What follows belongs to an exercise in optimizing a design on an open flow for small area, a short achievable clock period and few clock cycles per item; a production flow would make more cautious choices. In this exercise RTL edits were held to simulation tests only and were not proved equivalent to the original. Not every run is shown, and edits may drop behaviour that the tests do not exercise.

**Run 1: cell sizes after repair**

Drawn at 3 px/um.
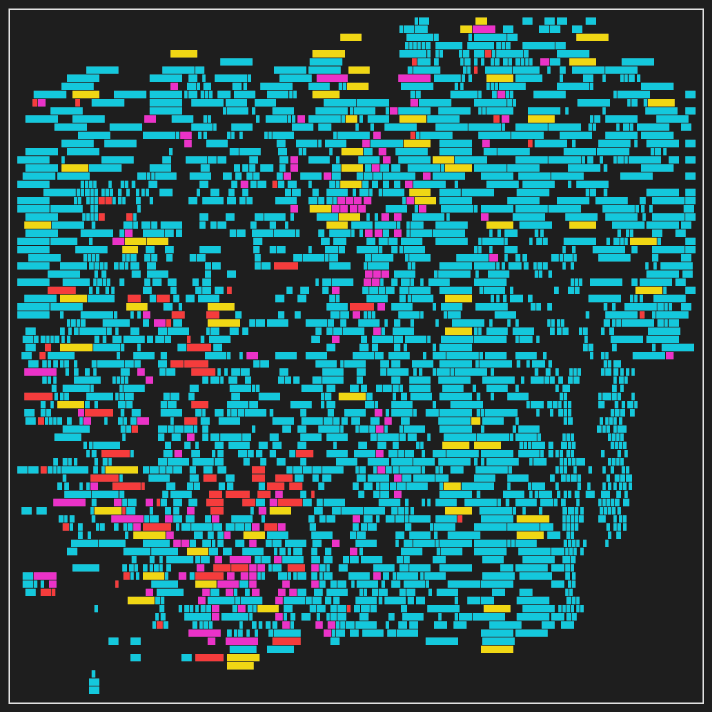
**Run 1: congestion heat map**

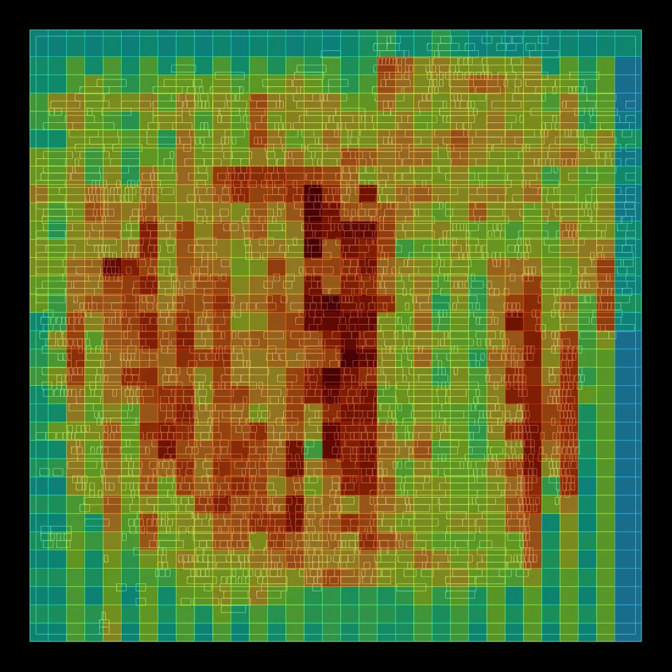
**Run 1: cells colored by class**

Drawn at 1.5 px/um.
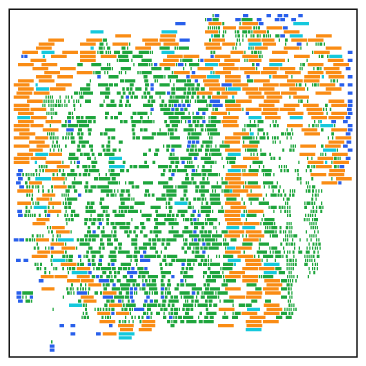
**Run 1: logic cells by family**

Drawn at 1.5 px/um.
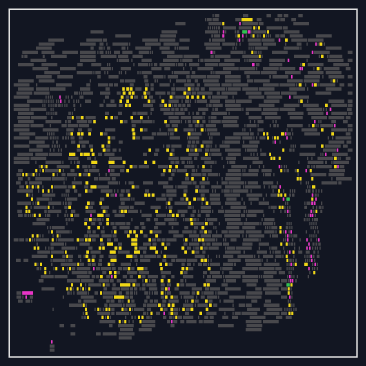
==> design/flow/design.v <==
module mac_s1(input [23:0] ae, input [23:0] be, input [15:0] W, input [15:0] P, output [79:0] x);
wire p0 = ((ae[0] & W[0])) ^ ae[2];
wire p1 = ((ae[0] & W[1]) | (ae[1] & W[0])) ^ ae[2];
wire p2 = ((ae[0] & W[2]) | (ae[1] & W[1])) ^ ae[2];
wire p3 = ((ae[0] & W[3]) | (ae[1] & W[2])) ^ ae[2];
wire p4 = ((ae[0] & W[4]) | (ae[1] & W[3])) ^ ae[2];
wire p5 = ((ae[0] & W[5]) | (ae[1] & W[4])) ^ ae[2];
wire p6 = ((ae[0] & W[6]) | (ae[1] & W[5])) ^ ae[2];
wire p7 = ((ae[0] & W[7]) | (ae[1] & W[6])) ^ ae[2];
wire p8 = ((ae[0] & W[8]) | (ae[1] & W[7])) ^ ae[2];
wire p9 = ((ae[0] & W[9]) | (ae[1] & W[8])) ^ ae[2];
wire p10 = ((ae[0] & W[10]) | (ae[1] & W[9])) ^ ae[2];
wire p11 = ((ae[0] & W[11]) | (ae[1] & W[10])) ^ ae[2];
wire p12 = ((ae[0] & W[12]) | (ae[1] & W[11])) ^ ae[2];
wire p13 = ((ae[0] & W[13]) | (ae[1] & W[12])) ^ ae[2];
wire p14 = ((ae[0] & W[14]) | (ae[1] & W[13])) ^ ae[2];
wire p15 = ((ae[0] & W[15]) | (ae[1] & W[14])) ^ ae[2];
wire p16 = ~(((ae[0] & W[15]) | (ae[1] & W[15])) ^ ae[2]);
wire p17 = ((ae[3] & W[0])) ^ ae[5];
wire p18 = ((ae[3] & W[1]) | (ae[4] & W[0])) ^ ae[5];
wire p19 = ((ae[3] & W[2]) | (ae[4] & W[1])) ^ ae[5];
wire p20 = ((ae[3] & W[3]) | (ae[4] & W[2])) ^ ae[5];
wire p21 = ((ae[3] & W[4]) | (ae[4] & W[3])) ^ ae[5];
wire p22 = ((ae[3] & W[5]) | (ae[4] & W[4])) ^ ae[5];
wire p23 = ((ae[3] & W[6]) | (ae[4] & W[5])) ^ ae[5];
wire p24 = ((ae[3] & W[7]) | (ae[4] & W[6])) ^ ae[5];
wire p25 = ((ae[3] & W[8]) | (ae[4] & W[7])) ^ ae[5];
wire p26 = ((ae[3] & W[9]) | (ae[4] & W[8])) ^ ae[5];
wire p27 = ((ae[3] & W[10]) | (ae[4] & W[9])) ^ ae[5];
wire p28 = ((ae[3] & W[11]) | (ae[4] & W[10])) ^ ae[5];
wire p29 = ((ae[3] & W[12]) | (ae[4] & W[11])) ^ ae[5];
wire p30 = ((ae[3] & W[13]) | (ae[4] & W[12])) ^ ae[5];
wire p31 = ((ae[3] & W[14]) | (ae[4] & W[13])) ^ ae[5];
wire p32 = ((ae[3] & W[15]) | (ae[4] & W[14])) ^ ae[5];
wire p33 = ~(((ae[3] & W[15]) | (ae[4] & W[15])) ^ ae[5]);
wire p34 = ((ae[6] & W[0])) ^ ae[8];
wire p35 = ((ae[6] & W[1]) | (ae[7] & W[0])) ^ ae[8];
wire p36 = ((ae[6] & W[2]) | (ae[7] & W[1])) ^ ae[8];
wire p37 = ((ae[6] & W[3]) | (ae[7] & W[2])) ^ ae[8];
wire p38 = ((ae[6] & W[4]) | (ae[7] & W[3])) ^ ae[8];
wire p39 = ((ae[6] & W[5]) | (ae[7] & W[4])) ^ ae[8];
wire p40 = ((ae[6] & W[6]) | (ae[7] & W[5])) ^ ae[8];
wire p41 = ((ae[6] & W[7]) | (ae[7] & W[6])) ^ ae[8];
wire p42 = ((ae[6] & W[8]) | (ae[7] & W[7])) ^ ae[8];
wire p43 = ((ae[6] & W[9]) | (ae[7] & W[8])) ^ ae[8];
wire p44 = ((ae[6] & W[10]) | (ae[7] & W[9])) ^ ae[8];
wire p45 = ((ae[6] & W[11]) | (ae[7] & W[10])) ^ ae[8];
wire p46 = ((ae[6] & W[12]) | (ae[7] & W[11])) ^ ae[8];
wire p47 = ((ae[6] & W[13]) | (ae[7] & W[12])) ^ ae[8];
wire p48 = ((ae[6] & W[14]) | (ae[7] & W[13])) ^ ae[8];
wire p49 = ((ae[6] & W[15]) | (ae[7] & W[14])) ^ ae[8];
wire p50 = ~(((ae[6] & W[15]) | (ae[7] & W[15])) ^ ae[8]);
wire p51 = ((ae[9] & W[0])) ^ ae[11];
wire p52 = ((ae[9] & W[1]) | (ae[10] & W[0])) ^ ae[11];
wire p53 = ((ae[9] & W[2]) | (ae[10] & W[1])) ^ ae[11];
wire p54 = ((ae[9] & W[3]) | (ae[10] & W[2])) ^ ae[11];
wire p55 = ((ae[9] & W[4]) | (ae[10] & W[3])) ^ ae[11];
wire p56 = ((ae[9] & W[5]) | (ae[10] & W[4])) ^ ae[11];
wire p57 = ((ae[9] & W[6]) | (ae[10] & W[5])) ^ ae[11];
wire p58 = ((ae[9] & W[7]) | (ae[10] & W[6])) ^ ae[11];
wire p59 = ((ae[9] & W[8]) | (ae[10] & W[7])) ^ ae[11];
wire p60 = ((ae[9] & W[9]) | (ae[10] & W[8])) ^ ae[11];
wire p61 = ((ae[9] & W[10]) | (ae[10] & W[9])) ^ ae[11];
wire p62 = ((ae[9] & W[11]) | (ae[10] & W[10])) ^ ae[11];
wire p63 = ((ae[9] & W[12]) | (ae[10] & W[11])) ^ ae[11];
wire p64 = ((ae[9] & W[13]) | (ae[10] & W[12])) ^ ae[11];
wire p65 = ((ae[9] & W[14]) | (ae[10] & W[13])) ^ ae[11];
wire p66 = ((ae[9] & W[15]) | (ae[10] & W[14])) ^ ae[11];
wire p67 = ~(((ae[9] & W[15]) | (ae[10] & W[15])) ^ ae[11]);
wire p68 = ((ae[12] & W[0])) ^ ae[14];
wire p69 = ((ae[12] & W[1]) | (ae[13] & W[0])) ^ ae[14];
wire p70 = ((ae[12] & W[2]) | (ae[13] & W[1])) ^ ae[14];
wire p71 = ((ae[12] & W[3]) | (ae[13] & W[2])) ^ ae[14];
wire p72 = ((ae[12] & W[4]) | (ae[13] & W[3])) ^ ae[14];
wire p73 = ((ae[12] & W[5]) | (ae[13] & W[4])) ^ ae[14];
wire p74 = ((ae[12] & W[6]) | (ae[13] & W[5])) ^ ae[14];
wire p75 = ((ae[12] & W[7]) | (ae[13] & W[6])) ^ ae[14];
wire p76 = ((ae[12] & W[8]) | (ae[13] & W[7])) ^ ae[14];
wire p77 = ((ae[12] & W[9]) | (ae[13] & W[8])) ^ ae[14];
wire p78 = ((ae[12] & W[10]) | (ae[13] & W[9])) ^ ae[14];
wire p79 = ((ae[12] & W[11]) | (ae[13] & W[10])) ^ ae[14];
wire p80 = ((ae[12] & W[12]) | (ae[13] & W[11])) ^ ae[14];
wire p81 = ((ae[12] & W[13]) | (ae[13] & W[12])) ^ ae[14];
wire p82 = ((ae[12] & W[14]) | (ae[13] & W[13])) ^ ae[14];
wire p83 = ((ae[12] & W[15]) | (ae[13] & W[14])) ^ ae[14];
wire p84 = ((ae[15] & W[0])) ^ ae[17];
wire p85 = ((ae[15] & W[1]) | (ae[16] & W[0])) ^ ae[17];
wire p86 = ((ae[15] & W[2]) | (ae[16] & W[1])) ^ ae[17];
wire p87 = ((ae[15] & W[3]) | (ae[16] & W[2])) ^ ae[17];
wire p88 = ((ae[15] & W[4]) | (ae[16] & W[3])) ^ ae[17];
wire p89 = ((ae[15] & W[5]) | (ae[16] & W[4])) ^ ae[17];
wire p90 = ((ae[15] & W[6]) | (ae[16] & W[5])) ^ ae[17];
wire p91 = ((ae[15] & W[7]) | (ae[16] & W[6])) ^ ae[17];
wire p92 = ((ae[15] & W[8]) | (ae[16] & W[7])) ^ ae[17];
wire p93 = ((ae[15] & W[9]) | (ae[16] & W[8])) ^ ae[17];
wire p94 = ((ae[15] & W[10]) | (ae[16] & W[9])) ^ ae[17];
wire p95 = ((ae[15] & W[11]) | (ae[16] & W[10])) ^ ae[17];
wire p96 = ((ae[15] & W[12]) | (ae[16] & W[11])) ^ ae[17];
wire p97 = ((ae[15] & W[13]) | (ae[16] & W[12])) ^ ae[17];
wire p98 = ((ae[18] & W[0])) ^ ae[20];
wire p99 = ((ae[18] & W[1]) | (ae[19] & W[0])) ^ ae[20];
wire p100 = ((ae[18] & W[2]) | (ae[19] & W[1])) ^ ae[20];
wire p101 = ((ae[18] & W[3]) | (ae[19] & W[2])) ^ ae[20];
wire p102 = ((ae[18] & W[4]) | (ae[19] & W[3])) ^ ae[20];
wire p103 = ((ae[18] & W[5]) | (ae[19] & W[4])) ^ ae[20];
wire p104 = ((ae[18] & W[6]) | (ae[19] & W[5])) ^ ae[20];
wire p105 = ((ae[18] & W[7]) | (ae[19] & W[6])) ^ ae[20];
wire p106 = ((ae[18] & W[8]) | (ae[19] & W[7])) ^ ae[20];
wire p107 = ((ae[18] & W[9]) | (ae[19] & W[8])) ^ ae[20];
wire p108 = ((ae[18] & W[10]) | (ae[19] & W[9])) ^ ae[20];
wire p109 = ((ae[18] & W[11]) | (ae[19] & W[10])) ^ ae[20];
wire p110 = ((ae[21] & W[0])) ^ ae[23];
wire p111 = ((ae[21] & W[1]) | (ae[22] & W[0])) ^ ae[23];
wire p112 = ((ae[21] & W[2]) | (ae[22] & W[1])) ^ ae[23];
wire p113 = ((ae[21] & W[3]) | (ae[22] & W[2])) ^ ae[23];
wire p114 = ((ae[21] & W[4]) | (ae[22] & W[3])) ^ ae[23];
wire p115 = ((ae[21] & W[5]) | (ae[22] & W[4])) ^ ae[23];
wire p116 = ((ae[21] & W[6]) | (ae[22] & W[5])) ^ ae[23];
wire p117 = ((ae[21] & W[7]) | (ae[22] & W[6])) ^ ae[23];
wire p118 = ((ae[21] & W[8]) | (ae[22] & W[7])) ^ ae[23];
wire p119 = ((ae[21] & W[9]) | (ae[22] & W[8])) ^ ae[23];
wire p120 = ((be[0] & P[0])) ^ be[2];
wire p121 = ((be[0] & P[1]) | (be[1] & P[0])) ^ be[2];
wire p122 = ((be[0] & P[2]) | (be[1] & P[1])) ^ be[2];
wire p123 = ((be[0] & P[3]) | (be[1] & P[2])) ^ be[2];
wire p124 = ((be[0] & P[4]) | (be[1] & P[3])) ^ be[2];
wire p125 = ((be[0] & P[5]) | (be[1] & P[4])) ^ be[2];
wire p126 = ((be[0] & P[6]) | (be[1] & P[5])) ^ be[2];
wire p127 = ((be[0] & P[7]) | (be[1] & P[6])) ^ be[2];
wire p128 = ((be[0] & P[8]) | (be[1] & P[7])) ^ be[2];
wire p129 = ((be[0] & P[9]) | (be[1] & P[8])) ^ be[2];
wire p130 = ((be[0] & P[10]) | (be[1] & P[9])) ^ be[2];
wire p131 = ((be[0] & P[11]) | (be[1] & P[10])) ^ be[2];
wire p132 = ((be[0] & P[12]) | (be[1] & P[11])) ^ be[2];
wire p133 = ((be[0] & P[13]) | (be[1] & P[12])) ^ be[2];
wire p134 = ((be[0] & P[14]) | (be[1] & P[13])) ^ be[2];
wire p135 = ((be[0] & P[15]) | (be[1] & P[14])) ^ be[2];
wire p136 = ~(((be[0] & P[15]) | (be[1] & P[15])) ^ be[2]);
wire p137 = ((be[3] & P[0])) ^ be[5];
wire p138 = ((be[3] & P[1]) | (be[4] & P[0])) ^ be[5];
wire p139 = ((be[3] & P[2]) | (be[4] & P[1])) ^ be[5];
wire p140 = ((be[3] & P[3]) | (be[4] & P[2])) ^ be[5];
wire p141 = ((be[3] & P[4]) | (be[4] & P[3])) ^ be[5];
wire p142 = ((be[3] & P[5]) | (be[4] & P[4])) ^ be[5];
wire p143 = ((be[3] & P[6]) | (be[4] & P[5])) ^ be[5];
wire p144 = ((be[3] & P[7]) | (be[4] & P[6])) ^ be[5];
wire p145 = ((be[3] & P[8]) | (be[4] & P[7])) ^ be[5];
wire p146 = ((be[3] & P[9]) | (be[4] & P[8])) ^ be[5];
wire p147 = ((be[3] & P[10]) | (be[4] & P[9])) ^ be[5];
wire p148 = ((be[3] & P[11]) | (be[4] & P[10])) ^ be[5];
wire p149 = ((be[3] & P[12]) | (be[4] & P[11])) ^ be[5];
wire p150 = ((be[3] & P[13]) | (be[4] & P[12])) ^ be[5];
wire p151 = ((be[3] & P[14]) | (be[4] & P[13])) ^ be[5];
wire p152 = ((be[3] & P[15]) | (be[4] & P[14])) ^ be[5];
wire p153 = ~(((be[3] & P[15]) | (be[4] & P[15])) ^ be[5]);
wire p154 = ((be[6] & P[0])) ^ be[8];
wire p155 = ((be[6] & P[1]) | (be[7] & P[0])) ^ be[8];
wire p156 = ((be[6] & P[2]) | (be[7] & P[1])) ^ be[8];
wire p157 = ((be[6] & P[3]) | (be[7] & P[2])) ^ be[8];
wire p158 = ((be[6] & P[4]) | (be[7] & P[3])) ^ be[8];
wire p159 = ((be[6] & P[5]) | (be[7] & P[4])) ^ be[8];
wire p160 = ((be[6] & P[6]) | (be[7] & P[5])) ^ be[8];
wire p161 = ((be[6] & P[7]) | (be[7] & P[6])) ^ be[8];
wire p162 = ((be[6] & P[8]) | (be[7] & P[7])) ^ be[8];
wire p163 = ((be[6] & P[9]) | (be[7] & P[8])) ^ be[8];
wire p164 = ((be[6] & P[10]) | (be[7] & P[9])) ^ be[8];
wire p165 = ((be[6] & P[11]) | (be[7] & P[10])) ^ be[8];
wire p166 = ((be[6] & P[12]) | (be[7] & P[11])) ^ be[8];
wire p167 = ((be[6] & P[13]) | (be[7] & P[12])) ^ be[8];
wire p168 = ((be[6] & P[14]) | (be[7] & P[13])) ^ be[8];
wire p169 = ((be[6] & P[15]) | (be[7] & P[14])) ^ be[8];
wire p170 = ~(((be[6] & P[15]) | (be[7] & P[15])) ^ be[8]);
wire p171 = ((be[9] & P[0])) ^ be[11];
wire p172 = ((be[9] & P[1]) | (be[10] & P[0])) ^ be[11];
wire p173 = ((be[9] & P[2]) | (be[10] & P[1])) ^ be[11];
wire p174 = ((be[9] & P[3]) | (be[10] & P[2])) ^ be[11];
wire p175 = ((be[9] & P[4]) | (be[10] & P[3])) ^ be[11];
wire p176 = ((be[9] & P[5]) | (be[10] & P[4])) ^ be[11];
wire p177 = ((be[9] & P[6]) | (be[10] & P[5])) ^ be[11];
wire p178 = ((be[9] & P[7]) | (be[10] & P[6])) ^ be[11];
wire p179 = ((be[9] & P[8]) | (be[10] & P[7])) ^ be[11];
wire p180 = ((be[9] & P[9]) | (be[10] & P[8])) ^ be[11];
wire p181 = ((be[9] & P[10]) | (be[10] & P[9])) ^ be[11];
wire p182 = ((be[9] & P[11]) | (be[10] & P[10])) ^ be[11];
wire p183 = ((be[9] & P[12]) | (be[10] & P[11])) ^ be[11];
wire p184 = ((be[9] & P[13]) | (be[10] & P[12])) ^ be[11];
wire p185 = ((be[9] & P[14]) | (be[10] & P[13])) ^ be[11];
wire p186 = ((be[9] & P[15]) | (be[10] & P[14])) ^ be[11];
wire p187 = ~(((be[9] & P[15]) | (be[10] & P[15])) ^ be[11]);
wire p188 = ((be[12] & P[0])) ^ be[14];
wire p189 = ((be[12] & P[1]) | (be[13] & P[0])) ^ be[14];
wire p190 = ((be[12] & P[2]) | (be[13] & P[1])) ^ be[14];
wire p191 = ((be[12] & P[3]) | (be[13] & P[2])) ^ be[14];
wire p192 = ((be[12] & P[4]) | (be[13] & P[3])) ^ be[14];
wire p193 = ((be[12] & P[5]) | (be[13] & P[4])) ^ be[14];
wire p194 = ((be[12] & P[6]) | (be[13] & P[5])) ^ be[14];
wire p195 = ((be[12] & P[7]) | (be[13] & P[6])) ^ be[14];
wire p196 = ((be[12] & P[8]) | (be[13] & P[7])) ^ be[14];
wire p197 = ((be[12] & P[9]) | (be[13] & P[8])) ^ be[14];
wire p198 = ((be[12] & P[10]) | (be[13] & P[9])) ^ be[14];
wire p199 = ((be[12] & P[11]) | (be[13] & P[10])) ^ be[14];
wire p200 = ((be[12] & P[12]) | (be[13] & P[11])) ^ be[14];
wire p201 = ((be[12] & P[13]) | (be[13] & P[12])) ^ be[14];
wire p202 = ((be[12] & P[14]) | (be[13] & P[13])) ^ be[14];
wire p203 = ((be[12] & P[15]) | (be[13] & P[14])) ^ be[14];
wire p204 = ((be[15] & P[0])) ^ be[17];
wire p205 = ((be[15] & P[1]) | (be[16] & P[0])) ^ be[17];
wire p206 = ((be[15] & P[2]) | (be[16] & P[1])) ^ be[17];
wire p207 = ((be[15] & P[3]) | (be[16] & P[2])) ^ be[17];
wire p208 = ((be[15] & P[4]) | (be[16] & P[3])) ^ be[17];
wire p209 = ((be[15] & P[5]) | (be[16] & P[4])) ^ be[17];
wire p210 = ((be[15] & P[6]) | (be[16] & P[5])) ^ be[17];
wire p211 = ((be[15] & P[7]) | (be[16] & P[6])) ^ be[17];
wire p212 = ((be[15] & P[8]) | (be[16] & P[7])) ^ be[17];
wire p213 = ((be[15] & P[9]) | (be[16] & P[8])) ^ be[17];
wire p214 = ((be[15] & P[10]) | (be[16] & P[9])) ^ be[17];
wire p215 = ((be[15] & P[11]) | (be[16] & P[10])) ^ be[17];
wire p216 = ((be[15] & P[12]) | (be[16] & P[11])) ^ be[17];
wire p217 = ((be[15] & P[13]) | (be[16] & P[12])) ^ be[17];
wire p218 = ((be[18] & P[0])) ^ be[20];
wire p219 = ((be[18] & P[1]) | (be[19] & P[0])) ^ be[20];
wire p220 = ((be[18] & P[2]) | (be[19] & P[1])) ^ be[20];
wire p221 = ((be[18] & P[3]) | (be[19] & P[2])) ^ be[20];
wire p222 = ((be[18] & P[4]) | (be[19] & P[3])) ^ be[20];
wire p223 = ((be[18] & P[5]) | (be[19] & P[4])) ^ be[20];
wire p224 = ((be[18] & P[6]) | (be[19] & P[5])) ^ be[20];
wire p225 = ((be[18] & P[7]) | (be[19] & P[6])) ^ be[20];
wire p226 = ((be[18] & P[8]) | (be[19] & P[7])) ^ be[20];
wire p227 = ((be[18] & P[9]) | (be[19] & P[8])) ^ be[20];
wire p228 = ((be[18] & P[10]) | (be[19] & P[9])) ^ be[20];
wire p229 = ((be[18] & P[11]) | (be[19] & P[10])) ^ be[20];
wire p230 = ((be[21] & P[0])) ^ be[23];
wire p231 = ((be[21] & P[1]) | (be[22] & P[0])) ^ be[23];
wire p232 = ((be[21] & P[2]) | (be[22] & P[1])) ^ be[23];
wire p233 = ((be[21] & P[3]) | (be[22] & P[2])) ^ be[23];
wire p234 = ((be[21] & P[4]) | (be[22] & P[3])) ^ be[23];
wire p235 = ((be[21] & P[5]) | (be[22] & P[4])) ^ be[23];
wire p236 = ((be[21] & P[6]) | (be[22] & P[5])) ^ be[23];
wire p237 = ((be[21] & P[7]) | (be[22] & P[6])) ^ be[23];
wire p238 = ((be[21] & P[8]) | (be[22] & P[7])) ^ be[23];
wire p239 = ((be[21] & P[9]) | (be[22] & P[8])) ^ be[23];
wire p240 = ae[2] ^ be[2] ^ p0;
wire p241 = (ae[2] & be[2]) | (ae[2] & p0) | (be[2] & p0);
wire p242 = p1 ^ p121;
wire p243 = p1 & p121;
wire p244 = ae[5] ^ be[5] ^ p122;
wire p245 = (ae[5] & be[5]) | (ae[5] & p122) | (be[5] & p122);
wire p246 = p137 ^ p17 ^ p2;
wire p247 = (p137 & p17) | (p137 & p2) | (p17 & p2);
wire p248 = p243 ^ p244;
wire p249 = p243 & p244;
wire p250 = p123 ^ p138 ^ p18;
wire p251 = (p123 & p138) | (p123 & p18) | (p138 & p18);
wire p252 = p3 ^ p245 ^ p247;
wire p253 = (p3 & p245) | (p3 & p247) | (p245 & p247);
wire p254 = p250 ^ p249;
wire p255 = p250 & p249;
wire p256 = ae[8] ^ be[8] ^ p124;
wire p257 = (ae[8] & be[8]) | (ae[8] & p124) | (be[8] & p124);
wire p258 = p139 ^ p154 ^ p19;
wire p259 = (p139 & p154) | (p139 & p19) | (p154 & p19);
wire p260 = p34 ^ p4 ^ p251;
wire p261 = (p34 & p4) | (p34 & p251) | (p4 & p251);
wire p262 = p256 ^ p258 ^ p253;
wire p263 = (p256 & p258) | (p256 & p253) | (p258 & p253);
wire p264 = p255 ^ p260;
wire p265 = p255 & p260;
wire p266 = p125 ^ p140 ^ p155;
wire p267 = (p125 & p140) | (p125 & p155) | (p140 & p155);
wire p268 = p20 ^ p35 ^ p5;
wire p269 = (p20 & p35) | (p20 & p5) | (p35 & p5);
wire p270 = p257 ^ p259 ^ p266;
wire p271 = (p257 & p259) | (p257 & p266) | (p259 & p266);
wire p272 = p268 ^ p261 ^ p270;
wire p273 = (p268 & p261) | (p268 & p270) | (p261 & p270);
wire p274 = p265 ^ p263;
wire p275 = p265 & p263;
wire p276 = ae[11] ^ be[11] ^ p126;
wire p277 = (ae[11] & be[11]) | (ae[11] & p126) | (be[11] & p126);
wire p278 = p141 ^ p156 ^ p171;
wire p279 = (p141 & p156) | (p141 & p171) | (p156 & p171);
wire p280 = p21 ^ p36 ^ p51;
wire p281 = (p21 & p36) | (p21 & p51) | (p36 & p51);
wire p282 = p6 ^ p267 ^ p269;
wire p283 = (p6 & p267) | (p6 & p269) | (p267 & p269);
wire p284 = p276 ^ p278 ^ p280;
wire p285 = (p276 & p278) | (p276 & p280) | (p278 & p280);
wire p286 = p271 ^ p282 ^ p284;
wire p287 = (p271 & p282) | (p271 & p284) | (p282 & p284);
wire p288 = p275 ^ p273;
wire p289 = p275 & p273;
wire p290 = p127 ^ p142 ^ p157;
wire p291 = (p127 & p142) | (p127 & p157) | (p142 & p157);
wire p292 = p172 ^ p22 ^ p37;
wire p293 = (p172 & p22) | (p172 & p37) | (p22 & p37);
wire p294 = p52 ^ p7 ^ p277;
wire p295 = (p52 & p7) | (p52 & p277) | (p7 & p277);
wire p296 = p279 ^ p281 ^ p290;
wire p297 = (p279 & p281) | (p279 & p290) | (p281 & p290);
wire p298 = p292 ^ p283 ^ p285;
wire p299 = (p292 & p283) | (p292 & p285) | (p283 & p285);
wire p300 = p294 ^ p296 ^ p287;
wire p301 = (p294 & p296) | (p294 & p287) | (p296 & p287);
wire p302 = p298 ^ p289;
wire p303 = p298 & p289;
wire p304 = ae[14] ^ be[14] ^ p128;
wire p305 = (ae[14] & be[14]) | (ae[14] & p128) | (be[14] & p128);
wire p306 = p143 ^ p158 ^ p173;
wire p307 = (p143 & p158) | (p143 & p173) | (p158 & p173);
wire p308 = p188 ^ p23 ^ p38;
wire p309 = (p188 & p23) | (p188 & p38) | (p23 & p38);
wire p310 = p53 ^ p68 ^ p8;
wire p311 = (p53 & p68) | (p53 & p8) | (p68 & p8);
wire p312 = p291 ^ p293 ^ p304;
wire p313 = (p291 & p293) | (p291 & p304) | (p293 & p304);
wire p314 = p306 ^ p308 ^ p310;
wire p315 = (p306 & p308) | (p306 & p310) | (p308 & p310);
wire p316 = p295 ^ p297 ^ p312;
wire p317 = (p295 & p297) | (p295 & p312) | (p297 & p312);
wire p318 = p314 ^ p299;
wire p319 = p314 & p299;
wire p320 = p129 ^ p144 ^ p159;
wire p321 = (p129 & p144) | (p129 & p159) | (p144 & p159);
wire p322 = p174 ^ p189 ^ p24;
wire p323 = (p174 & p189) | (p174 & p24) | (p189 & p24);
wire p324 = p39 ^ p54 ^ p69;
wire p325 = (p39 & p54) | (p39 & p69) | (p54 & p69);
wire p326 = p9 ^ p305 ^ p307;
wire p327 = (p9 & p305) | (p9 & p307) | (p305 & p307);
wire p328 = p309 ^ p311 ^ p320;
wire p329 = (p309 & p311) | (p309 & p320) | (p311 & p320);
wire p330 = p322 ^ p324 ^ p313;
wire p331 = (p322 & p324) | (p322 & p313) | (p324 & p313);
wire p332 = p315 ^ p326 ^ p328;
wire p333 = (p315 & p326) | (p315 & p328) | (p326 & p328);
wire p334 = ae[17] ^ be[17] ^ p10;
wire p335 = (ae[17] & be[17]) | (ae[17] & p10) | (be[17] & p10);
wire p336 = p130 ^ p145 ^ p160;
wire p337 = (p130 & p145) | (p130 & p160) | (p145 & p160);
wire p338 = p175 ^ p190 ^ p204;
wire p339 = (p175 & p190) | (p175 & p204) | (p190 & p204);
wire p340 = p25 ^ p40 ^ p55;
wire p341 = (p25 & p40) | (p25 & p55) | (p40 & p55);
wire p342 = p70 ^ p84 ^ p321;
wire p343 = (p70 & p84) | (p70 & p321) | (p84 & p321);
wire p344 = p323 ^ p325 ^ p334;
wire p345 = (p323 & p325) | (p323 & p334) | (p325 & p334);
wire p346 = p336 ^ p338 ^ p340;
wire p347 = (p336 & p338) | (p336 & p340) | (p338 & p340);
wire p348 = p327 ^ p329 ^ p342;
wire p349 = (p327 & p329) | (p327 & p342) | (p329 & p342);
wire p350 = p344 ^ p346;
wire p351 = p344 & p346;
wire p352 = p11 ^ p131 ^ p146;
wire p353 = (p11 & p131) | (p11 & p146) | (p131 & p146);
wire p354 = p161 ^ p176 ^ p191;
wire p355 = (p161 & p176) | (p161 & p191) | (p176 & p191);
wire p356 = p205 ^ p26 ^ p41;
wire p357 = (p205 & p26) | (p205 & p41) | (p26 & p41);
wire p358 = p56 ^ p71 ^ p85;
wire p359 = (p56 & p71) | (p56 & p85) | (p71 & p85);
wire p360 = p335 ^ p337 ^ p339;
wire p361 = (p335 & p337) | (p335 & p339) | (p337 & p339);
wire p362 = p341 ^ p352 ^ p354;
wire p363 = (p341 & p352) | (p341 & p354) | (p352 & p354);
wire p364 = p356 ^ p358 ^ p343;
wire p365 = (p356 & p358) | (p356 & p343) | (p358 & p343);
wire p366 = p345 ^ p347 ^ p360;
wire p367 = (p345 & p347) | (p345 & p360) | (p347 & p360);
wire p368 = p362 ^ p351;
wire p369 = p362 & p351;
wire p370 = ae[20] ^ be[20] ^ p12;
wire p371 = (ae[20] & be[20]) | (ae[20] & p12) | (be[20] & p12);
wire p372 = p132 ^ p147 ^ p162;
wire p373 = (p132 & p147) | (p132 & p162) | (p147 & p162);
wire p374 = p177 ^ p192 ^ p206;
wire p375 = (p177 & p192) | (p177 & p206) | (p192 & p206);
wire p376 = p218 ^ p27 ^ p42;
wire p377 = (p218 & p27) | (p218 & p42) | (p27 & p42);
wire p378 = p57 ^ p72 ^ p86;
wire p379 = (p57 & p72) | (p57 & p86) | (p72 & p86);
wire p380 = p98 ^ p353 ^ p355;
wire p381 = (p98 & p353) | (p98 & p355) | (p353 & p355);
wire p382 = p357 ^ p359 ^ p370;
wire p383 = (p357 & p359) | (p357 & p370) | (p359 & p370);
wire p384 = p372 ^ p374 ^ p376;
wire p385 = (p372 & p374) | (p372 & p376) | (p374 & p376);
wire p386 = p378 ^ p361 ^ p363;
wire p387 = (p378 & p361) | (p378 & p363) | (p361 & p363);
wire p388 = p380 ^ p382 ^ p384;
wire p389 = (p380 & p382) | (p380 & p384) | (p382 & p384);
wire p390 = p365 ^ p367;
wire p391 = p365 & p367;
wire p392 = p13 ^ p133 ^ p148;
wire p393 = (p13 & p133) | (p13 & p148) | (p133 & p148);
wire p394 = p163 ^ p178 ^ p193;
wire p395 = (p163 & p178) | (p163 & p193) | (p178 & p193);
wire p396 = p207 ^ p219 ^ p28;
wire p397 = (p207 & p219) | (p207 & p28) | (p219 & p28);
wire p398 = p43 ^ p58 ^ p73;
wire p399 = (p43 & p58) | (p43 & p73) | (p58 & p73);
wire p400 = p87 ^ p99 ^ p371;
wire p401 = (p87 & p99) | (p87 & p371) | (p99 & p371);
wire p402 = p373 ^ p375 ^ p377;
wire p403 = (p373 & p375) | (p373 & p377) | (p375 & p377);
wire p404 = p379 ^ p392 ^ p394;
wire p405 = (p379 & p392) | (p379 & p394) | (p392 & p394);
wire p406 = p396 ^ p398 ^ p381;
wire p407 = (p396 & p398) | (p396 & p381) | (p398 & p381);
wire p408 = p383 ^ p385 ^ p400;
wire p409 = (p383 & p385) | (p383 & p400) | (p385 & p400);
wire p410 = p402 ^ p404 ^ p387;
wire p411 = (p402 & p404) | (p402 & p387) | (p404 & p387);
wire p412 = p406 ^ p389;
wire p413 = p406 & p389;
wire p414 = ae[23] ^ be[23] ^ p100;
wire p415 = (ae[23] & be[23]) | (ae[23] & p100) | (be[23] & p100);
wire p416 = p110 ^ p134 ^ p14;
wire p417 = (p110 & p134) | (p110 & p14) | (p134 & p14);
wire p418 = p149 ^ p164 ^ p179;
wire p419 = (p149 & p164) | (p149 & p179) | (p164 & p179);
wire p420 = p194 ^ p208 ^ p220;
wire p421 = (p194 & p208) | (p194 & p220) | (p208 & p220);
wire p422 = p230 ^ p29 ^ p44;
wire p423 = (p230 & p29) | (p230 & p44) | (p29 & p44);
wire p424 = p59 ^ p74 ^ p88;
wire p425 = (p59 & p74) | (p59 & p88) | (p74 & p88);
wire p426 = p393 ^ p395 ^ p397;
wire p427 = (p393 & p395) | (p393 & p397) | (p395 & p397);
wire p428 = p399 ^ p414 ^ p416;
wire p429 = (p399 & p414) | (p399 & p416) | (p414 & p416);
wire p430 = p418 ^ p420 ^ p422;
wire p431 = (p418 & p420) | (p418 & p422) | (p420 & p422);
wire p432 = p424 ^ p401 ^ p403;
wire p433 = (p424 & p401) | (p424 & p403) | (p401 & p403);
wire p434 = p405 ^ p426 ^ p428;
wire p435 = (p405 & p426) | (p405 & p428) | (p426 & p428);
wire p436 = p430 ^ p407 ^ p409;
wire p437 = (p430 & p407) | (p430 & p409) | (p407 & p409);
wire p438 = p432 ^ p434;
wire p439 = p432 & p434;
wire p440 = p101 ^ p111 ^ p135;
wire p441 = (p101 & p111) | (p101 & p135) | (p111 & p135);
wire p442 = p15 ^ p150 ^ p165;
wire p443 = (p15 & p150) | (p15 & p165) | (p150 & p165);
wire p444 = p180 ^ p195 ^ p209;
wire p445 = (p180 & p195) | (p180 & p209) | (p195 & p209);
wire p446 = p221 ^ p231 ^ p30;
wire p447 = (p221 & p231) | (p221 & p30) | (p231 & p30);
wire p448 = p45 ^ p60 ^ p75;
wire p449 = (p45 & p60) | (p45 & p75) | (p60 & p75);
wire p450 = p89 ^ p415 ^ p417;
wire p451 = (p89 & p415) | (p89 & p417) | (p415 & p417);
wire p452 = p419 ^ p421 ^ p423;
wire p453 = (p419 & p421) | (p419 & p423) | (p421 & p423);
wire p454 = p425 ^ p440 ^ p442;
wire p455 = (p425 & p440) | (p425 & p442) | (p440 & p442);
wire p456 = p444 ^ p446 ^ p448;
wire p457 = (p444 & p446) | (p444 & p448) | (p446 & p448);
wire p458 = p427 ^ p429 ^ p431;
wire p459 = (p427 & p429) | (p427 & p431) | (p429 & p431);
wire p460 = p450 ^ p452 ^ p454;
wire p461 = (p450 & p452) | (p450 & p454) | (p452 & p454);
wire p462 = p456 ^ p433 ^ p435;
wire p463 = (p456 & p433) | (p456 & p435) | (p433 & p435);
wire p464 = p458 ^ p460;
wire p465 = p458 & p460;
wire p466 = p102 ^ p112 ^ p136;
wire p467 = (p102 & p112) | (p102 & p136) | (p112 & p136);
wire p468 = p151 ^ p16 ^ p166;
wire p469 = (p151 & p16) | (p151 & p166) | (p16 & p166);
wire p470 = p181 ^ p196 ^ p210;
wire p471 = (p181 & p196) | (p181 & p210) | (p196 & p210);
wire p472 = p222 ^ p232 ^ p31;
wire p473 = (p222 & p232) | (p222 & p31) | (p232 & p31);
wire p474 = p46 ^ p61 ^ p76;
wire p475 = (p46 & p61) | (p46 & p76) | (p61 & p76);
wire p476 = p90 ^ p441 ^ p443;
wire p477 = (p90 & p441) | (p90 & p443) | (p441 & p443);
wire p478 = p445 ^ p447 ^ p449;
wire p479 = (p445 & p447) | (p445 & p449) | (p447 & p449);
wire p480 = p466 ^ p468 ^ p470;
wire p481 = (p466 & p468) | (p466 & p470) | (p468 & p470);
wire p482 = p472 ^ p474 ^ p451;
wire p483 = (p472 & p474) | (p472 & p451) | (p474 & p451);
wire p484 = p453 ^ p455 ^ p457;
wire p485 = (p453 & p455) | (p453 & p457) | (p455 & p457);
wire p486 = p476 ^ p478 ^ p480;
wire p487 = (p476 & p478) | (p476 & p480) | (p478 & p480);
wire p488 = p459 ^ p482 ^ p461;
wire p489 = (p459 & p482) | (p459 & p461) | (p482 & p461);
wire p490 = p484 ^ p486;
wire p491 = p484 & p486;
wire p492 = 1'b1 ^ p103 ^ p113;
wire p493 = (1'b1 & p103) | (1'b1 & p113) | (p103 & p113);
wire p494 = p152 ^ p167 ^ p182;
wire p495 = (p152 & p167) | (p152 & p182) | (p167 & p182);
wire p496 = p197 ^ p211 ^ p223;
wire p497 = (p197 & p211) | (p197 & p223) | (p211 & p223);
wire p498 = p233 ^ p32 ^ p47;
wire p499 = (p233 & p32) | (p233 & p47) | (p32 & p47);
wire p500 = p62 ^ p77 ^ p91;
wire p501 = (p62 & p77) | (p62 & p91) | (p77 & p91);
wire p502 = p467 ^ p469 ^ p471;
wire p503 = (p467 & p469) | (p467 & p471) | (p469 & p471);
wire p504 = p473 ^ p475 ^ p492;
wire p505 = (p473 & p475) | (p473 & p492) | (p475 & p492);
wire p506 = p494 ^ p496 ^ p498;
wire p507 = (p494 & p496) | (p494 & p498) | (p496 & p498);
wire p508 = p500 ^ p477 ^ p479;
wire p509 = (p500 & p477) | (p500 & p479) | (p477 & p479);
wire p510 = p481 ^ p502 ^ p504;
wire p511 = (p481 & p502) | (p481 & p504) | (p502 & p504);
wire p512 = p506 ^ p483 ^ p485;
wire p513 = (p506 & p483) | (p506 & p485) | (p483 & p485);
wire p514 = p508 ^ p487 ^ p510;
wire p515 = (p508 & p487) | (p508 & p510) | (p487 & p510);
wire p516 = 1'b1 ^ p104 ^ p114;
wire p517 = (1'b1 & p104) | (1'b1 & p114) | (p104 & p114);
wire p518 = p153 ^ p168 ^ p183;
wire p519 = (p153 & p168) | (p153 & p183) | (p168 & p183);
wire p520 = p198 ^ p212 ^ p224;
wire p521 = (p198 & p212) | (p198 & p224) | (p212 & p224);
wire p522 = p234 ^ p33 ^ p48;
wire p523 = (p234 & p33) | (p234 & p48) | (p33 & p48);
wire p524 = p63 ^ p78 ^ p92;
wire p525 = (p63 & p78) | (p63 & p92) | (p78 & p92);
wire p526 = p493 ^ p495 ^ p497;
wire p527 = (p493 & p495) | (p493 & p497) | (p495 & p497);
wire p528 = p499 ^ p501 ^ p516;
wire p529 = (p499 & p501) | (p499 & p516) | (p501 & p516);
wire p530 = p518 ^ p520 ^ p522;
wire p531 = (p518 & p520) | (p518 & p522) | (p520 & p522);
wire p532 = p524 ^ p503 ^ p505;
wire p533 = (p524 & p503) | (p524 & p505) | (p503 & p505);
wire p534 = p507 ^ p526 ^ p528;
wire p535 = (p507 & p526) | (p507 & p528) | (p526 & p528);
wire p536 = p530 ^ p509 ^ p511;
wire p537 = (p530 & p509) | (p530 & p511) | (p509 & p511);
wire p538 = p532 ^ p534;
wire p539 = p532 & p534;
wire p540 = p105 ^ p115 ^ p169;
wire p541 = (p105 & p115) | (p105 & p169) | (p115 & p169);
wire p542 = p184 ^ p199 ^ p213;
wire p543 = (p184 & p199) | (p184 & p213) | (p199 & p213);
wire p544 = p225 ^ p235 ^ p49;
wire p545 = (p225 & p235) | (p225 & p49) | (p235 & p49);
wire p546 = p64 ^ p79 ^ p93;
wire p547 = (p64 & p79) | (p64 & p93) | (p79 & p93);
wire p548 = p517 ^ p519 ^ p521;
wire p549 = (p517 & p519) | (p517 & p521) | (p519 & p521);
wire p550 = p523 ^ p525 ^ p540;
wire p551 = (p523 & p525) | (p523 & p540) | (p525 & p540);
wire p552 = p542 ^ p544 ^ p546;
wire p553 = (p542 & p544) | (p542 & p546) | (p544 & p546);
wire p554 = p527 ^ p529 ^ p531;
wire p555 = (p527 & p529) | (p527 & p531) | (p529 & p531);
wire p556 = p548 ^ p550 ^ p552;
wire p557 = (p548 & p550) | (p548 & p552) | (p550 & p552);
wire p558 = p533 ^ p535 ^ p554;
wire p559 = (p533 & p535) | (p533 & p554) | (p535 & p554);
wire p560 = 1'b1 ^ p106 ^ p116;
wire p561 = (1'b1 & p106) | (1'b1 & p116) | (p106 & p116);
wire p562 = p170 ^ p185 ^ p200;
wire p563 = (p170 & p185) | (p170 & p200) | (p185 & p200);
wire p564 = p214 ^ p226 ^ p236;
wire p565 = (p214 & p226) | (p214 & p236) | (p226 & p236);
wire p566 = p50 ^ p65 ^ p80;
wire p567 = (p50 & p65) | (p50 & p80) | (p65 & p80);
wire p568 = p94 ^ p541 ^ p543;
wire p569 = (p94 & p541) | (p94 & p543) | (p541 & p543);
wire p570 = p545 ^ p547 ^ p560;
wire p571 = (p545 & p547) | (p545 & p560) | (p547 & p560);
wire p572 = p562 ^ p564 ^ p566;
wire p573 = (p562 & p564) | (p562 & p566) | (p564 & p566);
wire p574 = p549 ^ p551 ^ p553;
wire p575 = (p549 & p551) | (p549 & p553) | (p551 & p553);
wire p576 = p568 ^ p570 ^ p572;
wire p577 = (p568 & p570) | (p568 & p572) | (p570 & p572);
wire p578 = p555 ^ p557;
wire p579 = p555 & p557;
wire p580 = p107 ^ p117 ^ p186;
wire p581 = (p107 & p117) | (p107 & p186) | (p117 & p186);
wire p582 = p201 ^ p215 ^ p227;
wire p583 = (p201 & p215) | (p201 & p227) | (p215 & p227);
wire p584 = p237 ^ p66 ^ p81;
wire p585 = (p237 & p66) | (p237 & p81) | (p66 & p81);
wire p586 = p95 ^ p561 ^ p563;
wire p587 = (p95 & p561) | (p95 & p563) | (p561 & p563);
wire p588 = p565 ^ p567 ^ p580;
wire p589 = (p565 & p567) | (p565 & p580) | (p567 & p580);
wire p590 = p582 ^ p584 ^ p569;
wire p591 = (p582 & p584) | (p582 & p569) | (p584 & p569);
wire p592 = p571 ^ p573 ^ p586;
wire p593 = (p571 & p573) | (p571 & p586) | (p573 & p586);
wire p594 = p588 ^ p575 ^ p590;
wire p595 = (p588 & p575) | (p588 & p590) | (p575 & p590);
wire p596 = 1'b1 ^ p108 ^ p118;
wire p597 = (1'b1 & p108) | (1'b1 & p118) | (p108 & p118);
wire p598 = p187 ^ p202 ^ p216;
wire p599 = (p187 & p202) | (p187 & p216) | (p202 & p216);
wire p600 = p228 ^ p238 ^ p67;
wire p601 = (p228 & p238) | (p228 & p67) | (p238 & p67);
wire p602 = p82 ^ p96 ^ p581;
wire p603 = (p82 & p96) | (p82 & p581) | (p96 & p581);
wire p604 = p583 ^ p585 ^ p596;
wire p605 = (p583 & p585) | (p583 & p596) | (p585 & p596);
wire p606 = p598 ^ p600 ^ p587;
wire p607 = (p598 & p600) | (p598 & p587) | (p600 & p587);
wire p608 = p589 ^ p602 ^ p604;
wire p609 = (p589 & p602) | (p589 & p604) | (p602 & p604);
wire p610 = p591 ^ p593;
wire p611 = p591 & p593;
wire p612 = p109 ^ p119 ^ p203;
wire p613 = (p109 & p119) | (p109 & p203) | (p119 & p203);
wire p614 = p217 ^ p229 ^ p239;
wire p615 = (p217 & p229) | (p217 & p239) | (p229 & p239);
wire p616 = p83 ^ p97 ^ p597;
wire p617 = (p83 & p97) | (p83 & p597) | (p97 & p597);
wire p618 = p599 ^ p601 ^ p612;
wire p619 = (p599 & p601) | (p599 & p612) | (p601 & p612);
wire p620 = p614 ^ p603 ^ p605;
wire p621 = (p614 & p603) | (p614 & p605) | (p603 & p605);
wire p622 = p616 ^ p618 ^ p607;
wire p623 = (p616 & p618) | (p616 & p607) | (p618 & p607);
assign x = {p622, p611, p620, p609, p595, p610, p608, p606, p594, p579, p592, p577, p559, p578, p576, p574, p558, p537, p539, p556, p536, p515, p538, p513, p514, p512, p489, p491, p488, p490, p463, p465, p462, p464, p439, p437, p438, p436, p411, p413, p410, p412, p391, p408, p390, p388, p386, p369, p368, p366, p364, p349, p348, p333, p350, p331, p332, p319, p330, p317, p303, p301, p318, p316, p302, p300, p288, p286, p274, p272, p262, p264, p254, p252, p248, p246, p241, p242, p240, p120};
endmodule
module mac_s2(input [79:0] x, output [15:0] y);
wire q0 = x[16] ^ x[17] ^ x[18];
wire q1 = (x[16] & x[17]) | (x[16] & x[18]) | (x[17] & x[18]);
wire q2 = x[20] ^ x[21] ^ x[22];
wire q3 = (x[20] & x[21]) | (x[20] & x[22]) | (x[21] & x[22]);
wire q4 = x[23] ^ q1;
wire q5 = x[23] & q1;
wire q6 = x[24] ^ x[25] ^ x[26];
wire q7 = (x[24] & x[25]) | (x[24] & x[26]) | (x[25] & x[26]);
wire q8 = x[27] ^ q3 ^ q6;
wire q9 = (x[27] & q3) | (x[27] & q6) | (q3 & q6);
wire q10 = x[28] ^ x[29] ^ x[30];
wire q11 = (x[28] & x[29]) | (x[28] & x[30]) | (x[29] & x[30]);
wire q12 = x[31] ^ q7 ^ q10;
wire q13 = (x[31] & q7) | (x[31] & q10) | (q7 & q10);
wire q14 = x[32] ^ x[33] ^ x[34];
wire q15 = (x[32] & x[33]) | (x[32] & x[34]) | (x[33] & x[34]);
wire q16 = x[35] ^ q11 ^ q14;
wire q17 = (x[35] & q11) | (x[35] & q14) | (q11 & q14);
wire q18 = x[36] ^ x[37] ^ x[38];
wire q19 = (x[36] & x[37]) | (x[36] & x[38]) | (x[37] & x[38]);
wire q20 = x[39] ^ q15 ^ q18;
wire q21 = (x[39] & q15) | (x[39] & q18) | (q15 & q18);
wire q22 = x[40] ^ x[41] ^ x[42];
wire q23 = (x[40] & x[41]) | (x[40] & x[42]) | (x[41] & x[42]);
wire q24 = x[43] ^ q19 ^ q22;
wire q25 = (x[43] & q19) | (x[43] & q22) | (q19 & q22);
wire q26 = x[44] ^ x[45] ^ x[46];
wire q27 = (x[44] & x[45]) | (x[44] & x[46]) | (x[45] & x[46]);
wire q28 = x[47] ^ q23 ^ q26;
wire q29 = (x[47] & q23) | (x[47] & q26) | (q23 & q26);
wire q30 = x[48] ^ x[49] ^ x[50];
wire q31 = (x[48] & x[49]) | (x[48] & x[50]) | (x[49] & x[50]);
wire q32 = x[51] ^ q27 ^ q30;
wire q33 = (x[51] & q27) | (x[51] & q30) | (q27 & q30);
wire q34 = x[52] ^ x[53] ^ x[54];
wire q35 = (x[52] & x[53]) | (x[52] & x[54]) | (x[53] & x[54]);
wire q36 = x[55] ^ q31 ^ q34;
wire q37 = (x[55] & q31) | (x[55] & q34) | (q31 & q34);
wire q38 = x[56] ^ x[57] ^ x[58];
wire q39 = (x[56] & x[57]) | (x[56] & x[58]) | (x[57] & x[58]);
wire q40 = x[59] ^ q35 ^ q38;
wire q41 = (x[59] & q35) | (x[59] & q38) | (q35 & q38);
wire q42 = x[60] ^ x[61] ^ x[62];
wire q43 = (x[60] & x[61]) | (x[60] & x[62]) | (x[61] & x[62]);
wire q44 = x[63] ^ q39 ^ q42;
wire q45 = (x[63] & q39) | (x[63] & q42) | (q39 & q42);
wire q46 = x[64] ^ x[65] ^ x[66];
wire q47 = (x[64] & x[65]) | (x[64] & x[66]) | (x[65] & x[66]);
wire q48 = x[67] ^ q43 ^ q46;
wire q49 = (x[67] & q43) | (x[67] & q46) | (q43 & q46);
wire q50 = x[68] ^ x[69] ^ x[70];
wire q51 = (x[68] & x[69]) | (x[68] & x[70]) | (x[69] & x[70]);
wire q52 = x[71] ^ q47 ^ q50;
wire q53 = (x[71] & q47) | (x[71] & q50) | (q47 & q50);
wire q54 = x[72] ^ x[73] ^ x[74];
wire q55 = (x[72] & x[73]) | (x[72] & x[74]) | (x[73] & x[74]);
wire q56 = x[75] ^ q51 ^ q54;
wire q57 = (x[75] & q51) | (x[75] & q54) | (q51 & q54);
wire q58 = x[76] ^ x[77] ^ x[78];
wire q59 = (x[76] & x[77]) | (x[76] & x[78]) | (x[77] & x[78]);
wire q60 = x[79] ^ q55 ^ q58;
wire q61 = (x[79] & q55) | (x[79] & q58) | (q55 & q58);
wire [23:0] sum = {q57, q53, q49, q45, q41, q37, q33, q29, q25, q21, q17, q13, q9, q5, q2, x[19], x[14], x[12], x[10], x[8], x[6], x[4], x[2], x[0]} + {q60, q56, q52, q48, q44, q40, q36, q32, q28, q24, q20, q16, q12, q8, q4, q0, x[15], x[13], x[11], x[9], x[7], x[5], x[3], x[1]};
assign y = sum[23:8];
endmodule
`timescale 1ns/1ps
module phase_ctrl(
                  input             clk,
                  input             resetn,
                  input             i2c_wr,
                  input  [15:0]     i2c_wdata,
                  input  [3:0]      i2c_addr,
                  input             fifo_empty,
                  input  [17:0]     fifo_rdata,
                  output            fifo_rden,
                  output reg [17:0] fifo_wdata,
                  output            fifo_wren,
                  input             fifo_almost_full
                 );
localparam NX = 80;
wire [23:0] enc_a, enc_b;
genvar k;
generate
    for (k = 0; k < 8; k = k + 1) begin : benc
        wire hi  = i2c_wdata[2*k+1];
        wire mid = i2c_wdata[2*k];
        wire lo  = (k == 0) ? 1'b0 : i2c_wdata[(k == 0) ? 0 : 2*k-1];
        wire one = mid ^ lo;
        wire two = (hi & ~mid & ~lo) | (~hi & mid & lo);
        assign enc_a[3*k+2:3*k] = {hi, two, one};
        assign enc_b[3*k+2:3*k] = {~hi, two, one};
    end
endgenerate
reg [23:0] ae;   
reg [23:0] be;   
always @(posedge clk or negedge resetn) begin
    if (!resetn) begin
        ae <= 24'h001000;
        be <= 24'h925924;
    end else if (i2c_wr) begin
        if (i2c_addr == 4'd0) ae <= enc_a;
        if (i2c_addr == 4'd1) be <= enc_b;
    end
end
reg [8:0] sr;
reg       wv;            
reg [2:0] credit;        
reg       hv;            
reg       adv;           
wire mid = |sr[4:0];
wire can_wr = |credit;
wire idle = ~wv & ~|sr;
assign fifo_rden = (adv & mid) | (adv & ~fifo_empty);
assign fifo_wren = wv & can_wr;
wire       wv_n = adv ? |sr[8:3] : wv;
wire [2:0] credit_n = (fifo_almost_full ? (idle ? 3'd0 : credit) : 3'd6) - {2'b00, fifo_wren};
always @(posedge clk or negedge resetn) begin
    if (!resetn) begin
        sr <= 9'd0;
        hv <= 1'b0;
    end else if (adv) begin
        sr <= {sr[7:0], ~mid & ~fifo_empty};
        if (sr[6]) hv <= 1'b1;
    end
end
always @(posedge clk or negedge resetn) begin
    if (!resetn) begin
        wv <= 1'b0;
        credit <= 3'd0;
        adv <= 1'b1;
    end else begin
        wv <= wv_n;
        credit <= credit_n;
        adv <= ~wv_n | (|credit_n);
    end
end
reg  [15:0]   W;
reg  [15:0]   H0, H1, H2, H3, H4;
reg  [NX-1:0] X;
reg  [15:0]   Y, D;
wire [NX-1:0] x_n;
wire [15:0]   y_n;
wire        rot = sr[1] | sr[2] | sr[3] | sr[5] | sr[6];
wire [15:0] P = H0 & {16{hv}};
mac_s1 s1(.ae(ae), .be(be), .W(W), .P(P), .x(x_n));
mac_s2 s2(.x(X), .y(y_n));
always @(posedge clk) begin
    if (adv) begin
        W <= fifo_rdata[15:0];
        X <= x_n;
        Y <= y_n;
        D <= Y;
        if (rot) begin
            H0 <= H1;
            H1 <= H2;
            H2 <= H3;
            H3 <= H4;
            H4 <= W;
        end
        if (sr[3])
            fifo_wdata <= {2'b01, fifo_rdata[15:0]};
        else if (sr[4] | sr[5] | sr[6])
            fifo_wdata <= {2'b00, D};
        else if (sr[7])
            fifo_wdata <= {2'b00, Y};
        else
            fifo_wdata <= {2'b10, Y};
    end
end
endmodule
==> design/flow/run.sh <==
#!/bin/bash
# synth_recipe.tcl (not shown) runs the flow's synth.tcl, then flattens the netlist and writes it again
# the make line also repeats each setting of config.mk as NAME=value (left out here)
make -C /OpenROAD-flow-scripts/flow DESIGN_CONFIG=/design/flow/config.mk WORK_HOME=/design/flow/orfs CLKGATE_MAP_FILE= SYNTH_SCRIPT=/design/flow/synth_recipe.tcl finish
==> design/flow/config.mk <==
export PLATFORM = sky130hd
export DESIGN_NAME = phase_ctrl
export DESIGN_NICKNAME = phase_ctrl
export VERILOG_FILES = /design/flow/design.v
export SDC_FILE = /design/flow/constraint.sdc
export NUM_CORES = 4
export LEC_CHECK = 0
export ABC_AREA = 1
export CAP_MARGIN = 20
export CORE_MARGIN = 2
export CORE_UTILIZATION = 40
export SETUP_SLACK_MARGIN = 4.4
export SLEW_MARGIN = 20
==> design/flow/constraint.sdc <==
create_clock -name core_clock -period 8.0 [get_ports {clk}]
set_input_delay 1.6000 -clock core_clock [delete_from_list [all_inputs] [get_ports {clk}]]
set_output_delay 1.6000 -clock core_clock [all_outputs]
set_load 0.01 [all_outputs]
==> results.py, run 1 <==
metrics = {
    "yosys": {
        "ys_seq_area_share_pct": 40.7,
        "synth_area_um2": 20600,
        "synth_cell_types": 35,
        "synthCells": 2015,
        "synth_warnings": 1,
    },
    "detailed_routing": {
        "drc": 0,
        "num_vias": 15100,
        "drtPass1Iterations": 5,
        "drt_iter0_markers": 1408,
        "ant_nets": 0,
    },
    "sta": {
        "finalSetupViolCount": 0,
        "post-route-period-util_pct": 45.4,
        "hold_viol_final": 0,
        "fin_skew_ns": 0.0340,
        "tightest_slew_ns": 1.04,
    },
    "floorplan": {
        "die_y_um": 231,
        "floorplan.initialDensity_pct": 40.3,
        "ios": 63,
        "row_count": 83,
    },
    "clock_tree": {
        "htree_num_levels": 1,
        "clk_latency_ns": 0.60,
        "cts.sinks": 289,
    },
    "grt": {
        "grt_pass1_wl_um": 93800,
        "grt_start_max_net_pins": 81,
        "grt_pass1_vias": 15200,
        "antenna_found_initial": 1,
    },
    "layout": {
        "drive_above_1_share_pct": 12.9,
        "final_nets": 2389,
    },
    "placed_design": {
        "placedInstanceArea_um2": 21700,
        "dp_slack_ns": 3.50,
    },
    "setup_path": {
        "rrSetupSlack_ns": 4.37,
        "r2r_start": "hv",
        "regToRegEndpoint": "X[63]",
    },
    "hold_path": {
        "hold_end": "H1[6]",
        "holdCritStartpoint": "H2[6]",
    },
    "run": {
        "maxCapViolCount": 0,
    },
    "status": {
        "status": "finished clean",
    },
}
Testbench counts for the RTL of run 1, summed over its fixed seeds: cycles 2,344, frames 384.
About 'cell sizes after repair':
| color | size | cells | share |
|---|---|---|---|
| yellow | _6 and larger | 66 | 3.1% |
| red | _2 cells | 74 | 3.5% |
| magenta | _3 and _4 cells | 135 | 6.3% |
| cyan | _0 and _1 cells | 1857 | 87% |
Final Cell Area: 24200 um^2
Non-clk bufs: 156
Area Growth Syn to Fin: 17.4%

About 'congestion heat map':
Overall Global Routing Usage: 23.6%
met2 Use GR: 36.8%

About 'cells colored by class':
| color | class | cells | share of their area |
|---|---|---|---|
| cyan | clock drivers and dummy loads | 56 | 4.8% |
| green | combinational and other logic | 1631 | 53% |
| blue | other buffers and delay cells | 156 | 6.3% |
| orange | flops | 289 | 36% |

About 'logic cells by family':
| color | family | cells |
|---|---|---|
| green | AND-OR and OR-AND gates | 3 |
| magenta | NOR gates | 71 |
| yellow | inverting AOI/OAI gates | 349 |

## run 1: how the worst max path moves through the flow
stage | startpoint | end | cells past startpoint
5_1_grt | be[12] | X[55] | 8
6_report | hv | X[63] | 8
4_1_cts | fifo_empty | fifo_rden | 3
2_1_floorplan | adv | fifo_rden | 3
3_5_place_dp | hv | X[55] | 8
3_3_place_gp | hv | X[14] | 8
## run 1: synth_stat cells (all sizes together)
library cell / number
dfstp: 11
clkinv: 9
dfrtp: 52
or2: 8
nor2: 67
nand3b: 2
o21ai: 78
o22ai: 210
ha: 47
inv: 350
a32o: 1
nand2: 301
nand4: 12
fa: 191
buf: 51
nand3: 37
nor4: 1
edfxtp: 226
nor3: 3
a21o: 2
a31oi: 17
xor2: 243
clkbuf: 45
xnor2: 5
o21bai: 3
and2: 2
a21oi: 41
## run 1: sequential cells by signal, summed over array words and instances, names as in the netlist, 18 cells and up
signal,count
fifo_wdata,18
be,24
X,80
ae,24
## run 1: cell type report
cell class / count / area share (%)
sequential: 289 / 34.8
timing repair buffer: 156 / 6.07
clock inverter: 22 / 1.46
clock buffer: 34 / 3.17
antenna: 1 / 0.0104
inverter: 359 / 6.10
multi-input combinational: 1272 / 44.9
tap: 680 / 3.52
## run 1: worst max-delay path: stages (launching register included)
cell     delay, ns
dfrtp_4       0.56
buf_4         0.19
nand2_4       0.13
o22ai_2       0.21
xor2_1        0.24
fa_2          0.53
fa_1          0.48
fa_1          0.54
fa_1          0.44
## run 1: through the flow
stage / instances
global placement: 2669
CTS: 2768
detailed placement: 2669
finish: 2813
global route: 2812
floorplan: 2015
## run 1: layout by cell type, fill, tap and decap left out, drive strengths merged, types with 5 or more instances in the layout
| cell type | n |
|---|---|
| ha | 47 |
| o21ai | 78 |
| bufinv | 8 |
| nand4 | 12 |
| fa | 191 |
| xor2 | 243 |
| nand2 | 302 |
| clkinvlp | 31 |
| nor2 | 67 |
| dfrtp | 52 |
| edfxtp | 226 |
| a31oi | 17 |
| clkinv | 19 |
| clkbuf | 34 |
| clkdlybuf4s50 | 57 |
| inv | 323 |
| xnor2 | 5 |
| o22ai | 210 |
| a21oi | 41 |
| nand3 | 37 |
| or2 | 8 |
| dfstp | 11 |
| buf | 99 |
## run 1: kinds of logic after synthesis
group / count (synthesis) / share of synthesized area [%]
buffers and inverters: 455 / 8.70
and+or+nand+nor: 433 / 8.58
AOI/OAI and AO/OA: 352 / 10.0
DFF: 289 / 40.7
xor gates and xnor gates: 248 / 10.6
adders and majority gates: 238 / 21.4
## run 1: layer usage
metal | part of all wire (%) | vias to the layer above | global-route usage, %
li1 | - | 6775 | -
met1 | 42 | 7403 | 31.9
met2 | 45 | 703 | 36.8
met3 | 8.0 | 186 | 4.31
met4 | 5.5 | 0 | 11.4
met5 | 0 | - | 0
## run 1: what timing repair did
action / 4_1_cts / 5_1_grt
endpoints found under the setup margin: 73 / 18
setup buffers: 43 / 43
gates cloned: 0 / 1
resized for setup: 80 / 63
pin swaps: 4 / 16
hold endpoints to repair: 0 / 0
**Run 1: zoomed window**

Window x 158 to 188, y 158 to 188 um. Cells in gray, sequential cells in the stronger gray; small squares are vias.
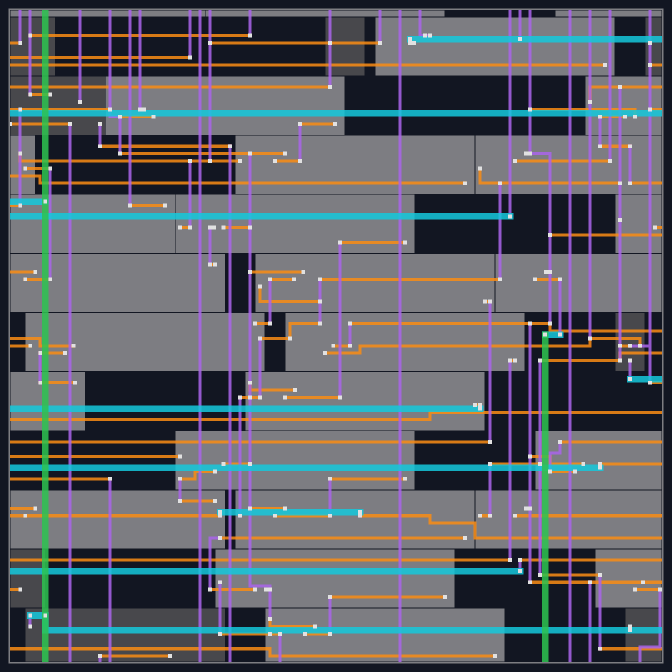

--- run 2 (diff from run 1) ---
--- a/design/flow/config.mk
+++ b/design/flow/config.mk
@@ -9,5 +9,7 @@
 export CAP_MARGIN = 20
 export CORE_MARGIN = 2
 export CORE_UTILIZATION = 40
+export CTS_BUF_LIST = sky130_fd_sc_hd__clkbuf_4 sky130_fd_sc_hd__clkbuf_8
+export CTS_CLUSTER_SIZE = 30
 export SETUP_SLACK_MARGIN = 4.4
 export SLEW_MARGIN = 20
**Run 2: zoomed window**

Window x 158 to 188, y 158 to 188 um. Cells in gray, sequential cells in the stronger gray; small squares are vias.
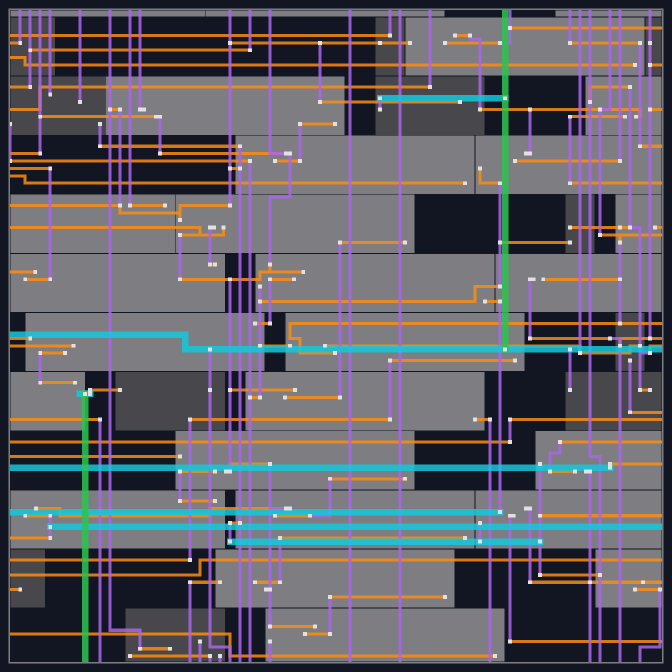
| color | layer |
|---|---|
| orange | metal 1 |
| cyan | metal 3 |
| purple | metal 2 |
| green | metal 4 |
cells with their middle in the window: 30
netlist names of flops here include: W (5), H0 (4), H1 (4)
sequential cells in the window: 19
most frequent: edfxtp_1 (19), clkbuf_8 (3)

**Run 2: logic cells by family**

Drawn at 1.5 px/um.
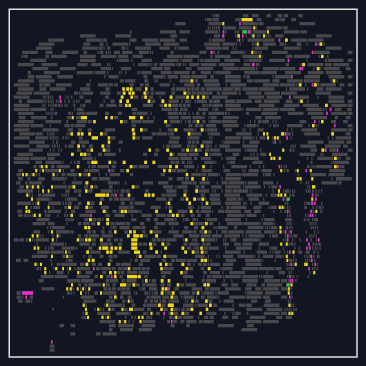
| color | family | cells |
|---|---|---|
| yellow | inverting AOI/OAI gates | 349 |
| green | AND-OR and OR-AND gates | 3 |
| magenta | NOR gates | 71 |
final cell count without fillers: 2858
multi-input logic portion of the cell area: 44.9%
commonest non-fill, non-tap cell in the layout: inv_1

==> run 2 against run 1 <==
  * Clock skew up 0.0076 ns
  * Critical path depth up 1
  * Synthesized area unchanged
  * Flip-flop and latch count unchanged
  * Largest cell class unchanged
  * Highest routed layer unchanged
==> results.py, run 2 <==
metrics = {
    "layout": {
        "diodes": 0,
        "largest_reg_flops": 80,
        "final_nets": 2419,
        "area_growth_pct": 17.5,
        "postLayoutCellArea_um2": 24200,
        "drive_above_1_share_pct": 15.0,
        "mostFrequentLayoutCells": "309 x inv_1, 282 x nand2_1, 236 x xor2_1",
        "top_regs": "X: 80 flops, ae: 24 flops, be: 24 flops",
        "regMostFlops": "X",
    },
    "floorplan": {
        "ios": 63,
        "die_y_um": 231,
        "row_count": 83,
        "core-area_um2": 51100,
        "floorplan.initialDensity_pct": 40.3,
        "die_area_um2": 53300,
    },
    "yosys": {
        "synth_area_um2": 20600,
        "syn_area_per_cell_um2": 10.2,
        "syn_nets": 2296,
        "ys_seq_area_share_pct": 40.7,
        "synth-simple-area-share_pct": 8.58,
        "synth_fa_ha_area_share_pct": 21.4,
        "synth_warnings": 1,
        "synth_xor_area_share_pct": 10.6,
        "post-synth-top-count-cell": "inv_1",
        "yosysTopAreaCellShare_pct": 33.0,
        "synth_top_family_by_area": "adder cells",
        "synthArstFlopShare_pct": 21.8,
        "synthCells": 2015,
        "yosys.area.top_type": "edfxtp_1",
        "synth_compound_area_share_pct": 10.0,
        "synth_cell_types": 35,
        "synth_flop_cell": "edfxtp_1",
        "muxShareOfSynthArea_pct": 0,
        "synth_edf_count": 226,
        "synthTopCellsByCount": "343 x inv_1, 298 x nand2_1, 243 x xor2_1",
    },
    "grt": {
        "grt_start_max_net_pins": 81,
        "grt_pass1_vias": 15400,
        "antenna_found_initial": 1,
        "grt_pass1_wl_um": 95400,
        "gr-usage-all-layers_pct": 24.1,
    },
    "detailed_routing": {
        "num_vias": 15300,
        "wl_per_cell_um": 22.6,
        "drt_iter0_markers": 1436,
        "drtPass1Iterations": 5,
        "drt_wl_total_um": 64500,
        "ant_nets": 0,
        "drc": 0,
    },
    "placed_design": {
        "globalplace.congestion": 0.955,
        "placedInstanceArea_um2": 21700,
    },
    "clock_tree": {
        "tritoncts": "yes",
        "cts_hold_buf": 0,
        "clk_latency_ns": 0.65,
        "cts.sinks": 289,
        "htree_num_levels": 2,
    },
    "setup_path": {
        "path_cells": "inv_1, o22ai_1, xor2_1, fa_1, inv_1, fa_1, fa_1, inv_1, fa_1",
        "critPathKind": "reg2reg",
        "crit_path_top_delay_cell": "dfrtp_1",
        "rrSetupSlack_ns": 4.42,
        "path_common_cell": "fa_1",
        "r2r_cells": 9,
        "regToRegEndpoint": "X[63]",
        "r2r_start": "ae[15]",
        "max_stage_delay_ns": 0.70,
        "endpoint_kind": "register",
    },
    "sta": {
        "slew_violations": 0,
        "rsz0062_at_grt": "true",
        "fin_skew_ns": 0.0416,
        "max_freq_ghz": 0.279,
        "tightest_slew_ns": 1.07,
        "hold_viol_final": 0,
        "finalSetupViolCount": 0,
        "post-route-period-util_pct": 44.8,
        "min_period_ns": 3.58,
    },
    "hold_path": {
        "hold_end": "H0[15]",
        "holdCritStartpoint": "H1[15]",
    },
    "status": {
        "status": "finished clean",
    },
    "run": {
        "maxCapViolCount": 0,
    },
}
**Run 2: cell sizes after repair**

Drawn at 3 px/um.
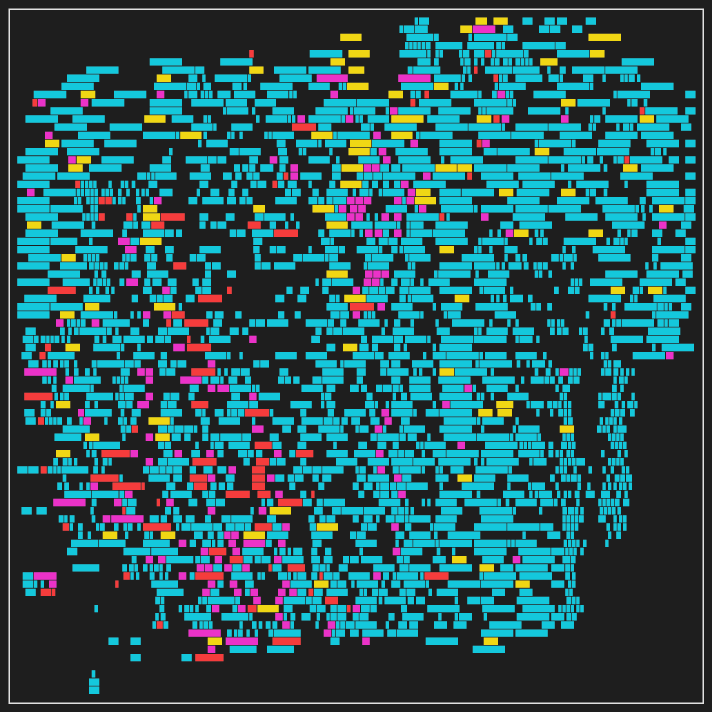
| color | size | cells | share |
|---|---|---|---|
| cyan | _0 and _1 cells | 1851 | 85% |
| magenta | _3 and _4 cells | 158 | 7.3% |
| yellow | _6 and larger | 84 | 3.9% |
| red | _2 cells | 85 | 3.9% |

**Run 2: cells colored by class**

Drawn at 1.5 px/um.
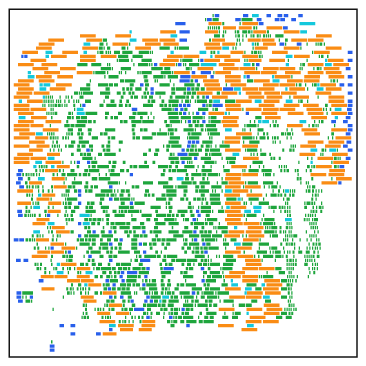
| color | class | cells | share of their area |
|---|---|---|---|
| blue | other buffers and delay cells | 164 | 6.6% |
| green | combinational and other logic | 1633 | 53% |
| cyan | clock drivers and dummy loads | 92 | 4.4% |
| orange | flops | 289 | 36% |

==> run 2: how the worst max path moves through the flow <==
stage               slack, ns  startpoint        end  cells after the start
floorplan                4.41         adv  fifo_rden                      3
CTS                      4.35       sr[3]  fifo_rden                      5
global placement         3.58          hv      X[14]                      8
finish                   4.42      ae[15]      X[63]                      9
detailed placement       3.50          hv      X[55]                      8
global route             4.34       be[9]      X[55]                      9
==> run 2: cell type report <==
type / count / area [um^2]
Clock buffer: 65 / 807
Clock inverter: 27 / 230
Fill cell: 4806 / 26900
Inverter: 359 / 1480
Multi-Input combinational cell: 1274 / 10900
Sequential cell: 289 / 8410
Tap cell: 680 / 851
Timing Repair Buffer: 164 / 1540
==> run 2: cells by family after synthesis <==
| group | after synthesis |
|---|---|
| xor gates and xnor gates | 248 |
| adders and majority gates | 238 |
| and+or+nand+nor | 433 |
| AOI/OAI and AO/OA | 352 |
| buffers and inverters | 455 |
| DFF | 289 |
==> run 2: repair_timing <==
action | in CTS | in global routing
resized for setup | 81 | 69
setup buffers | 47 | 47
pin swaps | 7 | 24
gates cloned | 1 | 2
endpoints found under the hold margin | 0 | 0
endpoints found under the setup margin | 72 | 20
==> run 2: layer usage <==
metal	vias to the layer above	wire length (um)	part of all wire (%)	track usage [%]
li1	6847	-	-	-
met1	7565	27200	42	32.6
met2	735	28900	45	37.6
met3	193	4900	7.6	4.15
met4	0	3470	5.4	11.9
met5	-	0	0	0
==> run 2: critical path, delay by kind of cell (launching register included) <==
family                   cells  cell delay, ns
AO/OA/AOI/OAI                1            0.30
XOR/XNOR                     1            0.12
adder cells (fa/ha/maj)      4            1.63
buffers and inverters        3            0.60
flip-flops                   1            0.70
==> run 2: stage by stage <==
stage	worst slack (ns)	util (%)	hold slack, ns	std cells
global placement	3.58	42.4	0.401	2669
detailed placement	3.50	42.4	0.405	2669
finish	4.42	47.3	0.410	2858
CTS	4.35	45.8	0.416	2809
floorplan	4.41	-	0.400	2015
global route	4.34	47.3	0.419	2858
**Run 2: congestion heat map**

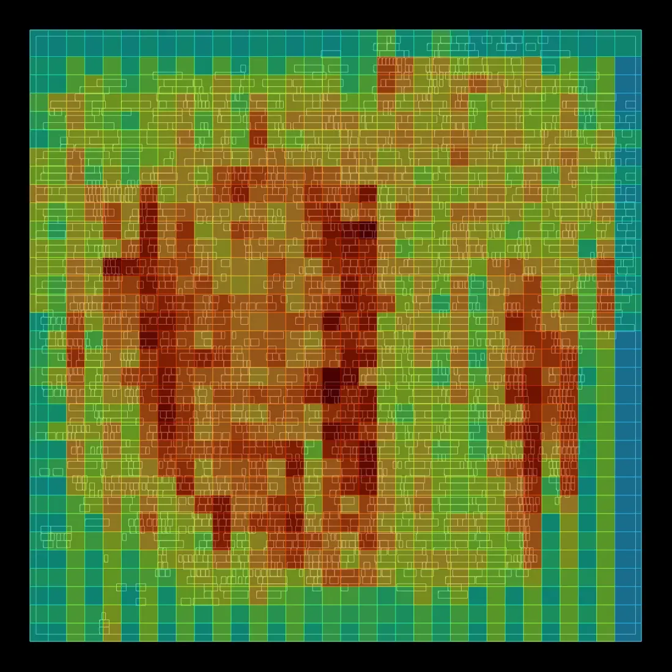

--- run 3 (diff from run 2) ---
--- a/design/flow/config.mk
+++ b/design/flow/config.mk
@@ -9,7 +9,5 @@
 export CAP_MARGIN = 20
 export CORE_MARGIN = 2
 export CORE_UTILIZATION = 40
-export CTS_BUF_LIST = sky130_fd_sc_hd__clkbuf_4 sky130_fd_sc_hd__clkbuf_8
-export CTS_CLUSTER_SIZE = 30
-export SETUP_SLACK_MARGIN = 4.4
+export SETUP_SLACK_MARGIN = 4.3
 export SLEW_MARGIN = 20
**Run 3: congestion heat map**

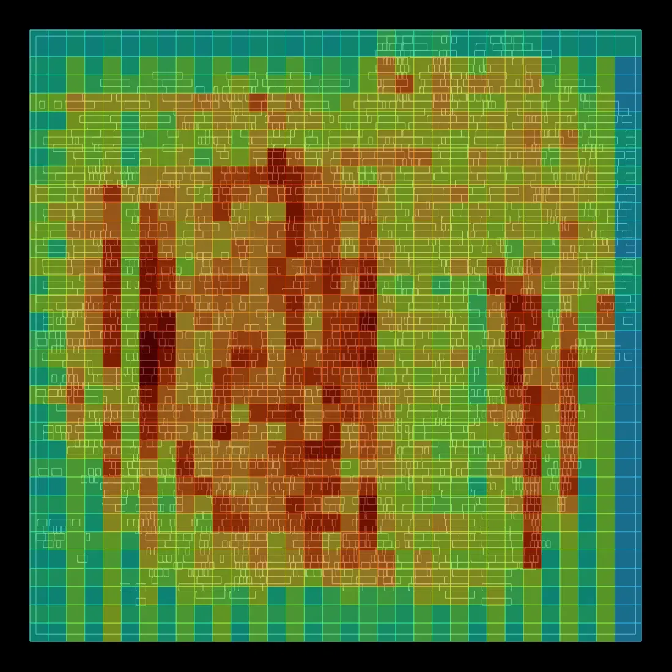
most used routing layer: met2
Overall Global Routing Usage: 23.4%
met1 Use GR: 32.2%

**Run 3: logic cells by family**

Drawn at 1.5 px/um.
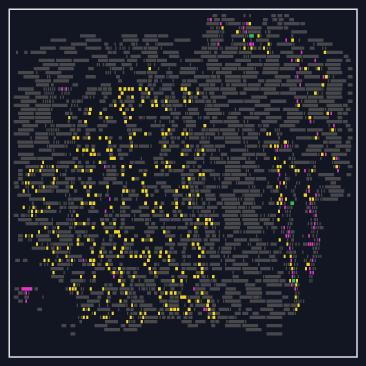
| color | family | cells |
|---|---|---|
| green | AND-OR and OR-AND gates | 3 |
| yellow | inverting AOI/OAI gates | 349 |
| magenta | NOR gates | 71 |
multi-input logic portion of the cell area: 45.0%
final cell count without fillers: 2789

==> run 3 against run 2 <==
  * Largest cell class unchanged
  * Fmax shrank 4.3%
  * Still clean
  * Register-to-register slack lost 0.16 ns
  * Critical path type unchanged
  * Non-clock buffer count shrank 32
  * Via count shrank 2.6%
  * Core utilization shrank 1.4 points
  * Cell count shrank 2.4%
  * Sequential share of layout area grew 1.0 points
==> results.py, run 3 <==
metrics = {
    "clock_tree": {
        "clk_latency_ns": 0.61,
        "htree_num_levels": 1,
        "tritoncts": "yes",
        "clock_path_buffers": 3,
        "cts_hold_buf": 0,
        "cts.sinks": 289,
    },
    "grt": {
        "antenna_found_initial": 0,
        "grt_pass1_wl_um": 92900,
        "grt_start_max_net_pins": 81,
        "grt_pass1_vias": 15000,
    },
    "setup_path": {
        "critPathTopFamily": "adder cells",
        "max_stage_delay_ns": 0.56,
        "crit_path_top_delay_cell": "dfrtp_4",
        "cp.buffers_inverters": 2,
        "critPathKind": "reg2reg",
    },
    "sta": {
        "tightest_slew_ns": 1.03,
        "worst_slack_ns": 4.26,
        "finalSetupViolCount": 0,
        "rsz0062_at_grt": "true",
        "slew_violations": 0,
        "hold_viol_final": 0,
        "fin_skew_ns": 0.0276,
        "hold-worst-slack_ns": 0.417,
        "max_freq_ghz": 0.267,
        "relSlewSlack_pct": 31.5,
        "min_period_ns": 3.74,
    },
    "floorplan": {
        "floorplan.initialDensity_pct": 40.3,
        "die_area_um2": 53300,
        "row_count": 83,
        "die_y_um": 231,
        "ios": 63,
        "core-area_um2": 51100,
    },
    "layout": {
        "mostFrequentLayoutCells": "323 x inv_1, 282 x nand2_1, 241 x xor2_1",
        "diodes": 0,
        "largest_reg_flops": 80,
        "regMostFlops": "X",
        "final_core_util_pct": 45.9,
        "area_growth_pct": 14.0,
        "final_common_cell": "inv_1",
        "drive_above_1_share_pct": 9.77,
    },
    "status": {
        "status": "finished clean",
    },
    "hold_path": {
        "min_path_type": "reg2reg",
    },
    "detailed_routing": {
        "drt_wl_total_um": 62200,
        "drtPass1Iterations": 6,
        "num_vias": 14900,
        "ant_nets": 0,
        "drc": 0,
        "drt_iter0_markers": 1509,
        "wl_per_cell_um": 22.3,
    },
    "yosys": {
        "yosys.area.top_type": "edfxtp_1",
        "synthCells": 2015,
        "yosysTopAreaCellShare_pct": 33.0,
        "post-synth-top-count-cell": "inv_1",
        "ys_seq_area_share_pct": 40.7,
        "synth_edf_count": 226,
        "synthArstFlopShare_pct": 21.8,
        "synth_warnings": 1,
        "synth_flop_cell": "edfxtp_1",
        "syn_nets": 2296,
        "syn_area_per_cell_um2": 10.2,
        "synth_area_um2": 20600,
        "synth_cell_types": 35,
    },
    "placed_design": {
        "globalplace.congestion": 0.978,
        "placedCellCount": 2665,
        "dp_slack_ns": 3.37,
    },
    "run": {
        "maxCapViolCount": 0,
    },
}
**Run 3: cells colored by class**

Drawn at 1.5 px/um.
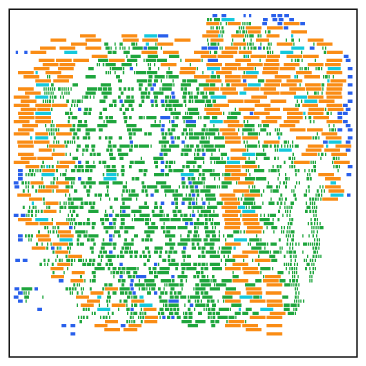
| color | class | cells | share of their area |
|---|---|---|---|
| orange | flops | 289 | 37% |
| cyan | clock drivers and dummy loads | 58 | 4.4% |
| blue | other buffers and delay cells | 132 | 5.4% |
| green | combinational and other logic | 1630 | 53% |

**Run 3: cell sizes after repair**

Drawn at 3 px/um.
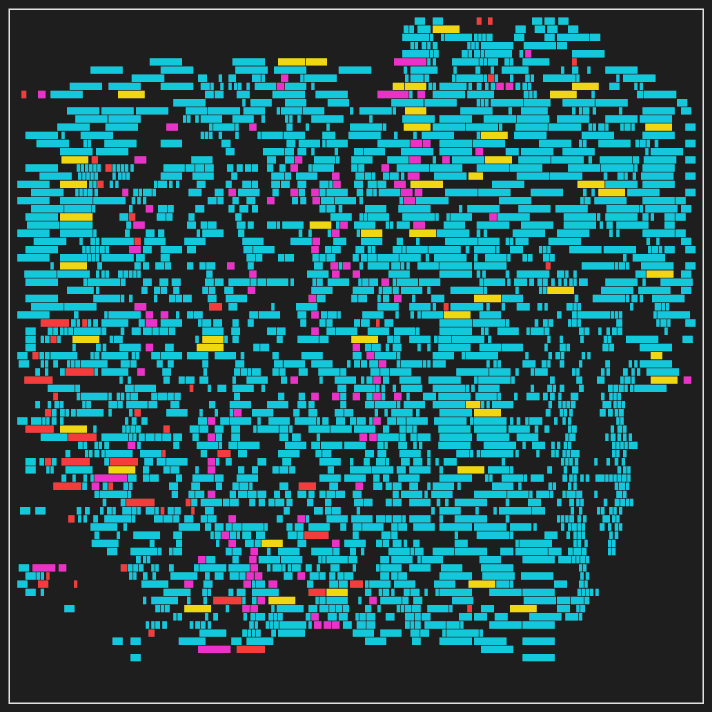
| color | size | cells | share |
|---|---|---|---|
| yellow | _6 and larger | 45 | 2.1% |
| cyan | _0 and _1 cells | 1903 | 90% |
| magenta | _3 and _4 cells | 110 | 5.2% |
| red | _2 cells | 51 | 2.4% |

[run 3: changes by cell type in the layout (fill, tap and decap cells not counted), sizes merged]
cell | previous run | this run
clkinvlp | 33 | 26
clkinv | 27 | 14
inv | 324 | 334
clkbuf | 65 | 42
buf | 107 | 74
nand2 | 304 | 301
[run 3: worst register-to-register path, stage by stage (launching register included)]
cell and delay (ns):
dfrtp_4 0.56, buf_12 0.21, nand2_4 0.18, o22ai_2 0.21
xor2_1 0.31, fa_1 0.53, fa_1 0.44, fa_1 0.55
inv_1 0.05, fa_1 0.44
[run 3: layout make-up]
type	instances	area, um^2
Clock buffer	41	833
Clock inverter	17	163
Fill cell	4836	27600
Inverter	359	1440
Multi-Input combinational cell	1271	10600
Sequential cell	289	8400
Tap cell	680	851
Timing Repair Buffer	132	1220
[run 3: cell families (layout without fill, tap and decap cells)]
family                     count (synthesis)  after routing  share of synthesized area (%)
xor gates and xnor gates                 248            248                           10.6
adders and majority gates                238            238                           21.4
DFF                                      289            289                           40.7
and+or+nand+nor                          433            433                           8.58
buffers and inverters                    455            549                           8.70
AOI/OAI and AO/OA                        352            352                           10.0
[run 3: what timing repair did]
action                                  4_1_cts  5_1_grt
endpoints found under the setup margin       72       20
resized for setup                            43       35
buffers inserted                             18       48
pin swaps                                     2        3
[run 3: stage by stage]
step	instance area, um^2
2_1_floorplan	20600
3_5_place_dp	21600
3_3_place_gp	21600
5_1_grt	23500
6_report	23500
4_1_cts	22900
[run 3: worst paths after layout]
check                        from     end  slack [ns]  cells past startpoint
setup / recovery               hv   X[55]        4.26                      9
hold / removal              H3[1]   H2[1]        0.42                      0
setup reg to reg               hv   X[55]        4.26                      9
hold reg to reg             H3[1]   H2[1]        0.42                      0
max in group asynchronous  resetn      hv        6.15                      2
min in group asynchronous  resetn  ae[16]        1.20                      2
[run 3: layer usage]
layer  vias to the layer above  GRT usage, %  wire, um
li1                       6714             -         -
met1                      7427          32.2     26500
met2                       674          36.6     28100
met3                       129          3.74      4720
met4                         0          10.0      2850
met5                         -             0         0
**Run 3: zoomed window**

Window x 158 to 188, y 158 to 188 um. Cells in gray, sequential cells in the stronger gray; small squares are vias.
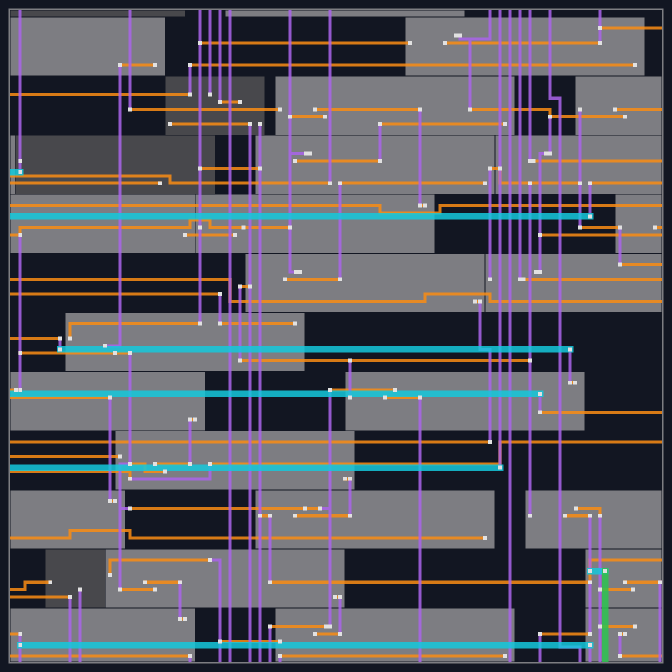

--- run 4 (diff from run 3) ---
--- a/design/flow/design.v
+++ b/design/flow/design.v
@@ -491,8 +491,8 @@
 wire p489 = (p459 & p482) | (p459 & p461) | (p482 & p461);
 wire p490 = p484 ^ p486;
 wire p491 = p484 & p486;
-wire p492 = 1'b1 ^ p103 ^ p113;
-wire p493 = (1'b1 & p103) | (1'b1 & p113) | (p103 & p113);
+wire p492 = ~(p103 ^ p113);
+wire p493 = p103 | p113;
 wire p494 = p152 ^ p167 ^ p182;
 wire p495 = (p152 & p167) | (p152 & p182) | (p167 & p182);
 wire p496 = p197 ^ p211 ^ p223;
@@ -515,8 +515,8 @@
 wire p513 = (p506 & p483) | (p506 & p485) | (p483 & p485);
 wire p514 = p508 ^ p487 ^ p510;
 wire p515 = (p508 & p487) | (p508 & p510) | (p487 & p510);
-wire p516 = 1'b1 ^ p104 ^ p114;
-wire p517 = (1'b1 & p104) | (1'b1 & p114) | (p104 & p114);
+wire p516 = ~(p104 ^ p114);
+wire p517 = p104 | p114;
 wire p518 = p153 ^ p168 ^ p183;
 wire p519 = (p153 & p168) | (p153 & p183) | (p168 & p183);
 wire p520 = p198 ^ p212 ^ p224;
@@ -559,8 +559,8 @@
 wire p557 = (p548 & p550) | (p548 & p552) | (p550 & p552);
 wire p558 = p533 ^ p535 ^ p554;
 wire p559 = (p533 & p535) | (p533 & p554) | (p535 & p554);
-wire p560 = 1'b1 ^ p106 ^ p116;
-wire p561 = (1'b1 & p106) | (1'b1 & p116) | (p106 & p116);
+wire p560 = ~(p106 ^ p116);
+wire p561 = p106 | p116;
 wire p562 = p170 ^ p185 ^ p200;
 wire p563 = (p170 & p185) | (p170 & p200) | (p185 & p200);
 wire p564 = p214 ^ p226 ^ p236;
@@ -595,8 +595,8 @@
 wire p593 = (p571 & p573) | (p571 & p586) | (p573 & p586);
 wire p594 = p588 ^ p575 ^ p590;
 wire p595 = (p588 & p575) | (p588 & p590) | (p575 & p590);
-wire p596 = 1'b1 ^ p108 ^ p118;
-wire p597 = (1'b1 & p108) | (1'b1 & p118) | (p108 & p118);
+wire p596 = ~(p108 ^ p118);
+wire p597 = p108 | p118;
 wire p598 = p187 ^ p202 ^ p216;
 wire p599 = (p187 & p202) | (p187 & p216) | (p202 & p216);
 wire p600 = p228 ^ p238 ^ p67;
@@ -701,7 +701,7 @@
                   input             fifo_empty,
                   input  [17:0]     fifo_rdata,
                   output            fifo_rden,
-                  output reg [17:0] fifo_wdata,
+                  output     [17:0] fifo_wdata,
                   output            fifo_wren,
                   input             fifo_almost_full
                  );
@@ -731,16 +731,16 @@
     end
 end
 reg [8:0] sr;
-reg       wv;            
 reg [2:0] credit;        
 reg       hv;            
 reg       adv;           
 wire mid = |sr[4:0];
+wire ov = |sr[8:3];      
 wire can_wr = |credit;
-wire idle = ~wv & ~|sr;
+wire idle = ~|sr;
 assign fifo_rden = (adv & mid) | (adv & ~fifo_empty);
-assign fifo_wren = wv & can_wr;
-wire       wv_n = adv ? |sr[8:3] : wv;
+assign fifo_wren = ov & can_wr;
+wire       ov_n = adv ? |sr[7:2] : ov;
 wire [2:0] credit_n = (fifo_almost_full ? (idle ? 3'd0 : credit) : 3'd6) - {2'b00, fifo_wren};
 always @(posedge clk or negedge resetn) begin
     if (!resetn) begin
@@ -753,13 +753,11 @@
 end
 always @(posedge clk or negedge resetn) begin
     if (!resetn) begin
-        wv <= 1'b0;
         credit <= 3'd0;
         adv <= 1'b1;
     end else begin
-        wv <= wv_n;
         credit <= credit_n;
-        adv <= ~wv_n | (|credit_n);
+        adv <= ~ov_n | (|credit_n);
     end
 end
 reg  [15:0]   W;
@@ -785,14 +783,9 @@
             H3 <= H4;
             H4 <= W;
         end
-        if (sr[3])
-            fifo_wdata <= {2'b01, fifo_rdata[15:0]};
-        else if (sr[4] | sr[5] | sr[6])
-            fifo_wdata <= {2'b00, D};
-        else if (sr[7])
-            fifo_wdata <= {2'b00, Y};
-        else
-            fifo_wdata <= {2'b10, Y};
     end
 end
+assign fifo_wdata = sr[3] ? {2'b01, fifo_rdata[15:0]} :
+                    (sr[4] | sr[5] | sr[6]) ? {2'b00, D} :
+                    {sr[8], 1'b0, Y};
 endmodule
**Run 4: zoomed window**

Window x 158 to 188, y 158 to 188 um. Cells in gray, sequential cells in the stronger gray; small squares are vias.
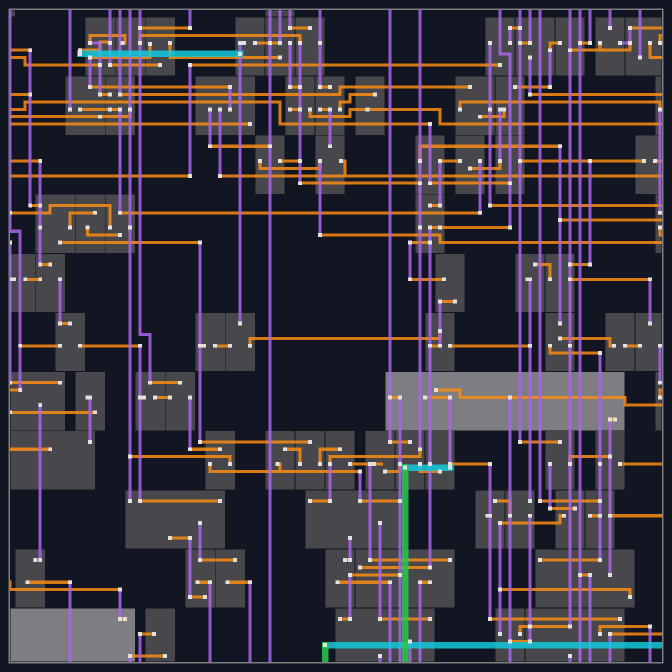
| color | layer |
|---|---|
| cyan | metal 3 |
| purple | metal 2 |
| orange | metal 1 |
| green | metal 4 |
netlist names of flops here include: X (2)
sequential cells in the window: 2
most frequent: nand2_1 (32), inv_1 (21), ha_1 (7)
cells with their middle in the window: 73

**Run 4: cell sizes after repair**

Drawn at 3 px/um.
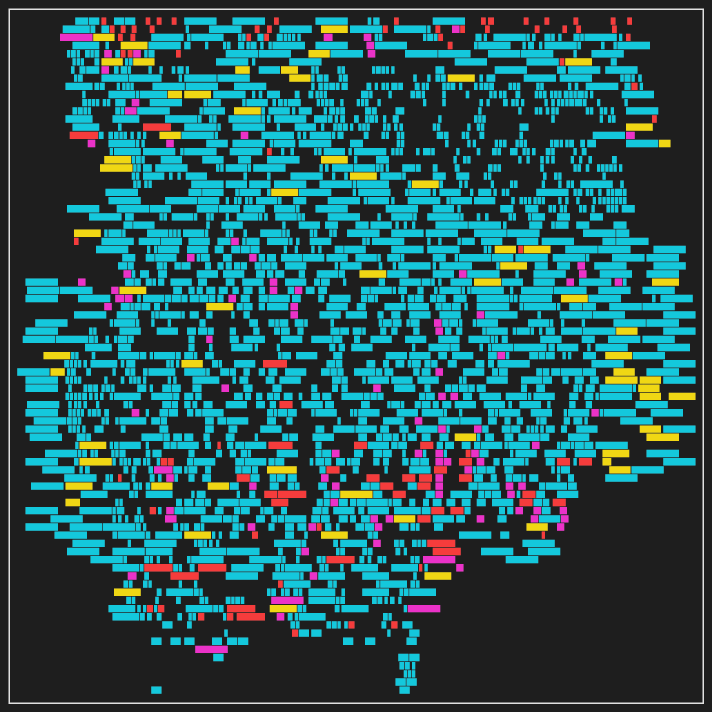
| color | size | cells | share |
|---|---|---|---|
| cyan | _0 and _1 cells | 1890 | 88% |
| red | _2 cells | 98 | 4.6% |
| magenta | _3 and _4 cells | 95 | 4.4% |
| yellow | _6 and larger | 65 | 3.0% |

==> run 4 against run 3 <==
  * Still clean
  * Non-clock buffer count down 2
  * Worst hold slack worse by 0.0049 ns
  * Count of clock-buffer cells in the layout down 4
  * Cell count increased by 1.4%
  * Critical path depth fell by 5
  * Wire length is 1.9% lower
  * Synthesized cell count is 1.9% higher
  * Worst setup slack improved by 0.065 ns
  * Critical path type is now in2out
  * Critical endpoint is now fifo_wdata[2]
==> results.py, run 4 <==
metrics = {
    "yosys": {
        "synth-simple-area-share_pct": 10.1,
        "synth_compound_area_share_pct": 10.4,
        "synthCells": 2054,
        "synth_area_um2": 20600,
        "synthArstFlopShare_pct": 23.0,
        "synth_flop_cell": "edfxtp_1",
        "synth_xor_area_share_pct": 10.4,
        "yosysTopAreaCellShare_pct": 30.4,
        "ys_seq_area_share_pct": 38.0,
        "muxShareOfSynthArea_pct": 0,
        "synth_fa_ha_area_share_pct": 21.4,
        "syn_nets": 2335,
        "yosys.area.top_type": "edfxtp_1",
        "synth_edf_count": 208,
        "synth_warnings": 1,
        "synth_top_family_by_area": "adder cells",
        "syn_area_per_cell_um2": 10.0,
    },
    "setup_path": {
        "startpoint": "fifo_rdata[2]",
        "critPathKind": "in2out",
        "r2r_start": "be[1]",
        "critPathTopFamily": "buffers and inverters",
    },
    "sta": {
        "max_freq_ghz": 0.272,
        "fin_skew_ns": 0.0344,
        "worst_slack_ns": 4.32,
        "rsz0062_at_grt": "true",
        "finalSetupViolCount": 0,
        "min_period_ns": 3.68,
        "slew_violations": 0,
        "hold_viol_final": 0,
        "relSlewSlack_pct": 32.4,
    },
    "hold_path": {
        "holdCritStartpoint": "H2[14]",
        "min_path_type": "reg2reg",
    },
    "layout": {
        "diodes": 0,
        "area_growth_pct": 13.2,
        "fillCellCount": 4879,
        "multiInputGateArea_um2": 10800,
        "regMostFlops": "X",
        "largest_reg_flops": 80,
        "mostFrequentLayoutCells": "356 x inv_1, 324 x nand2_1, 237 x xor2_1",
        "drive_above_1_share_pct": 12.0,
    },
    "floorplan": {
        "die_area_um2": 53300,
        "die_y_um": 231,
        "floorplan.initialDensity_pct": 40.3,
        "ios": 63,
    },
    "clock_tree": {
        "tritoncts": "yes",
        "htree_num_levels": 1,
        "cts_hold_buf": 0,
        "clock_path_buffers": 3,
        "clk_latency_ns": 0.62,
    },
    "run": {
        "maxCapViolCount": 0,
    },
    "placed_design": {
        "placedCellCount": 2708,
        "globalplace.congestion": 0.940,
    },
    "detailed_routing": {
        "drt_wl_total_um": 61000,
        "drc": 0,
        "drtPass1Iterations": 5,
        "wl_per_cell_um": 21.6,
        "num_vias": 15200,
    },
    "grt": {
        "antenna_found_initial": 0,
        "gr-usage-all-layers_pct": 23.1,
    },
    "status": {
        "status": "finished clean",
    },
}
Testbench counts for the RTL of run 4, summed over its fixed seeds: cycles 2,336, frames 384.
**Run 4: logic cells by family**

Drawn at 1.5 px/um.
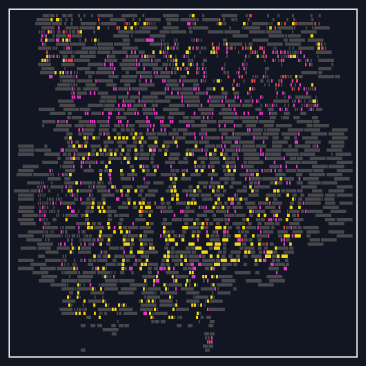
| color | family | cells |
|---|---|---|
| red | NOR gates | 62 |
| yellow | inverting AOI/OAI gates | 337 |
| magenta | inverters | 392 |
multi-input logic portion of the cell area: 46.4%
final cell count without fillers: 2828

**Run 4: cells colored by class**

Drawn at 1.5 px/um.
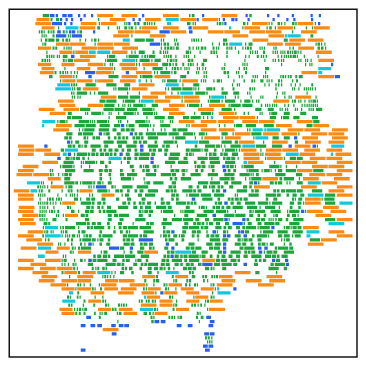
| color | class | cells | share of their area |
|---|---|---|---|
| cyan | clock drivers and dummy loads | 58 | 5.0% |
| green | combinational and other logic | 1690 | 55% |
| blue | other buffers and delay cells | 130 | 4.9% |
| orange | flops | 270 | 35% |
final design utilization: 45.6%
Final Cell Area: 23300 um^2
Site Rows: 83
register share of the cell area: 33.6%
Placeable Area: 51100 um^2

==> run 4: changes by cell type after synthesis, moves of 5 or more <==
cell      previous run  this run
edfxtp_1           226       208
o22ai_2              0        23
xor2_1             243       238
nor2_1              66        56
buf_2               40        34
nand2_8              0         9
o22ai_1            210       185
o21ai_1              7         0
clkbuf_1            45        34
inv_1              343       376
nand2_1            298       328
buf_6                3        11
nand3_1             37        55
==> run 4: layout make-up <==
cell class	instances	share of cell area, %
inverter	391	6.72
tap	680	3.65
timing repair buffer	130	4.70
clock buffer	37	3.69
sequential	270	33.6
multi-input combinational	1298	46.4
timing repair inverter	1	0.0322
clock inverter	21	1.13
==> run 4: cells by family after synthesis <==
logic type / Yosys count
buf+inv: 486
simple gates: 476
xor+xnor: 245
compound gates: 339
fa+ha+maj: 238
flops: 270
==> run 4: metrics by stage <==
step,hold WS (ns),area [um^2]
2_1_floorplan,0.400,20600
3_3_place_gp,0.402,21600
3_5_place_dp,0.405,21600
4_1_cts,0.416,22900
5_1_grt,0.422,23300
6_report,0.412,23300
==> run 4: worst reg2reg max path, cell delays in order, from the launching register on <==
cell and delay, ns:
dfrtp_1 0.39, clkinvlp_4 0.36, o22ai_1 0.33, xor2_1 0.42
fa_1 0.52, fa_1 0.42, fa_1 0.41, inv_1 0.08
fa_1 0.43
==> run 4: per-layer routing <==
layer | track usage (%) | share of wire [%] | vias up
li1 | - | - | 6807
met1 | 30.4 | 40 | 7555
met2 | 36.8 | 46 | 660
met3 | 3.43 | 7.3 | 178
met4 | 12.7 | 6.5 | 0
met5 | 0 | 0 | -
==> run 4: final timing paths <==
check / endpoint / slack (ns) / depth (start not counted)
setup / recovery: fifo_wdata[2] / 4.32 / 4
hold / removal: H1[14] / 0.41 / 0
setup reg to reg: X[54] / 4.38 / 8
hold reg to reg: H1[14] / 0.41 / 0
max in group asynchronous: ae[5] / 6.09 / 2
min in group asynchronous: sr[7] / 1.17 / 2
==> run 4: timing repair <==
item	4_1_cts	5_1_grt
resized for setup	159	37
endpoints found under the setup margin	71	33
cloned	3	0
buffers inserted	23	36
pin swaps	4	2
**Run 4: congestion heat map**

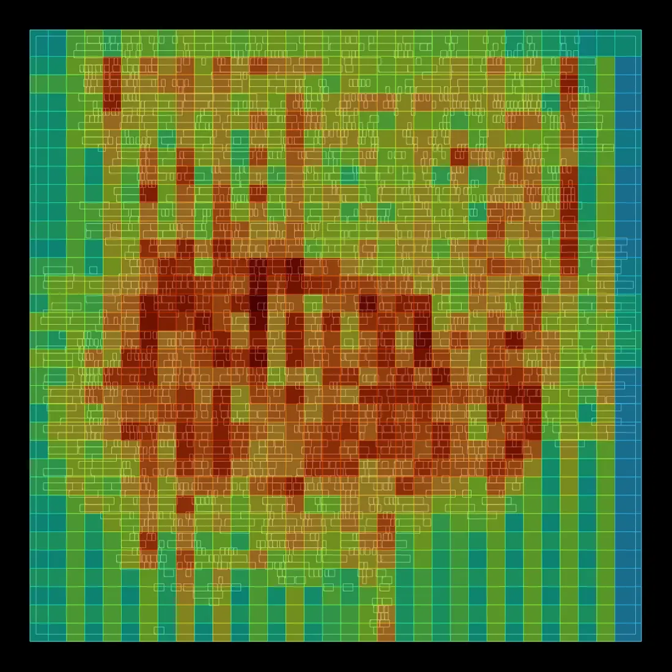

--- run 5 (diff from run 4) ---
--- a/design/flow/config.mk
+++ b/design/flow/config.mk
@@ -9,5 +9,5 @@
 export CAP_MARGIN = 20
 export CORE_MARGIN = 2
 export CORE_UTILIZATION = 40
-export SETUP_SLACK_MARGIN = 4.3
+export SETUP_SLACK_MARGIN = 4.45
 export SLEW_MARGIN = 20
**Run 5: congestion heat map**

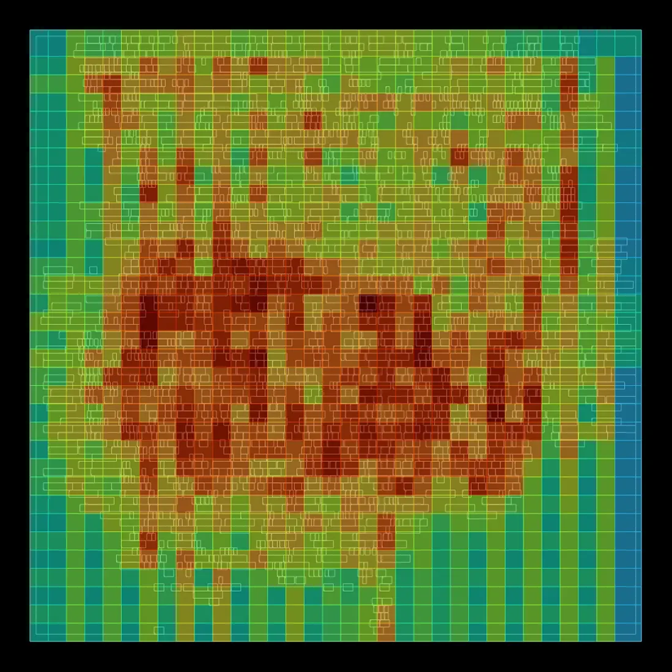
final design utilization: 48.2%
met2 Use GR: 37.4%
Overall Global Routing Usage: 23.5%
WL/cell: 21.6 um

**Run 5: logic cells by family**

Drawn at 1.5 px/um.
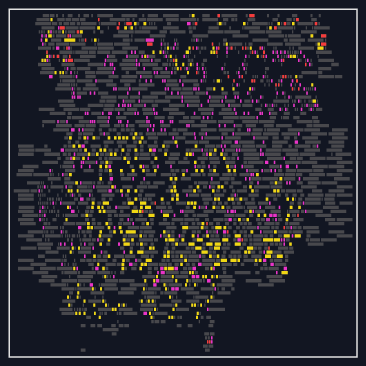
| color | family | cells |
|---|---|---|
| yellow | inverting AOI/OAI gates | 337 |
| red | NOR gates | 62 |
| magenta | inverters | 393 |

==> run 5 against run 4 <==
  * Worst setup slack better by 0.043 ns
  * Count of clock-buffer cells in the layout unchanged
  * Core utilization up 2.6 points
  * Cell area up 5.8%
  * First-iteration DRC count up 0.42%
==> results.py, run 5 <==
metrics = {
    "status": {
        "status": "finished clean",
    },
    "floorplan": {
        "die_area_um2": 53300,
        "row_count": 83,
        "core-area_um2": 51100,
        "floorplan.initialDensity_pct": 40.3,
        "die_y_um": 231,
        "die_w_um": 231,
        "ios": 63,
    },
    "clock_tree": {
        "cts_hold_buf": 0,
        "cts.clk_slew.worst_paths_ns": 0.06,
        "numCtsBuffers": 31,
        "tritoncts": "yes",
        "clock_path_buffers": 3,
        "clk_latency_ns": 0.62,
        "cts.sinks": 270,
        "root_buffer": "clkbuf_16",
        "htree_num_levels": 1,
    },
    "sta": {
        "slew_violations": 0,
        "hold_viol_final": 0,
        "finalSetupViolCount": 0,
        "finalSetupTns_ns": 0,
        "tightest_slew_ns": 1.10,
        "post-route-period-util_pct": 45.4,
        "rsz0062_at_grt": "true",
        "fin_skew_ns": 0.0320,
        "min_period_ns": 3.64,
        "max_freq_ghz": 0.275,
        "relSlewSlack_pct": 26.4,
    },
    "detailed_routing": {
        "num_vias": 15700,
        "drc": 0,
        "drt_wl_total_um": 63100,
        "drt_iter0_markers": 1447,
        "ant_nets": 0,
        "drtPass1Iterations": 5,
        "via_per_inst": 5.36,
    },
    "setup_path": {
        "startpoint": "fifo_rdata[13]",
        "critPathKind": "in2out",
        "endpoint_kind": "output port",
        "start_kind": "input port",
        "crit_fanout": 2,
        "cp.required_ns": 6.40,
        "worst_ep_arrival_time_ns": 2.04,
        "r2r_start": "hv",
    },
    "layout": {
        "final_nets": 2500,
        "mostFrequentLayoutCells": "338 x inv_1, 321 x nand2_1, 229 x xor2_1",
        "top_regs": "X: 80 flops, ae: 24 flops, be: 24 flops",
        "largest_reg_flops": 80,
        "regMostFlops": "X",
        "diodes": 0,
        "final_common_cell": "inv_1",
        "drive_above_1_share_pct": 19.3,
    },
    "yosys": {
        "synth_edf_count": 208,
        "synthCells": 2054,
        "synth_fa_ha_area_share_pct": 21.4,
        "synth_compound_area_share_pct": 10.4,
        "synth_flop_cell": "edfxtp_1",
        "muxShareOfSynthArea_pct": 0,
        "synth_top_family_by_area": "adder cells",
        "synth_xor_area_share_pct": 10.4,
        "ys_seq_area_share_pct": 38.0,
        "synth-seq-cells": 270,
        "synth_cell_types": 36,
        "yosysTopAreaCellShare_pct": 30.4,
        "synth-simple-area-share_pct": 10.1,
        "synthArstFlopShare_pct": 23.0,
        "synth_warnings": 1,
        "synthTopCellsByCount": "376 x inv_1, 328 x nand2_1, 238 x xor2_1",
        "syn_nets": 2335,
        "syn_area_per_cell_um2": 10.0,
        "yosys.area.top_type": "edfxtp_1",
        "synth.area.top_cells": "edfxtp_1 30%, fa_1 19%, xor2_1 10%, inv_1 6.9%, dfrtp_1 6.2%",
        "synth_area_um2": 20600,
        "post-synth-top-count-cell": "inv_1",
    },
    "grt": {
        "antenna_found_initial": 0,
        "grt_pass1_vias": 15600,
        "grt_overflow_total": 0,
        "grt_pass1_wl_um": 94200,
        "grt_start_max_net_pins": 70,
    },
    "placed_design": {
        "placedInstanceArea_um2": 21600,
        "dp_hpwl_um": 44300,
        "dp_slack_ns": 3.45,
        "globalplace.congestion": 0.940,
        "port-buffer-count": 60,
    },
    "run": {
        "maxCapViolCount": 0,
    },
    "hold_path": {
        "min_path_type": "reg2reg",
        "holdCritStartpoint": "H2[14]",
    },
}
**Run 5: cells colored by class**

Drawn at 1.5 px/um.
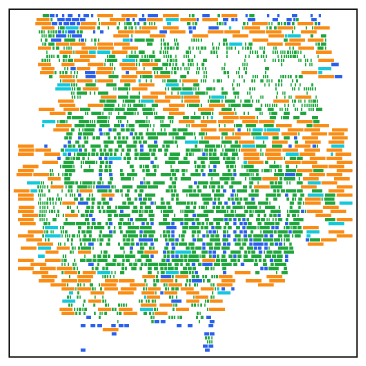
| color | class | cells | share of their area |
|---|---|---|---|
| cyan | clock drivers and dummy loads | 58 | 4.7% |
| orange | flops | 270 | 33% |
| green | combinational and other logic | 1693 | 54% |
| blue | other buffers and delay cells | 223 | 8.5% |

**Run 5: cell sizes after repair**

Drawn at 3 px/um.
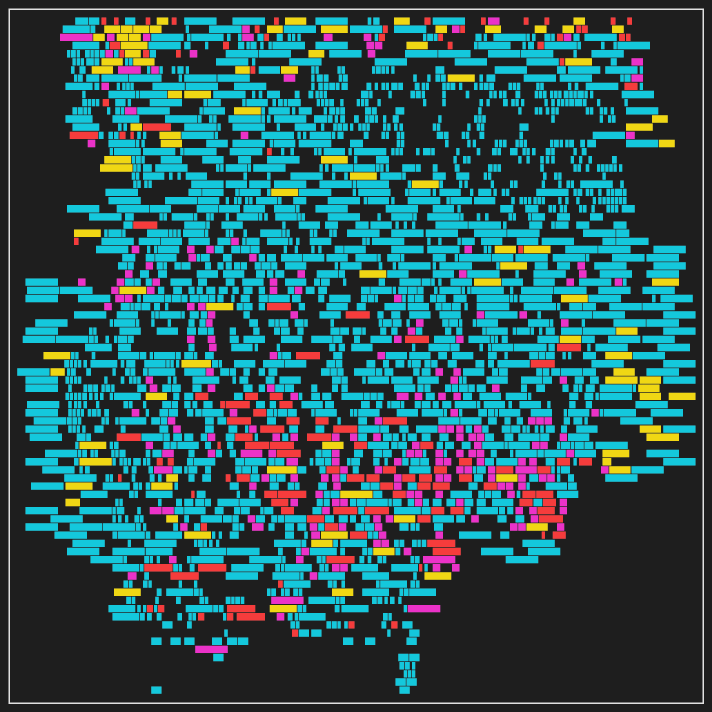
| color | size | cells | share |
|---|---|---|---|
| magenta | _3 and _4 cells | 209 | 9.3% |
| cyan | _0 and _1 cells | 1811 | 81% |
| red | _2 cells | 131 | 5.8% |
| yellow | _6 and larger | 93 | 4.1% |
Non-clk bufs: 223
Worst Setup Slack, final: 4.36 ns
Final Cell Area: 24600 um^2
Area Growth Syn to Fin: 19.8%

==> run 5: cell counts after synthesis <==
Identical to the previous run, type by type.
==> run 5: area by class of cell <==
type	count	area [um^2]
inverter	391	1640
clock buffer	37	860
fill	4739	26500
multi-input combinational	1300	11200
sequential	270	7840
timing repair buffer	223	2030
tap	680	851
clock inverter	21	264
timing repair inverter	2	12.5
==> run 5: what timing repair did <==
| item | CTS | global route |
|---|---|---|
| endpoints found under the setup margin | 76 | 62 |
| gates cloned | 4 | 2 |
| buffers inserted | 68 | 84 |
| pin swaps | 28 | 31 |
| resized for setup | 241 | 77 |
==> run 5: layer usage <==
metal | share of wire [%] | up-vias | GRT usage (%)
met5 | 0 | - | 0
met4 | 6.1 | 0 | 12.8
met3 | 7.8 | 180 | 3.83
met2 | 46 | 724 | 37.4
met1 | 40 | 7758 | 30.6
li1 | - | 7005 | -
==> run 5: final timing paths <==
path	cells past startpoint	endpoint	slack, ns
worst max-delay path	4	fifo_wdata[13]	4.36
worst min-delay path	0	H1[14]	0.41
worst max register to register	10	X[14]	4.44
worst min register to register	0	H1[14]	0.41
max in group asynchronous	2	ae[5]	6.06
min in group asynchronous	2	credit[2]	1.17
==> run 5: critical path, stage by stage <==
cell and delay (ns):
buf_6 0.07, nor2_1 0.04, a31oi_1 0.15, buf_2 0.17
==> run 5: logic make-up after synthesis <==
family / Yosys count
buffers and inverters: 486
and+or+nand+nor: 476
AOI/OAI and AO/OA: 339
DFF: 270
xor gates and xnor gates: 245
adders and majority gates: 238
==> run 5: per-stage QoR <==
stage	hold slack [ns]	std cells
CTS	0.416	2838
global route	0.422	2924
detailed placement	0.405	2708
global placement	0.402	2708
finish	0.412	2924
floorplan	0.400	2054
**Run 5: zoomed window**

Window x 158 to 188, y 158 to 188 um. Cells in gray, sequential cells in the stronger gray; small squares are vias.
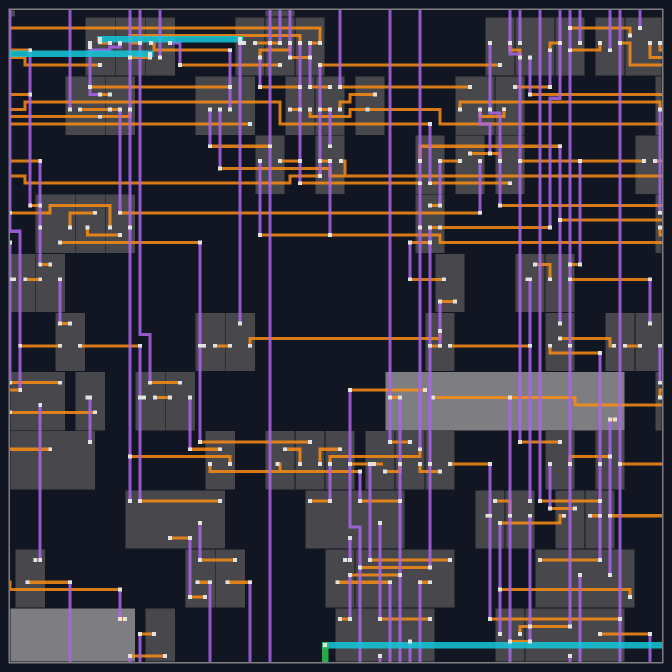

--- run 6 (diff from run 5) ---
--- a/design/flow/config.mk
+++ b/design/flow/config.mk
@@ -8,6 +8,7 @@
 export ABC_AREA = 1
 export CAP_MARGIN = 20
 export CORE_MARGIN = 2
-export CORE_UTILIZATION = 40
-export SETUP_SLACK_MARGIN = 4.45
+export CORE_UTILIZATION = 60
+export CTS_BUF_LIST = sky130_fd_sc_hd__clkbuf_4
+export SETUP_SLACK_MARGIN = 4.3
 export SLEW_MARGIN = 20
**Run 6: zoomed window**

Window x 127 to 157, y 127 to 157 um. Cells in gray, sequential cells in the stronger gray; small squares are vias.
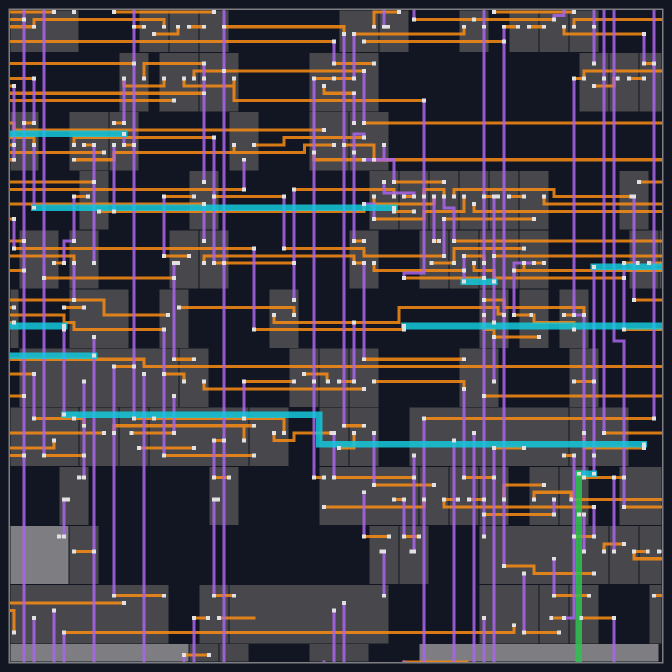
| color | layer |
|---|---|
| green | metal 4 |
| purple | metal 2 |
| orange | metal 1 |
| cyan | metal 3 |
cells with their middle in the window: 85
sequential cells in the window: 0
most frequent: nand2_1 (26), inv_1 (25), nor2_1 (8)

**Run 6: congestion heat map**

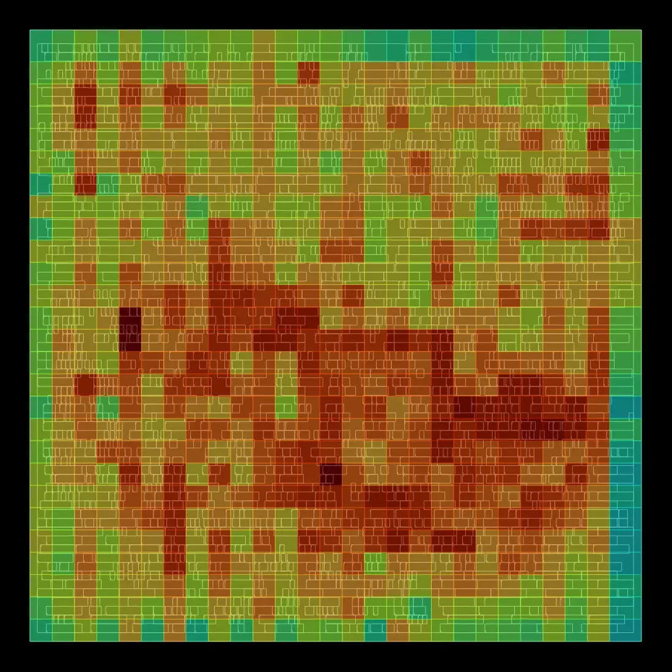
met2 Use GR: 52.6%
met3 usage: 7.27%

**Run 6: logic cells by family**

Drawn at 2 px/um.
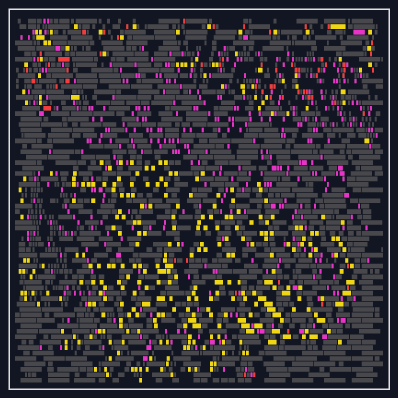
| color | family | cells | where |
|---|---|---|---|
| magenta | inverters | 392 | widely spread |
| red | NOR gates | 62 | widely spread |
| yellow | inverting AOI/OAI gates | 337 | widely spread |

**Run 6: cell sizes after repair**

Drawn at 4 px/um.
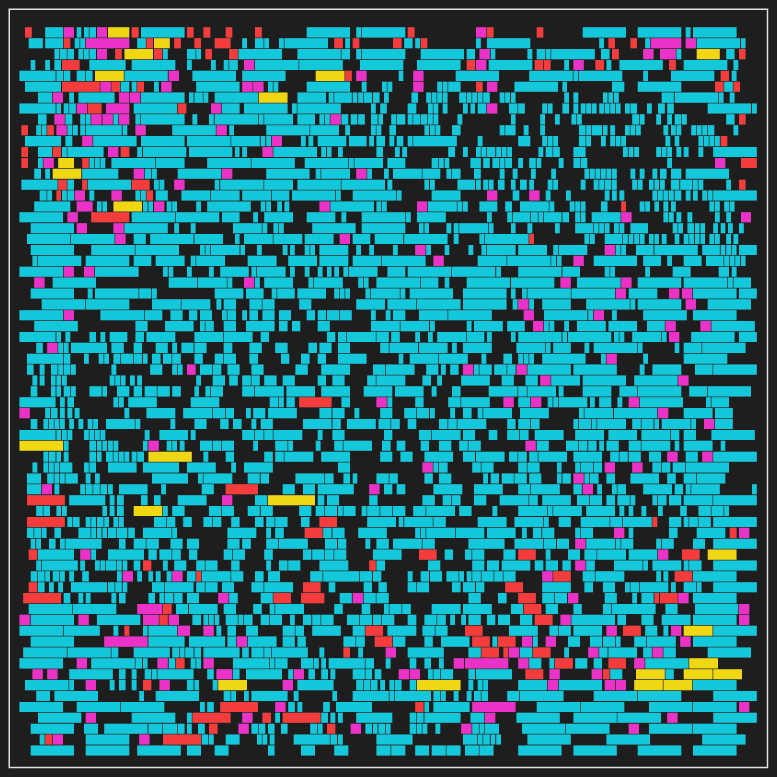
| color | size | cells | share |
|---|---|---|---|
| magenta | _3 and _4 cells | 178 | 8.1% |
| red | _2 cells | 117 | 5.3% |
| cyan | _0 and _1 cells | 1891 | 86% |
| yellow | _6 and larger | 24 | 1.1% |
Worst Setup Slack, final: 4.29 ns
Non-clk bufs: 120
Area Growth Syn to Fin: 10.9%
Final Cell Area: 22800 um^2

==> run 6 against run 5 <==
  * Still clean
  * Synthesized cell count did not move
  * Core utilization rose by 20 points
  * Wire length fell by 7.4%
  * Count of clock-buffer cells in the layout rose by 60
  * Worst hold slack got worse by 0.0016 ns
  * Cell area fell by 7.4%
  * Critical path depth did not move
  * Cell count fell by 9.0%
  * Die area fell by 33%
  * Critical path type unchanged
==> results.py, run 6 <==
metrics = {
    "detailed_routing": {
        "top_layer": "met4",
        "wirelength_met1_um": 23100,
        "via_per_inst": 5.83,
        "drt_wl_total_um": 58400,
        "wl_per_cell_um": 22.0,
        "dr_wl_met2_um": 26900,
        "drtPass1Iterations": 6,
        "met3_length_um": 4770,
        "drt_iter0_markers": 1639,
        "drc": 0,
        "num_vias": 15500,
    },
    "floorplan": {
        "die_w_um": 189,
        "row_count": 67,
        "core-area_um2": 33600,
        "ios": 63,
        "floorplan.initialDensity_pct": 61.2,
        "die_y_um": 189,
        "die_area_um2": 35800,
    },
    "setup_path": {
        "cp.required_ns": 6.40,
        "rrSetupSlack_ns": 4.37,
        "worst_ep_arrival_time_ns": 2.11,
        "endpoint_kind": "output port",
        "regToRegEndpoint": "X[55]",
        "crit_fanout": 2,
        "critPathKind": "in2out",
    },
    "clock_tree": {
        "htree_num_levels": 3,
        "cts_hold_buf": 0,
        "clk_latency_ns": 0.78,
        "clock_path_buffers": 3,
        "cts.clk_slew.worst_paths_ns": 0.06,
        "tritoncts": "yes",
        "cts.sinks": 270,
        "root_buffer": "clkbuf_4",
        "numCtsBuffers": 74,
    },
    "placed_design": {
        "placedCellCount": 2476,
        "port-buffer-count": 60,
    },
    "layout": {
        "mostFrequentLayoutCells": "357 x inv_1, 311 x nand2_1, 237 x xor2_1",
        "final_common_cell": "inv_1",
        "top_regs": "X: 80 flops, ae: 24 flops, be: 24 flops",
        "largest_reg_flops": 80,
        "regMostFlops": "X",
        "drive_above_1_share_pct": 14.4,
        "fillCellCount": 2706,
        "final_nets": 2437,
    },
    "yosys": {
        "yosys.area.top_type": "edfxtp_1",
        "syn_area_per_cell_um2": 10.0,
        "synthTopCellsByCount": "376 x inv_1, 328 x nand2_1, 238 x xor2_1",
        "ys_seq_area_share_pct": 38.0,
        "synth_area_um2": 20600,
        "syn_nets": 2335,
        "synth_flop_cell": "edfxtp_1",
        "synthArstFlopShare_pct": 23.0,
        "post-synth-top-count-cell": "inv_1",
        "synth_edf_count": 208,
        "synth_cell_types": 36,
        "yosysTopAreaCellShare_pct": 30.4,
        "synth_warnings": 1,
    },
    "status": {
        "status": "finished clean",
    },
    "sta": {
        "max_freq_ghz": 0.270,
        "fin_skew_ns": 0.0391,
        "hold_viol_final": 0,
        "tightest_slew_ns": 1.06,
    },
    "hold_path": {
        "min_path_type": "reg2reg",
        "holdCritStartpoint": "H2[9]",
        "hold_depth": 0,
    },
    "grt": {
        "gr-usage-all-layers_pct": 34.3,
    },
}
run 6: cell counts after synthesis:
No cell type changed its count.
run 6: cell families (layout without fill, tap and decap cells):
family / after synthesis / count (layout) / synth area share, %
buf+inv: 486 / 642 / 9.66
simple gates: 476 / 476 / 10.1
compound gates: 339 / 339 / 10.4
flops: 270 / 270 / 38.0
xor+xnor: 245 / 245 / 10.4
fa+ha+maj: 238 / 238 / 21.4
other cells: 0 / 2 / 0
run 6: critical path, cell delays in order:
cell,delay (ns)
buf_2,0.10
nor2_2,0.05
a31oi_2,0.19
buf_2,0.17
run 6: per-stage QoR:
stage	utilization, %	hold WS (ns)	worst slack, ns
after global routing	67.9	0.425	4.20
after CTS	67.3	0.404	4.28
final	67.9	0.410	4.29
after global placement	63.3	0.401	3.46
after detailed placement	63.3	0.405	3.41
after floorplan	-	0.400	4.51
run 6: how the worst max path moves through the flow:
stage / cells past startpoint / slack [ns] / end / startpoint
after CTS: 8 / 4.28 / fifo_wdata[14] / sr[5]
after global placement: 4 / 3.46 / fifo_wdata[10] / fifo_rdata[10]
after global routing: 8 / 4.20 / fifo_wdata[13] / sr[6]
after floorplan: 2 / 4.51 / fifo_rden / adv
after detailed placement: 4 / 3.41 / fifo_wdata[10] / fifo_rdata[10]
final: 4 / 4.29 / fifo_wdata[10] / fifo_rdata[10]
run 6: routing by layer:
layer / track usage [%] / vias up
met3: 7.27 / 176
met1: 45.5 / 7696
li1: - / 6909
met5: 0 / -
met4: 19.8 / 0
met2: 52.6 / 722
run 6: area by class of cell:
cell class / count / area [um^2] / area share, %
flip-flops and latches: 270 / 7830 / 34.3
diodes: 2 / 5.00 / 0.0219
repair inverters: 1 / 7.51 / 0.0329
clock buffers: 97 / 728 / 3.19
multi-input cells: 1298 / 10900 / 47.8
inverters: 391 / 1550 / 6.78
well taps: 448 / 561 / 2.46
repair buffers: 120 / 1010 / 4.41
clock inverters: 33 / 218 / 0.954
run 6: repair_timing:
item | in CTS | in global routing
resized for setup | 180 | 38
pin swaps | 14 | 11
gates cloned | 3 | 0
buffers inserted | 38 | 11
endpoints found under the setup margin | 69 | 34
**Run 6: cells colored by class**

Drawn at 2 px/um.
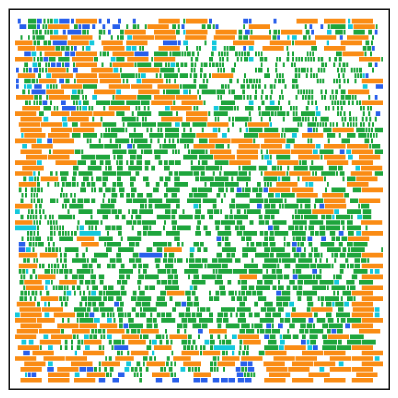

--- run 7 (diff from run 6) ---
--- a/design/flow/config.mk
+++ b/design/flow/config.mk
@@ -5,7 +5,7 @@
 export SDC_FILE = /design/flow/constraint.sdc
 export NUM_CORES = 4
 export LEC_CHECK = 0
-export ABC_AREA = 1
+export ABC_CLOCK_PERIOD_IN_PS = 3600
 export CAP_MARGIN = 20
 export CORE_MARGIN = 2
 export CORE_UTILIZATION = 60
**Run 7: cells colored by class**

Drawn at 2 px/um.
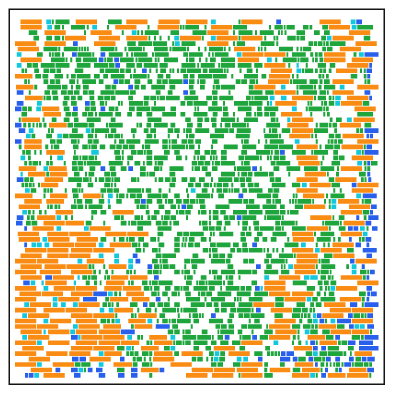
| color | class | cells | share of their area |
|---|---|---|---|
| orange | flops | 270 | 36% |
| blue | other buffers and delay cells | 142 | 6.0% |
| cyan | clock drivers and dummy loads | 124 | 4.1% |
| green | combinational and other logic | 1377 | 54% |
final design utilization: 68.2%
register share of the cell area: 35.1%
Placeable Area: 32700 um^2
Site Rows: 66

**Run 7: zoomed window**

Window x 125 to 155, y 125 to 155 um. Cells in gray, sequential cells in the stronger gray; small squares are vias.
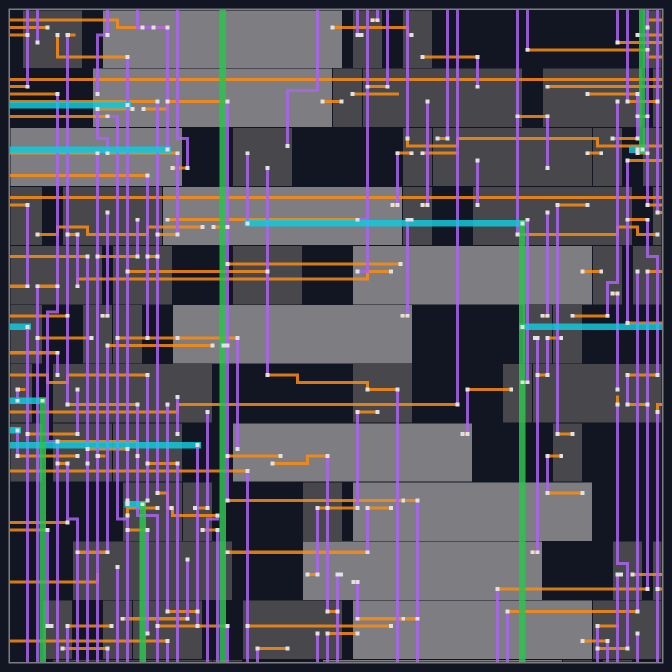
| color | layer |
|---|---|
| cyan | metal 3 |
| green | metal 4 |
| orange | metal 1 |
| purple | metal 2 |
cells with their middle in the window: 47
most frequent: inv_1 (16), edfxtp_1 (10), fa_1 (7)
sequential cells in the window: 10
netlist names of flops here include: X (10)

==> run 7 against run 6 <==
  * Non-clock buffer count is 22 higher
  * First-iteration DRC count shrank 16%
  * Worst setup slack worse by 0.059 ns
  * Cell area decreased by 2.3%
  * Sequential share of layout area is 0.82 points higher
  * Synthesized cell count decreased by 12%
  * Global-route usage shrank 3.4 points
==> results.py, run 7 <==
metrics = {
    "status": {
        "status": "finished clean",
    },
    "detailed_routing": {
        "num_vias": 13900,
        "drt_wl_total_um": 52600,
        "via_per_inst": 5.89,
    },
    "setup_path": {
        "crit_path_top_delay_cell": "dfrtp_1",
        "critPathKind": "reg2out",
        "path_common_cell": "buf_12",
        "endpoint_kind": "output port",
        "crit_fanout": 6,
        "startpoint": "sr[4]",
        "path_depth": 6,
        "rrSetupSlack_ns": 4.32,
    },
    "layout": {
        "regMostFlops": "X",
        "top_regs": "X: 80 flops, ae: 24 flops, be: 24 flops",
        "postLayoutCellArea_um2": 22300,
        "largest_reg_flops": 80,
        "drive_above_1_share_pct": 14.4,
        "seq_area_um2": 7840,
    },
    "hold_path": {
        "holdCritStartpoint": "H1[4]",
    },
    "sta": {
        "worst_slack_ns": 4.23,
        "hold-worst-slack_ns": 0.395,
        "tightest_slew_ns": 1.10,
        "hold_viol_final": 0,
    },
    "clock_tree": {
        "root_buffer": "clkbuf_4",
        "cts.sinks": 270,
        "clk_latency_ns": 0.79,
        "tritoncts": "yes",
        "numCtsBuffers": 72,
        "clock_path_buffers": 3,
    },
    "yosys": {
        "post-synth-top-count-cell": "inv_1",
        "synth_area_um2": 20000,
        "synth_fa_ha_area_share_pct": 22.0,
        "synth_edf_count": 208,
        "synth_compound_area_share_pct": 12.5,
        "yosysTopAreaCellShare_pct": 31.2,
        "synthArstFlopShare_pct": 23.0,
    },
    "floorplan": {
        "die_w_um": 187,
        "floorplan.initialDensity_pct": 61.3,
    },
    "placed_design": {
        "port-buffer-count": 60,
        "placedCellCount": 2164,
    },
}
**Run 7: congestion heat map**

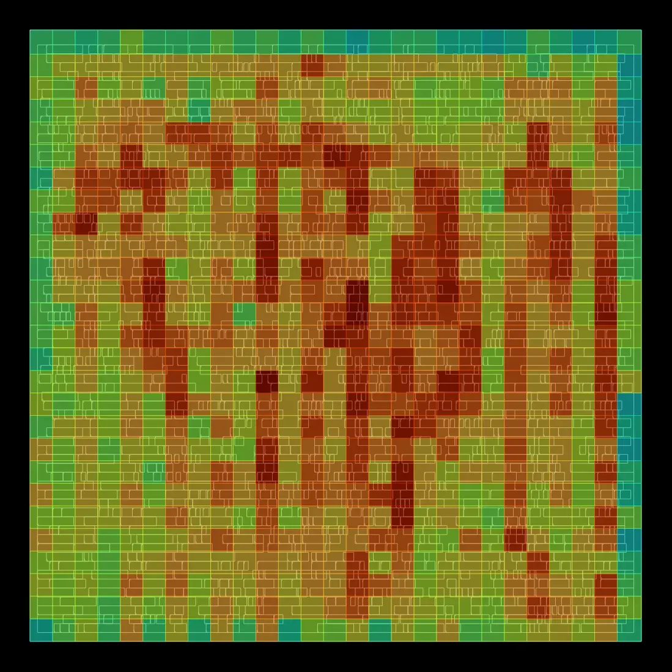
met3 usage: 5.45%
Overall Global Routing Usage: 30.9%
WL/cell: 22.3 um
met2 Use GR: 49.0%

**Run 7: logic cells by family**

Drawn at 2 px/um.
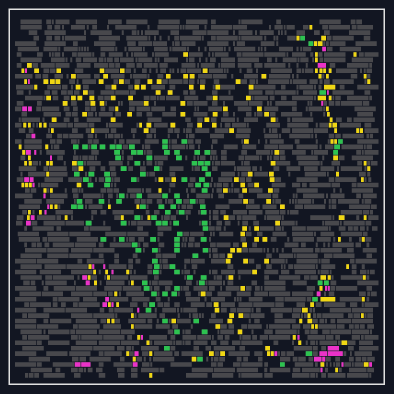
| color | family | cells | where |
|---|---|---|---|
| magenta | NOR gates | 47 | widely spread |
| yellow | inverting AOI/OAI gates | 230 | widely spread |
| green | AND-OR and OR-AND gates | 116 | center |
multi-input logic portion of the cell area: 48.5%
final cell count without fillers: 2356

-- run 7: cell types whose count changed after synthesis, moves of 17 or more --
cell	delta
xor2_1	-165
nor2_1	-34
a22oi_1	+111
buf_2	-18
o22ai_1	-184
xnor2_1	+200
o22ai_2	-22
nand3_1	-44
inv_1	-146
a22o_1	+105
nand2_1	-147
a31oi_1	-17
mux2i_1	+17
clkbuf_1	+92
-- run 7: worst paths after layout --
kind	endpoint
worst min-delay path	H0[4]
worst max register to register	X[63]
worst max-delay path	fifo_wdata[7]
max in group asynchronous	sr[3]
worst min register to register	H0[4]
min in group asynchronous	ae[2]
-- run 7: cell families (layout without fill, tap and decap cells) --
logic type,Yosys count,after routing
AOI/OAI and AO/OA,346,346
xor gates and xnor gates,280,280
adders and majority gates,238,238
buffers and inverters,390,501
DFF,270,270
muxes,29,29
other,0,1
and+or+nand+nor,249,249
-- run 7: layer usage --
metal / part of all wire, % / GRT usage, %
met3: 7.9 / 5.45
met4: 4.2 / 13.7
met2: 47 / 49.0
met1: 41 / 42.2
met5: 0 / 0
-- run 7: cell type report --
type	count	area share, %
clock inverters	20	0.522
repair buffers	142	5.83
diodes	1	0.0112
inverters	235	4.02
flip-flops and latches	270	35.1
well taps	442	2.48
clock buffers	104	3.50
multi-input cells	1142	48.5
-- run 7: repair_timing --
item / 4_1_cts / 5_1_grt
pin swaps: 2 / 8
hold endpoints to repair: 0 / 0
buffers inserted: 22 / 45
resized for setup: 129 / 27
endpoints found under the setup margin: 69 / 30
cloned: 0 / 0
-- run 7: worst reg2reg max path, stage by stage, from the launching register on --
cell,delay (ns)
edfxtp_1,1.08
a22oi_1,0.23
xnor2_1,0.20
fa_1,0.44
fa_1,0.52
inv_1,0.05
fa_1,0.35
inv_1,0.08
fa_1,0.44
**Run 7: cell sizes after repair**

Drawn at 4 px/um.
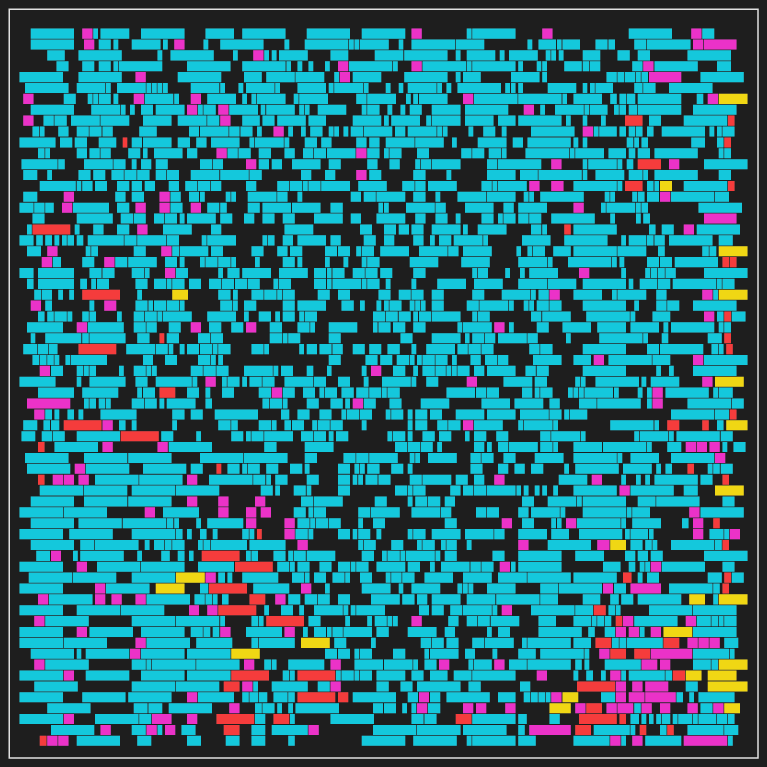

--- run 8 (diff from run 7) ---
--- a/design/flow/config.mk
+++ b/design/flow/config.mk
@@ -8,7 +8,6 @@
 export ABC_CLOCK_PERIOD_IN_PS = 3600
 export CAP_MARGIN = 20
 export CORE_MARGIN = 2
-export CORE_UTILIZATION = 60
-export CTS_BUF_LIST = sky130_fd_sc_hd__clkbuf_4
+export CORE_UTILIZATION = 40
 export SETUP_SLACK_MARGIN = 4.3
 export SLEW_MARGIN = 20
**Run 8: cell sizes after repair**

Drawn at 3 px/um.
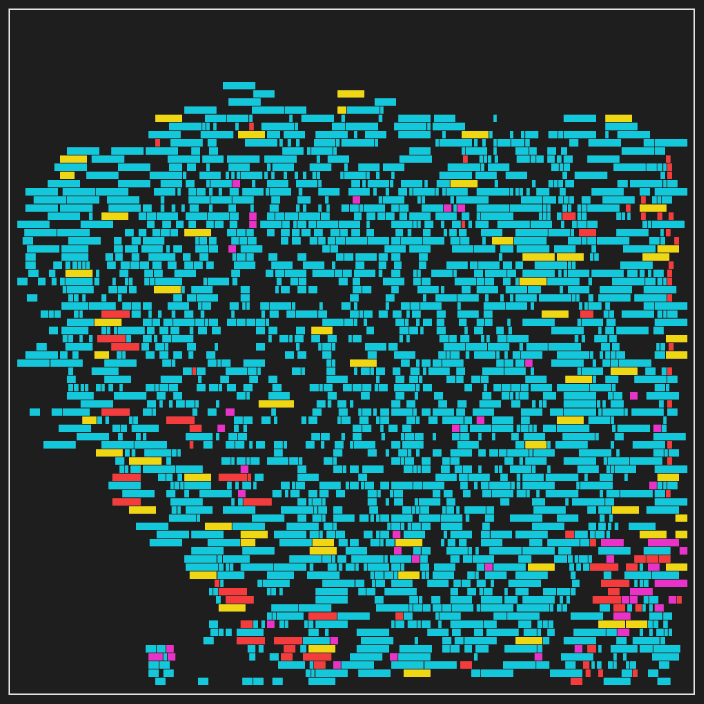
| color | size | cells | share |
|---|---|---|---|
| red | _2 cells | 72 | 4.0% |
| yellow | _6 and larger | 58 | 3.2% |
| magenta | _3 and _4 cells | 43 | 2.4% |
| cyan | _0 and _1 cells | 1639 | 90% |
Non-clk bufs: 104
Worst Setup Slack, final: 4.28 ns
Area Growth Syn to Fin: 12.0%

**Run 8: logic cells by family**

Drawn at 1.5 px/um.
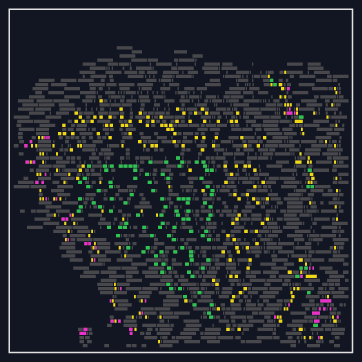
| color | family | cells |
|---|---|---|
| yellow | inverting AOI/OAI gates | 230 |
| magenta | NOR gates | 47 |
| green | AND-OR and OR-AND gates | 116 |

==> run 8 against run 7 <==
  * Count of clock-buffer cells in the layout shrank 55
  * Global-route usage shrank 9.9 points
  * Via count shrank 3.1%
  * Worst setup slack gained 0.052 ns
  * Register-to-register slack lost 0.04 ns
  * Sequential share of layout area shrank 0.25 points
  * Critical endpoint is now X[55]
==> results.py, run 8 <==
metrics = {
    "status": {
        "status": "finished clean",
    },
    "setup_path": {
        "path_cells": "clkinv_1, xnor2_1, fa_1, fa_1, fa_1, inv_1, fa_1",
        "regToRegEndpoint": "X[55]",
        "critPathKind": "reg2reg",
        "r2r_cells": 7,
        "crit_path_top_delay_cell": "dfstp_2",
        "crit_fanout": 10,
        "endpoint_kind": "register",
        "critPathTopFamily": "adder cells",
        "path_common_cell": "fa_1",
        "rrSetupSlack_ns": 4.28,
        "startpoint": "be[20]",
        "max_stage_delay_ns": 0.74,
    },
    "layout": {
        "drive_above_1_share_pct": 9.55,
        "multiInputGateArea_um2": 10800,
        "fillCellCount": 4700,
        "largest_reg_flops": 80,
        "regMostFlops": "X",
        "diodes": 0,
        "top_regs": "X: 80 flops, ae: 24 flops, be: 24 flops",
        "final_cells": 2484,
        "seq_area_um2": 7830,
    },
    "grt": {
        "grt_pass1_vias": 14000,
        "grt_pass1_wl_um": 83500,
    },
    "sta": {
        "hold_viol_final": 0,
        "min_period_ns": 3.72,
        "tightest_slew_ns": 1.04,
        "finalSetupTns_ns": 0,
        "max_freq_ghz": 0.269,
        "slew_violations": 0,
    },
    "detailed_routing": {
        "drt_wl_total_um": 53900,
        "met3_length_um": 4270,
        "ant_nets": 0,
        "via_per_inst": 5.41,
        "wirelength_met1_um": 22700,
        "top_layer": "met4",
        "num_vias": 13400,
        "dr_wl_met2_um": 25200,
    },
    "yosys": {
        "post-synth-top-count-cell": "inv_1",
        "synth_edf_count": 208,
        "syn_nets": 2083,
        "yosysTopAreaCellShare_pct": 31.2,
        "synthCells": 1802,
        "synth_warnings": 1,
        "synthArstFlopShare_pct": 23.0,
        "synth_area_um2": 20000,
    },
    "placed_design": {
        "dp_hpwl_um": 37000,
        "globalplace.congestion": 0.908,
        "port-buffer-count": 60,
        "placedCellCount": 2394,
    },
    "clock_tree": {
        "tritoncts": "yes",
        "root_buffer": "clkbuf_16",
        "clock_path_buffers": 3,
        "numCtsBuffers": 34,
        "cts.sinks": 270,
        "cts.clk_slew.worst_paths_ns": 0.06,
        "clk_latency_ns": 0.55,
    },
    "floorplan": {
        "die_w_um": 228,
        "floorplan.initialDensity_pct": 40.2,
        "row_count": 82,
        "die_y_um": 228,
    },
    "hold_path": {
        "hold_end": "H0[5]",
        "holdCritStartpoint": "H1[5]",
    },
}
**Run 8: congestion heat map**

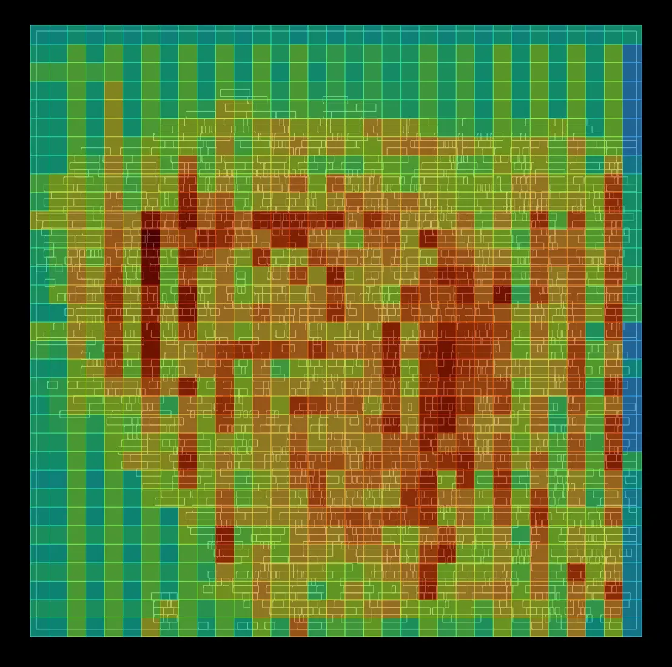
Overall Global Routing Usage: 21.0%
WL/cell: 21.7 um

**Run 8: cells colored by class**

Drawn at 1.5 px/um.
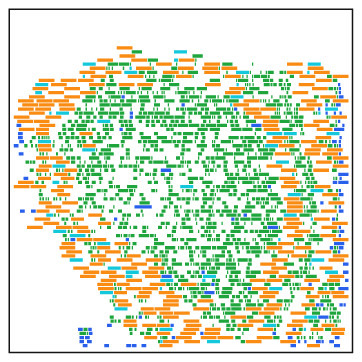
| color | class | cells | share of their area |
|---|---|---|---|
| cyan | clock drivers and dummy loads | 61 | 5.2% |
| orange | flops | 270 | 36% |
| green | combinational and other logic | 1377 | 54% |
| blue | other buffers and delay cells | 104 | 4.6% |
register share of the cell area: 34.9%
Final Cell Area: 22400 um^2
final design utilization: 45.0%
Placeable Area: 49900 um^2

[run 8: cell counts after synthesis]
No cell type changed its count.
[run 8: final cells by class]
| class | count | area share, % |
|---|---|---|
| multi-input combinational | 1142 | 48.0 |
| sequential | 270 | 34.9 |
| clock buffer | 49 | 4.50 |
| timing repair buffer | 104 | 4.39 |
| inverter | 235 | 3.96 |
| tap | 672 | 3.75 |
| clock inverter | 12 | 0.496 |
[run 8: timing repair]
action,4_1_cts,5_1_grt
setup buffers,12,16
resized for setup,127,21
setup endpoints to repair,35,25
pin swaps,3,3
gates cloned,1,0
[run 8: cells by family (layout without fill, tap and decap cells)]
family	count (synthesis)	count (layout)	synth area share [%]
AO/OA/AOI/OAI	346	346	12.5
XOR/XNOR	280	280	12.2
adder cells (fa/ha/maj)	238	238	22.0
buffers and inverters	390	400	7.46
flip-flops	270	270	39.0
multiplexers	29	29	1.52
AND/OR/NAND/NOR	249	249	5.34
[run 8: metal layers]
layer	up-vias	GRT usage, %
li1	5954	-
met1	6817	28.4
met2	556	33.4
met3	118	4.26
met4	0	7.88
met5	-	0
[run 8: worst max-delay path by stage]
stage,to,slack (ns),cells after the start
floorplan,fifo_rden,4.47,2
global placement,fifo_wdata[0],3.58,4
detailed placement,fifo_wdata[9],3.56,4
CTS,fifo_wdata[14],4.28,4
global route,X[55],4.22,7
finish,X[55],4.28,7
[run 8: stage by stage]
stage               setup slack, ns  util (%)  instance area (um^2)  hold slack [ns]
global placement               3.58      42.1                 21000            0.401
global route                   4.22      45.0                 22400            0.410
finish                         4.28      45.0                 22400            0.403
detailed placement             3.56      42.1                 21000            0.405
floorplan                      4.47         -                 20100            0.400
CTS                            4.28      44.6                 22300            0.406
**Run 8: zoomed window**

Window x 156 to 186, y 156 to 186 um. Cells in gray, sequential cells in the stronger gray; small squares are vias.
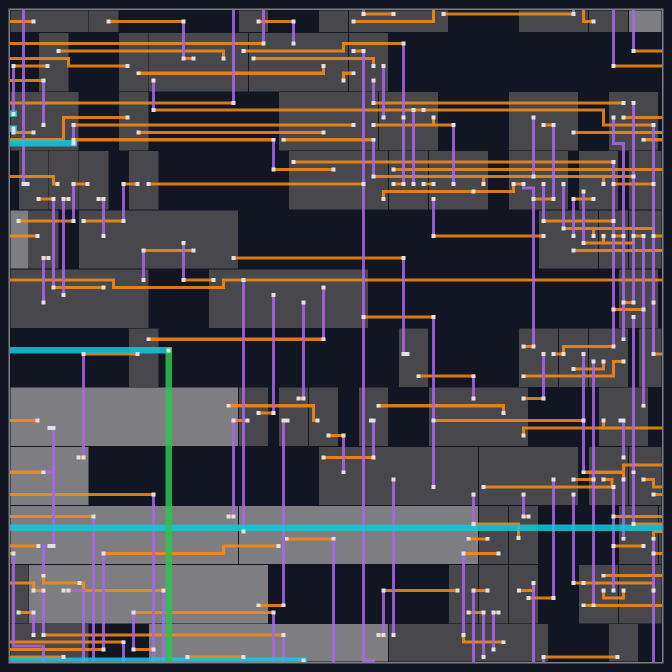

--- run 9 (diff from run 8) ---
==> design/flow/flow/run.sh (new file) <==
#!/bin/bash
# Own flow: the standard flow (standard.sh) with one extra step between
# Yosys and the rest of the layout.  fa_polarity.py removes inverters around
# the full-adder cells: a full adder fed complemented inputs computes
# complemented outputs, so flipping some adders removes inverters.  Only
# combinational cells change; the registers are Yosys's own.  The rewritten
# netlist is proved equivalent to Yosys's netlist (check_eq.ys); if the proof
# fails, Yosys's netlist is used unchanged.
set -euo pipefail
W=$PWD
RES=$W/orfs/results/sky130hd/phase_ctrl/base
YOSYS=$FLOW_HOME/../tools/install/yosys/bin/yosys
LIB=$FLOW_HOME/platforms/sky130hd/lib/sky130_fd_sc_hd__tt_025C_1v80.lib

bash standard.sh $RES/1_2_yosys.v > synth.log 2>&1
cp $RES/1_2_yosys.v $W/netlist_yosys.v
if python3 flow/fa_polarity.py $W/netlist_yosys.v $W/netlist_fapol.v > fa_polarity.log 2>&1; then
    sed -e "s#LIBFILE#$LIB#" -e "s#GOLDFILE#$W/netlist_yosys.v#" -e "s#GATEFILE#$W/netlist_fapol.v#" \
        flow/check_eq.ys > check_eq_run.ys
    if "$YOSYS" -q check_eq_run.ys > check_eq.log 2>&1; then
        cp $W/netlist_fapol.v $RES/1_2_yosys.v
        echo "using the rewritten netlist" >> fa_polarity.log
    else
        echo "equivalence proof failed: using Yosys's netlist" >> fa_polarity.log
    fi
fi
bash standard.sh > layout.log 2>&1
==> design/flow/flow/check_eq.ys (new file) <==
# equivalence of the rewritten netlist (gate) with yosys's netlist (gold)
read_liberty -ignore_miss_func LIBFILE
read_verilog GOLDFILE
rename phase_ctrl gold
read_verilog GATEFILE
rename phase_ctrl gate
flatten
async2sync
equiv_make gold gate eq
hierarchy -top eq
equiv_simple -seq 2
equiv_status -assert
==> design/flow/flow/fa_polarity.py (new file) <==
#!/usr/bin/env python3
"""Remove inverters around full-adder cells in a Yosys netlist.

A full adder is self-dual: FA(~a, ~b, ~c) = (~sum, ~cout).  Each
sky130_fd_sc_hd__fa_* cell may therefore be "flipped" (fed complemented
inputs, producing complemented outputs).  This script chooses flips that
minimise the number of inverters needed, then rewrites the netlist.
The logic function of every port and flip-flop input is unchanged.

usage: fa_polarity.py in.v out.v
"""
import re
import sys

INV_RE = re.compile(r'^sky130_fd_sc_hd__(inv|clkinv)_\d+$')
FA_RE = re.compile(r'^sky130_fd_sc_hd__fa_\d+$')
OUT_PINS = {'X', 'Y', 'Q', 'Q_N', 'SUM', 'COUT', 'HI', 'LO'}

src = open(sys.argv[1]).read()
m = re.search(r'\bmodule\b.*?;', src, re.S)
head_end = m.end()
body_end = src.rindex('endmodule')
body = src[head_end:body_end]

# split body into statements
stmts = [s.strip() for s in body.split(';')]
decls, assigns, cells = [], [], []
inst_re = re.compile(r'^(\S+)\s+(\S+)\s*\((.*)\)$', re.S)
pin_re = re.compile(r'\.(\w+)\s*\(\s*(.*?)\s*\)\s*(?:,|$)', re.S)
for s in stmts:
    if not s:
        continue
    if re.match(r'^(wire|input|output|inout|reg)\b', s):
        decls.append(s)
    elif s.startswith('assign'):
        assigns.append(s)
    else:
        mm = inst_re.match(s)
        if not mm:
            sys.exit('cannot parse: ' + s[:200])
        typ, name, pins = mm.groups()
        pd = {}
        for p, n in pin_re.findall(pins + ','):
            pd[p] = n.strip()
        cells.append([typ, name, pd])

fixed_nets = set()
for d in decls:
    if re.match(r'^(input|output|inout)\b', d):
        for n in re.findall(r'(\\\S+|[A-Za-z_][\w$]*)\s*$', d):
            fixed_nets.add(n)
for a in assigns:
    for tok in re.findall(r'\\\S+|[A-Za-z_][\w$]*(?:\s*\[\d+\])?', a[len('assign'):]):
        fixed_nets.add(tok.split('[')[0].strip())
        fixed_nets.add(tok.replace(' ', ''))


def base(n):
    return n.split('[')[0].strip()


driver = {}
loads = {}
for ci, (typ, name, pd) in enumerate(cells):
    for p, n in pd.items():
        if p in OUT_PINS:
            driver[n] = (ci, p)
        else:
            loads.setdefault(n, []).append((ci, p))

# resolve each consumer pin to (root signal, parity) through inverter chains
inv_cells = set(ci for ci, c in enumerate(cells) if INV_RE.match(c[0]))
fa_cells = [ci for ci, c in enumerate(cells) if FA_RE.match(c[0])]


def root(n):
    par = 0
    seen = 0
    while n in driver and driver[n][0] in inv_cells and seen < 50:
        n = cells[driver[n][0]][2]['A']
        par ^= 1
        seen += 1
    return n, par


def is_fixed(n):
    return n in fixed_nets or base(n) in fixed_nets


# consumer list: every non-inverter pin, with the signal it needs
consumers = []          # (ci, pin, root, parity)
for ci, (typ, name, pd) in enumerate(cells):
    if ci in inv_cells:
        continue
    for p, n in pd.items():
        if p in OUT_PINS:
            continue
        r, par = root(n)
        consumers.append((ci, p, r, par))
# fixed nets driven through inverters (ports / assigns) are consumers too
port_consumers = []
for n in list(driver):
    if driver[n][0] in inv_cells and is_fixed(n):
        r, par = root(n)
        port_consumers.append((n, r, par))

fa_index = {ci: k for k, ci in enumerate(fa_cells)}
flip = [0] * len(fa_cells)


def src_flip(r):
    d = driver.get(r)
    if d and d[0] in fa_index:
        return flip[fa_index[d[0]]]
    return 0


def need_inv(ci, r, par):
    """Does consumer (cell ci) of signal r with wanted parity par need an inverter?"""
    v = par ^ src_flip(r)
    if ci in fa_index:
        v ^= flip[fa_index[ci]]
    return v


def cost():
    need = set()
    for ci, p, r, par in consumers:
        if need_inv(ci, r, par):
            need.add(r)
    for n, r, par in port_consumers:
        if par ^ src_flip(r):
            need.add(r)
    # a flipped FA whose output net is fixed needs an inverter to restore it
    for ci in fa_cells:
        if flip[fa_index[ci]]:
            for p in ('SUM', 'COUT'):
                if is_fixed(cells[ci][2][p]):
                    need.add(cells[ci][2][p] + '#fixed')
    return len(need)


best = cost()
orig_inv = len(inv_cells)
improved = True
passes = 0
while improved and passes < 20:
    improved = False
    passes += 1
    for k in range(len(fa_cells)):
        flip[k] ^= 1
        c = cost()
        if c < best:
            best = c
            improved = True
        else:
            flip[k] ^= 1
sys.stderr.write('fa_polarity: %d FAs, %d flipped, inverters %d -> %d\n'
                 % (len(fa_cells), sum(flip), orig_inv, best))

# rebuild: physical net of a root r carries r ^ src_flip(r).
new_cells = []
inv_of = {}        # root -> net carrying the complement of the physical net
counter = [0]
extra_wires = []


def fresh(prefix):
    counter[0] += 1
    n = '\\fapol_%s_%d ' % (prefix, counter[0])
    extra_wires.append(n)
    return n


# physical net names: a flipped FA output that is a fixed net must be renamed
phys = {}
for ci in fa_cells:
    if flip[fa_index[ci]]:
        for p in ('SUM', 'COUT'):
            n = cells[ci][2][p]
            phys[n] = fresh('o')
fixed_renamed = [n for n in phys if is_fixed(n)]


def phys_net(r):
    return phys.get(r, r)


def inverted(r):
    if r not in inv_of:
        o = fresh('n')
        inv_of[r] = o
        new_cells.append(['sky130_fd_sc_hd__inv_1', '\\fapol_inv_%d ' % counter[0],
                          {'A': phys_net(r), 'Y': o}])
    return inv_of[r]


for ci, (typ, name, pd) in enumerate(cells):
    if ci in inv_cells:
        continue
    npd = {}
    for p, n in pd.items():
        if p in OUT_PINS:
            npd[p] = phys_net(n) if ci in fa_index else n
            continue
        r, par = root(n)
        if need_inv(ci, r, par):
            npd[p] = inverted(r)
        else:
            npd[p] = phys_net(r)
    if ci in fa_index and flip[fa_index[ci]]:
        name = '\\fapol_fa_%d ' % ci     # a flipped cell computes complemented values
    new_cells.append([typ, name, npd])
# restore fixed nets: renamed FA outputs and port nets driven by inverters
for n in fixed_renamed:
    o = phys[n]
    new_cells.append(['sky130_fd_sc_hd__inv_1', '\\fapol_fix_%d ' % len(new_cells), {'A': o, 'Y': n}])
for n, r, par in port_consumers:
    v = par ^ src_flip(r)
    if v:
        new_cells.append(['sky130_fd_sc_hd__inv_1', '\\fapol_port_%d ' % len(new_cells), {'A': phys_net(r), 'Y': n}])
    else:
        new_cells.append(['sky130_fd_sc_hd__buf_1', '\\fapol_port_%d ' % len(new_cells), {'A': phys_net(r), 'X': n}])

out = [src[:head_end], '\n']
for d in decls:
    out.append('  %s ;\n' % d)
for w in extra_wires:
    out.append('  wire %s ;\n' % w)
for a in assigns:
    out.append('  %s ;\n' % a)
for typ, name, pd in new_cells:
    out.append('  %s %s (%s);\n' % (typ, name, ', '.join('.%s(%s )' % (p, n) for p, n in pd.items())))
out.append('endmodule\n')
open(sys.argv[2], 'w').write(''.join(out))
==> design/flow/standard.sh (new file) <==
#!/bin/bash
# synth_recipe.tcl (not shown) runs the flow's synth.tcl, then flattens the netlist and writes it again
# the make line also repeats each setting of config.mk as NAME=value (left out here)
make -C /OpenROAD-flow-scripts/flow DESIGN_CONFIG=/design/flow/config.mk WORK_HOME=/design/flow/orfs CLKGATE_MAP_FILE= SYNTH_SCRIPT=/design/flow/synth_recipe.tcl "${@:-finish}"
--- a/design/flow/config.mk
+++ b/design/flow/config.mk
@@ -9,5 +9,7 @@
 export CAP_MARGIN = 20
 export CORE_MARGIN = 2
 export CORE_UTILIZATION = 40
+export CTS_CLUSTER_DIAMETER = 100
+export CTS_CLUSTER_SIZE = 25
 export SETUP_SLACK_MARGIN = 4.3
 export SLEW_MARGIN = 20
removed: design/flow/run.sh
**Run 9: zoomed window**

Window x 154 to 184, y 154 to 184 um. Cells in gray, sequential cells in the stronger gray; small squares are vias.
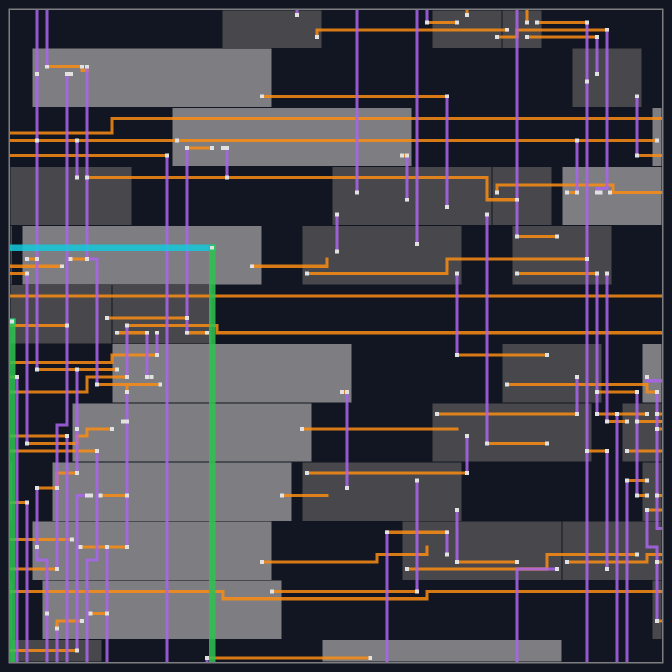
| color | layer |
|---|---|
| cyan | metal 3 |
| orange | metal 1 |
| purple | metal 2 |
| green | metal 4 |
netlist names of flops here include: X (8)
most frequent: edfxtp_1 (8), fa_1 (6), ha_1 (5)
sequential cells in the window: 8
cells with their middle in the window: 25

**Run 9: logic cells by family**

Drawn at 1.5 px/um.
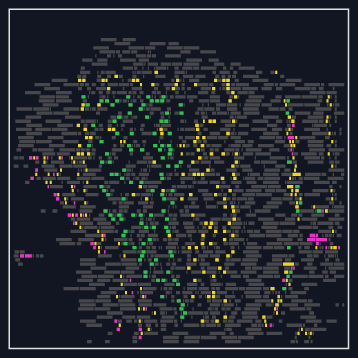
| color | family | cells |
|---|---|---|
| yellow | inverting AOI/OAI gates | 230 |
| magenta | NOR gates | 47 |
| green | AND-OR and OR-AND gates | 116 |

**Run 9: cell sizes after repair**

Drawn at 3 px/um.
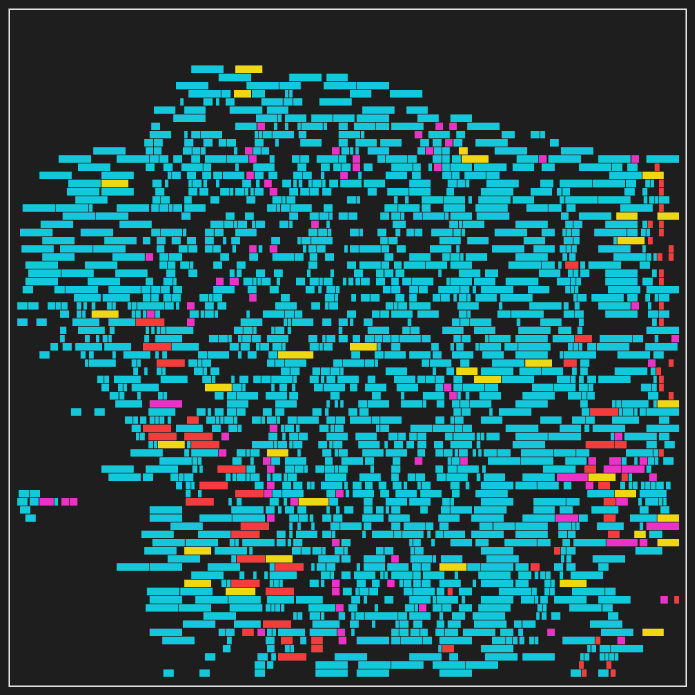
| color | size | cells | share |
|---|---|---|---|
| magenta | _3 and _4 cells | 76 | 4.5% |
| red | _2 cells | 67 | 4.0% |
| cyan | _0 and _1 cells | 1500 | 90% |
| yellow | _6 and larger | 32 | 1.9% |

**Run 9: cells colored by class**

Drawn at 1.5 px/um.
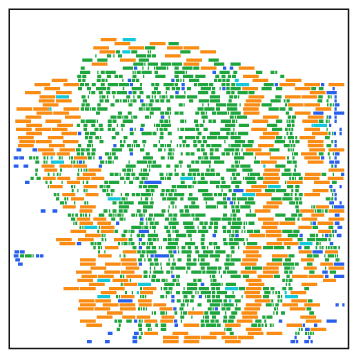
| color | class | cells | share of their area |
|---|---|---|---|
| cyan | clock drivers and dummy loads | 25 | 2.2% |
| orange | flops | 270 | 38% |
| blue | other buffers and delay cells | 133 | 5.8% |
| green | combinational and other logic | 1247 | 54% |
final design utilization: 44.1%
Site Rows: 81
Placeable Area: 48600 um^2

==> run 9 against run 8 <==
  * First-iteration DRC count rose by 9.6%
  * Die area shrank 2.4%
  * Count of clock-buffer cells in the layout fell by 27
  * Global-route usage grew 0.42 points
  * Worst hold slack improved by 0.012 ns
  * Synthesized area is 2.4% lower
  * Synthesized cell count down 7.2%
  * Critical path type is now in2out
  * Critical endpoint is now fifo_wdata[0]
  * Largest cell class unchanged
==> results.py, run 9 <==
metrics = {
    "detailed_routing": {
        "drc": 0,
        "wl_per_cell_um": 23.2,
        "num_vias": 12900,
        "ant_nets": 0,
        "drt_wl_total_um": 53400,
        "via_per_inst": 5.61,
    },
    "sta": {
        "worst_slack_ns": 4.33,
        "max_freq_ghz": 0.273,
        "tightest_slew_ns": 0.963,
        "relSlewSlack_pct": 35.8,
        "finalSetupViolCount": 0,
        "hold_viol_final": 0,
        "min_period_ns": 3.67,
        "slew_violations": 0,
        "finalSetupTns_ns": 0,
        "fin_skew_ns": 0.0210,
        "post-route-period-util_pct": 45.8,
        "rsz0062_at_grt": "false",
    },
    "run": {
        "maxCapViolCount": 0,
    },
    "yosys": {
        "synth_area_um2": 19600,
        "syn_area_per_cell_um2": 11.7,
        "synth_warnings": 1,
        "synthCells": 1672,
        "syn_nets": 1953,
    },
    "grt": {
        "grt_pass1_wl_um": 81600,
        "antenna_found_initial": 0,
        "grt_overflow_total": 0,
        "gr-usage-all-layers_pct": 21.4,
        "grt_pass1_vias": 13100,
    },
    "layout": {
        "fillCellCount": 4530,
        "top_regs": "X: 80 flops, ae: 24 flops, be: 24 flops",
        "largest_reg_flops": 80,
        "regMostFlops": "X",
        "final_common_cell": "edfxtp_1",
        "drive_above_1_share_pct": 10.4,
        "final_nets": 1948,
        "area_growth_pct": 9.77,
        "diodes": 0,
    },
    "clock_tree": {
        "clock_path_buffers": 3,
        "cts.clk_slew.worst_paths_ns": 0.09,
        "cts_hold_buf": 0,
        "numCtsBuffers": 15,
        "tritoncts": "yes",
        "cts.sinks": 270,
        "root_buffer": "clkbuf_16",
        "clk_latency_ns": 0.52,
    },
    "floorplan": {
        "die_area_um2": 50700,
        "die_w_um": 225,
        "die_y_um": 225,
        "floorplan.initialDensity_pct": 40.2,
    },
    "setup_path": {
        "regToRegEndpoint": "X[51]",
        "r2r_start": "H0[0]",
        "crit_path_top_delay_cell": "clkdlybuf4s15_1",
        "crit_fanout": 2,
        "max_stage_delay_ns": 0.20,
        "endpoint_kind": "output port",
        "path_cells": "clkdlybuf4s15_1, nand2_1, o21ai_1, buf_2",
        "critPathKind": "in2out",
        "r2r_cells": 8,
        "rrSetupSlack_ns": 4.36,
        "worst_ep_arrival_time_ns": 2.07,
    },
    "placed_design": {
        "dp_hpwl_um": 36200,
        "dp_slack_ns": 3.56,
        "globalplace.congestion": 0.981,
        "port-buffer-count": 60,
    },
    "hold_path": {
        "holdCritStartpoint": "H1[4]",
        "min_path_type": "reg2reg",
        "hold_end": "H0[4]",
    },
    "status": {
        "status": "finished clean",
    },
}
run 9: layout make-up:
type                    instances  area (um^2)  area share (%)
clock buffers                  22          423            1.97
clock inverters                 3         30.0           0.140
inverters                     105          417            1.94
multi-input cells            1142        10800            50.2
flip-flops and latches        270         7840            36.5
well taps                     622          778            3.62
repair buffers                133         1210            5.62
run 9: what timing repair did:
item / 4_1_cts / 5_1_grt
pin swaps: 2 / 2
endpoints found under the hold margin: 0 / 0
gates cloned: 1 / 0
gates resized for setup: 123 / 32
endpoints found under the setup margin: 62 / 29
buffers inserted: 18 / 35
run 9: worst max path at each step:
stage | startpoint | endpoint | slack, ns
finish | fifo_rdata[0] | fifo_wdata[0] | 4.33
global route | H0[0] | X[42] | 4.30
CTS | fifo_empty | fifo_rden | 4.26
global placement | fifo_empty | fifo_rden | 3.57
floorplan | adv | fifo_rden | 4.47
detailed placement | fifo_empty | fifo_rden | 3.56
run 9: per-layer routing:
metal,part of all wire [%],up-vias,track usage [%]
met2,44,585,33.0
met4,3.2,0,6.71
met3,8.0,98,3.66
li1,-,5684,-
met1,44,6526,30.9
met5,0,-,0
run 9: worst max-delay path: cells and delay by family:
family / cells / cell delay (ns)
buf+inv: 2 / 0.34
compound gates: 1 / 0.07
simple gates: 1 / 0.06
run 9: stage by stage:
step | cell area, um^2 | std cells | hold WS [ns] | utilization, %
after floorplan | 19600 | 1672 | 0.400 | -
final | 21500 | 2297 | 0.415 | 44.1
after global placement | 20500 | 2217 | 0.401 | 42.1
after CTS | 21100 | 2261 | 0.421 | 43.4
after detailed placement | 20500 | 2217 | 0.405 | 42.1
after global routing | 21500 | 2297 | 0.418 | 44.1
**Run 9: congestion heat map**

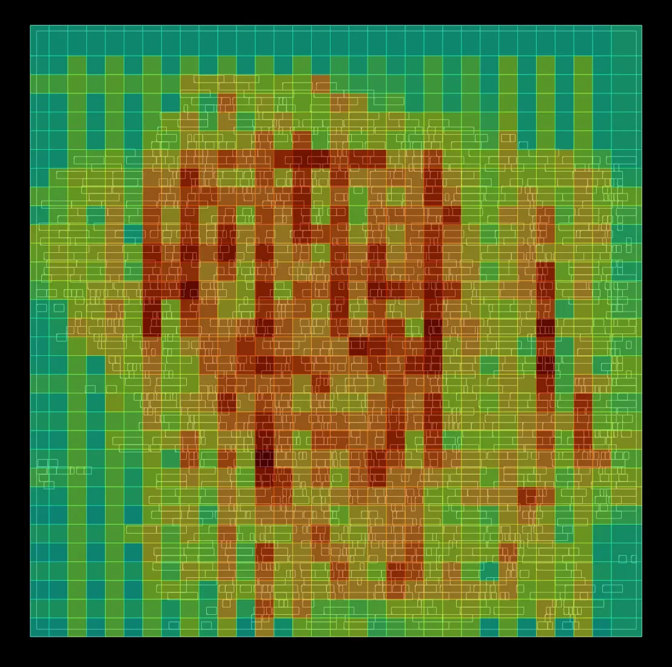

--- run 10 (diff from run 9) ---
--- a/design/flow/config.mk
+++ b/design/flow/config.mk
@@ -9,7 +9,5 @@
 export CAP_MARGIN = 20
 export CORE_MARGIN = 2
 export CORE_UTILIZATION = 40
-export CTS_CLUSTER_DIAMETER = 100
-export CTS_CLUSTER_SIZE = 25
 export SETUP_SLACK_MARGIN = 4.3
 export SLEW_MARGIN = 20
**Run 10: congestion heat map**

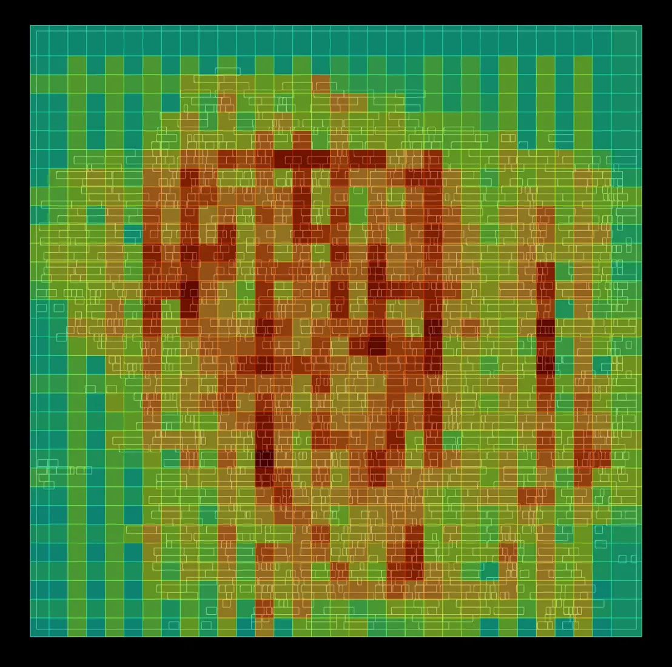
final design utilization: 45.3%
WL/cell: 23.4 um
met2 Use GR: 34.0%

**Run 10: zoomed window**

Window x 154 to 184, y 154 to 184 um. Cells in gray, sequential cells in the stronger gray; small squares are vias.
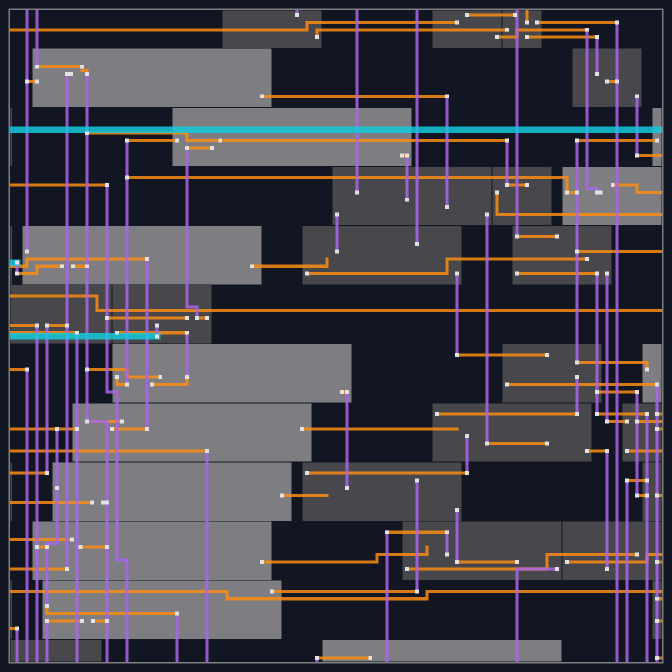
| color | layer |
|---|---|
| orange | metal 1 |
| purple | metal 2 |
| cyan | metal 3 |
most frequent: edfxtp_1 (8), fa_1 (6), ha_1 (5)
netlist names of flops here include: X (8)
cells with their middle in the window: 24
sequential cells in the window: 8

==> run 10 against run 9 <==
  * Still clean on timing, DRC and antenna
  * Cell area grew 2.6%
  * Non-clock buffer count is the same
  * Clock skew grew 0.0035 ns
  * Count of clock-buffer cells in the layout grew 10
  * Critical path depth is the same
  * Synthesized cell count is the same
  * Die area is the same
  * Global-route usage grew 0.40 points
  * Critical path type unchanged
==> results.py, run 10 <==
metrics = {
    "sta": {
        "fin_skew_ns": 0.0245,
        "tightest_slew_ns": 0.971,
        "finalSetupTns_ns": 0,
        "finalSetupViolCount": 0,
        "rsz0062_at_grt": "true",
        "post-route-period-util_pct": 45.8,
        "hold_viol_final": 0,
        "relSlewSlack_pct": 35.3,
        "slew_violations": 0,
        "max_freq_ghz": 0.273,
    },
    "setup_path": {
        "cp.buffers_inverters": 2,
        "path_cells": "clkdlybuf4s15_1, nand2_1, o21ai_1, buf_2",
        "crit_fanout": 2,
        "worst_ep_arrival_time_ns": 2.06,
        "crit_path_top_delay_cell": "clkdlybuf4s15_1",
        "critPathTopFamily": "buffers and inverters",
        "critPathKind": "in2out",
    },
    "clock_tree": {
        "numCtsBuffers": 30,
        "cts.sinks": 270,
        "clock_path_buffers": 3,
        "tritoncts": "yes",
        "root_buffer": "clkbuf_16",
        "clk_latency_ns": 0.58,
    },
    "detailed_routing": {
        "via_per_inst": 5.61,
        "drc": 0,
        "ant_nets": 0,
        "num_vias": 13000,
        "drt_wl_total_um": 54300,
    },
    "layout": {
        "area_growth_pct": 12.7,
        "regMostFlops": "X",
        "drive_above_1_share_pct": 11.9,
        "largest_reg_flops": 80,
    },
    "yosys": {
        "synth_area_um2": 19600,
        "syn_area_per_cell_um2": 11.7,
        "syn_nets": 1953,
    },
    "placed_design": {
        "placedCellCount": 2217,
        "dp_hpwl_um": 36200,
        "port-buffer-count": 60,
    },
    "floorplan": {
        "die_w_um": 225,
        "die_y_um": 225,
        "row_count": 81,
        "die_area_um2": 50700,
        "floorplan.initialDensity_pct": 40.2,
    },
    "grt": {
        "grt_overflow_total": 0,
        "grt_pass1_vias": 13400,
    },
    "hold_path": {
        "min_path_type": "reg2reg",
    },
    "status": {
        "status": "finished clean",
    },
}
**Run 10: cells colored by class**

Drawn at 1.5 px/um.
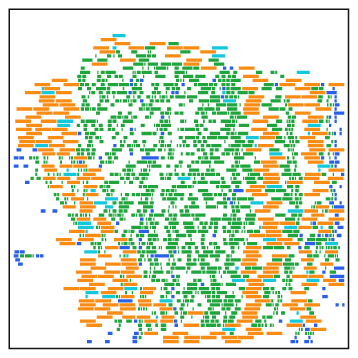
| color | class | cells | share of their area |
|---|---|---|---|
| orange | flops | 270 | 37% |
| blue | other buffers and delay cells | 133 | 5.7% |
| green | combinational and other logic | 1247 | 53% |
| cyan | clock drivers and dummy loads | 53 | 4.8% |

**Run 10: cell sizes after repair**

Drawn at 3 px/um.
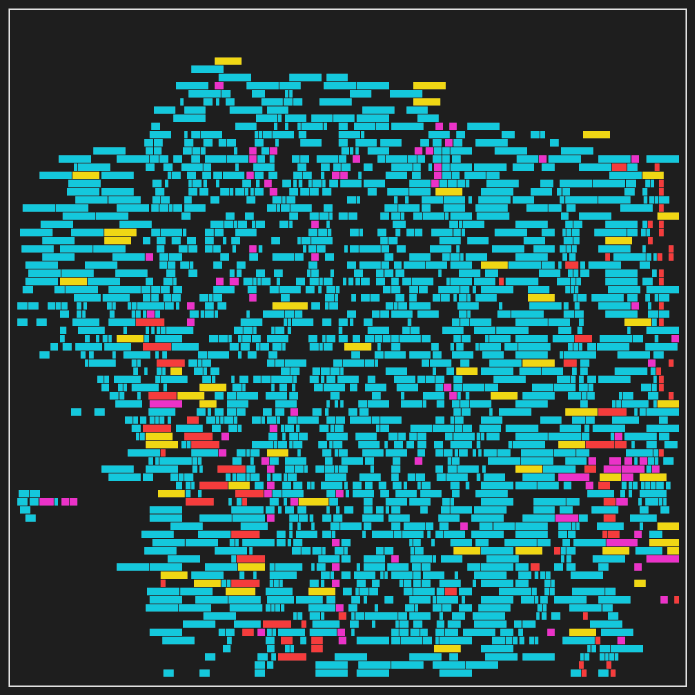
| color | size | cells | share |
|---|---|---|---|
| red | _2 cells | 72 | 4.2% |
| magenta | _3 and _4 cells | 80 | 4.7% |
| yellow | _6 and larger | 51 | 3.0% |
| cyan | _0 and _1 cells | 1500 | 88% |

## run 10: worst reg2reg max path, cell delays in order, from the launching register on
cell	delay [ns]
dfrtp_1	0.84
a22o_1	0.25
nand2_1	0.07
xor2_1	0.17
fa_1	0.57
inv_1	0.06
fa_1	0.49
fa_1	0.47
fa_1	0.50
## run 10: final timing paths
path	end	startpoint	cells after the start	slack [ns]
worst max register to register	X[51]	be[3]	8	4.34
max in group asynchronous	be[10]	resetn	2	6.16
worst max-delay path	fifo_wdata[0]	fifo_rdata[0]	4	4.34
worst min register to register	H0[0]	H1[0]	0	0.41
worst min-delay path	H0[0]	H1[0]	0	0.41
min in group asynchronous	credit[2]	resetn	2	1.19
## run 10: per-stage QoR
| step | cell area (um^2) | hold WS (ns) | setup WS, ns |
|---|---|---|---|
| after global placement | 20500 | 0.401 | 3.57 |
| final | 22000 | 0.412 | 4.34 |
| after floorplan | 19600 | 0.400 | 4.47 |
| after global routing | 22000 | 0.422 | 4.30 |
| after CTS | 21700 | 0.406 | 4.22 |
| after detailed placement | 20500 | 0.405 | 3.56 |
## run 10: what timing repair did
item	in CTS	in global routing
resized for setup	131	26
setup buffers	19	34
cloned	1	0
pin swaps	3	2
hold buffers	0	0
endpoints found under the hold margin	0	0
endpoints found under the setup margin	61	23
## run 10: final cells by class
class                      instances  area, um^2  share of cell area [%]
clock buffer                      32         758                    3.44
clock inverter                    21         253                    1.15
inverter                         105         417                    1.89
multi-input combinational       1142       10800                    48.9
sequential                       270        7840                    35.6
tap                              622         778                    3.53
timing repair buffer             133        1210                    5.48
## run 10: metal layers
layer	GRT usage [%]	wire [um]	up-vias
met5	0	0	-
met4	6.88	1840	0
met3	3.52	4300	108
met2	34.0	24200	623
met1	31.2	24000	6559
li1	-	-	5743
**Run 10: logic cells by family**

Drawn at 1.5 px/um.
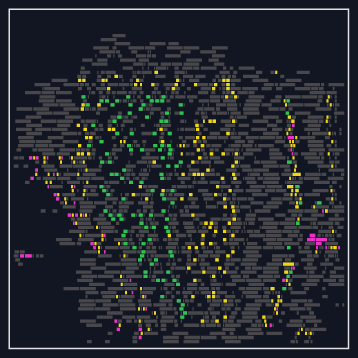

--- run 11 (diff from run 10) ---
--- a/design/flow/config.mk
+++ b/design/flow/config.mk
@@ -9,5 +9,7 @@
 export CAP_MARGIN = 20
 export CORE_MARGIN = 2
 export CORE_UTILIZATION = 40
+export CTS_CLUSTER_DIAMETER = 70
+export CTS_CLUSTER_SIZE = 30
 export SETUP_SLACK_MARGIN = 4.3
 export SLEW_MARGIN = 20
**Run 11: logic cells by family**

Drawn at 1.5 px/um.
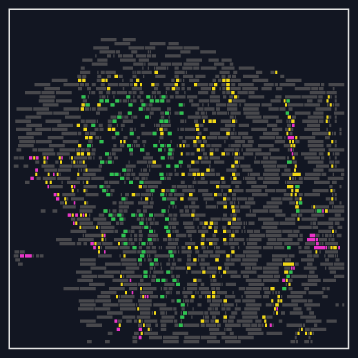
| color | family | cells |
|---|---|---|
| green | AND-OR and OR-AND gates | 116 |
| yellow | inverting AOI/OAI gates | 230 |
| magenta | NOR gates | 47 |

**Run 11: cell sizes after repair**

Drawn at 3 px/um.
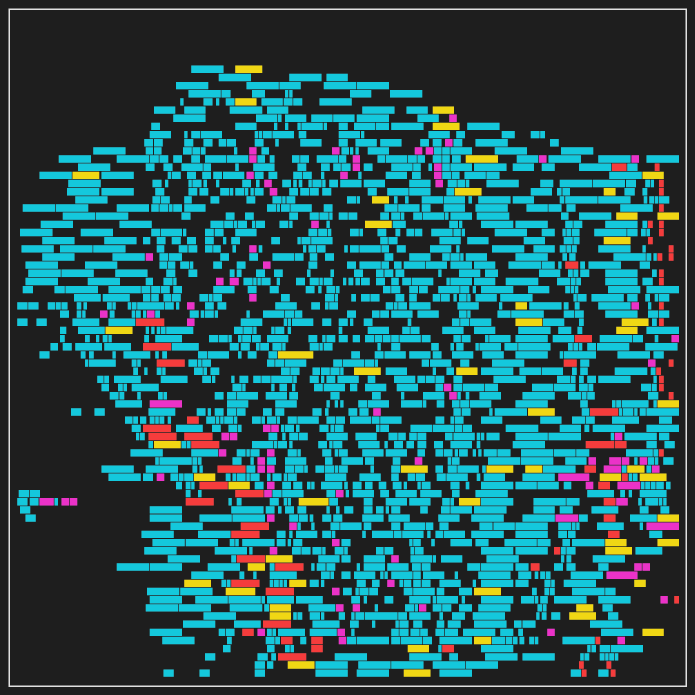
| color | size | cells | share |
|---|---|---|---|
| cyan | _0 and _1 cells | 1493 | 88% |
| yellow | _6 and larger | 55 | 3.2% |
| red | _2 cells | 67 | 3.9% |
| magenta | _3 and _4 cells | 85 | 5.0% |
Area Growth Syn to Fin: 12.4%
Non-clk bufs: 143
Final Cell Area: 22000 um^2

==> run 11 against run 10 <==
  * Register-to-register slack better by 0.03 ns
  * Critical path type unchanged
  * Via count down 0.23%
  * Cell area down 0.21%
==> results.py, run 11 <==
metrics = {
    "setup_path": {
        "crit_path_top_delay_cell": "clkdlybuf4s15_1",
        "regToRegEndpoint": "X[51]",
        "worst_ep_arrival_time_ns": 2.07,
        "crit_fanout": 2,
        "critPathTopFamily": "buffers and inverters",
        "r2r_cells": 9,
        "r2r_start": "hv",
        "critPathKind": "in2out",
        "cp.buffers_inverters": 2,
        "rrSetupSlack_ns": 4.37,
        "path_cells": "clkdlybuf4s15_1, nand2_1, o21ai_1, buf_2",
        "max_stage_delay_ns": 0.20,
    },
    "detailed_routing": {
        "drt_wl_total_um": 53800,
        "num_vias": 13000,
        "drc": 0,
        "wl_per_cell_um": 23.1,
        "ant_nets": 0,
        "via_per_inst": 5.60,
    },
    "floorplan": {
        "die_y_um": 225,
        "row_count": 81,
        "floorplan.initialDensity_pct": 40.2,
        "die_area_um2": 50700,
        "die_w_um": 225,
    },
    "grt": {
        "met2_usage_pct": 33.3,
        "use_met3_pct": 3.56,
        "grt-busiest-layer": "met2",
        "gr-usage-all-layers_pct": 21.6,
        "grt_overflow_total": 0,
        "met1_usage_pct": 30.9,
        "grt_pass1_vias": 13300,
    },
    "placed_design": {
        "port-buffer-count": 60,
        "dp_hpwl_um": 36200,
        "placedCellCount": 2217,
    },
    "yosys": {
        "synth_area_um2": 19600,
        "syn_nets": 1953,
        "synth_warnings": 1,
        "syn_area_per_cell_um2": 11.7,
    },
    "clock_tree": {
        "numCtsBuffers": 22,
        "clk_latency_ns": 0.57,
        "tritoncts": "yes",
        "cts_hold_buf": 0,
        "cts.sinks": 270,
        "cts.clk_slew.worst_paths_ns": 0.09,
        "clock_path_buffers": 3,
        "root_buffer": "clkbuf_16",
    },
    "layout": {
        "drive_above_1_share_pct": 12.2,
        "mostFrequentLayoutCells": "208 x edfxtp_1, 207 x xnor2_1, 191 x fa_1",
        "final_cells": 2322,
        "largest_reg_flops": 80,
        "regMostFlops": "X",
        "top_regs": "X: 80 flops, ae: 24 flops, be: 24 flops",
    },
    "sta": {
        "finalSetupViolCount": 0,
        "relSlewSlack_pct": 35.6,
        "fin_skew_ns": 0.0231,
        "rsz0062_at_grt": "true",
        "hold_viol_final": 0,
        "finalSetupTns_ns": 0,
        "tightest_slew_ns": 0.965,
        "max_freq_ghz": 0.273,
        "post-route-period-util_pct": 45.8,
        "slew_violations": 0,
    },
    "hold_path": {
        "holdCritStartpoint": "H1[2]",
        "hold_end": "H0[2]",
        "hold_depth": 0,
        "min_path_type": "reg2reg",
    },
    "status": {
        "status": "finished clean",
    },
}
**Run 11: zoomed window**

Window x 154 to 184, y 154 to 184 um. Cells in gray, sequential cells in the stronger gray; small squares are vias.
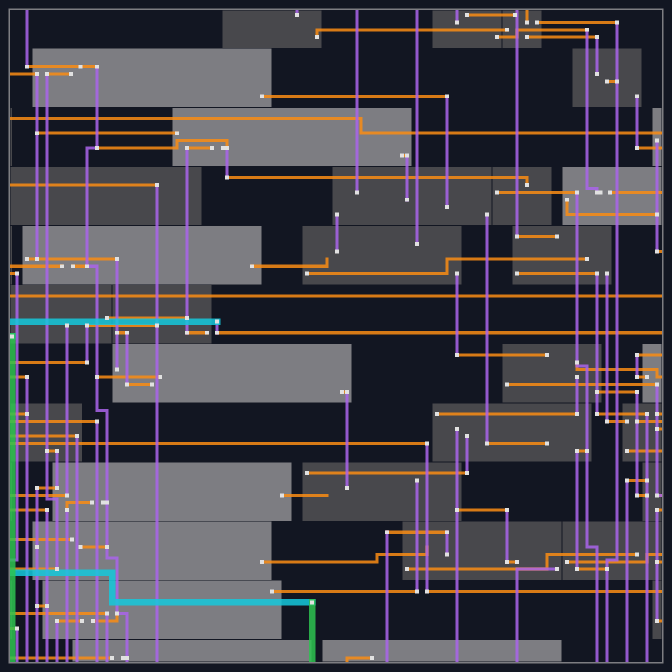
| color | layer |
|---|---|
| green | metal 4 |
| orange | metal 1 |
| cyan | metal 3 |
| purple | metal 2 |
most frequent: edfxtp_1 (7), fa_1 (6), ha_1 (5)
cells with their middle in the window: 24
sequential cells in the window: 7
netlist names of flops here include: X (7)

**Run 11: cells colored by class**

Drawn at 1.5 px/um.
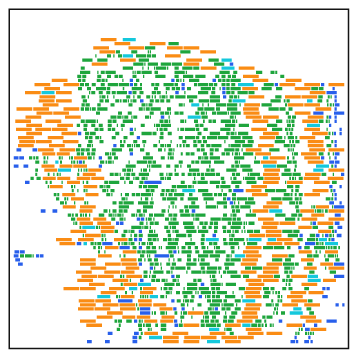
| color | class | cells | share of their area |
|---|---|---|---|
| green | combinational and other logic | 1247 | 53% |
| cyan | clock drivers and dummy loads | 40 | 4.0% |
| orange | flops | 270 | 37% |
| blue | other buffers and delay cells | 143 | 6.2% |
register share of the cell area: 35.7%
final design utilization: 45.2%

[run 11: metrics by stage]
stage | hold WS (ns) | utilization [%] | worst slack, ns | instance area, um^2
after floorplan | 0.400 | - | 4.47 | 19600
after global placement | 0.401 | 42.1 | 3.57 | 20500
after detailed placement | 0.405 | 42.1 | 3.56 | 20500
after CTS | 0.411 | 44.3 | 4.26 | 21500
after global routing | 0.419 | 45.2 | 4.26 | 22000
final | 0.416 | 45.2 | 4.33 | 22000
[run 11: repair_timing]
item / 4_1_cts / 5_1_grt
cloned: 1 / 0
endpoints found under the setup margin: 61 / 31
resized for setup: 126 / 31
setup buffers: 22 / 41
pin swaps: 2 / 3
[run 11: how the worst max path moves through the flow]
stage / cells after the start / start / end
floorplan: 2 / adv / fifo_rden
finish: 4 / fifo_rdata[0] / fifo_wdata[0]
CTS: 3 / fifo_empty / fifo_rden
global placement: 3 / fifo_empty / fifo_rden
detailed placement: 3 / fifo_empty / fifo_rden
global route: 3 / sr[3] / fifo_wren
[run 11: metal layers]
metal	vias up	wire length (um)
li1	5743	-
met1	6558	23800
met2	598	23700
met3	104	4530
met4	0	1700
met5	-	0
[run 11: worst reg2reg max path: cells and delay by family, from the launching register on]
family	cells	cell delay, ns
xor gates and xnor gates	1	0.18
adders and majority gates	4	1.94
buffers and inverters	2	0.23
DFF	1	0.51
and+or+nand+nor	2	0.51
[run 11: area by class of cell]
class	count	area (um^2)	share of cell area, %
flip-flops and latches	270	7840	35.7
multi-input cells	1142	10800	49.0
well taps	622	778	3.54
clock inverters	18	302	1.37
repair buffers	143	1320	6.01
inverters	105	417	1.89
clock buffers	22	551	2.50
**Run 11: congestion heat map**

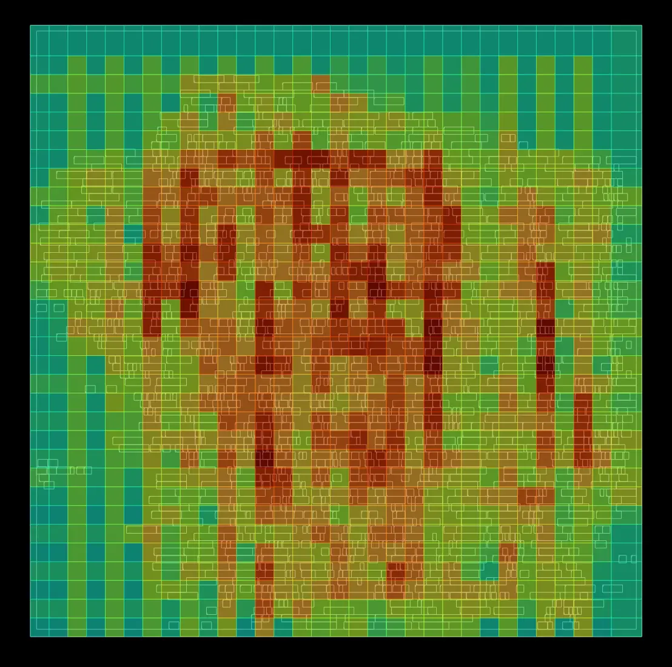

--- run 12 (diff from run 11) ---
==> design/flow/flow/run.sh (replaced) <==
#!/bin/bash
# Own flow: the standard flow (standard.sh) with two extra netlist steps
# between Yosys and the rest of the layout.  Only combinational cells change;
# the registers are Yosys's own, with their names and cell types.
#  1. fa_polarity.py removes inverters around the full-adder cells: a full
#     adder fed complemented inputs computes complemented outputs.
#  2. remap.py + ABC (area.abc) re-map the plain logic for area, keeping the
#     flip-flops, full/half adders and tie cells as they are.
# Each step is proved equivalent to its input netlist (check_eq.ys); a step
# whose proof fails is dropped.
set -euo pipefail
W=$PWD
RES=$W/orfs/results/sky130hd/phase_ctrl/base
YOSYS=$FLOW_HOME/../tools/install/yosys/bin/yosys
LIB=$FLOW_HOME/platforms/sky130hd/lib/sky130_fd_sc_hd__tt_025C_1v80.lib

check() {  # check GOLD GATE LOG
    sed -e "s#LIBFILE#$LIB#" -e "s#GOLDFILE#$1#" -e "s#GATEFILE#$2#" flow/check_eq.ys > $3.ys
    "$YOSYS" -q $3.ys > $3.log 2>&1
}

bash standard.sh $RES/1_2_yosys.v > synth.log 2>&1
cp $RES/1_2_yosys.v $W/netlist_yosys.v
CUR=$W/netlist_yosys.v

if python3 flow/fa_polarity.py $CUR $W/netlist_fapol.v > fa_polarity.log 2>&1 &&
   check $CUR $W/netlist_fapol.v check_fapol; then
    CUR=$W/netlist_fapol.v
    echo "fa_polarity: used" >> fa_polarity.log
else
    echo "fa_polarity: dropped" >> fa_polarity.log
fi

if python3 flow/remap.py $LIB $CUR $W/netlist_remap.v $W/flow/area.abc > remap_run.ys 2> remap_py.log &&
   "$YOSYS" -q remap_run.ys > remap.log 2>&1 &&
   check $CUR $W/netlist_remap.v check_remap; then
    CUR=$W/netlist_remap.v
    echo "remap: used" >> remap.log
else
    echo "remap: dropped" >> remap.log
fi

cp $CUR $RES/1_2_yosys.v
bash standard.sh > layout.log 2>&1
==> design/flow/flow/area.abc (new file) <==
&get -n
&st
&dch -f
&nf -R 20
&st
&syn2
&dch -f
&nf -R 20
&st
&synch2
&nf -R 20
&put
topo
stime -c
==> design/flow/flow/remap.py (new file) <==
#!/usr/bin/env python3
"""Write a Yosys script that re-maps the plain logic of a netlist with ABC
for area.  Flip-flops, full/half adders and tie cells are kept as they are
(same instances, same names); only the other combinational cells change.

usage: remap.py LIB IN.v OUT.v SCRIPT.abc > remap_run.ys
"""
import re
import sys

lib, src, dst, script = sys.argv[1:5]
text = open(src).read()
types = sorted(set(re.findall(r'^\s*(sky130_fd_sc_hd__\w+)\s', text, re.M)))
keep = [t for t in types if re.match(r'sky130_fd_sc_hd__(e?df|sdf|fa_|ha_|conb)', t)]
libcells = re.findall(r'^\s*cell\s*\(\s*"?(\w+)"?\s*\)', open(lib).read(), re.M)
dont = [c for c in libcells if re.search(r'lpflow|probe', c)]
print('read_liberty -ignore_miss_func %s' % lib)
print('read_verilog %s' % src)
print('hierarchy -top phase_ctrl')
print('setattr -mod -set keep_hierarchy 1 %s' % ' '.join(keep))
print('flatten')
print('opt_clean')
print('abc -liberty %s %s -script %s' % (lib, ' '.join('-dont_use %s' % c for c in dont), script))
print('opt_clean -purge')
print('hilomap -singleton -hicell sky130_fd_sc_hd__conb_1 HI -locell sky130_fd_sc_hd__conb_1 LO')
print('insbuf -buf sky130_fd_sc_hd__buf_4 A X')
print('splitnets')
print('opt_clean -purge')
print('select phase_ctrl')
print('write_verilog -noattr -nohex -nodec -selected %s' % dst)
--- a/design/flow/config.mk
+++ b/design/flow/config.mk
@@ -9,7 +9,7 @@
 export CAP_MARGIN = 20
 export CORE_MARGIN = 2
 export CORE_UTILIZATION = 40
-export CTS_CLUSTER_DIAMETER = 70
-export CTS_CLUSTER_SIZE = 30
+export CTS_CLUSTER_DIAMETER = 110
+export CTS_CLUSTER_SIZE = 32
 export SETUP_SLACK_MARGIN = 4.3
 export SLEW_MARGIN = 20
**Run 12: congestion heat map**

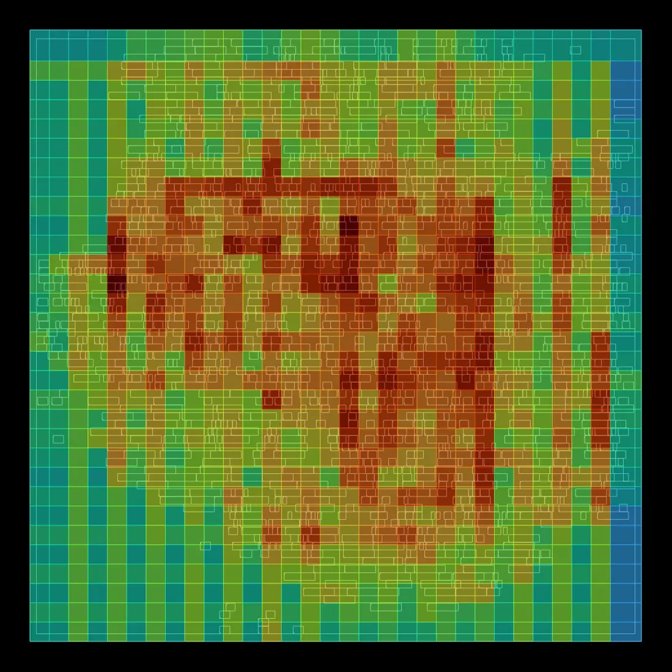
met3 usage: 2.94%
final design utilization: 45.8%
met2 Use GR: 33.9%
Overall Global Routing Usage: 21.1%
WL/cell: 23.3 um

**Run 12: cell sizes after repair**

Drawn at 3 px/um.
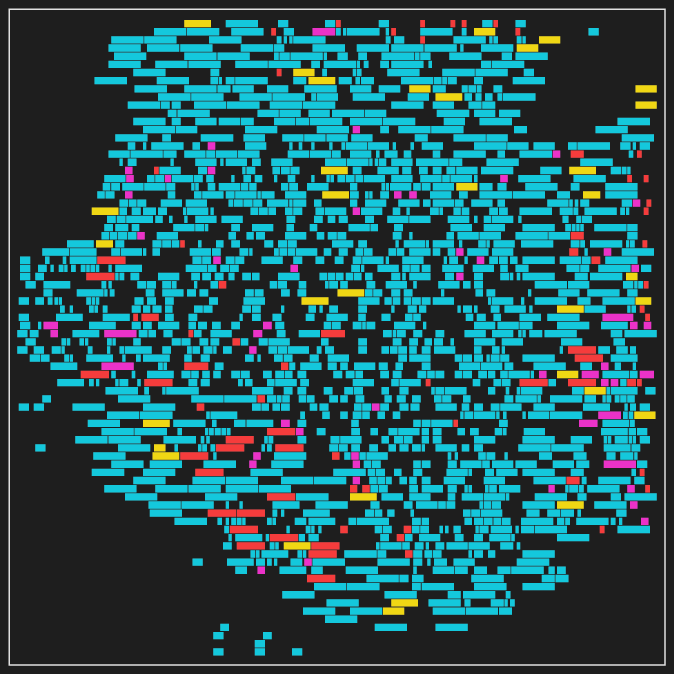
| color | size | cells | share |
|---|---|---|---|
| cyan | _0 and _1 cells | 1368 | 89% |
| red | _2 cells | 73 | 4.8% |
| yellow | _6 and larger | 33 | 2.2% |
| magenta | _3 and _4 cells | 55 | 3.6% |

==> run 12 against run 11 <==
  * Worst setup slack got worse by 0.023 ns
  * Critical path depth unchanged
  * Count of clock-buffer cells in the layout decreased by 5
  * Synthesized cell count decreased by 17%
  * Clock skew increased by 0.0055 ns
  * Worst hold slack improved by 0.0051 ns
  * Wire length decreased by 7.6%
  * Critical path type unchanged
  * Largest cell class unchanged
  * Highest routed layer unchanged
==> results.py, run 12 <==
metrics = {
    "status": {
        "status": "finished clean",
    },
    "setup_path": {
        "startpoint": "fifo_empty",
        "worst_ep_arrival_time_ns": 2.09,
        "crit_fanout": 2,
    },
    "detailed_routing": {
        "ant_nets": 0,
        "drc": 0,
        "via_per_inst": 5.68,
    },
    "floorplan": {
        "floorplan.initialDensity_pct": 40.5,
        "die_y_um": 218,
        "row_count": 78,
        "die_area_um2": 47500,
    },
    "layout": {
        "final_cells": 2129,
        "top_regs": "X: 80 flops, ae: 24 flops, be: 24 flops",
        "postLayoutCellArea_um2": 20700,
        "mostFrequentLayoutCells": "210 x xnor2_1, 208 x edfxtp_1, 189 x fa_1",
    },
    "yosys": {
        "syn_nets": 1676,
        "synth_warnings": 1,
    },
    "sta": {
        "tightest_slew_ns": 1.01,
        "post-route-period-util_pct": 46.1,
        "max_freq_ghz": 0.271,
        "rsz0062_at_grt": "true",
        "finalSetupViolCount": 0,
        "relSlewSlack_pct": 32.8,
        "finalSetupTns_ns": 0,
        "hold_viol_final": 0,
    },
    "placed_design": {
        "dp_hpwl_um": 34100,
        "placedInstanceArea_um2": 19800,
        "placedCellCount": 2070,
        "port-buffer-count": 60,
    },
    "grt": {
        "grt_pass1_vias": 12400,
        "grt_overflow_total": 0,
    },
    "clock_tree": {
        "root_buffer": "clkbuf_16",
        "cts.sinks": 270,
        "clk_latency_ns": 0.53,
    },
    "hold_path": {
        "min_path_type": "reg2reg",
        "holdCritStartpoint": "H1[11]",
    },
}
**Run 12: cells colored by class**

Drawn at 1.5 px/um.
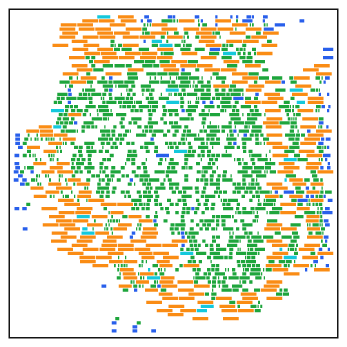
| color | class | cells | share of their area |
|---|---|---|---|
| cyan | clock drivers and dummy loads | 23 | 2.4% |
| orange | flops | 270 | 39% |
| blue | other buffers and delay cells | 112 | 5.1% |
| green | combinational and other logic | 1124 | 53% |

**Run 12: zoomed window**

Window x 149 to 179, y 149 to 179 um. Cells in gray, sequential cells in the stronger gray; small squares are vias.
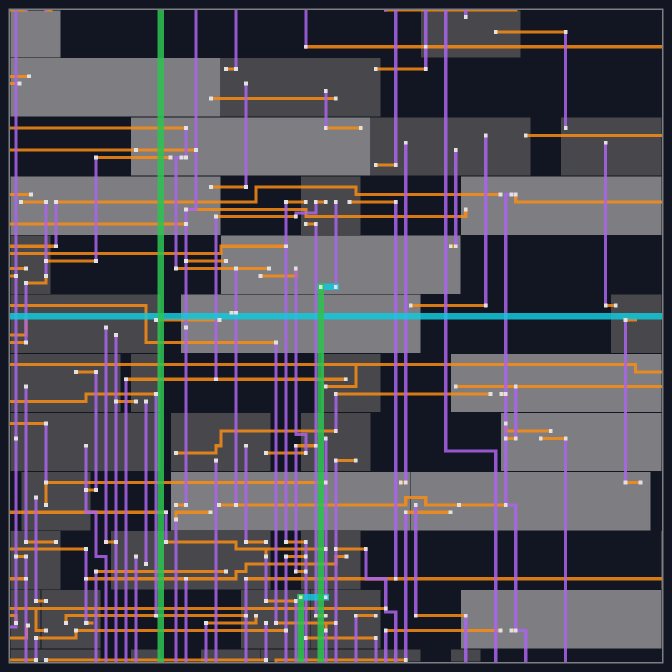
| color | layer |
|---|---|
| green | metal 4 |
| cyan | metal 3 |
| orange | metal 1 |
| purple | metal 2 |
sequential cells in the window: 11
netlist names of flops here include: X (11)
most frequent: edfxtp_1 (11), fa_1 (6)
cells with their middle in the window: 31

==> run 12: worst max-delay path, stage by stage <==
cell             delay, ns
clkdlybuf4s15_1       0.17
nand2b_4              0.13
nand2_1               0.06
buf_2                 0.12
==> run 12: worst paths after layout <==
kind	endpoint	slack, ns	cells after the start
worst min register to register	H0[11]	0.42	0
min in group asynchronous	hv	1.25	2
worst max-delay path	fifo_rden	4.31	4
worst min-delay path	H0[11]	0.42	0
worst max register to register	X[55]	4.37	8
max in group asynchronous	ae[7]	6.11	2
==> run 12: repair_timing <==
action                     4_1_cts  5_1_grt
buffers inserted                 8       27
hold buffers                     0        0
setup endpoints to repair       77       39
gates cloned                     0        1
resized for setup              158       49
pin swaps                        1        3
==> run 12: metrics by stage <==
| stage | setup WS (ns) | utilization, % | hold WS (ns) |
|---|---|---|---|
| after CTS | 4.23 | 44.9 | 0.421 |
| after global routing | 4.25 | 45.8 | 0.434 |
| after global placement | 3.52 | 43.8 | 0.400 |
| final | 4.31 | 45.8 | 0.421 |
| after floorplan | 4.32 | - | 0.400 |
| after detailed placement | 3.54 | 43.8 | 0.405 |
==> run 12: layer usage <==
metal / global-route usage [%] / part of all wire, % / up-vias
met5: 0 / 0 / -
met4: 8.87 / 4.1 / 0
met3: 2.94 / 6.7 / 110
met2: 33.9 / 47 / 491
met1: 28.8 / 42 / 6216
li1: - / - / 5269
==> run 12: layout make-up <==
cell class                 instances  area [um^2]
inverter                         100          394
fill                            4140        24500
clock inverter                     6         90.1
sequential                       270         7850
clock buffer                      17          383
tap                              600          751
timing repair buffer             112         1030
multi-input combinational       1024        10300
**Run 12: logic cells by family**

Drawn at 1.5 px/um.
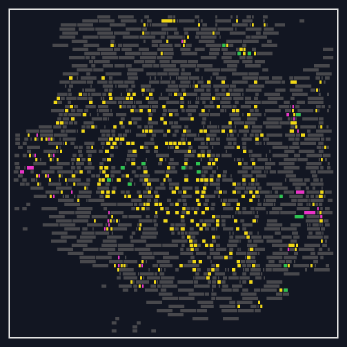

--- run 13 (diff from run 12) ---
--- a/design/flow/config.mk
+++ b/design/flow/config.mk
@@ -9,7 +9,7 @@
 export CAP_MARGIN = 20
 export CORE_MARGIN = 2
 export CORE_UTILIZATION = 40
-export CTS_CLUSTER_DIAMETER = 110
-export CTS_CLUSTER_SIZE = 32
+export CTS_CLUSTER_DIAMETER = 100
+export CTS_CLUSTER_SIZE = 25
 export SETUP_SLACK_MARGIN = 4.3
 export SLEW_MARGIN = 20
**Run 13: logic cells by family**

Drawn at 1.5 px/um.
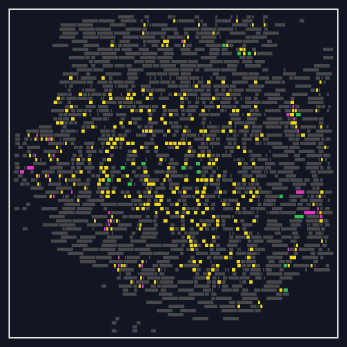
| color | family | cells |
|---|---|---|
| yellow | inverting AOI/OAI gates | 308 |
| green | AND-OR and OR-AND gates | 15 |
| magenta | NOR gates | 28 |
commonest non-fill, non-tap cell in the layout: xnor2_1
multi-input logic portion of the cell area: 49.4%
final cell count without fillers: 2138

**Run 13: cells colored by class**

Drawn at 1.5 px/um.
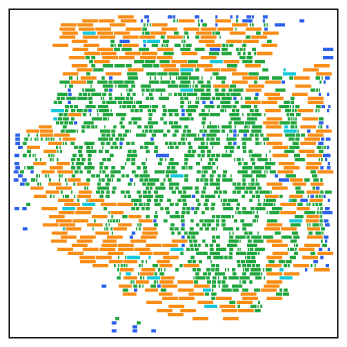
| color | class | cells | share of their area |
|---|---|---|---|
| orange | flops | 270 | 39% |
| green | combinational and other logic | 1124 | 53% |
| blue | other buffers and delay cells | 117 | 5.2% |
| cyan | clock drivers and dummy loads | 27 | 2.5% |
final design utilization: 45.9%
Final Cell Area: 20800 um^2
register share of the cell area: 37.7%

**Run 13: cell sizes after repair**

Drawn at 3 px/um.
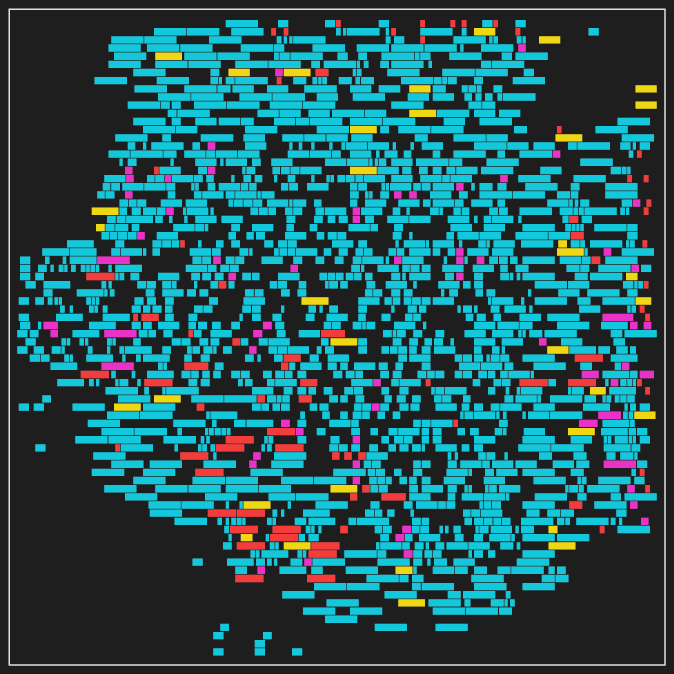
| color | size | cells | share |
|---|---|---|---|
| red | _2 cells | 78 | 5.1% |
| cyan | _0 and _1 cells | 1362 | 89% |
| magenta | _3 and _4 cells | 64 | 4.2% |
| yellow | _6 and larger | 34 | 2.2% |
Area Growth Syn to Fin: 13.5%
Non-clk bufs: 117
Worst Setup Slack, final: 4.35 ns

**Run 13: congestion heat map**

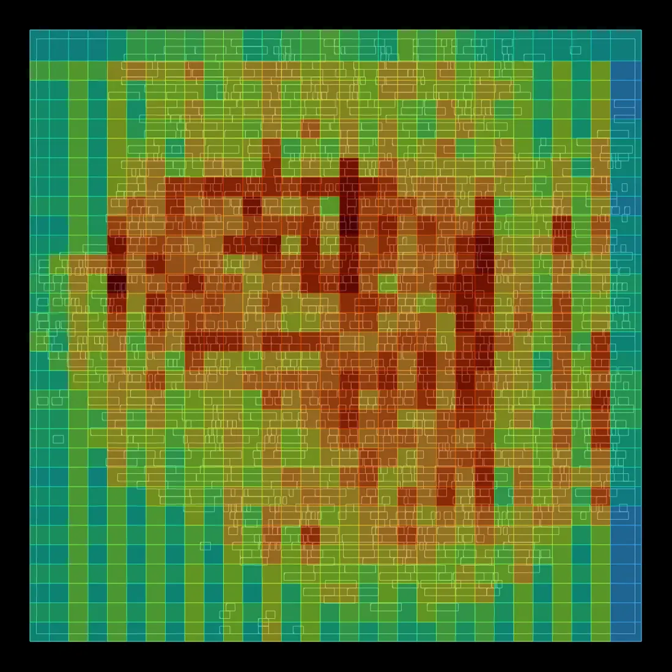
met2 Use GR: 33.7%
met1 Use GR: 28.8%
Overall Global Routing Usage: 21.1%

==> run 13 against run 12 <==
  * Clock skew shrank 0.0094 ns
  * Critical path type unchanged
  * Still clean on timing, DRC and antenna
  * Critical endpoint is now fifo_wdata[0]
  * Flip-flop and latch count unchanged
  * Via count down 0.46%
  * Highest routed layer unchanged
  * Synthesized cell count unchanged
==> results.py, run 13 <==
metrics = {
    "setup_path": {
        "crit_path_top_delay_cell": "clkdlybuf4s15_1",
        "max_stage_delay_ns": 0.18,
        "start_kind": "input port",
        "cp.required_ns": 6.40,
        "endpoint_kind": "output port",
        "crit_fanout": 2,
        "path_cells": "clkdlybuf4s15_1, nand2_1, o21ai_1, buf_2",
        "worst_ep_arrival_time_ns": 2.05,
    },
    "clock_tree": {
        "clock_path_buffers": 3,
        "cts.clk_slew.worst_paths_ns": 0.10,
        "clk_latency_ns": 0.53,
        "root_buffer": "clkbuf_16",
        "tritoncts": "yes",
        "htree_num_levels": 1,
        "cts_hold_buf": 0,
        "cts.sinks": 270,
    },
    "sta": {
        "post-route-period-util_pct": 45.6,
        "hold-worst-slack_ns": 0.420,
        "finalSetupTns_ns": 0,
        "relSlewSlack_pct": 33.4,
        "min_period_ns": 3.65,
        "tightest_slew_ns": 0.998,
        "finalSetupViolCount": 0,
        "fin_skew_ns": 0.0192,
        "max_freq_ghz": 0.274,
        "hold_viol_final": 0,
        "rsz0062_at_grt": "true",
    },
    "layout": {
        "final_nets": 1810,
        "diodes": 0,
        "largest_reg_flops": 80,
        "mostFrequentLayoutCells": "210 x xnor2_1, 208 x edfxtp_1, 188 x fa_1",
        "drive_above_1_share_pct": 11.4,
        "top_regs": "X: 80 flops, ae: 24 flops, be: 24 flops",
    },
    "grt": {
        "grt_pass1_vias": 12500,
        "grt_overflow_total": 0,
        "antenna_found_initial": 0,
    },
    "hold_path": {
        "min_path_type": "reg2reg",
    },
    "run": {
        "maxCapViolCount": 0,
    },
    "placed_design": {
        "port-buffer-count": 60,
        "globalplace.congestion": 0.925,
        "placedInstanceArea_um2": 19800,
        "dp_slack_ns": 3.54,
        "dp_hpwl_um": 34100,
    },
    "detailed_routing": {
        "drtPass1Iterations": 6,
        "drt_iter0_markers": 1141,
        "via_per_inst": 5.63,
        "ant_nets": 0,
        "num_vias": 12000,
        "wl_per_cell_um": 23.2,
        "drc": 0,
    },
    "floorplan": {
        "die_area_um2": 47500,
        "floorplan.initialDensity_pct": 40.5,
        "die_y_um": 218,
        "row_count": 78,
    },
    "yosys": {
        "synth_warnings": 1,
        "synth_area_um2": 18300,
        "syn_nets": 1676,
    },
    "status": {
        "status": "finished clean",
    },
}
==> run 13: critical path, delay by kind of cell <==
family	cells	cell delay [ns]
compound gates	1	0.07
simple gates	1	0.05
buf+inv	2	0.33
==> run 13: timing repair <==
action / in CTS / in global routing
resized for setup: 163 / 53
pin swaps: 1 / 2
cloned: 0 / 1
endpoints found under the hold margin: 0 / 0
buffers inserted: 8 / 32
endpoints found under the setup margin: 77 / 35
==> run 13: metrics by stage <==
| step | util, % | std cells |
|---|---|---|
| 3_5_place_dp | 43.8 | 2070 |
| 4_1_cts | 45.0 | 2105 |
| 2_1_floorplan | - | 1395 |
| 6_report | 45.9 | 2138 |
| 5_1_grt | 45.9 | 2138 |
| 3_3_place_gp | 43.8 | 2070 |
==> run 13: path summary, 6_finish.rpt <==
path                               start            end  slack, ns  cells past startpoint
setup / recovery           fifo_rdata[0]  fifo_wdata[0]       4.35                      4
hold / removal                    H1[11]         H0[11]       0.42                      0
setup reg to reg                  be[14]          X[55]       4.39                      7
hold reg to reg                   H1[11]         H0[11]       0.42                      0
max in group asynchronous         resetn          ae[7]       6.11                      2
min in group asynchronous         resetn      credit[2]       1.24                      2
==> run 13: final cells by class <==
| type | instances | area, um^2 |
|---|---|---|
| repair buffers | 117 | 1040 |
| clock buffers | 19 | 433 |
| inverters | 100 | 394 |
| fillers | 4138 | 24500 |
| multi-input cells | 1024 | 10300 |
| flip-flops and latches | 270 | 7850 |
| well taps | 600 | 751 |
| clock inverters | 8 | 71.3 |
==> run 13: routing by layer <==
metal / track usage, % / share of wire, % / up-vias
li1: - / - / 5275
met1: 28.8 / 43 / 6183
met2: 33.7 / 47 / 475
met3: 2.96 / 6.5 / 97
met4: 9.30 / 4.0 / 0
met5: 0 / 0 / -
**Run 13: zoomed window**

Window x 149 to 179, y 149 to 179 um. Cells in gray, sequential cells in the stronger gray; small squares are vias.
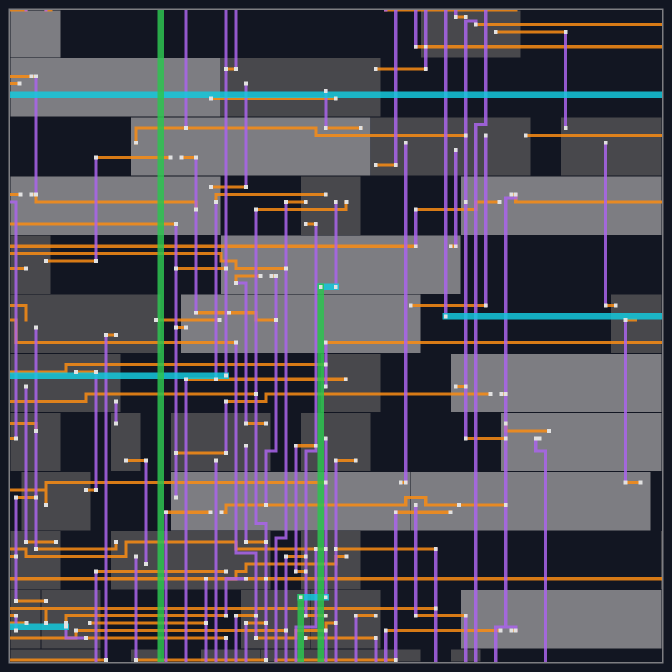

--- run 14 (diff from run 13) ---
--- a/design/flow/flow/run.sh
+++ b/design/flow/flow/run.sh
@@ -6,6 +6,8 @@
 #     adder fed complemented inputs computes complemented outputs.
 #  2. remap.py + ABC (area.abc) re-map the plain logic for area, keeping the
 #     flip-flops, full/half adders and tie cells as they are.
+# The ports are buffered with the smallest buffer cell (buffer_ports
+# -buffer_cell) instead of the delay cell buffer_ports picks by itself.
 # Each step is proved equivalent to its input netlist (check_eq.ys); a step
 # whose proof fails is dropped.
 set -euo pipefail
@@ -41,4 +43,4 @@
 fi
 
 cp $CUR $RES/1_2_yosys.v
-bash standard.sh > layout.log 2>&1
+bash standard.sh finish BUFFER_PORTS_ARGS="-buffer_cell sky130_fd_sc_hd__buf_1" > layout.log 2>&1
--- a/design/flow/config.mk
+++ b/design/flow/config.mk
@@ -11,5 +11,5 @@
 export CORE_UTILIZATION = 40
 export CTS_CLUSTER_DIAMETER = 100
 export CTS_CLUSTER_SIZE = 25
-export SETUP_SLACK_MARGIN = 4.3
+export SETUP_SLACK_MARGIN = 4.2
 export SLEW_MARGIN = 20
**Run 14: zoomed window**

Window x 149 to 179, y 149 to 179 um. Cells in gray, sequential cells in the stronger gray; small squares are vias.
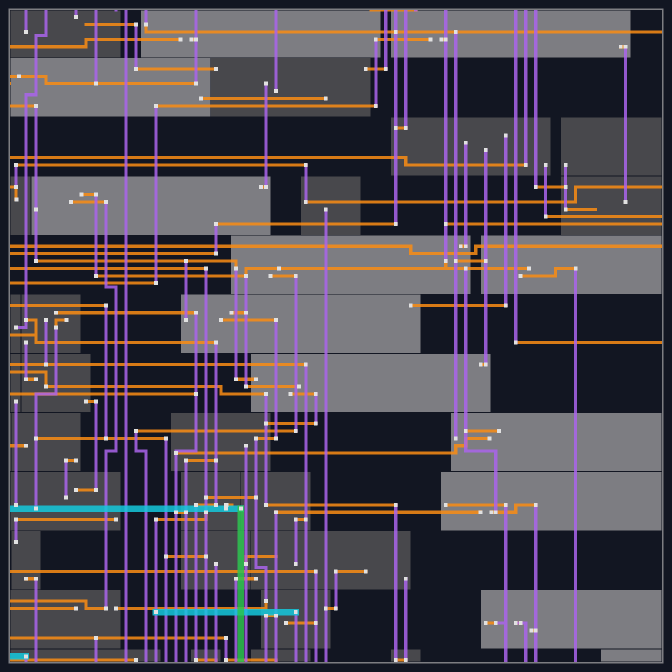
| color | layer |
|---|---|
| orange | metal 1 |
| green | metal 4 |
| purple | metal 2 |
| cyan | metal 3 |
sequential cells in the window: 11
netlist names of flops here include: X (11)
most frequent: edfxtp_1 (11), fa_1 (8), xnor2_1 (3)
cells with their middle in the window: 29

**Run 14: logic cells by family**

Drawn at 1.5 px/um.
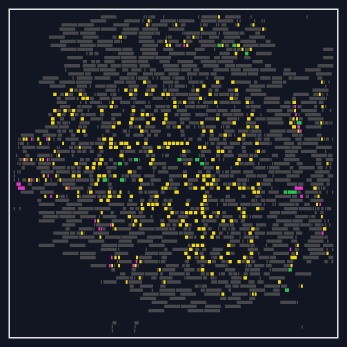
| color | family | cells |
|---|---|---|
| magenta | NOR gates | 28 |
| green | AND-OR and OR-AND gates | 15 |
| yellow | inverting AOI/OAI gates | 308 |

==> run 14 against run 13 <==
  * Synthesized cell count unchanged
  * Critical endpoint is now Y[12]
==> results.py, run 14 <==
metrics = {
    "setup_path": {
        "critPathTopFamily": "compound AO/OA/AOI/OAI gates",
        "start_kind": "register",
        "cp.buffers_inverters": 0,
        "cp.required_ns": 8.28,
        "max_stage_delay_ns": 0.57,
        "crit_path_top_delay_cell": "fa_1",
        "crit_fanout": 4,
        "worst_ep_arrival_time_ns": 4.07,
        "endpoint_kind": "register",
        "path_cells": "fa_1, fa_1, ha_1, a21oi_1, nor2_1, a211oi_1, o21ai_0, a22oi_1, o21bai_1, a21o_1, a21oi_1, xnor2_1",
    },
    "layout": {
        "postLayoutCellArea_um2": 20100,
        "final_nets": 1779,
        "area_growth_pct": 9.85,
        "final_core_util_pct": 44.5,
        "mostFrequentLayoutCells": "210 x xnor2_1, 208 x edfxtp_1, 191 x fa_1",
        "fillCellCount": 4215,
        "final_cells": 2107,
        "drive_above_1_share_pct": 5.84,
        "final_common_cell": "xnor2_1",
        "top_regs": "X: 80 flops, ae: 24 flops, be: 24 flops",
        "largest_reg_flops": 80,
    },
    "status": {
        "status": "finished clean",
    },
    "clock_tree": {
        "clk_latency_ns": 0.52,
        "tritoncts": "yes",
        "cts.sinks": 270,
        "clock_path_buffers": 3,
        "cts.clk_slew.worst_paths_ns": 0.10,
        "cts_hold_buf": 0,
        "root_buffer": "clkbuf_16",
        "htree_num_levels": 1,
    },
    "floorplan": {
        "die_y_um": 218,
        "row_count": 78,
        "floorplan.initialDensity_pct": 40.5,
        "die_area_um2": 47500,
    },
    "yosys": {
        "synth_area_um2": 18300,
        "synth_warnings": 1,
        "syn_nets": 1676,
    },
    "sta": {
        "max_freq_ghz": 0.264,
        "tightest_slew_ns": 1.06,
        "finalSetupViolCount": 0,
        "hold_viol_final": 0,
        "rsz0062_at_grt": "true",
        "hold-worst-slack_ns": 0.417,
        "fin_skew_ns": 0.0152,
        "min_period_ns": 3.79,
        "finalSetupTns_ns": 0,
        "worst_slack_ns": 4.21,
        "relSlewSlack_pct": 29.1,
        "post-route-period-util_pct": 47.4,
    },
    "placed_design": {
        "placedInstanceArea_um2": 19400,
        "port-buffer-count": 60,
        "dp_hpwl_um": 34300,
        "dp_slack_ns": 3.69,
        "globalplace.congestion": 0.917,
    },
    "detailed_routing": {
        "drt_iter0_markers": 1099,
        "drtPass1Iterations": 6,
        "via_per_inst": 5.64,
        "num_vias": 11900,
        "drc": 0,
        "ant_nets": 0,
    },
    "hold_path": {
        "min_path_type": "reg2reg",
    },
    "grt": {
        "antenna_found_initial": 1,
        "grt_overflow_total": 0,
        "grt_pass1_vias": 12100,
    },
    "run": {
        "maxCapViolCount": 0,
    },
}
**Run 14: cells colored by class**

Drawn at 1.5 px/um.
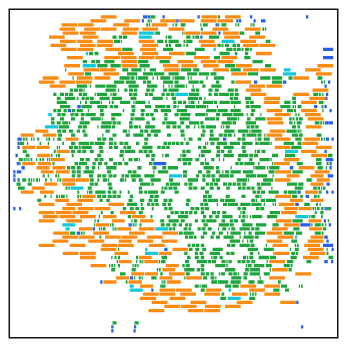
| color | class | cells | share of their area |
|---|---|---|---|
| orange | flops | 270 | 40% |
| green | combinational and other logic | 1124 | 55% |
| cyan | clock drivers and dummy loads | 25 | 2.4% |
| blue | other buffers and delay cells | 87 | 2.6% |

**Run 14: congestion heat map**

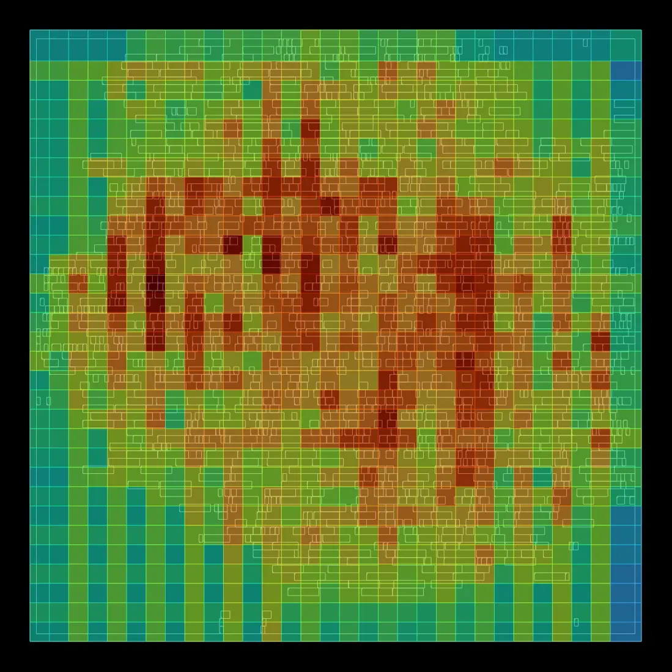
Overall Global Routing Usage: 20.9%
met1 Use GR: 28.4%
WL/cell: 23.4 um
met2 Use GR: 34.7%
met3 usage: 3.29%

-- run 14: cell types whose count changed in the layout (fill, tap and decap cells not counted), moves of 5 or more --
cell | before | now
clkdlybuf4s50_1 | 25 | 0
clkbuf_2 | 7 | 0
dfrtp_2 | 15 | 6
buf_1 | 0 | 59
o21ai_0 | 40 | 56
and2_2 | 11 | 5
clkdlybuf4s15_1 | 10 | 0
dfrtp_1 | 35 | 44
and2_1 | 2 | 7
buf_4 | 45 | 20
o21ai_1 | 17 | 1
buf_2 | 18 | 1
-- run 14: routing by layer --
metal	up-vias	global-route usage [%]	part of all wire, %
met4	0	6.55	2.9
met2	480	34.7	48
li1	5212	-	-
met3	78	3.29	7.1
met1	6121	28.4	42
met5	-	0	0
-- run 14: worst register-to-register path: stages (launching register included) --
cell	delay, ns
edfxtp_1	0.42
fa_1	0.57
fa_1	0.42
ha_1	0.35
a21oi_1	0.22
nor2_1	0.06
a211oi_1	0.34
o21ai_0	0.17
a22oi_1	0.35
o21bai_1	0.18
a21o_1	0.23
a21oi_1	0.18
xnor2_1	0.08
-- run 14: path summary, 6_finish.rpt --
| kind | slack (ns) | startpoint | depth (start not counted) | to |
|---|---|---|---|---|
| setup / recovery | 4.21 | X[32] | 12 | Y[12] |
| hold / removal | 0.42 | H1[12] | 0 | H0[12] |
| setup reg to reg | 4.21 | X[32] | 12 | Y[12] |
| hold reg to reg | 0.42 | H1[12] | 0 | H0[12] |
| max in group asynchronous | 6.11 | resetn | 2 | be[10] |
| min in group asynchronous | 1.24 | resetn | 2 | credit[0] |
-- run 14: repair_timing --
item / CTS / global route
pin swaps: 0 / 1
buffers inserted: 2 / 10
resized for setup: 33 / 13
endpoints found under the setup margin: 60 / 20
cloned: 0 / 1
-- run 14: final cells by class --
cell class | count | area (um^2) | share of cell area, %
clock inverters | 5 | 61.3 | 0.305
diodes | 1 | 2.50 | 0.0124
repair buffers | 87 | 508 | 2.52
multi-input cells | 1024 | 10200 | 50.6
well taps | 600 | 751 | 3.73
inverters | 100 | 390 | 1.94
clock buffers | 20 | 404 | 2.01
flip-flops and latches | 270 | 7830 | 38.9
**Run 14: cell sizes after repair**

Drawn at 3 px/um.
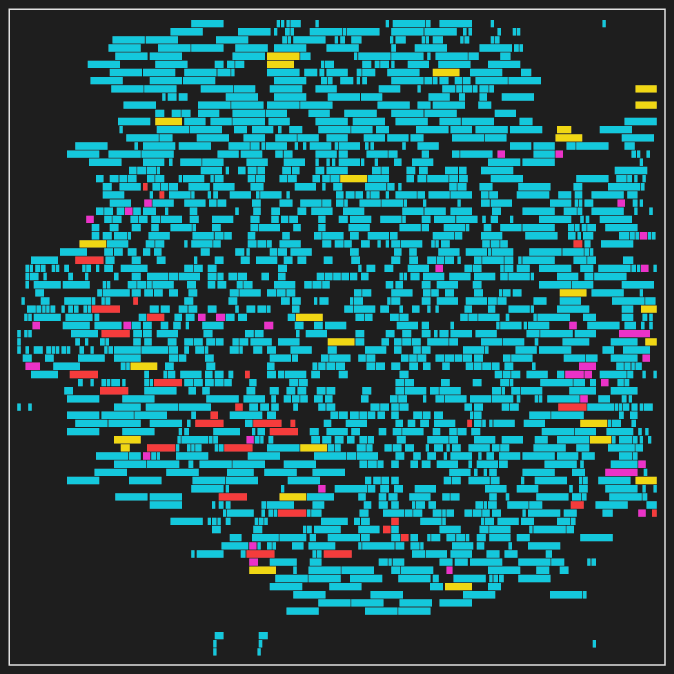

--- run 15 (diff from run 14) ---
--- a/design/flow/config.mk
+++ b/design/flow/config.mk
@@ -11,5 +11,5 @@
 export CORE_UTILIZATION = 40
 export CTS_CLUSTER_DIAMETER = 100
 export CTS_CLUSTER_SIZE = 25
-export SETUP_SLACK_MARGIN = 4.2
+export SETUP_SLACK_MARGIN = 4.5
 export SLEW_MARGIN = 20
**Run 15: cell sizes after repair**

Drawn at 3 px/um.
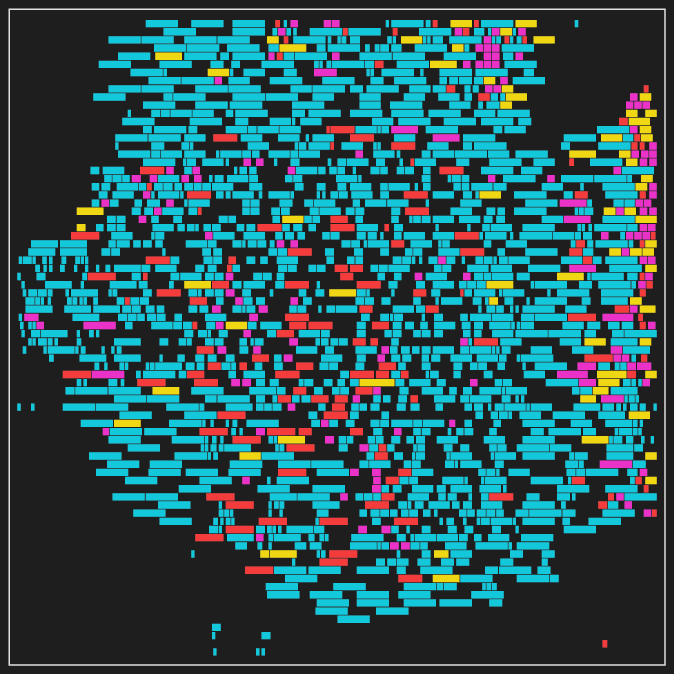
| color | size | cells | share |
|---|---|---|---|
| magenta | _3 and _4 cells | 145 | 8.9% |
| cyan | _0 and _1 cells | 1273 | 78% |
| yellow | _6 and larger | 67 | 4.1% |
| red | _2 cells | 141 | 8.7% |

**Run 15: cells colored by class**

Drawn at 1.5 px/um.
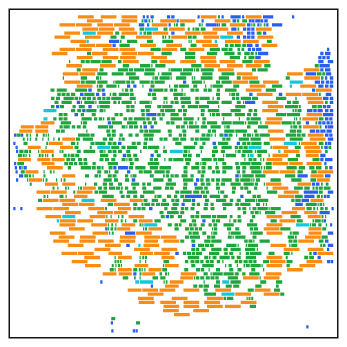
| color | class | cells | share of their area |
|---|---|---|---|
| orange | flops | 270 | 37% |
| green | combinational and other logic | 1129 | 53% |
| cyan | clock drivers and dummy loads | 26 | 2.1% |
| blue | other buffers and delay cells | 201 | 8.1% |

==> run 15 against run 14 <==
  * Clock skew is 0.0020 ns higher
  * Critical path depth shrank 8
  * Synthesized cell count unchanged
  * Fmax increased by 5.9%
  * Critical path type is now in2out
  * Critical endpoint is now fifo_rden
==> results.py, run 15 <==
metrics = {
    "layout": {
        "final_core_util_pct": 48.3,
        "top_regs": "X: 80 flops, ae: 24 flops, be: 24 flops",
        "largest_reg_flops": 80,
        "final_nets": 1898,
        "mostFrequentLayoutCells": "208 x edfxtp_1, 206 x xnor2_1, 162 x fa_1",
        "drive_above_1_share_pct": 21.7,
    },
    "setup_path": {
        "cp.required_ns": 6.40,
        "r2r_cells": 9,
        "max_stage_delay_ns": 0.13,
        "cp.buffers_inverters": 2,
        "path_cells": "buf_1, nand2b_4, nand2_2, buf_6",
        "critPathTopFamily": "simple AND/OR/NAND/NOR gates",
        "endpoint_kind": "output port",
        "crit_fanout": 2,
        "regToRegEndpoint": "X[55]",
        "worst_ep_arrival_time_ns": 1.98,
        "rrSetupSlack_ns": 4.47,
        "start_kind": "input port",
        "crit_path_top_delay_cell": "nand2b_4",
        "r2r_start": "hv",
    },
    "sta": {
        "fin_skew_ns": 0.0172,
        "hold-worst-slack_ns": 0.416,
        "finalSetupViolCount": 0,
        "max_freq_ghz": 0.279,
        "hold_viol_final": 0,
        "post-route-period-util_pct": 44.7,
        "finalSetupTns_ns": 0,
        "tightest_slew_ns": 0.993,
        "min_period_ns": 3.58,
        "relSlewSlack_pct": 33.8,
    },
    "placed_design": {
        "port-buffer-count": 60,
        "dp_hpwl_um": 34500,
        "globalplace.congestion": 0.917,
    },
    "floorplan": {
        "die_y_um": 218,
        "die_area_um2": 47500,
        "row_count": 78,
        "floorplan.initialDensity_pct": 40.5,
    },
    "hold_path": {
        "hold_end": "H2[1]",
        "hold_depth": 0,
    },
    "yosys": {
        "synth_warnings": 1,
        "synth_area_um2": 18300,
        "syn_nets": 1676,
    },
    "detailed_routing": {
        "num_vias": 12600,
        "ant_nets": 0,
        "wl_per_cell_um": 23.7,
        "drt_iter0_markers": 1242,
        "drc": 0,
        "via_per_inst": 5.67,
        "drtPass1Iterations": 8,
    },
    "clock_tree": {
        "clk_latency_ns": 0.53,
        "tritoncts": "yes",
        "cts.clk_slew.worst_paths_ns": 0.10,
        "root_buffer": "clkbuf_16",
        "clock_path_buffers": 3,
    },
    "grt": {
        "gr-usage-all-layers_pct": 22.0,
        "grt_overflow_total": 0,
        "grt_pass1_vias": 13000,
        "antenna_found_initial": 4,
    },
    "run": {
        "maxCapViolCount": 0,
    },
    "status": {
        "status": "finished clean",
    },
}
**Run 15: logic cells by family**

Drawn at 1.5 px/um.
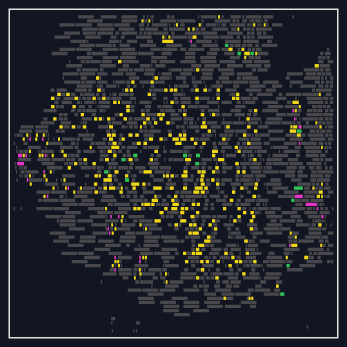
| color | family | cells |
|---|---|---|
| green | AND-OR and OR-AND gates | 15 |
| magenta | NOR gates | 28 |
| yellow | inverting AOI/OAI gates | 308 |
final cell count without fillers: 2227
multi-input logic portion of the cell area: 48.9%
commonest non-fill, non-tap cell in the layout: edfxtp_1

**Run 15: zoomed window**

Window x 149 to 179, y 149 to 179 um. Cells in gray, sequential cells in the stronger gray; small squares are vias.
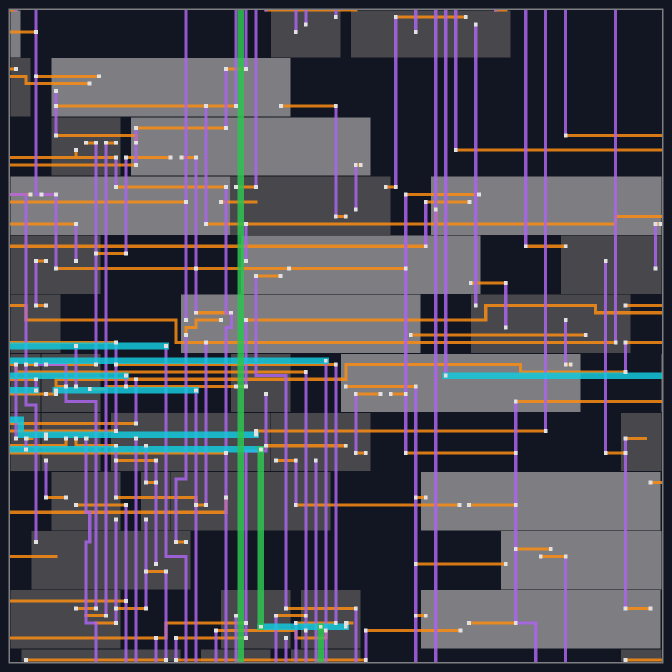
| color | layer |
|---|---|
| cyan | metal 3 |
| orange | metal 1 |
| green | metal 4 |
| purple | metal 2 |
most frequent: edfxtp_1 (10), fa_1 (7), a22oi_1 (4)
netlist names of flops here include: X (10)
sequential cells in the window: 10
cells with their middle in the window: 30

[run 15: changes by cell type in the layout (fill, tap and decap cells not counted), moves of 18 or more]
cell     delta
o21ai_0    -18
fa_2       +29
a22oi_1    -21
buf_6      +26
fa_1       -29
buf_4      +84
buf_1      -27
a22oi_2    +21
[run 15: worst register-to-register path, cell delays in order (launching register included)]
cell and delay [ns]:
dfrtp_4 0.58, buf_8 0.18, and2_4 0.18, a32oi_2 0.23
xnor2_2 0.12, fa_1 0.46, fa_2 0.60, fa_1 0.44
inv_2 0.07, fa_2 0.43
[run 15: cell type report]
type | count | area, um^2
flip-flops and latches | 270 | 7850
fillers | 4007 | 23400
multi-input cells | 1029 | 10700
clock buffers | 20 | 404
clock inverters | 6 | 43.8
diodes | 1 | 2.50
well taps | 600 | 751
repair buffers | 201 | 1720
inverters | 100 | 400
[run 15: metal layers]
layer,vias up,GRT usage (%),part of all wire [%]
met5,-,0,0
met4,0,10.9,5.6
met3,157,4.55,7.5
met2,585,34.8,46
met1,6432,28.8,41
li1,5460,-,-
[run 15: worst max path at each step]
| stage | from | endpoint | slack, ns | cells past startpoint |
|---|---|---|---|---|
| 2_1_floorplan | hv | X[55] | 4.50 | 8 |
| 3_3_place_gp | X[16] | Y[15] | 3.81 | 10 |
| 3_5_place_dp | X[16] | Y[15] | 3.68 | 10 |
| 4_1_cts | fifo_empty | fifo_rden | 4.41 | 4 |
| 5_1_grt | sr[3] | fifo_rden | 4.39 | 5 |
| 6_report | fifo_empty | fifo_rden | 4.42 | 4 |
[run 15: per-stage QoR]
stage | std cells | worst slack, ns | cell area (um^2)
6_report | 2227 | 4.42 | 21900
5_1_grt | 2226 | 4.39 | 21900
4_1_cts | 2205 | 4.41 | 21200
3_5_place_dp | 2068 | 3.68 | 19400
3_3_place_gp | 2068 | 3.81 | 19400
2_1_floorplan | 1395 | 4.50 | 18300
[run 15: timing repair]
action / in CTS / in global routing
buffers inserted: 110 / 16
hold buffers: 0 / 0
gates cloned: 1 / 5
resized for setup: 148 / 115
endpoints found under the setup margin: 90 / 53
pin swaps: 21 / 45
**Run 15: congestion heat map**

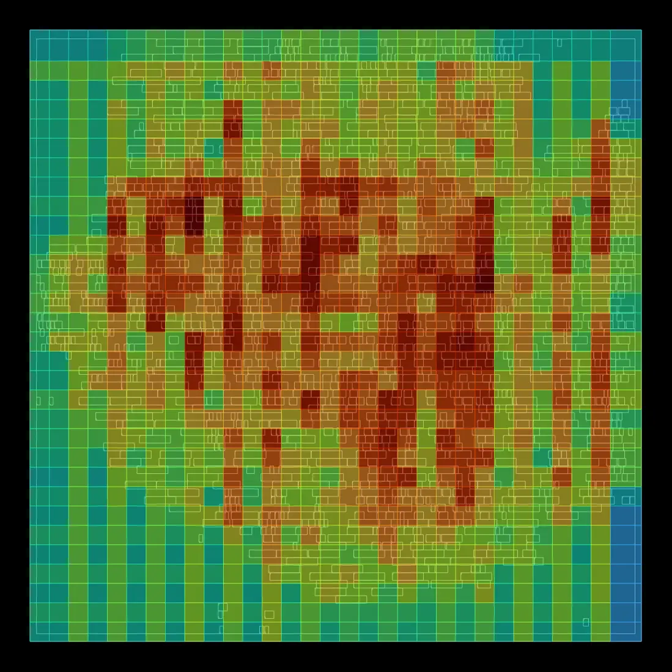

--- run 16 (diff from run 15) ---
--- a/design/flow/config.mk
+++ b/design/flow/config.mk
@@ -11,5 +11,5 @@
 export CORE_UTILIZATION = 40
 export CTS_CLUSTER_DIAMETER = 100
 export CTS_CLUSTER_SIZE = 25
-export SETUP_SLACK_MARGIN = 4.5
+export SETUP_SLACK_MARGIN = 4.4
 export SLEW_MARGIN = 20
**Run 16: congestion heat map**

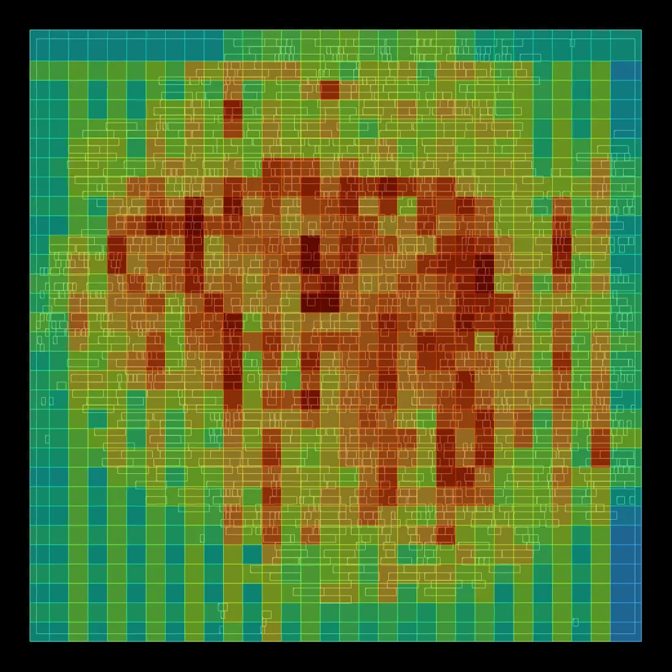
met2 Use GR: 34.3%
Overall Global Routing Usage: 21.4%
WL/cell: 23.2 um

**Run 16: cells colored by class**

Drawn at 1.5 px/um.
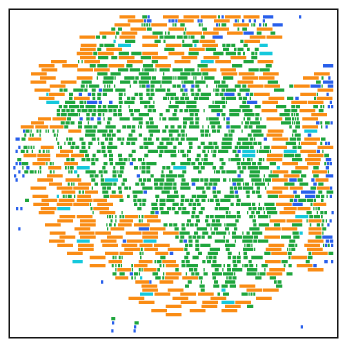
| color | class | cells | share of their area |
|---|---|---|---|
| cyan | clock drivers and dummy loads | 28 | 2.5% |
| orange | flops | 270 | 39% |
| green | combinational and other logic | 1124 | 54% |
| blue | other buffers and delay cells | 123 | 4.7% |

==> run 16 against run 15 <==
  * Critical endpoint is now X[55]
  * Register-to-register slack got worse by 0.097 ns
  * Worst setup slack got worse by 0.049 ns
  * Synthesized area did not move
  * Non-clock buffer count fell by 78
  * Via count fell by 2.8%
  * Fmax fell by 1.3%
  * Core utilization fell by 2.1 points
  * Cell count fell by 3.7%
  * Critical path depth rose by 3
  * Count of clock-buffer cells in the layout did not move
  * Flip-flop and latch count did not move
==> results.py, run 16 <==
metrics = {
    "clock_tree": {
        "clk_latency_ns": 0.54,
        "cts.clk_slew.worst_paths_ns": 0.10,
        "root_buffer": "clkbuf_16",
    },
    "status": {
        "status": "finished clean",
    },
    "floorplan": {
        "die_y_um": 218,
        "floorplan.initialDensity_pct": 40.5,
        "row_count": 78,
    },
    "sta": {
        "finalSetupTns_ns": 0,
        "tightest_slew_ns": 0.975,
        "hold_viol_final": 0,
        "finalSetupViolCount": 0,
        "min_period_ns": 3.63,
        "worst_slack_ns": 4.37,
        "max_freq_ghz": 0.276,
    },
    "layout": {
        "final_core_util_pct": 46.2,
        "top_regs": "X: 80 flops, ae: 24 flops, be: 24 flops",
        "fillCellCount": 4106,
        "postLayoutCellArea_um2": 20900,
        "final_nets": 1816,
        "diodes": 0,
        "largest_reg_flops": 80,
        "drive_above_1_share_pct": 14.4,
    },
    "setup_path": {
        "start_kind": "register",
        "crit_fanout": 10,
        "worst_ep_arrival_time_ns": 3.90,
        "r2r_cells": 7,
    },
    "grt": {
        "grt_pass1_vias": 12600,
        "antenna_found_initial": 1,
    },
    "placed_design": {
        "dp_hpwl_um": 33900,
        "globalplace.congestion": 0.929,
        "placedCellCount": 2068,
    },
    "yosys": {
        "synth_warnings": 1,
        "syn_nets": 1676,
        "synth_area_um2": 18300,
    },
    "detailed_routing": {
        "drt_iter0_markers": 1186,
        "drc": 0,
        "num_vias": 12300,
    },
    "hold_path": {
        "hold_depth": 0,
    },
}
**Run 16: logic cells by family**

Drawn at 1.5 px/um.
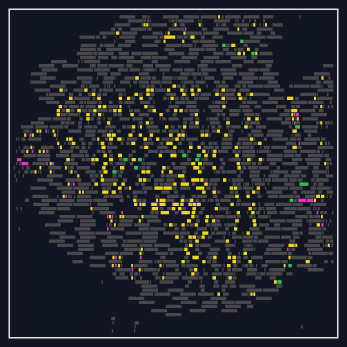
| color | family | cells |
|---|---|---|
| yellow | inverting AOI/OAI gates | 308 |
| green | AND-OR and OR-AND gates | 15 |
| magenta | NOR gates | 28 |
final cell count without fillers: 2145
multi-input logic portion of the cell area: 50.0%

**Run 16: zoomed window**

Window x 149 to 179, y 149 to 179 um. Cells in gray, sequential cells in the stronger gray; small squares are vias.
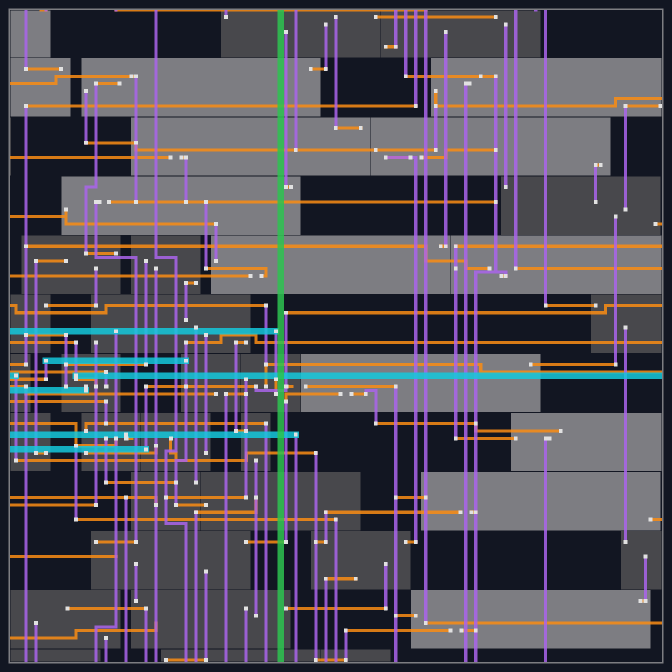
| color | layer |
|---|---|
| cyan | metal 3 |
| purple | metal 2 |
| green | metal 4 |
| orange | metal 1 |
cells with their middle in the window: 29
netlist names of flops here include: X (11)
most frequent: edfxtp_1 (11), fa_1 (6), a22oi_1 (3)
sequential cells in the window: 11

[run 16: metal layers]
metal / up-vias / track usage [%] / share of wire [%]
met3: 110 / 3.35 / 7.5
met1: 6314 / 29.4 / 42
met5: - / 0 / 0
met2: 567 / 34.3 / 47
met4: 0 / 7.87 / 3.8
li1: 5287 / - / -
[run 16: layout make-up]
class | count | area, um^2 | area share (%)
clock inverter | 8 | 77.6 | 0.371
clock buffer | 20 | 437 | 2.09
sequential | 270 | 7840 | 37.5
timing repair buffer | 123 | 953 | 4.56
inverter | 100 | 397 | 1.90
multi-input combinational | 1024 | 10500 | 50.0
tap | 600 | 751 | 3.59
[run 16: timing repair]
| action | in CTS | in global routing |
|---|---|---|
| pin swaps | 4 | 16 |
| endpoints found under the setup margin | 89 | 42 |
| buffers inserted | 41 | 8 |
| hold buffers | 0 | 0 |
| resized for setup | 75 | 101 |
[run 16: worst max path at each step]
stage	start	end	slack, ns	depth (start not counted)
2_1_floorplan	hv	X[55]	4.43	8
6_report	be[17]	X[55]	4.37	7
4_1_cts	fifo_rdata[7]	fifo_wdata[7]	4.40	4
3_3_place_gp	X[16]	Y[15]	3.79	10
3_5_place_dp	X[16]	Y[15]	3.72	10
5_1_grt	X[32]	Y[12]	4.27	12
[run 16: critical path, cell delays in order, from the launching register on]
cell      delay [ns]
dfstp_2         0.78
clkinv_2        0.31
xnor2_1         0.27
fa_1            0.47
fa_2            0.58
clkinv_1        0.09
fa_1            0.39
fa_1            0.49
**Run 16: cell sizes after repair**

Drawn at 3 px/um.
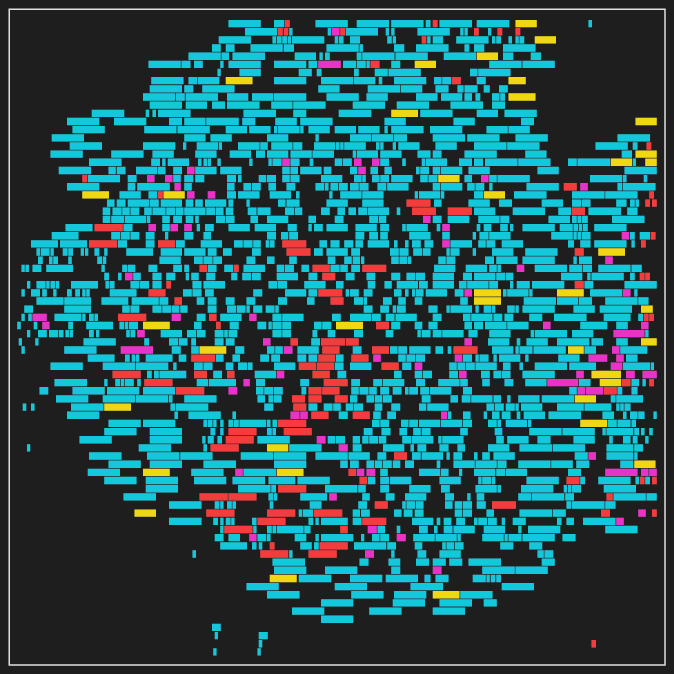

--- run 17 (diff from run 16) ---
--- a/design/flow/config.mk
+++ b/design/flow/config.mk
@@ -11,5 +11,5 @@
 export CORE_UTILIZATION = 40
 export CTS_CLUSTER_DIAMETER = 100
 export CTS_CLUSTER_SIZE = 25
-export SETUP_SLACK_MARGIN = 4.4
+export SETUP_SLACK_MARGIN = 4.3
 export SLEW_MARGIN = 20
**Run 17: cell sizes after repair**

Drawn at 3 px/um.
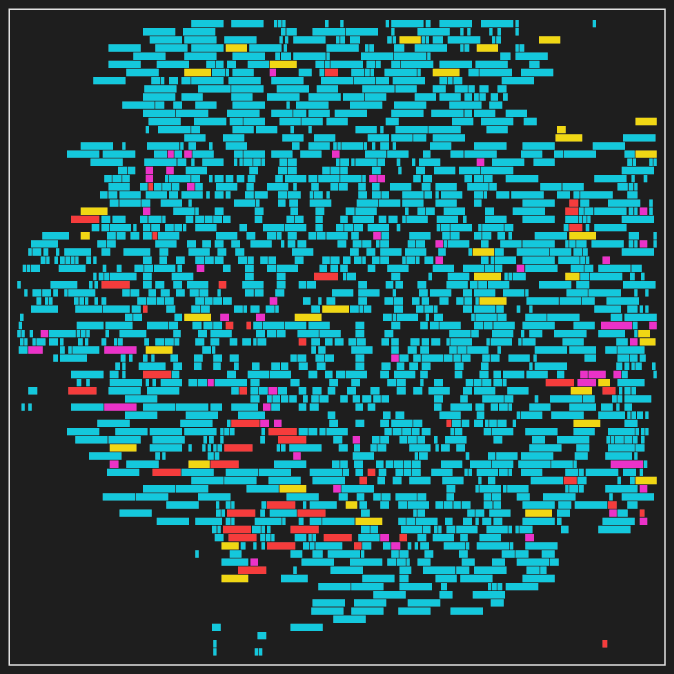
| color | size | cells | share |
|---|---|---|---|
| cyan | _0 and _1 cells | 1398 | 91% |
| yellow | _6 and larger | 36 | 2.4% |
| magenta | _3 and _4 cells | 52 | 3.4% |
| red | _2 cells | 43 | 2.8% |

**Run 17: zoomed window**

Window x 149 to 179, y 149 to 179 um. Cells in gray, sequential cells in the stronger gray; small squares are vias.
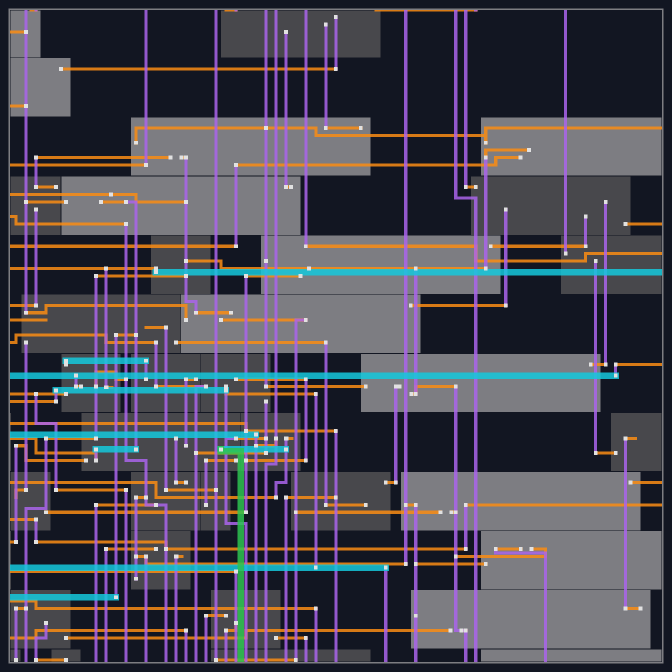
| color | layer |
|---|---|
| cyan | metal 3 |
| orange | metal 1 |
| green | metal 4 |
| purple | metal 2 |
cells with their middle in the window: 25
sequential cells in the window: 9
netlist names of flops here include: X (9)
most frequent: edfxtp_1 (9), fa_1 (5)

==> run 17 against run 16 <==
  * Fmax fell by 0.17%
  * Global-route usage down 0.28 points
  * Flip-flop and latch count did not move
  * Largest cell class unchanged
  * First-iteration DRC count grew 8.0%
  * Non-clock buffer count decreased by 16
  * Critical path type is now in2out
  * Synthesized area unchanged
  * Sequential share of layout area up 0.83 points
  * Cell area is 2.2% lower
  * Core utilization shrank 1.0 points
  * Cell count decreased by 0.70%
==> results.py, run 17 <==
metrics = {
    "layout": {
        "fillCellCount": 4148,
        "postLayoutCellArea_um2": 20500,
        "top_regs": "X: 80 flops, ae: 24 flops, be: 24 flops",
        "seq_area_um2": 7840,
        "final_cells": 2130,
        "final_common_cell": "xnor2_1",
        "largest_reg_flops": 80,
        "multiInputGateArea_um2": 10200,
        "area_growth_pct": 11.7,
        "mostFrequentLayoutCells": "211 x xnor2_1, 208 x edfxtp_1, 190 x fa_1",
        "final_nets": 1800,
        "drive_above_1_share_pct": 8.57,
    },
    "clock_tree": {
        "clk_latency_ns": 0.53,
        "numCtsBuffers": 16,
        "clock_path_buffers": 3,
        "root_buffer": "clkbuf_16",
        "cts.clk_slew.worst_paths_ns": 0.10,
        "tritoncts": "yes",
        "cts_hold_buf": 0,
    },
    "sta": {
        "fin_skew_ns": 0.0165,
        "hold_viol_final": 0,
        "max_freq_ghz": 0.275,
        "finalSetupViolCount": 0,
        "min_period_ns": 3.63,
        "finalSetupTns_ns": 0,
        "relSlewSlack_pct": 33.7,
        "tightest_slew_ns": 0.992,
    },
    "floorplan": {
        "die_area_um2": 47500,
        "ios": 63,
        "die_w_um": 218,
        "die_y_um": 218,
        "core-area_um2": 45300,
        "floorplan.initialDensity_pct": 40.5,
        "row_count": 78,
    },
    "setup_path": {
        "crit_path_top_delay_cell": "buf_1",
        "endpoint_kind": "output port",
        "worst_ep_arrival_time_ns": 2.03,
        "cp.required_ns": 6.40,
        "max_stage_delay_ns": 0.15,
        "start_kind": "input port",
        "path_common_cell": "buf_1",
        "crit_fanout": 2,
        "path_cells": "buf_1, nand2b_1, nand2_1, buf_1",
    },
    "placed_design": {
        "globalplace.congestion": 0.918,
        "placedCellCount": 2070,
        "placedInstanceArea_um2": 19400,
        "dp_hpwl_um": 34600,
    },
    "detailed_routing": {
        "drc": 0,
        "drt_iter0_markers": 1281,
        "drt_wl_total_um": 49700,
        "num_vias": 12100,
        "ant_nets": 0,
    },
    "grt": {
        "grt_pass1_vias": 12300,
        "grt_overflow_total": 0,
        "antenna_found_initial": 1,
    },
    "yosys": {
        "synthCells": 1395,
        "syn_area_per_cell_um2": 13.1,
        "syn_nets": 1676,
        "synth_area_um2": 18300,
        "synth_warnings": 1,
    },
    "hold_path": {
        "min_path_type": "reg2reg",
    },
    "status": {
        "status": "finished clean",
    },
}
**Run 17: logic cells by family**

Drawn at 1.5 px/um.
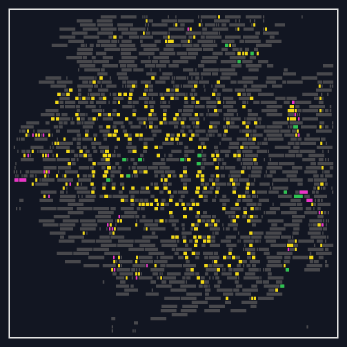
| color | family | cells |
|---|---|---|
| green | AND-OR and OR-AND gates | 15 |
| magenta | NOR gates | 28 |
| yellow | inverting AOI/OAI gates | 308 |

**Run 17: congestion heat map**

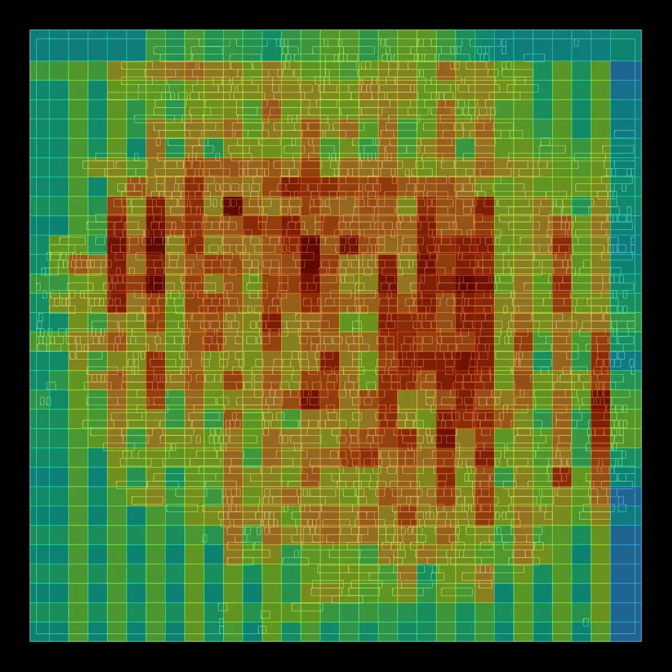
final design utilization: 45.2%
Overall Global Routing Usage: 21.1%
met3 usage: 3.33%
WL/cell: 23.4 um
met2 Use GR: 34.3%

run 17: path summary, 6_finish.rpt:
path	from	to	slack [ns]	depth (start not counted)
min reg2reg	H3[11]	H2[11]	0.41	0
max	fifo_empty	fifo_rden	4.37	4
max in group asynchronous	resetn	ae[7]	6.12	2
max reg2reg	be[10]	X[51]	4.37	8
min	H3[11]	H2[11]	0.41	0
min in group asynchronous	resetn	credit[0]	1.26	2
run 17: layout make-up:
| type | instances | area share (%) |
|---|---|---|
| Tap cell | 600 | 3.67 |
| Antenna cell | 1 | 0.0122 |
| Multi-Input combinational cell | 1024 | 49.9 |
| Sequential cell | 270 | 38.3 |
| Inverter | 100 | 1.93 |
| Clock buffer | 21 | 2.20 |
| Timing Repair Buffer | 107 | 3.61 |
| Clock inverter | 7 | 0.336 |
run 17: timing repair:
item,4_1_cts,5_1_grt
resized for setup,48,29
cloned,0,1
buffers inserted,9,21
setup endpoints to repair,67,23
pin swaps,0,3
run 17: metal layers:
layer | wire length (um) | global-route usage, % | up-vias
li1 | - | - | 5255
met1 | 20500 | 28.5 | 6185
met2 | 23600 | 34.3 | 515
met3 | 3620 | 3.33 | 101
met4 | 2020 | 8.28 | 0
met5 | 0 | 0 | -
run 17: critical path, delay by kind of cell:
family                 cells  cell delay, ns
buffers and inverters      2            0.22
and+or+nand+nor            2            0.22
run 17: through the flow:
step	hold slack (ns)	utilization, %	setup slack, ns
6_report	0.413	45.2	4.37
5_1_grt	0.432	45.2	4.28
4_1_cts	0.415	44.5	4.31
3_5_place_dp	0.405	42.9	3.77
3_3_place_gp	0.400	42.9	3.80
2_1_floorplan	0.400	-	4.32
**Run 17: cells colored by class**

Drawn at 1.5 px/um.
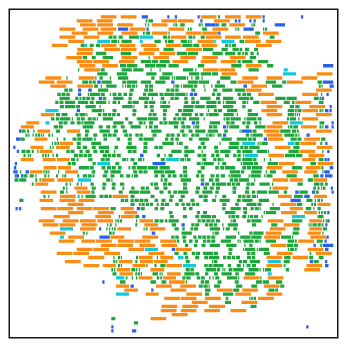

--- run 18 (diff from run 17) ---
--- a/design/flow/config.mk
+++ b/design/flow/config.mk
@@ -8,7 +8,7 @@
 export ABC_CLOCK_PERIOD_IN_PS = 3600
 export CAP_MARGIN = 20
 export CORE_MARGIN = 2
-export CORE_UTILIZATION = 40
+export CORE_UTILIZATION = 55
 export CTS_CLUSTER_DIAMETER = 100
 export CTS_CLUSTER_SIZE = 25
 export SETUP_SLACK_MARGIN = 4.3
**Run 18: cells colored by class**

Drawn at 2 px/um.
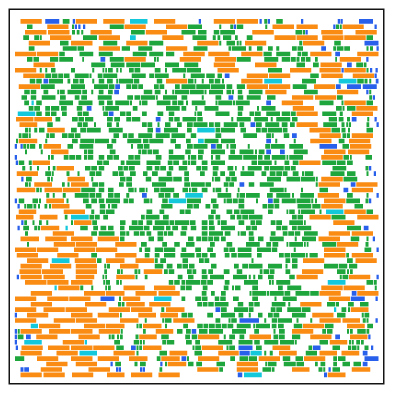
| color | class | cells | share of their area |
|---|---|---|---|
| orange | flops | 270 | 40% |
| blue | other buffers and delay cells | 112 | 4.0% |
| green | combinational and other logic | 1124 | 54% |
| cyan | clock drivers and dummy loads | 24 | 2.2% |

**Run 18: cell sizes after repair**

Drawn at 4 px/um.
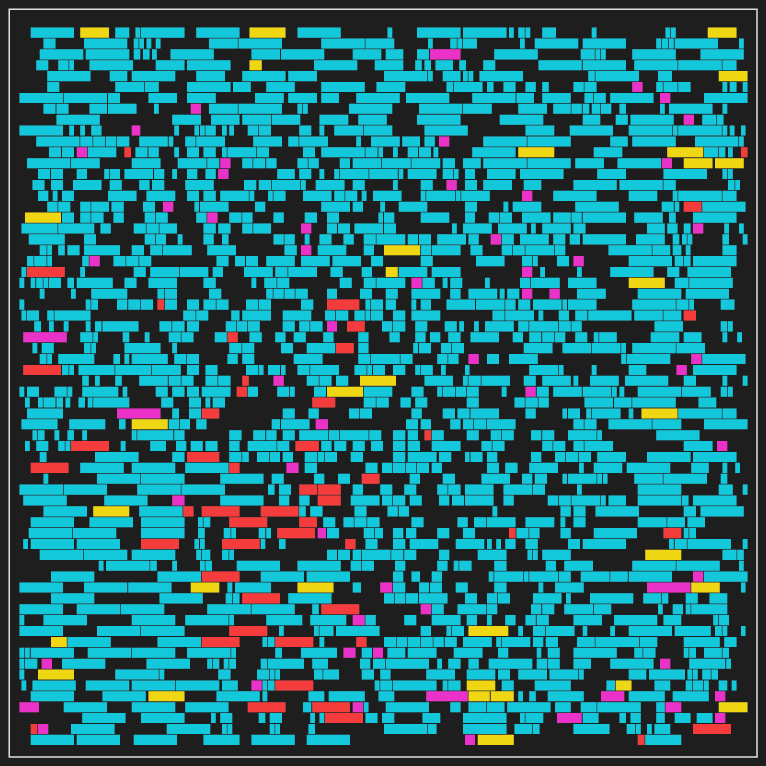
| color | size | cells | share |
|---|---|---|---|
| cyan | _0 and _1 cells | 1390 | 91% |
| red | _2 cells | 50 | 3.3% |
| magenta | _3 and _4 cells | 58 | 3.8% |
| yellow | _6 and larger | 32 | 2.1% |

==> run 18 against run 17 <==
  * Critical path type is now reg2out
  * Flip-flop and latch count did not move
  * Count of clock-buffer cells in the layout fell by 1
  * Global-route usage rose by 7.0 points
  * Cell area fell by 0.86%
  * Highest routed layer unchanged
  * Critical path depth rose by 2
  * Via count fell by 0.17%
  * Still clean on timing, DRC and antenna
  * Core utilization rose by 17 points
==> results.py, run 18 <==
metrics = {
    "setup_path": {
        "cp.buffers_inverters": 2,
        "max_stage_delay_ns": 0.44,
        "endpoint_kind": "output port",
        "startpoint": "sr[3]",
        "crit_fanout": 3,
        "path_cells": "buf_12, or3_4, or2_1, o21ai_1, nand2_1, clkbuf_2",
        "worst_ep_arrival_time_ns": 2.05,
        "start_kind": "register",
        "critPathTopFamily": "simple AND/OR/NAND/NOR gates",
    },
    "floorplan": {
        "core-area_um2": 32700,
        "die_y_um": 187,
        "die_area_um2": 34800,
        "row_count": 66,
    },
    "hold_path": {
        "min_path_type": "reg2reg",
        "holdCritStartpoint": "H3[5]",
    },
    "layout": {
        "final_nets": 1804,
        "area_growth_pct": 10.7,
        "top_regs": "X: 80 flops, ae: 24 flops, be: 24 flops",
        "largest_reg_flops": 80,
        "mostFrequentLayoutCells": "211 x xnor2_1, 208 x edfxtp_1, 189 x fa_1",
    },
    "grt": {
        "grt-busiest-layer": "met2",
        "grt_pass1_vias": 12400,
        "grt_overflow_total": 0,
    },
    "clock_tree": {
        "clock_path_buffers": 3,
        "numCtsBuffers": 15,
    },
    "status": {
        "status": "finished clean",
    },
    "yosys": {
        "synthCells": 1395,
        "syn_nets": 1676,
        "synth_warnings": 1,
    },
    "detailed_routing": {
        "num_vias": 12000,
        "wl_per_cell_um": 24.6,
        "ant_nets": 0,
    },
    "sta": {
        "finalSetupViolCount": 0,
        "max_freq_ghz": 0.274,
        "tightest_slew_ns": 1.03,
    },
    "placed_design": {
        "dp_hpwl_um": 33200,
    },
}
**Run 18: congestion heat map**

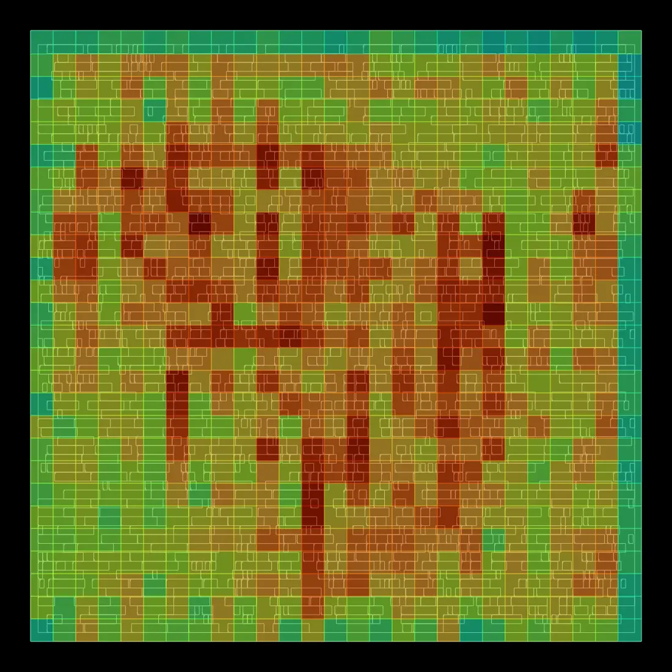
met1 Use GR: 40.6%
met3 usage: 3.57%
Overall Global Routing Usage: 28.1%
final design utilization: 62.0%
met2 Use GR: 45.2%

**Run 18: zoomed window**

Window x 125 to 155, y 125 to 155 um. Cells in gray, sequential cells in the stronger gray; small squares are vias.
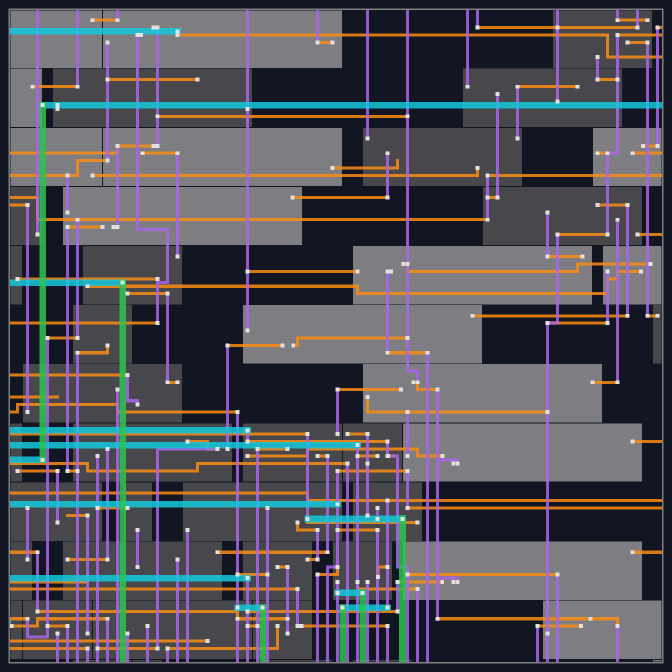
| color | layer |
|---|---|
| cyan | metal 3 |
| orange | metal 1 |
| green | metal 4 |
| purple | metal 2 |
most frequent: fa_1 (9), edfxtp_1 (8)
netlist names of flops here include: X (8)
cells with their middle in the window: 29
sequential cells in the window: 8

==> run 18: routing by layer <==
layer / part of all wire (%) / vias to the layer above
met5: 0 / -
met4: 2.8 / 0
met3: 6.9 / 80
met2: 47 / 513
met1: 44 / 6183
li1: - / 5260
==> run 18: worst paths after layout <==
kind,endpoint,slack (ns),depth (start not counted)
max in group asynchronous,hv,6.12,2
max,fifo_rden,4.35,6
min in group asynchronous,ae[5],1.24,2
max reg2reg,X[14],4.35,8
min,H2[5],0.41,0
min reg2reg,H2[5],0.41,0
==> run 18: cell type report <==
cell class	instances	area [um^2]
Clock buffer	20	394
Clock inverter	4	45.0
Fill cell	2687	12400
Inverter	100	394
Multi-Input combinational cell	1024	10300
Sequential cell	270	7840
Tap cell	442	553
Timing Repair Buffer	112	781
==> run 18: metrics by stage <==
step | worst slack (ns) | instances | util (%) | cell area, um^2 | hold WS [ns]
2_1_floorplan | 4.32 | 1395 | - | 18300 | 0.400
3_3_place_gp | 3.69 | 1912 | 58.9 | 19300 | 0.401
3_5_place_dp | 3.62 | 1912 | 58.9 | 19300 | 0.405
4_1_cts | 4.29 | 1944 | 60.7 | 19800 | 0.414
5_1_grt | 4.25 | 1972 | 62.0 | 20300 | 0.430
6_report | 4.35 | 1972 | 62.0 | 20300 | 0.412
==> run 18: repair_timing <==
action	CTS	global route
gates resized for setup	32	56
cloned	0	1
pin swaps	0	7
buffers inserted	8	27
endpoints found under the setup margin	70	31

-- port drivers added, routing unchanged --
No port has a modelled driver above. Below, the same layouts with a new extraction and two added sets of constraints.
Step 1 sets driving cells, clkbuf_16 on the clock port and buf_2 on the other inputs (assumed; they add their load-dependent delay and slew).
Step 2 moves the port delays by t, midway between the first and last clock arrival at a register: inputs arrive t later, outputs are due t later. That takes back most of the time a late clock gives input paths.
Slacks: no drivers / after step 1 / after step 2; pairs: no drivers / after step 1.
| run | t, ns | slack for setup (ns) | worst register clock-pin slew, ns |
|---|---|---|---|
| run 1 | 0.642 | 4.369 / 4.369 / 4.275 | 0.07 / 0.07 |
| run 2 | 0.686 | 4.416 / 4.407 / 4.220 | 0.07 / 0.07 |
| run 3 | 0.647 | 4.257 / 4.257 / 4.257 | 0.07 / 0.07 |
| run 4 | 0.659 | 4.322 / 4.290 / 4.017 | 0.07 / 0.07 |
| run 5 | 0.655 | 4.365 / 4.308 / 4.068 | 0.07 / 0.07 |
| run 6 | 0.816 | 4.291 / 4.261 / 4.076 | 0.09 / 0.09 |
| run 7 | 0.812 | 4.232 / 4.180 / 4.171 | 0.08 / 0.08 |
| run 8 | 0.601 | 4.283 / 4.283 / 4.283 | 0.06 / 0.06 |
| run 9 | 0.561 | 4.334 / 4.312 / 4.312 | 0.10 / 0.10 |
| run 10 | 0.626 | 4.339 / 4.317 / 4.317 | 0.06 / 0.06 |
| run 11 | 0.615 | 4.335 / 4.292 / 4.313 | 0.10 / 0.10 |
| run 12 | 0.569 | 4.312 / 4.287 / 4.200 | 0.12 / 0.12 |
| run 13 | 0.573 | 4.350 / 4.307 / 4.187 | 0.10 / 0.10 |
| run 14 | 0.566 | 4.210 / 4.210 / 4.210 | 0.10 / 0.10 |
| run 15 | 0.577 | 4.422 / 4.392 / 3.931 | 0.10 / 0.10 |
| run 16 | 0.579 | 4.373 / 4.373 / 4.373 | 0.10 / 0.10 |
| run 17 | 0.573 | 4.367 / 4.347 / 4.347 | 0.10 / 0.10 |
| run 18 | 0.568 | 4.348 / 4.294 / 4.355 | 0.10 / 0.10 |
After both steps setup and hold are still met in every run listed. The setup slack of run 15, which loses most, moves by -0.030 ns with the drivers and by -0.491 ns with both steps.
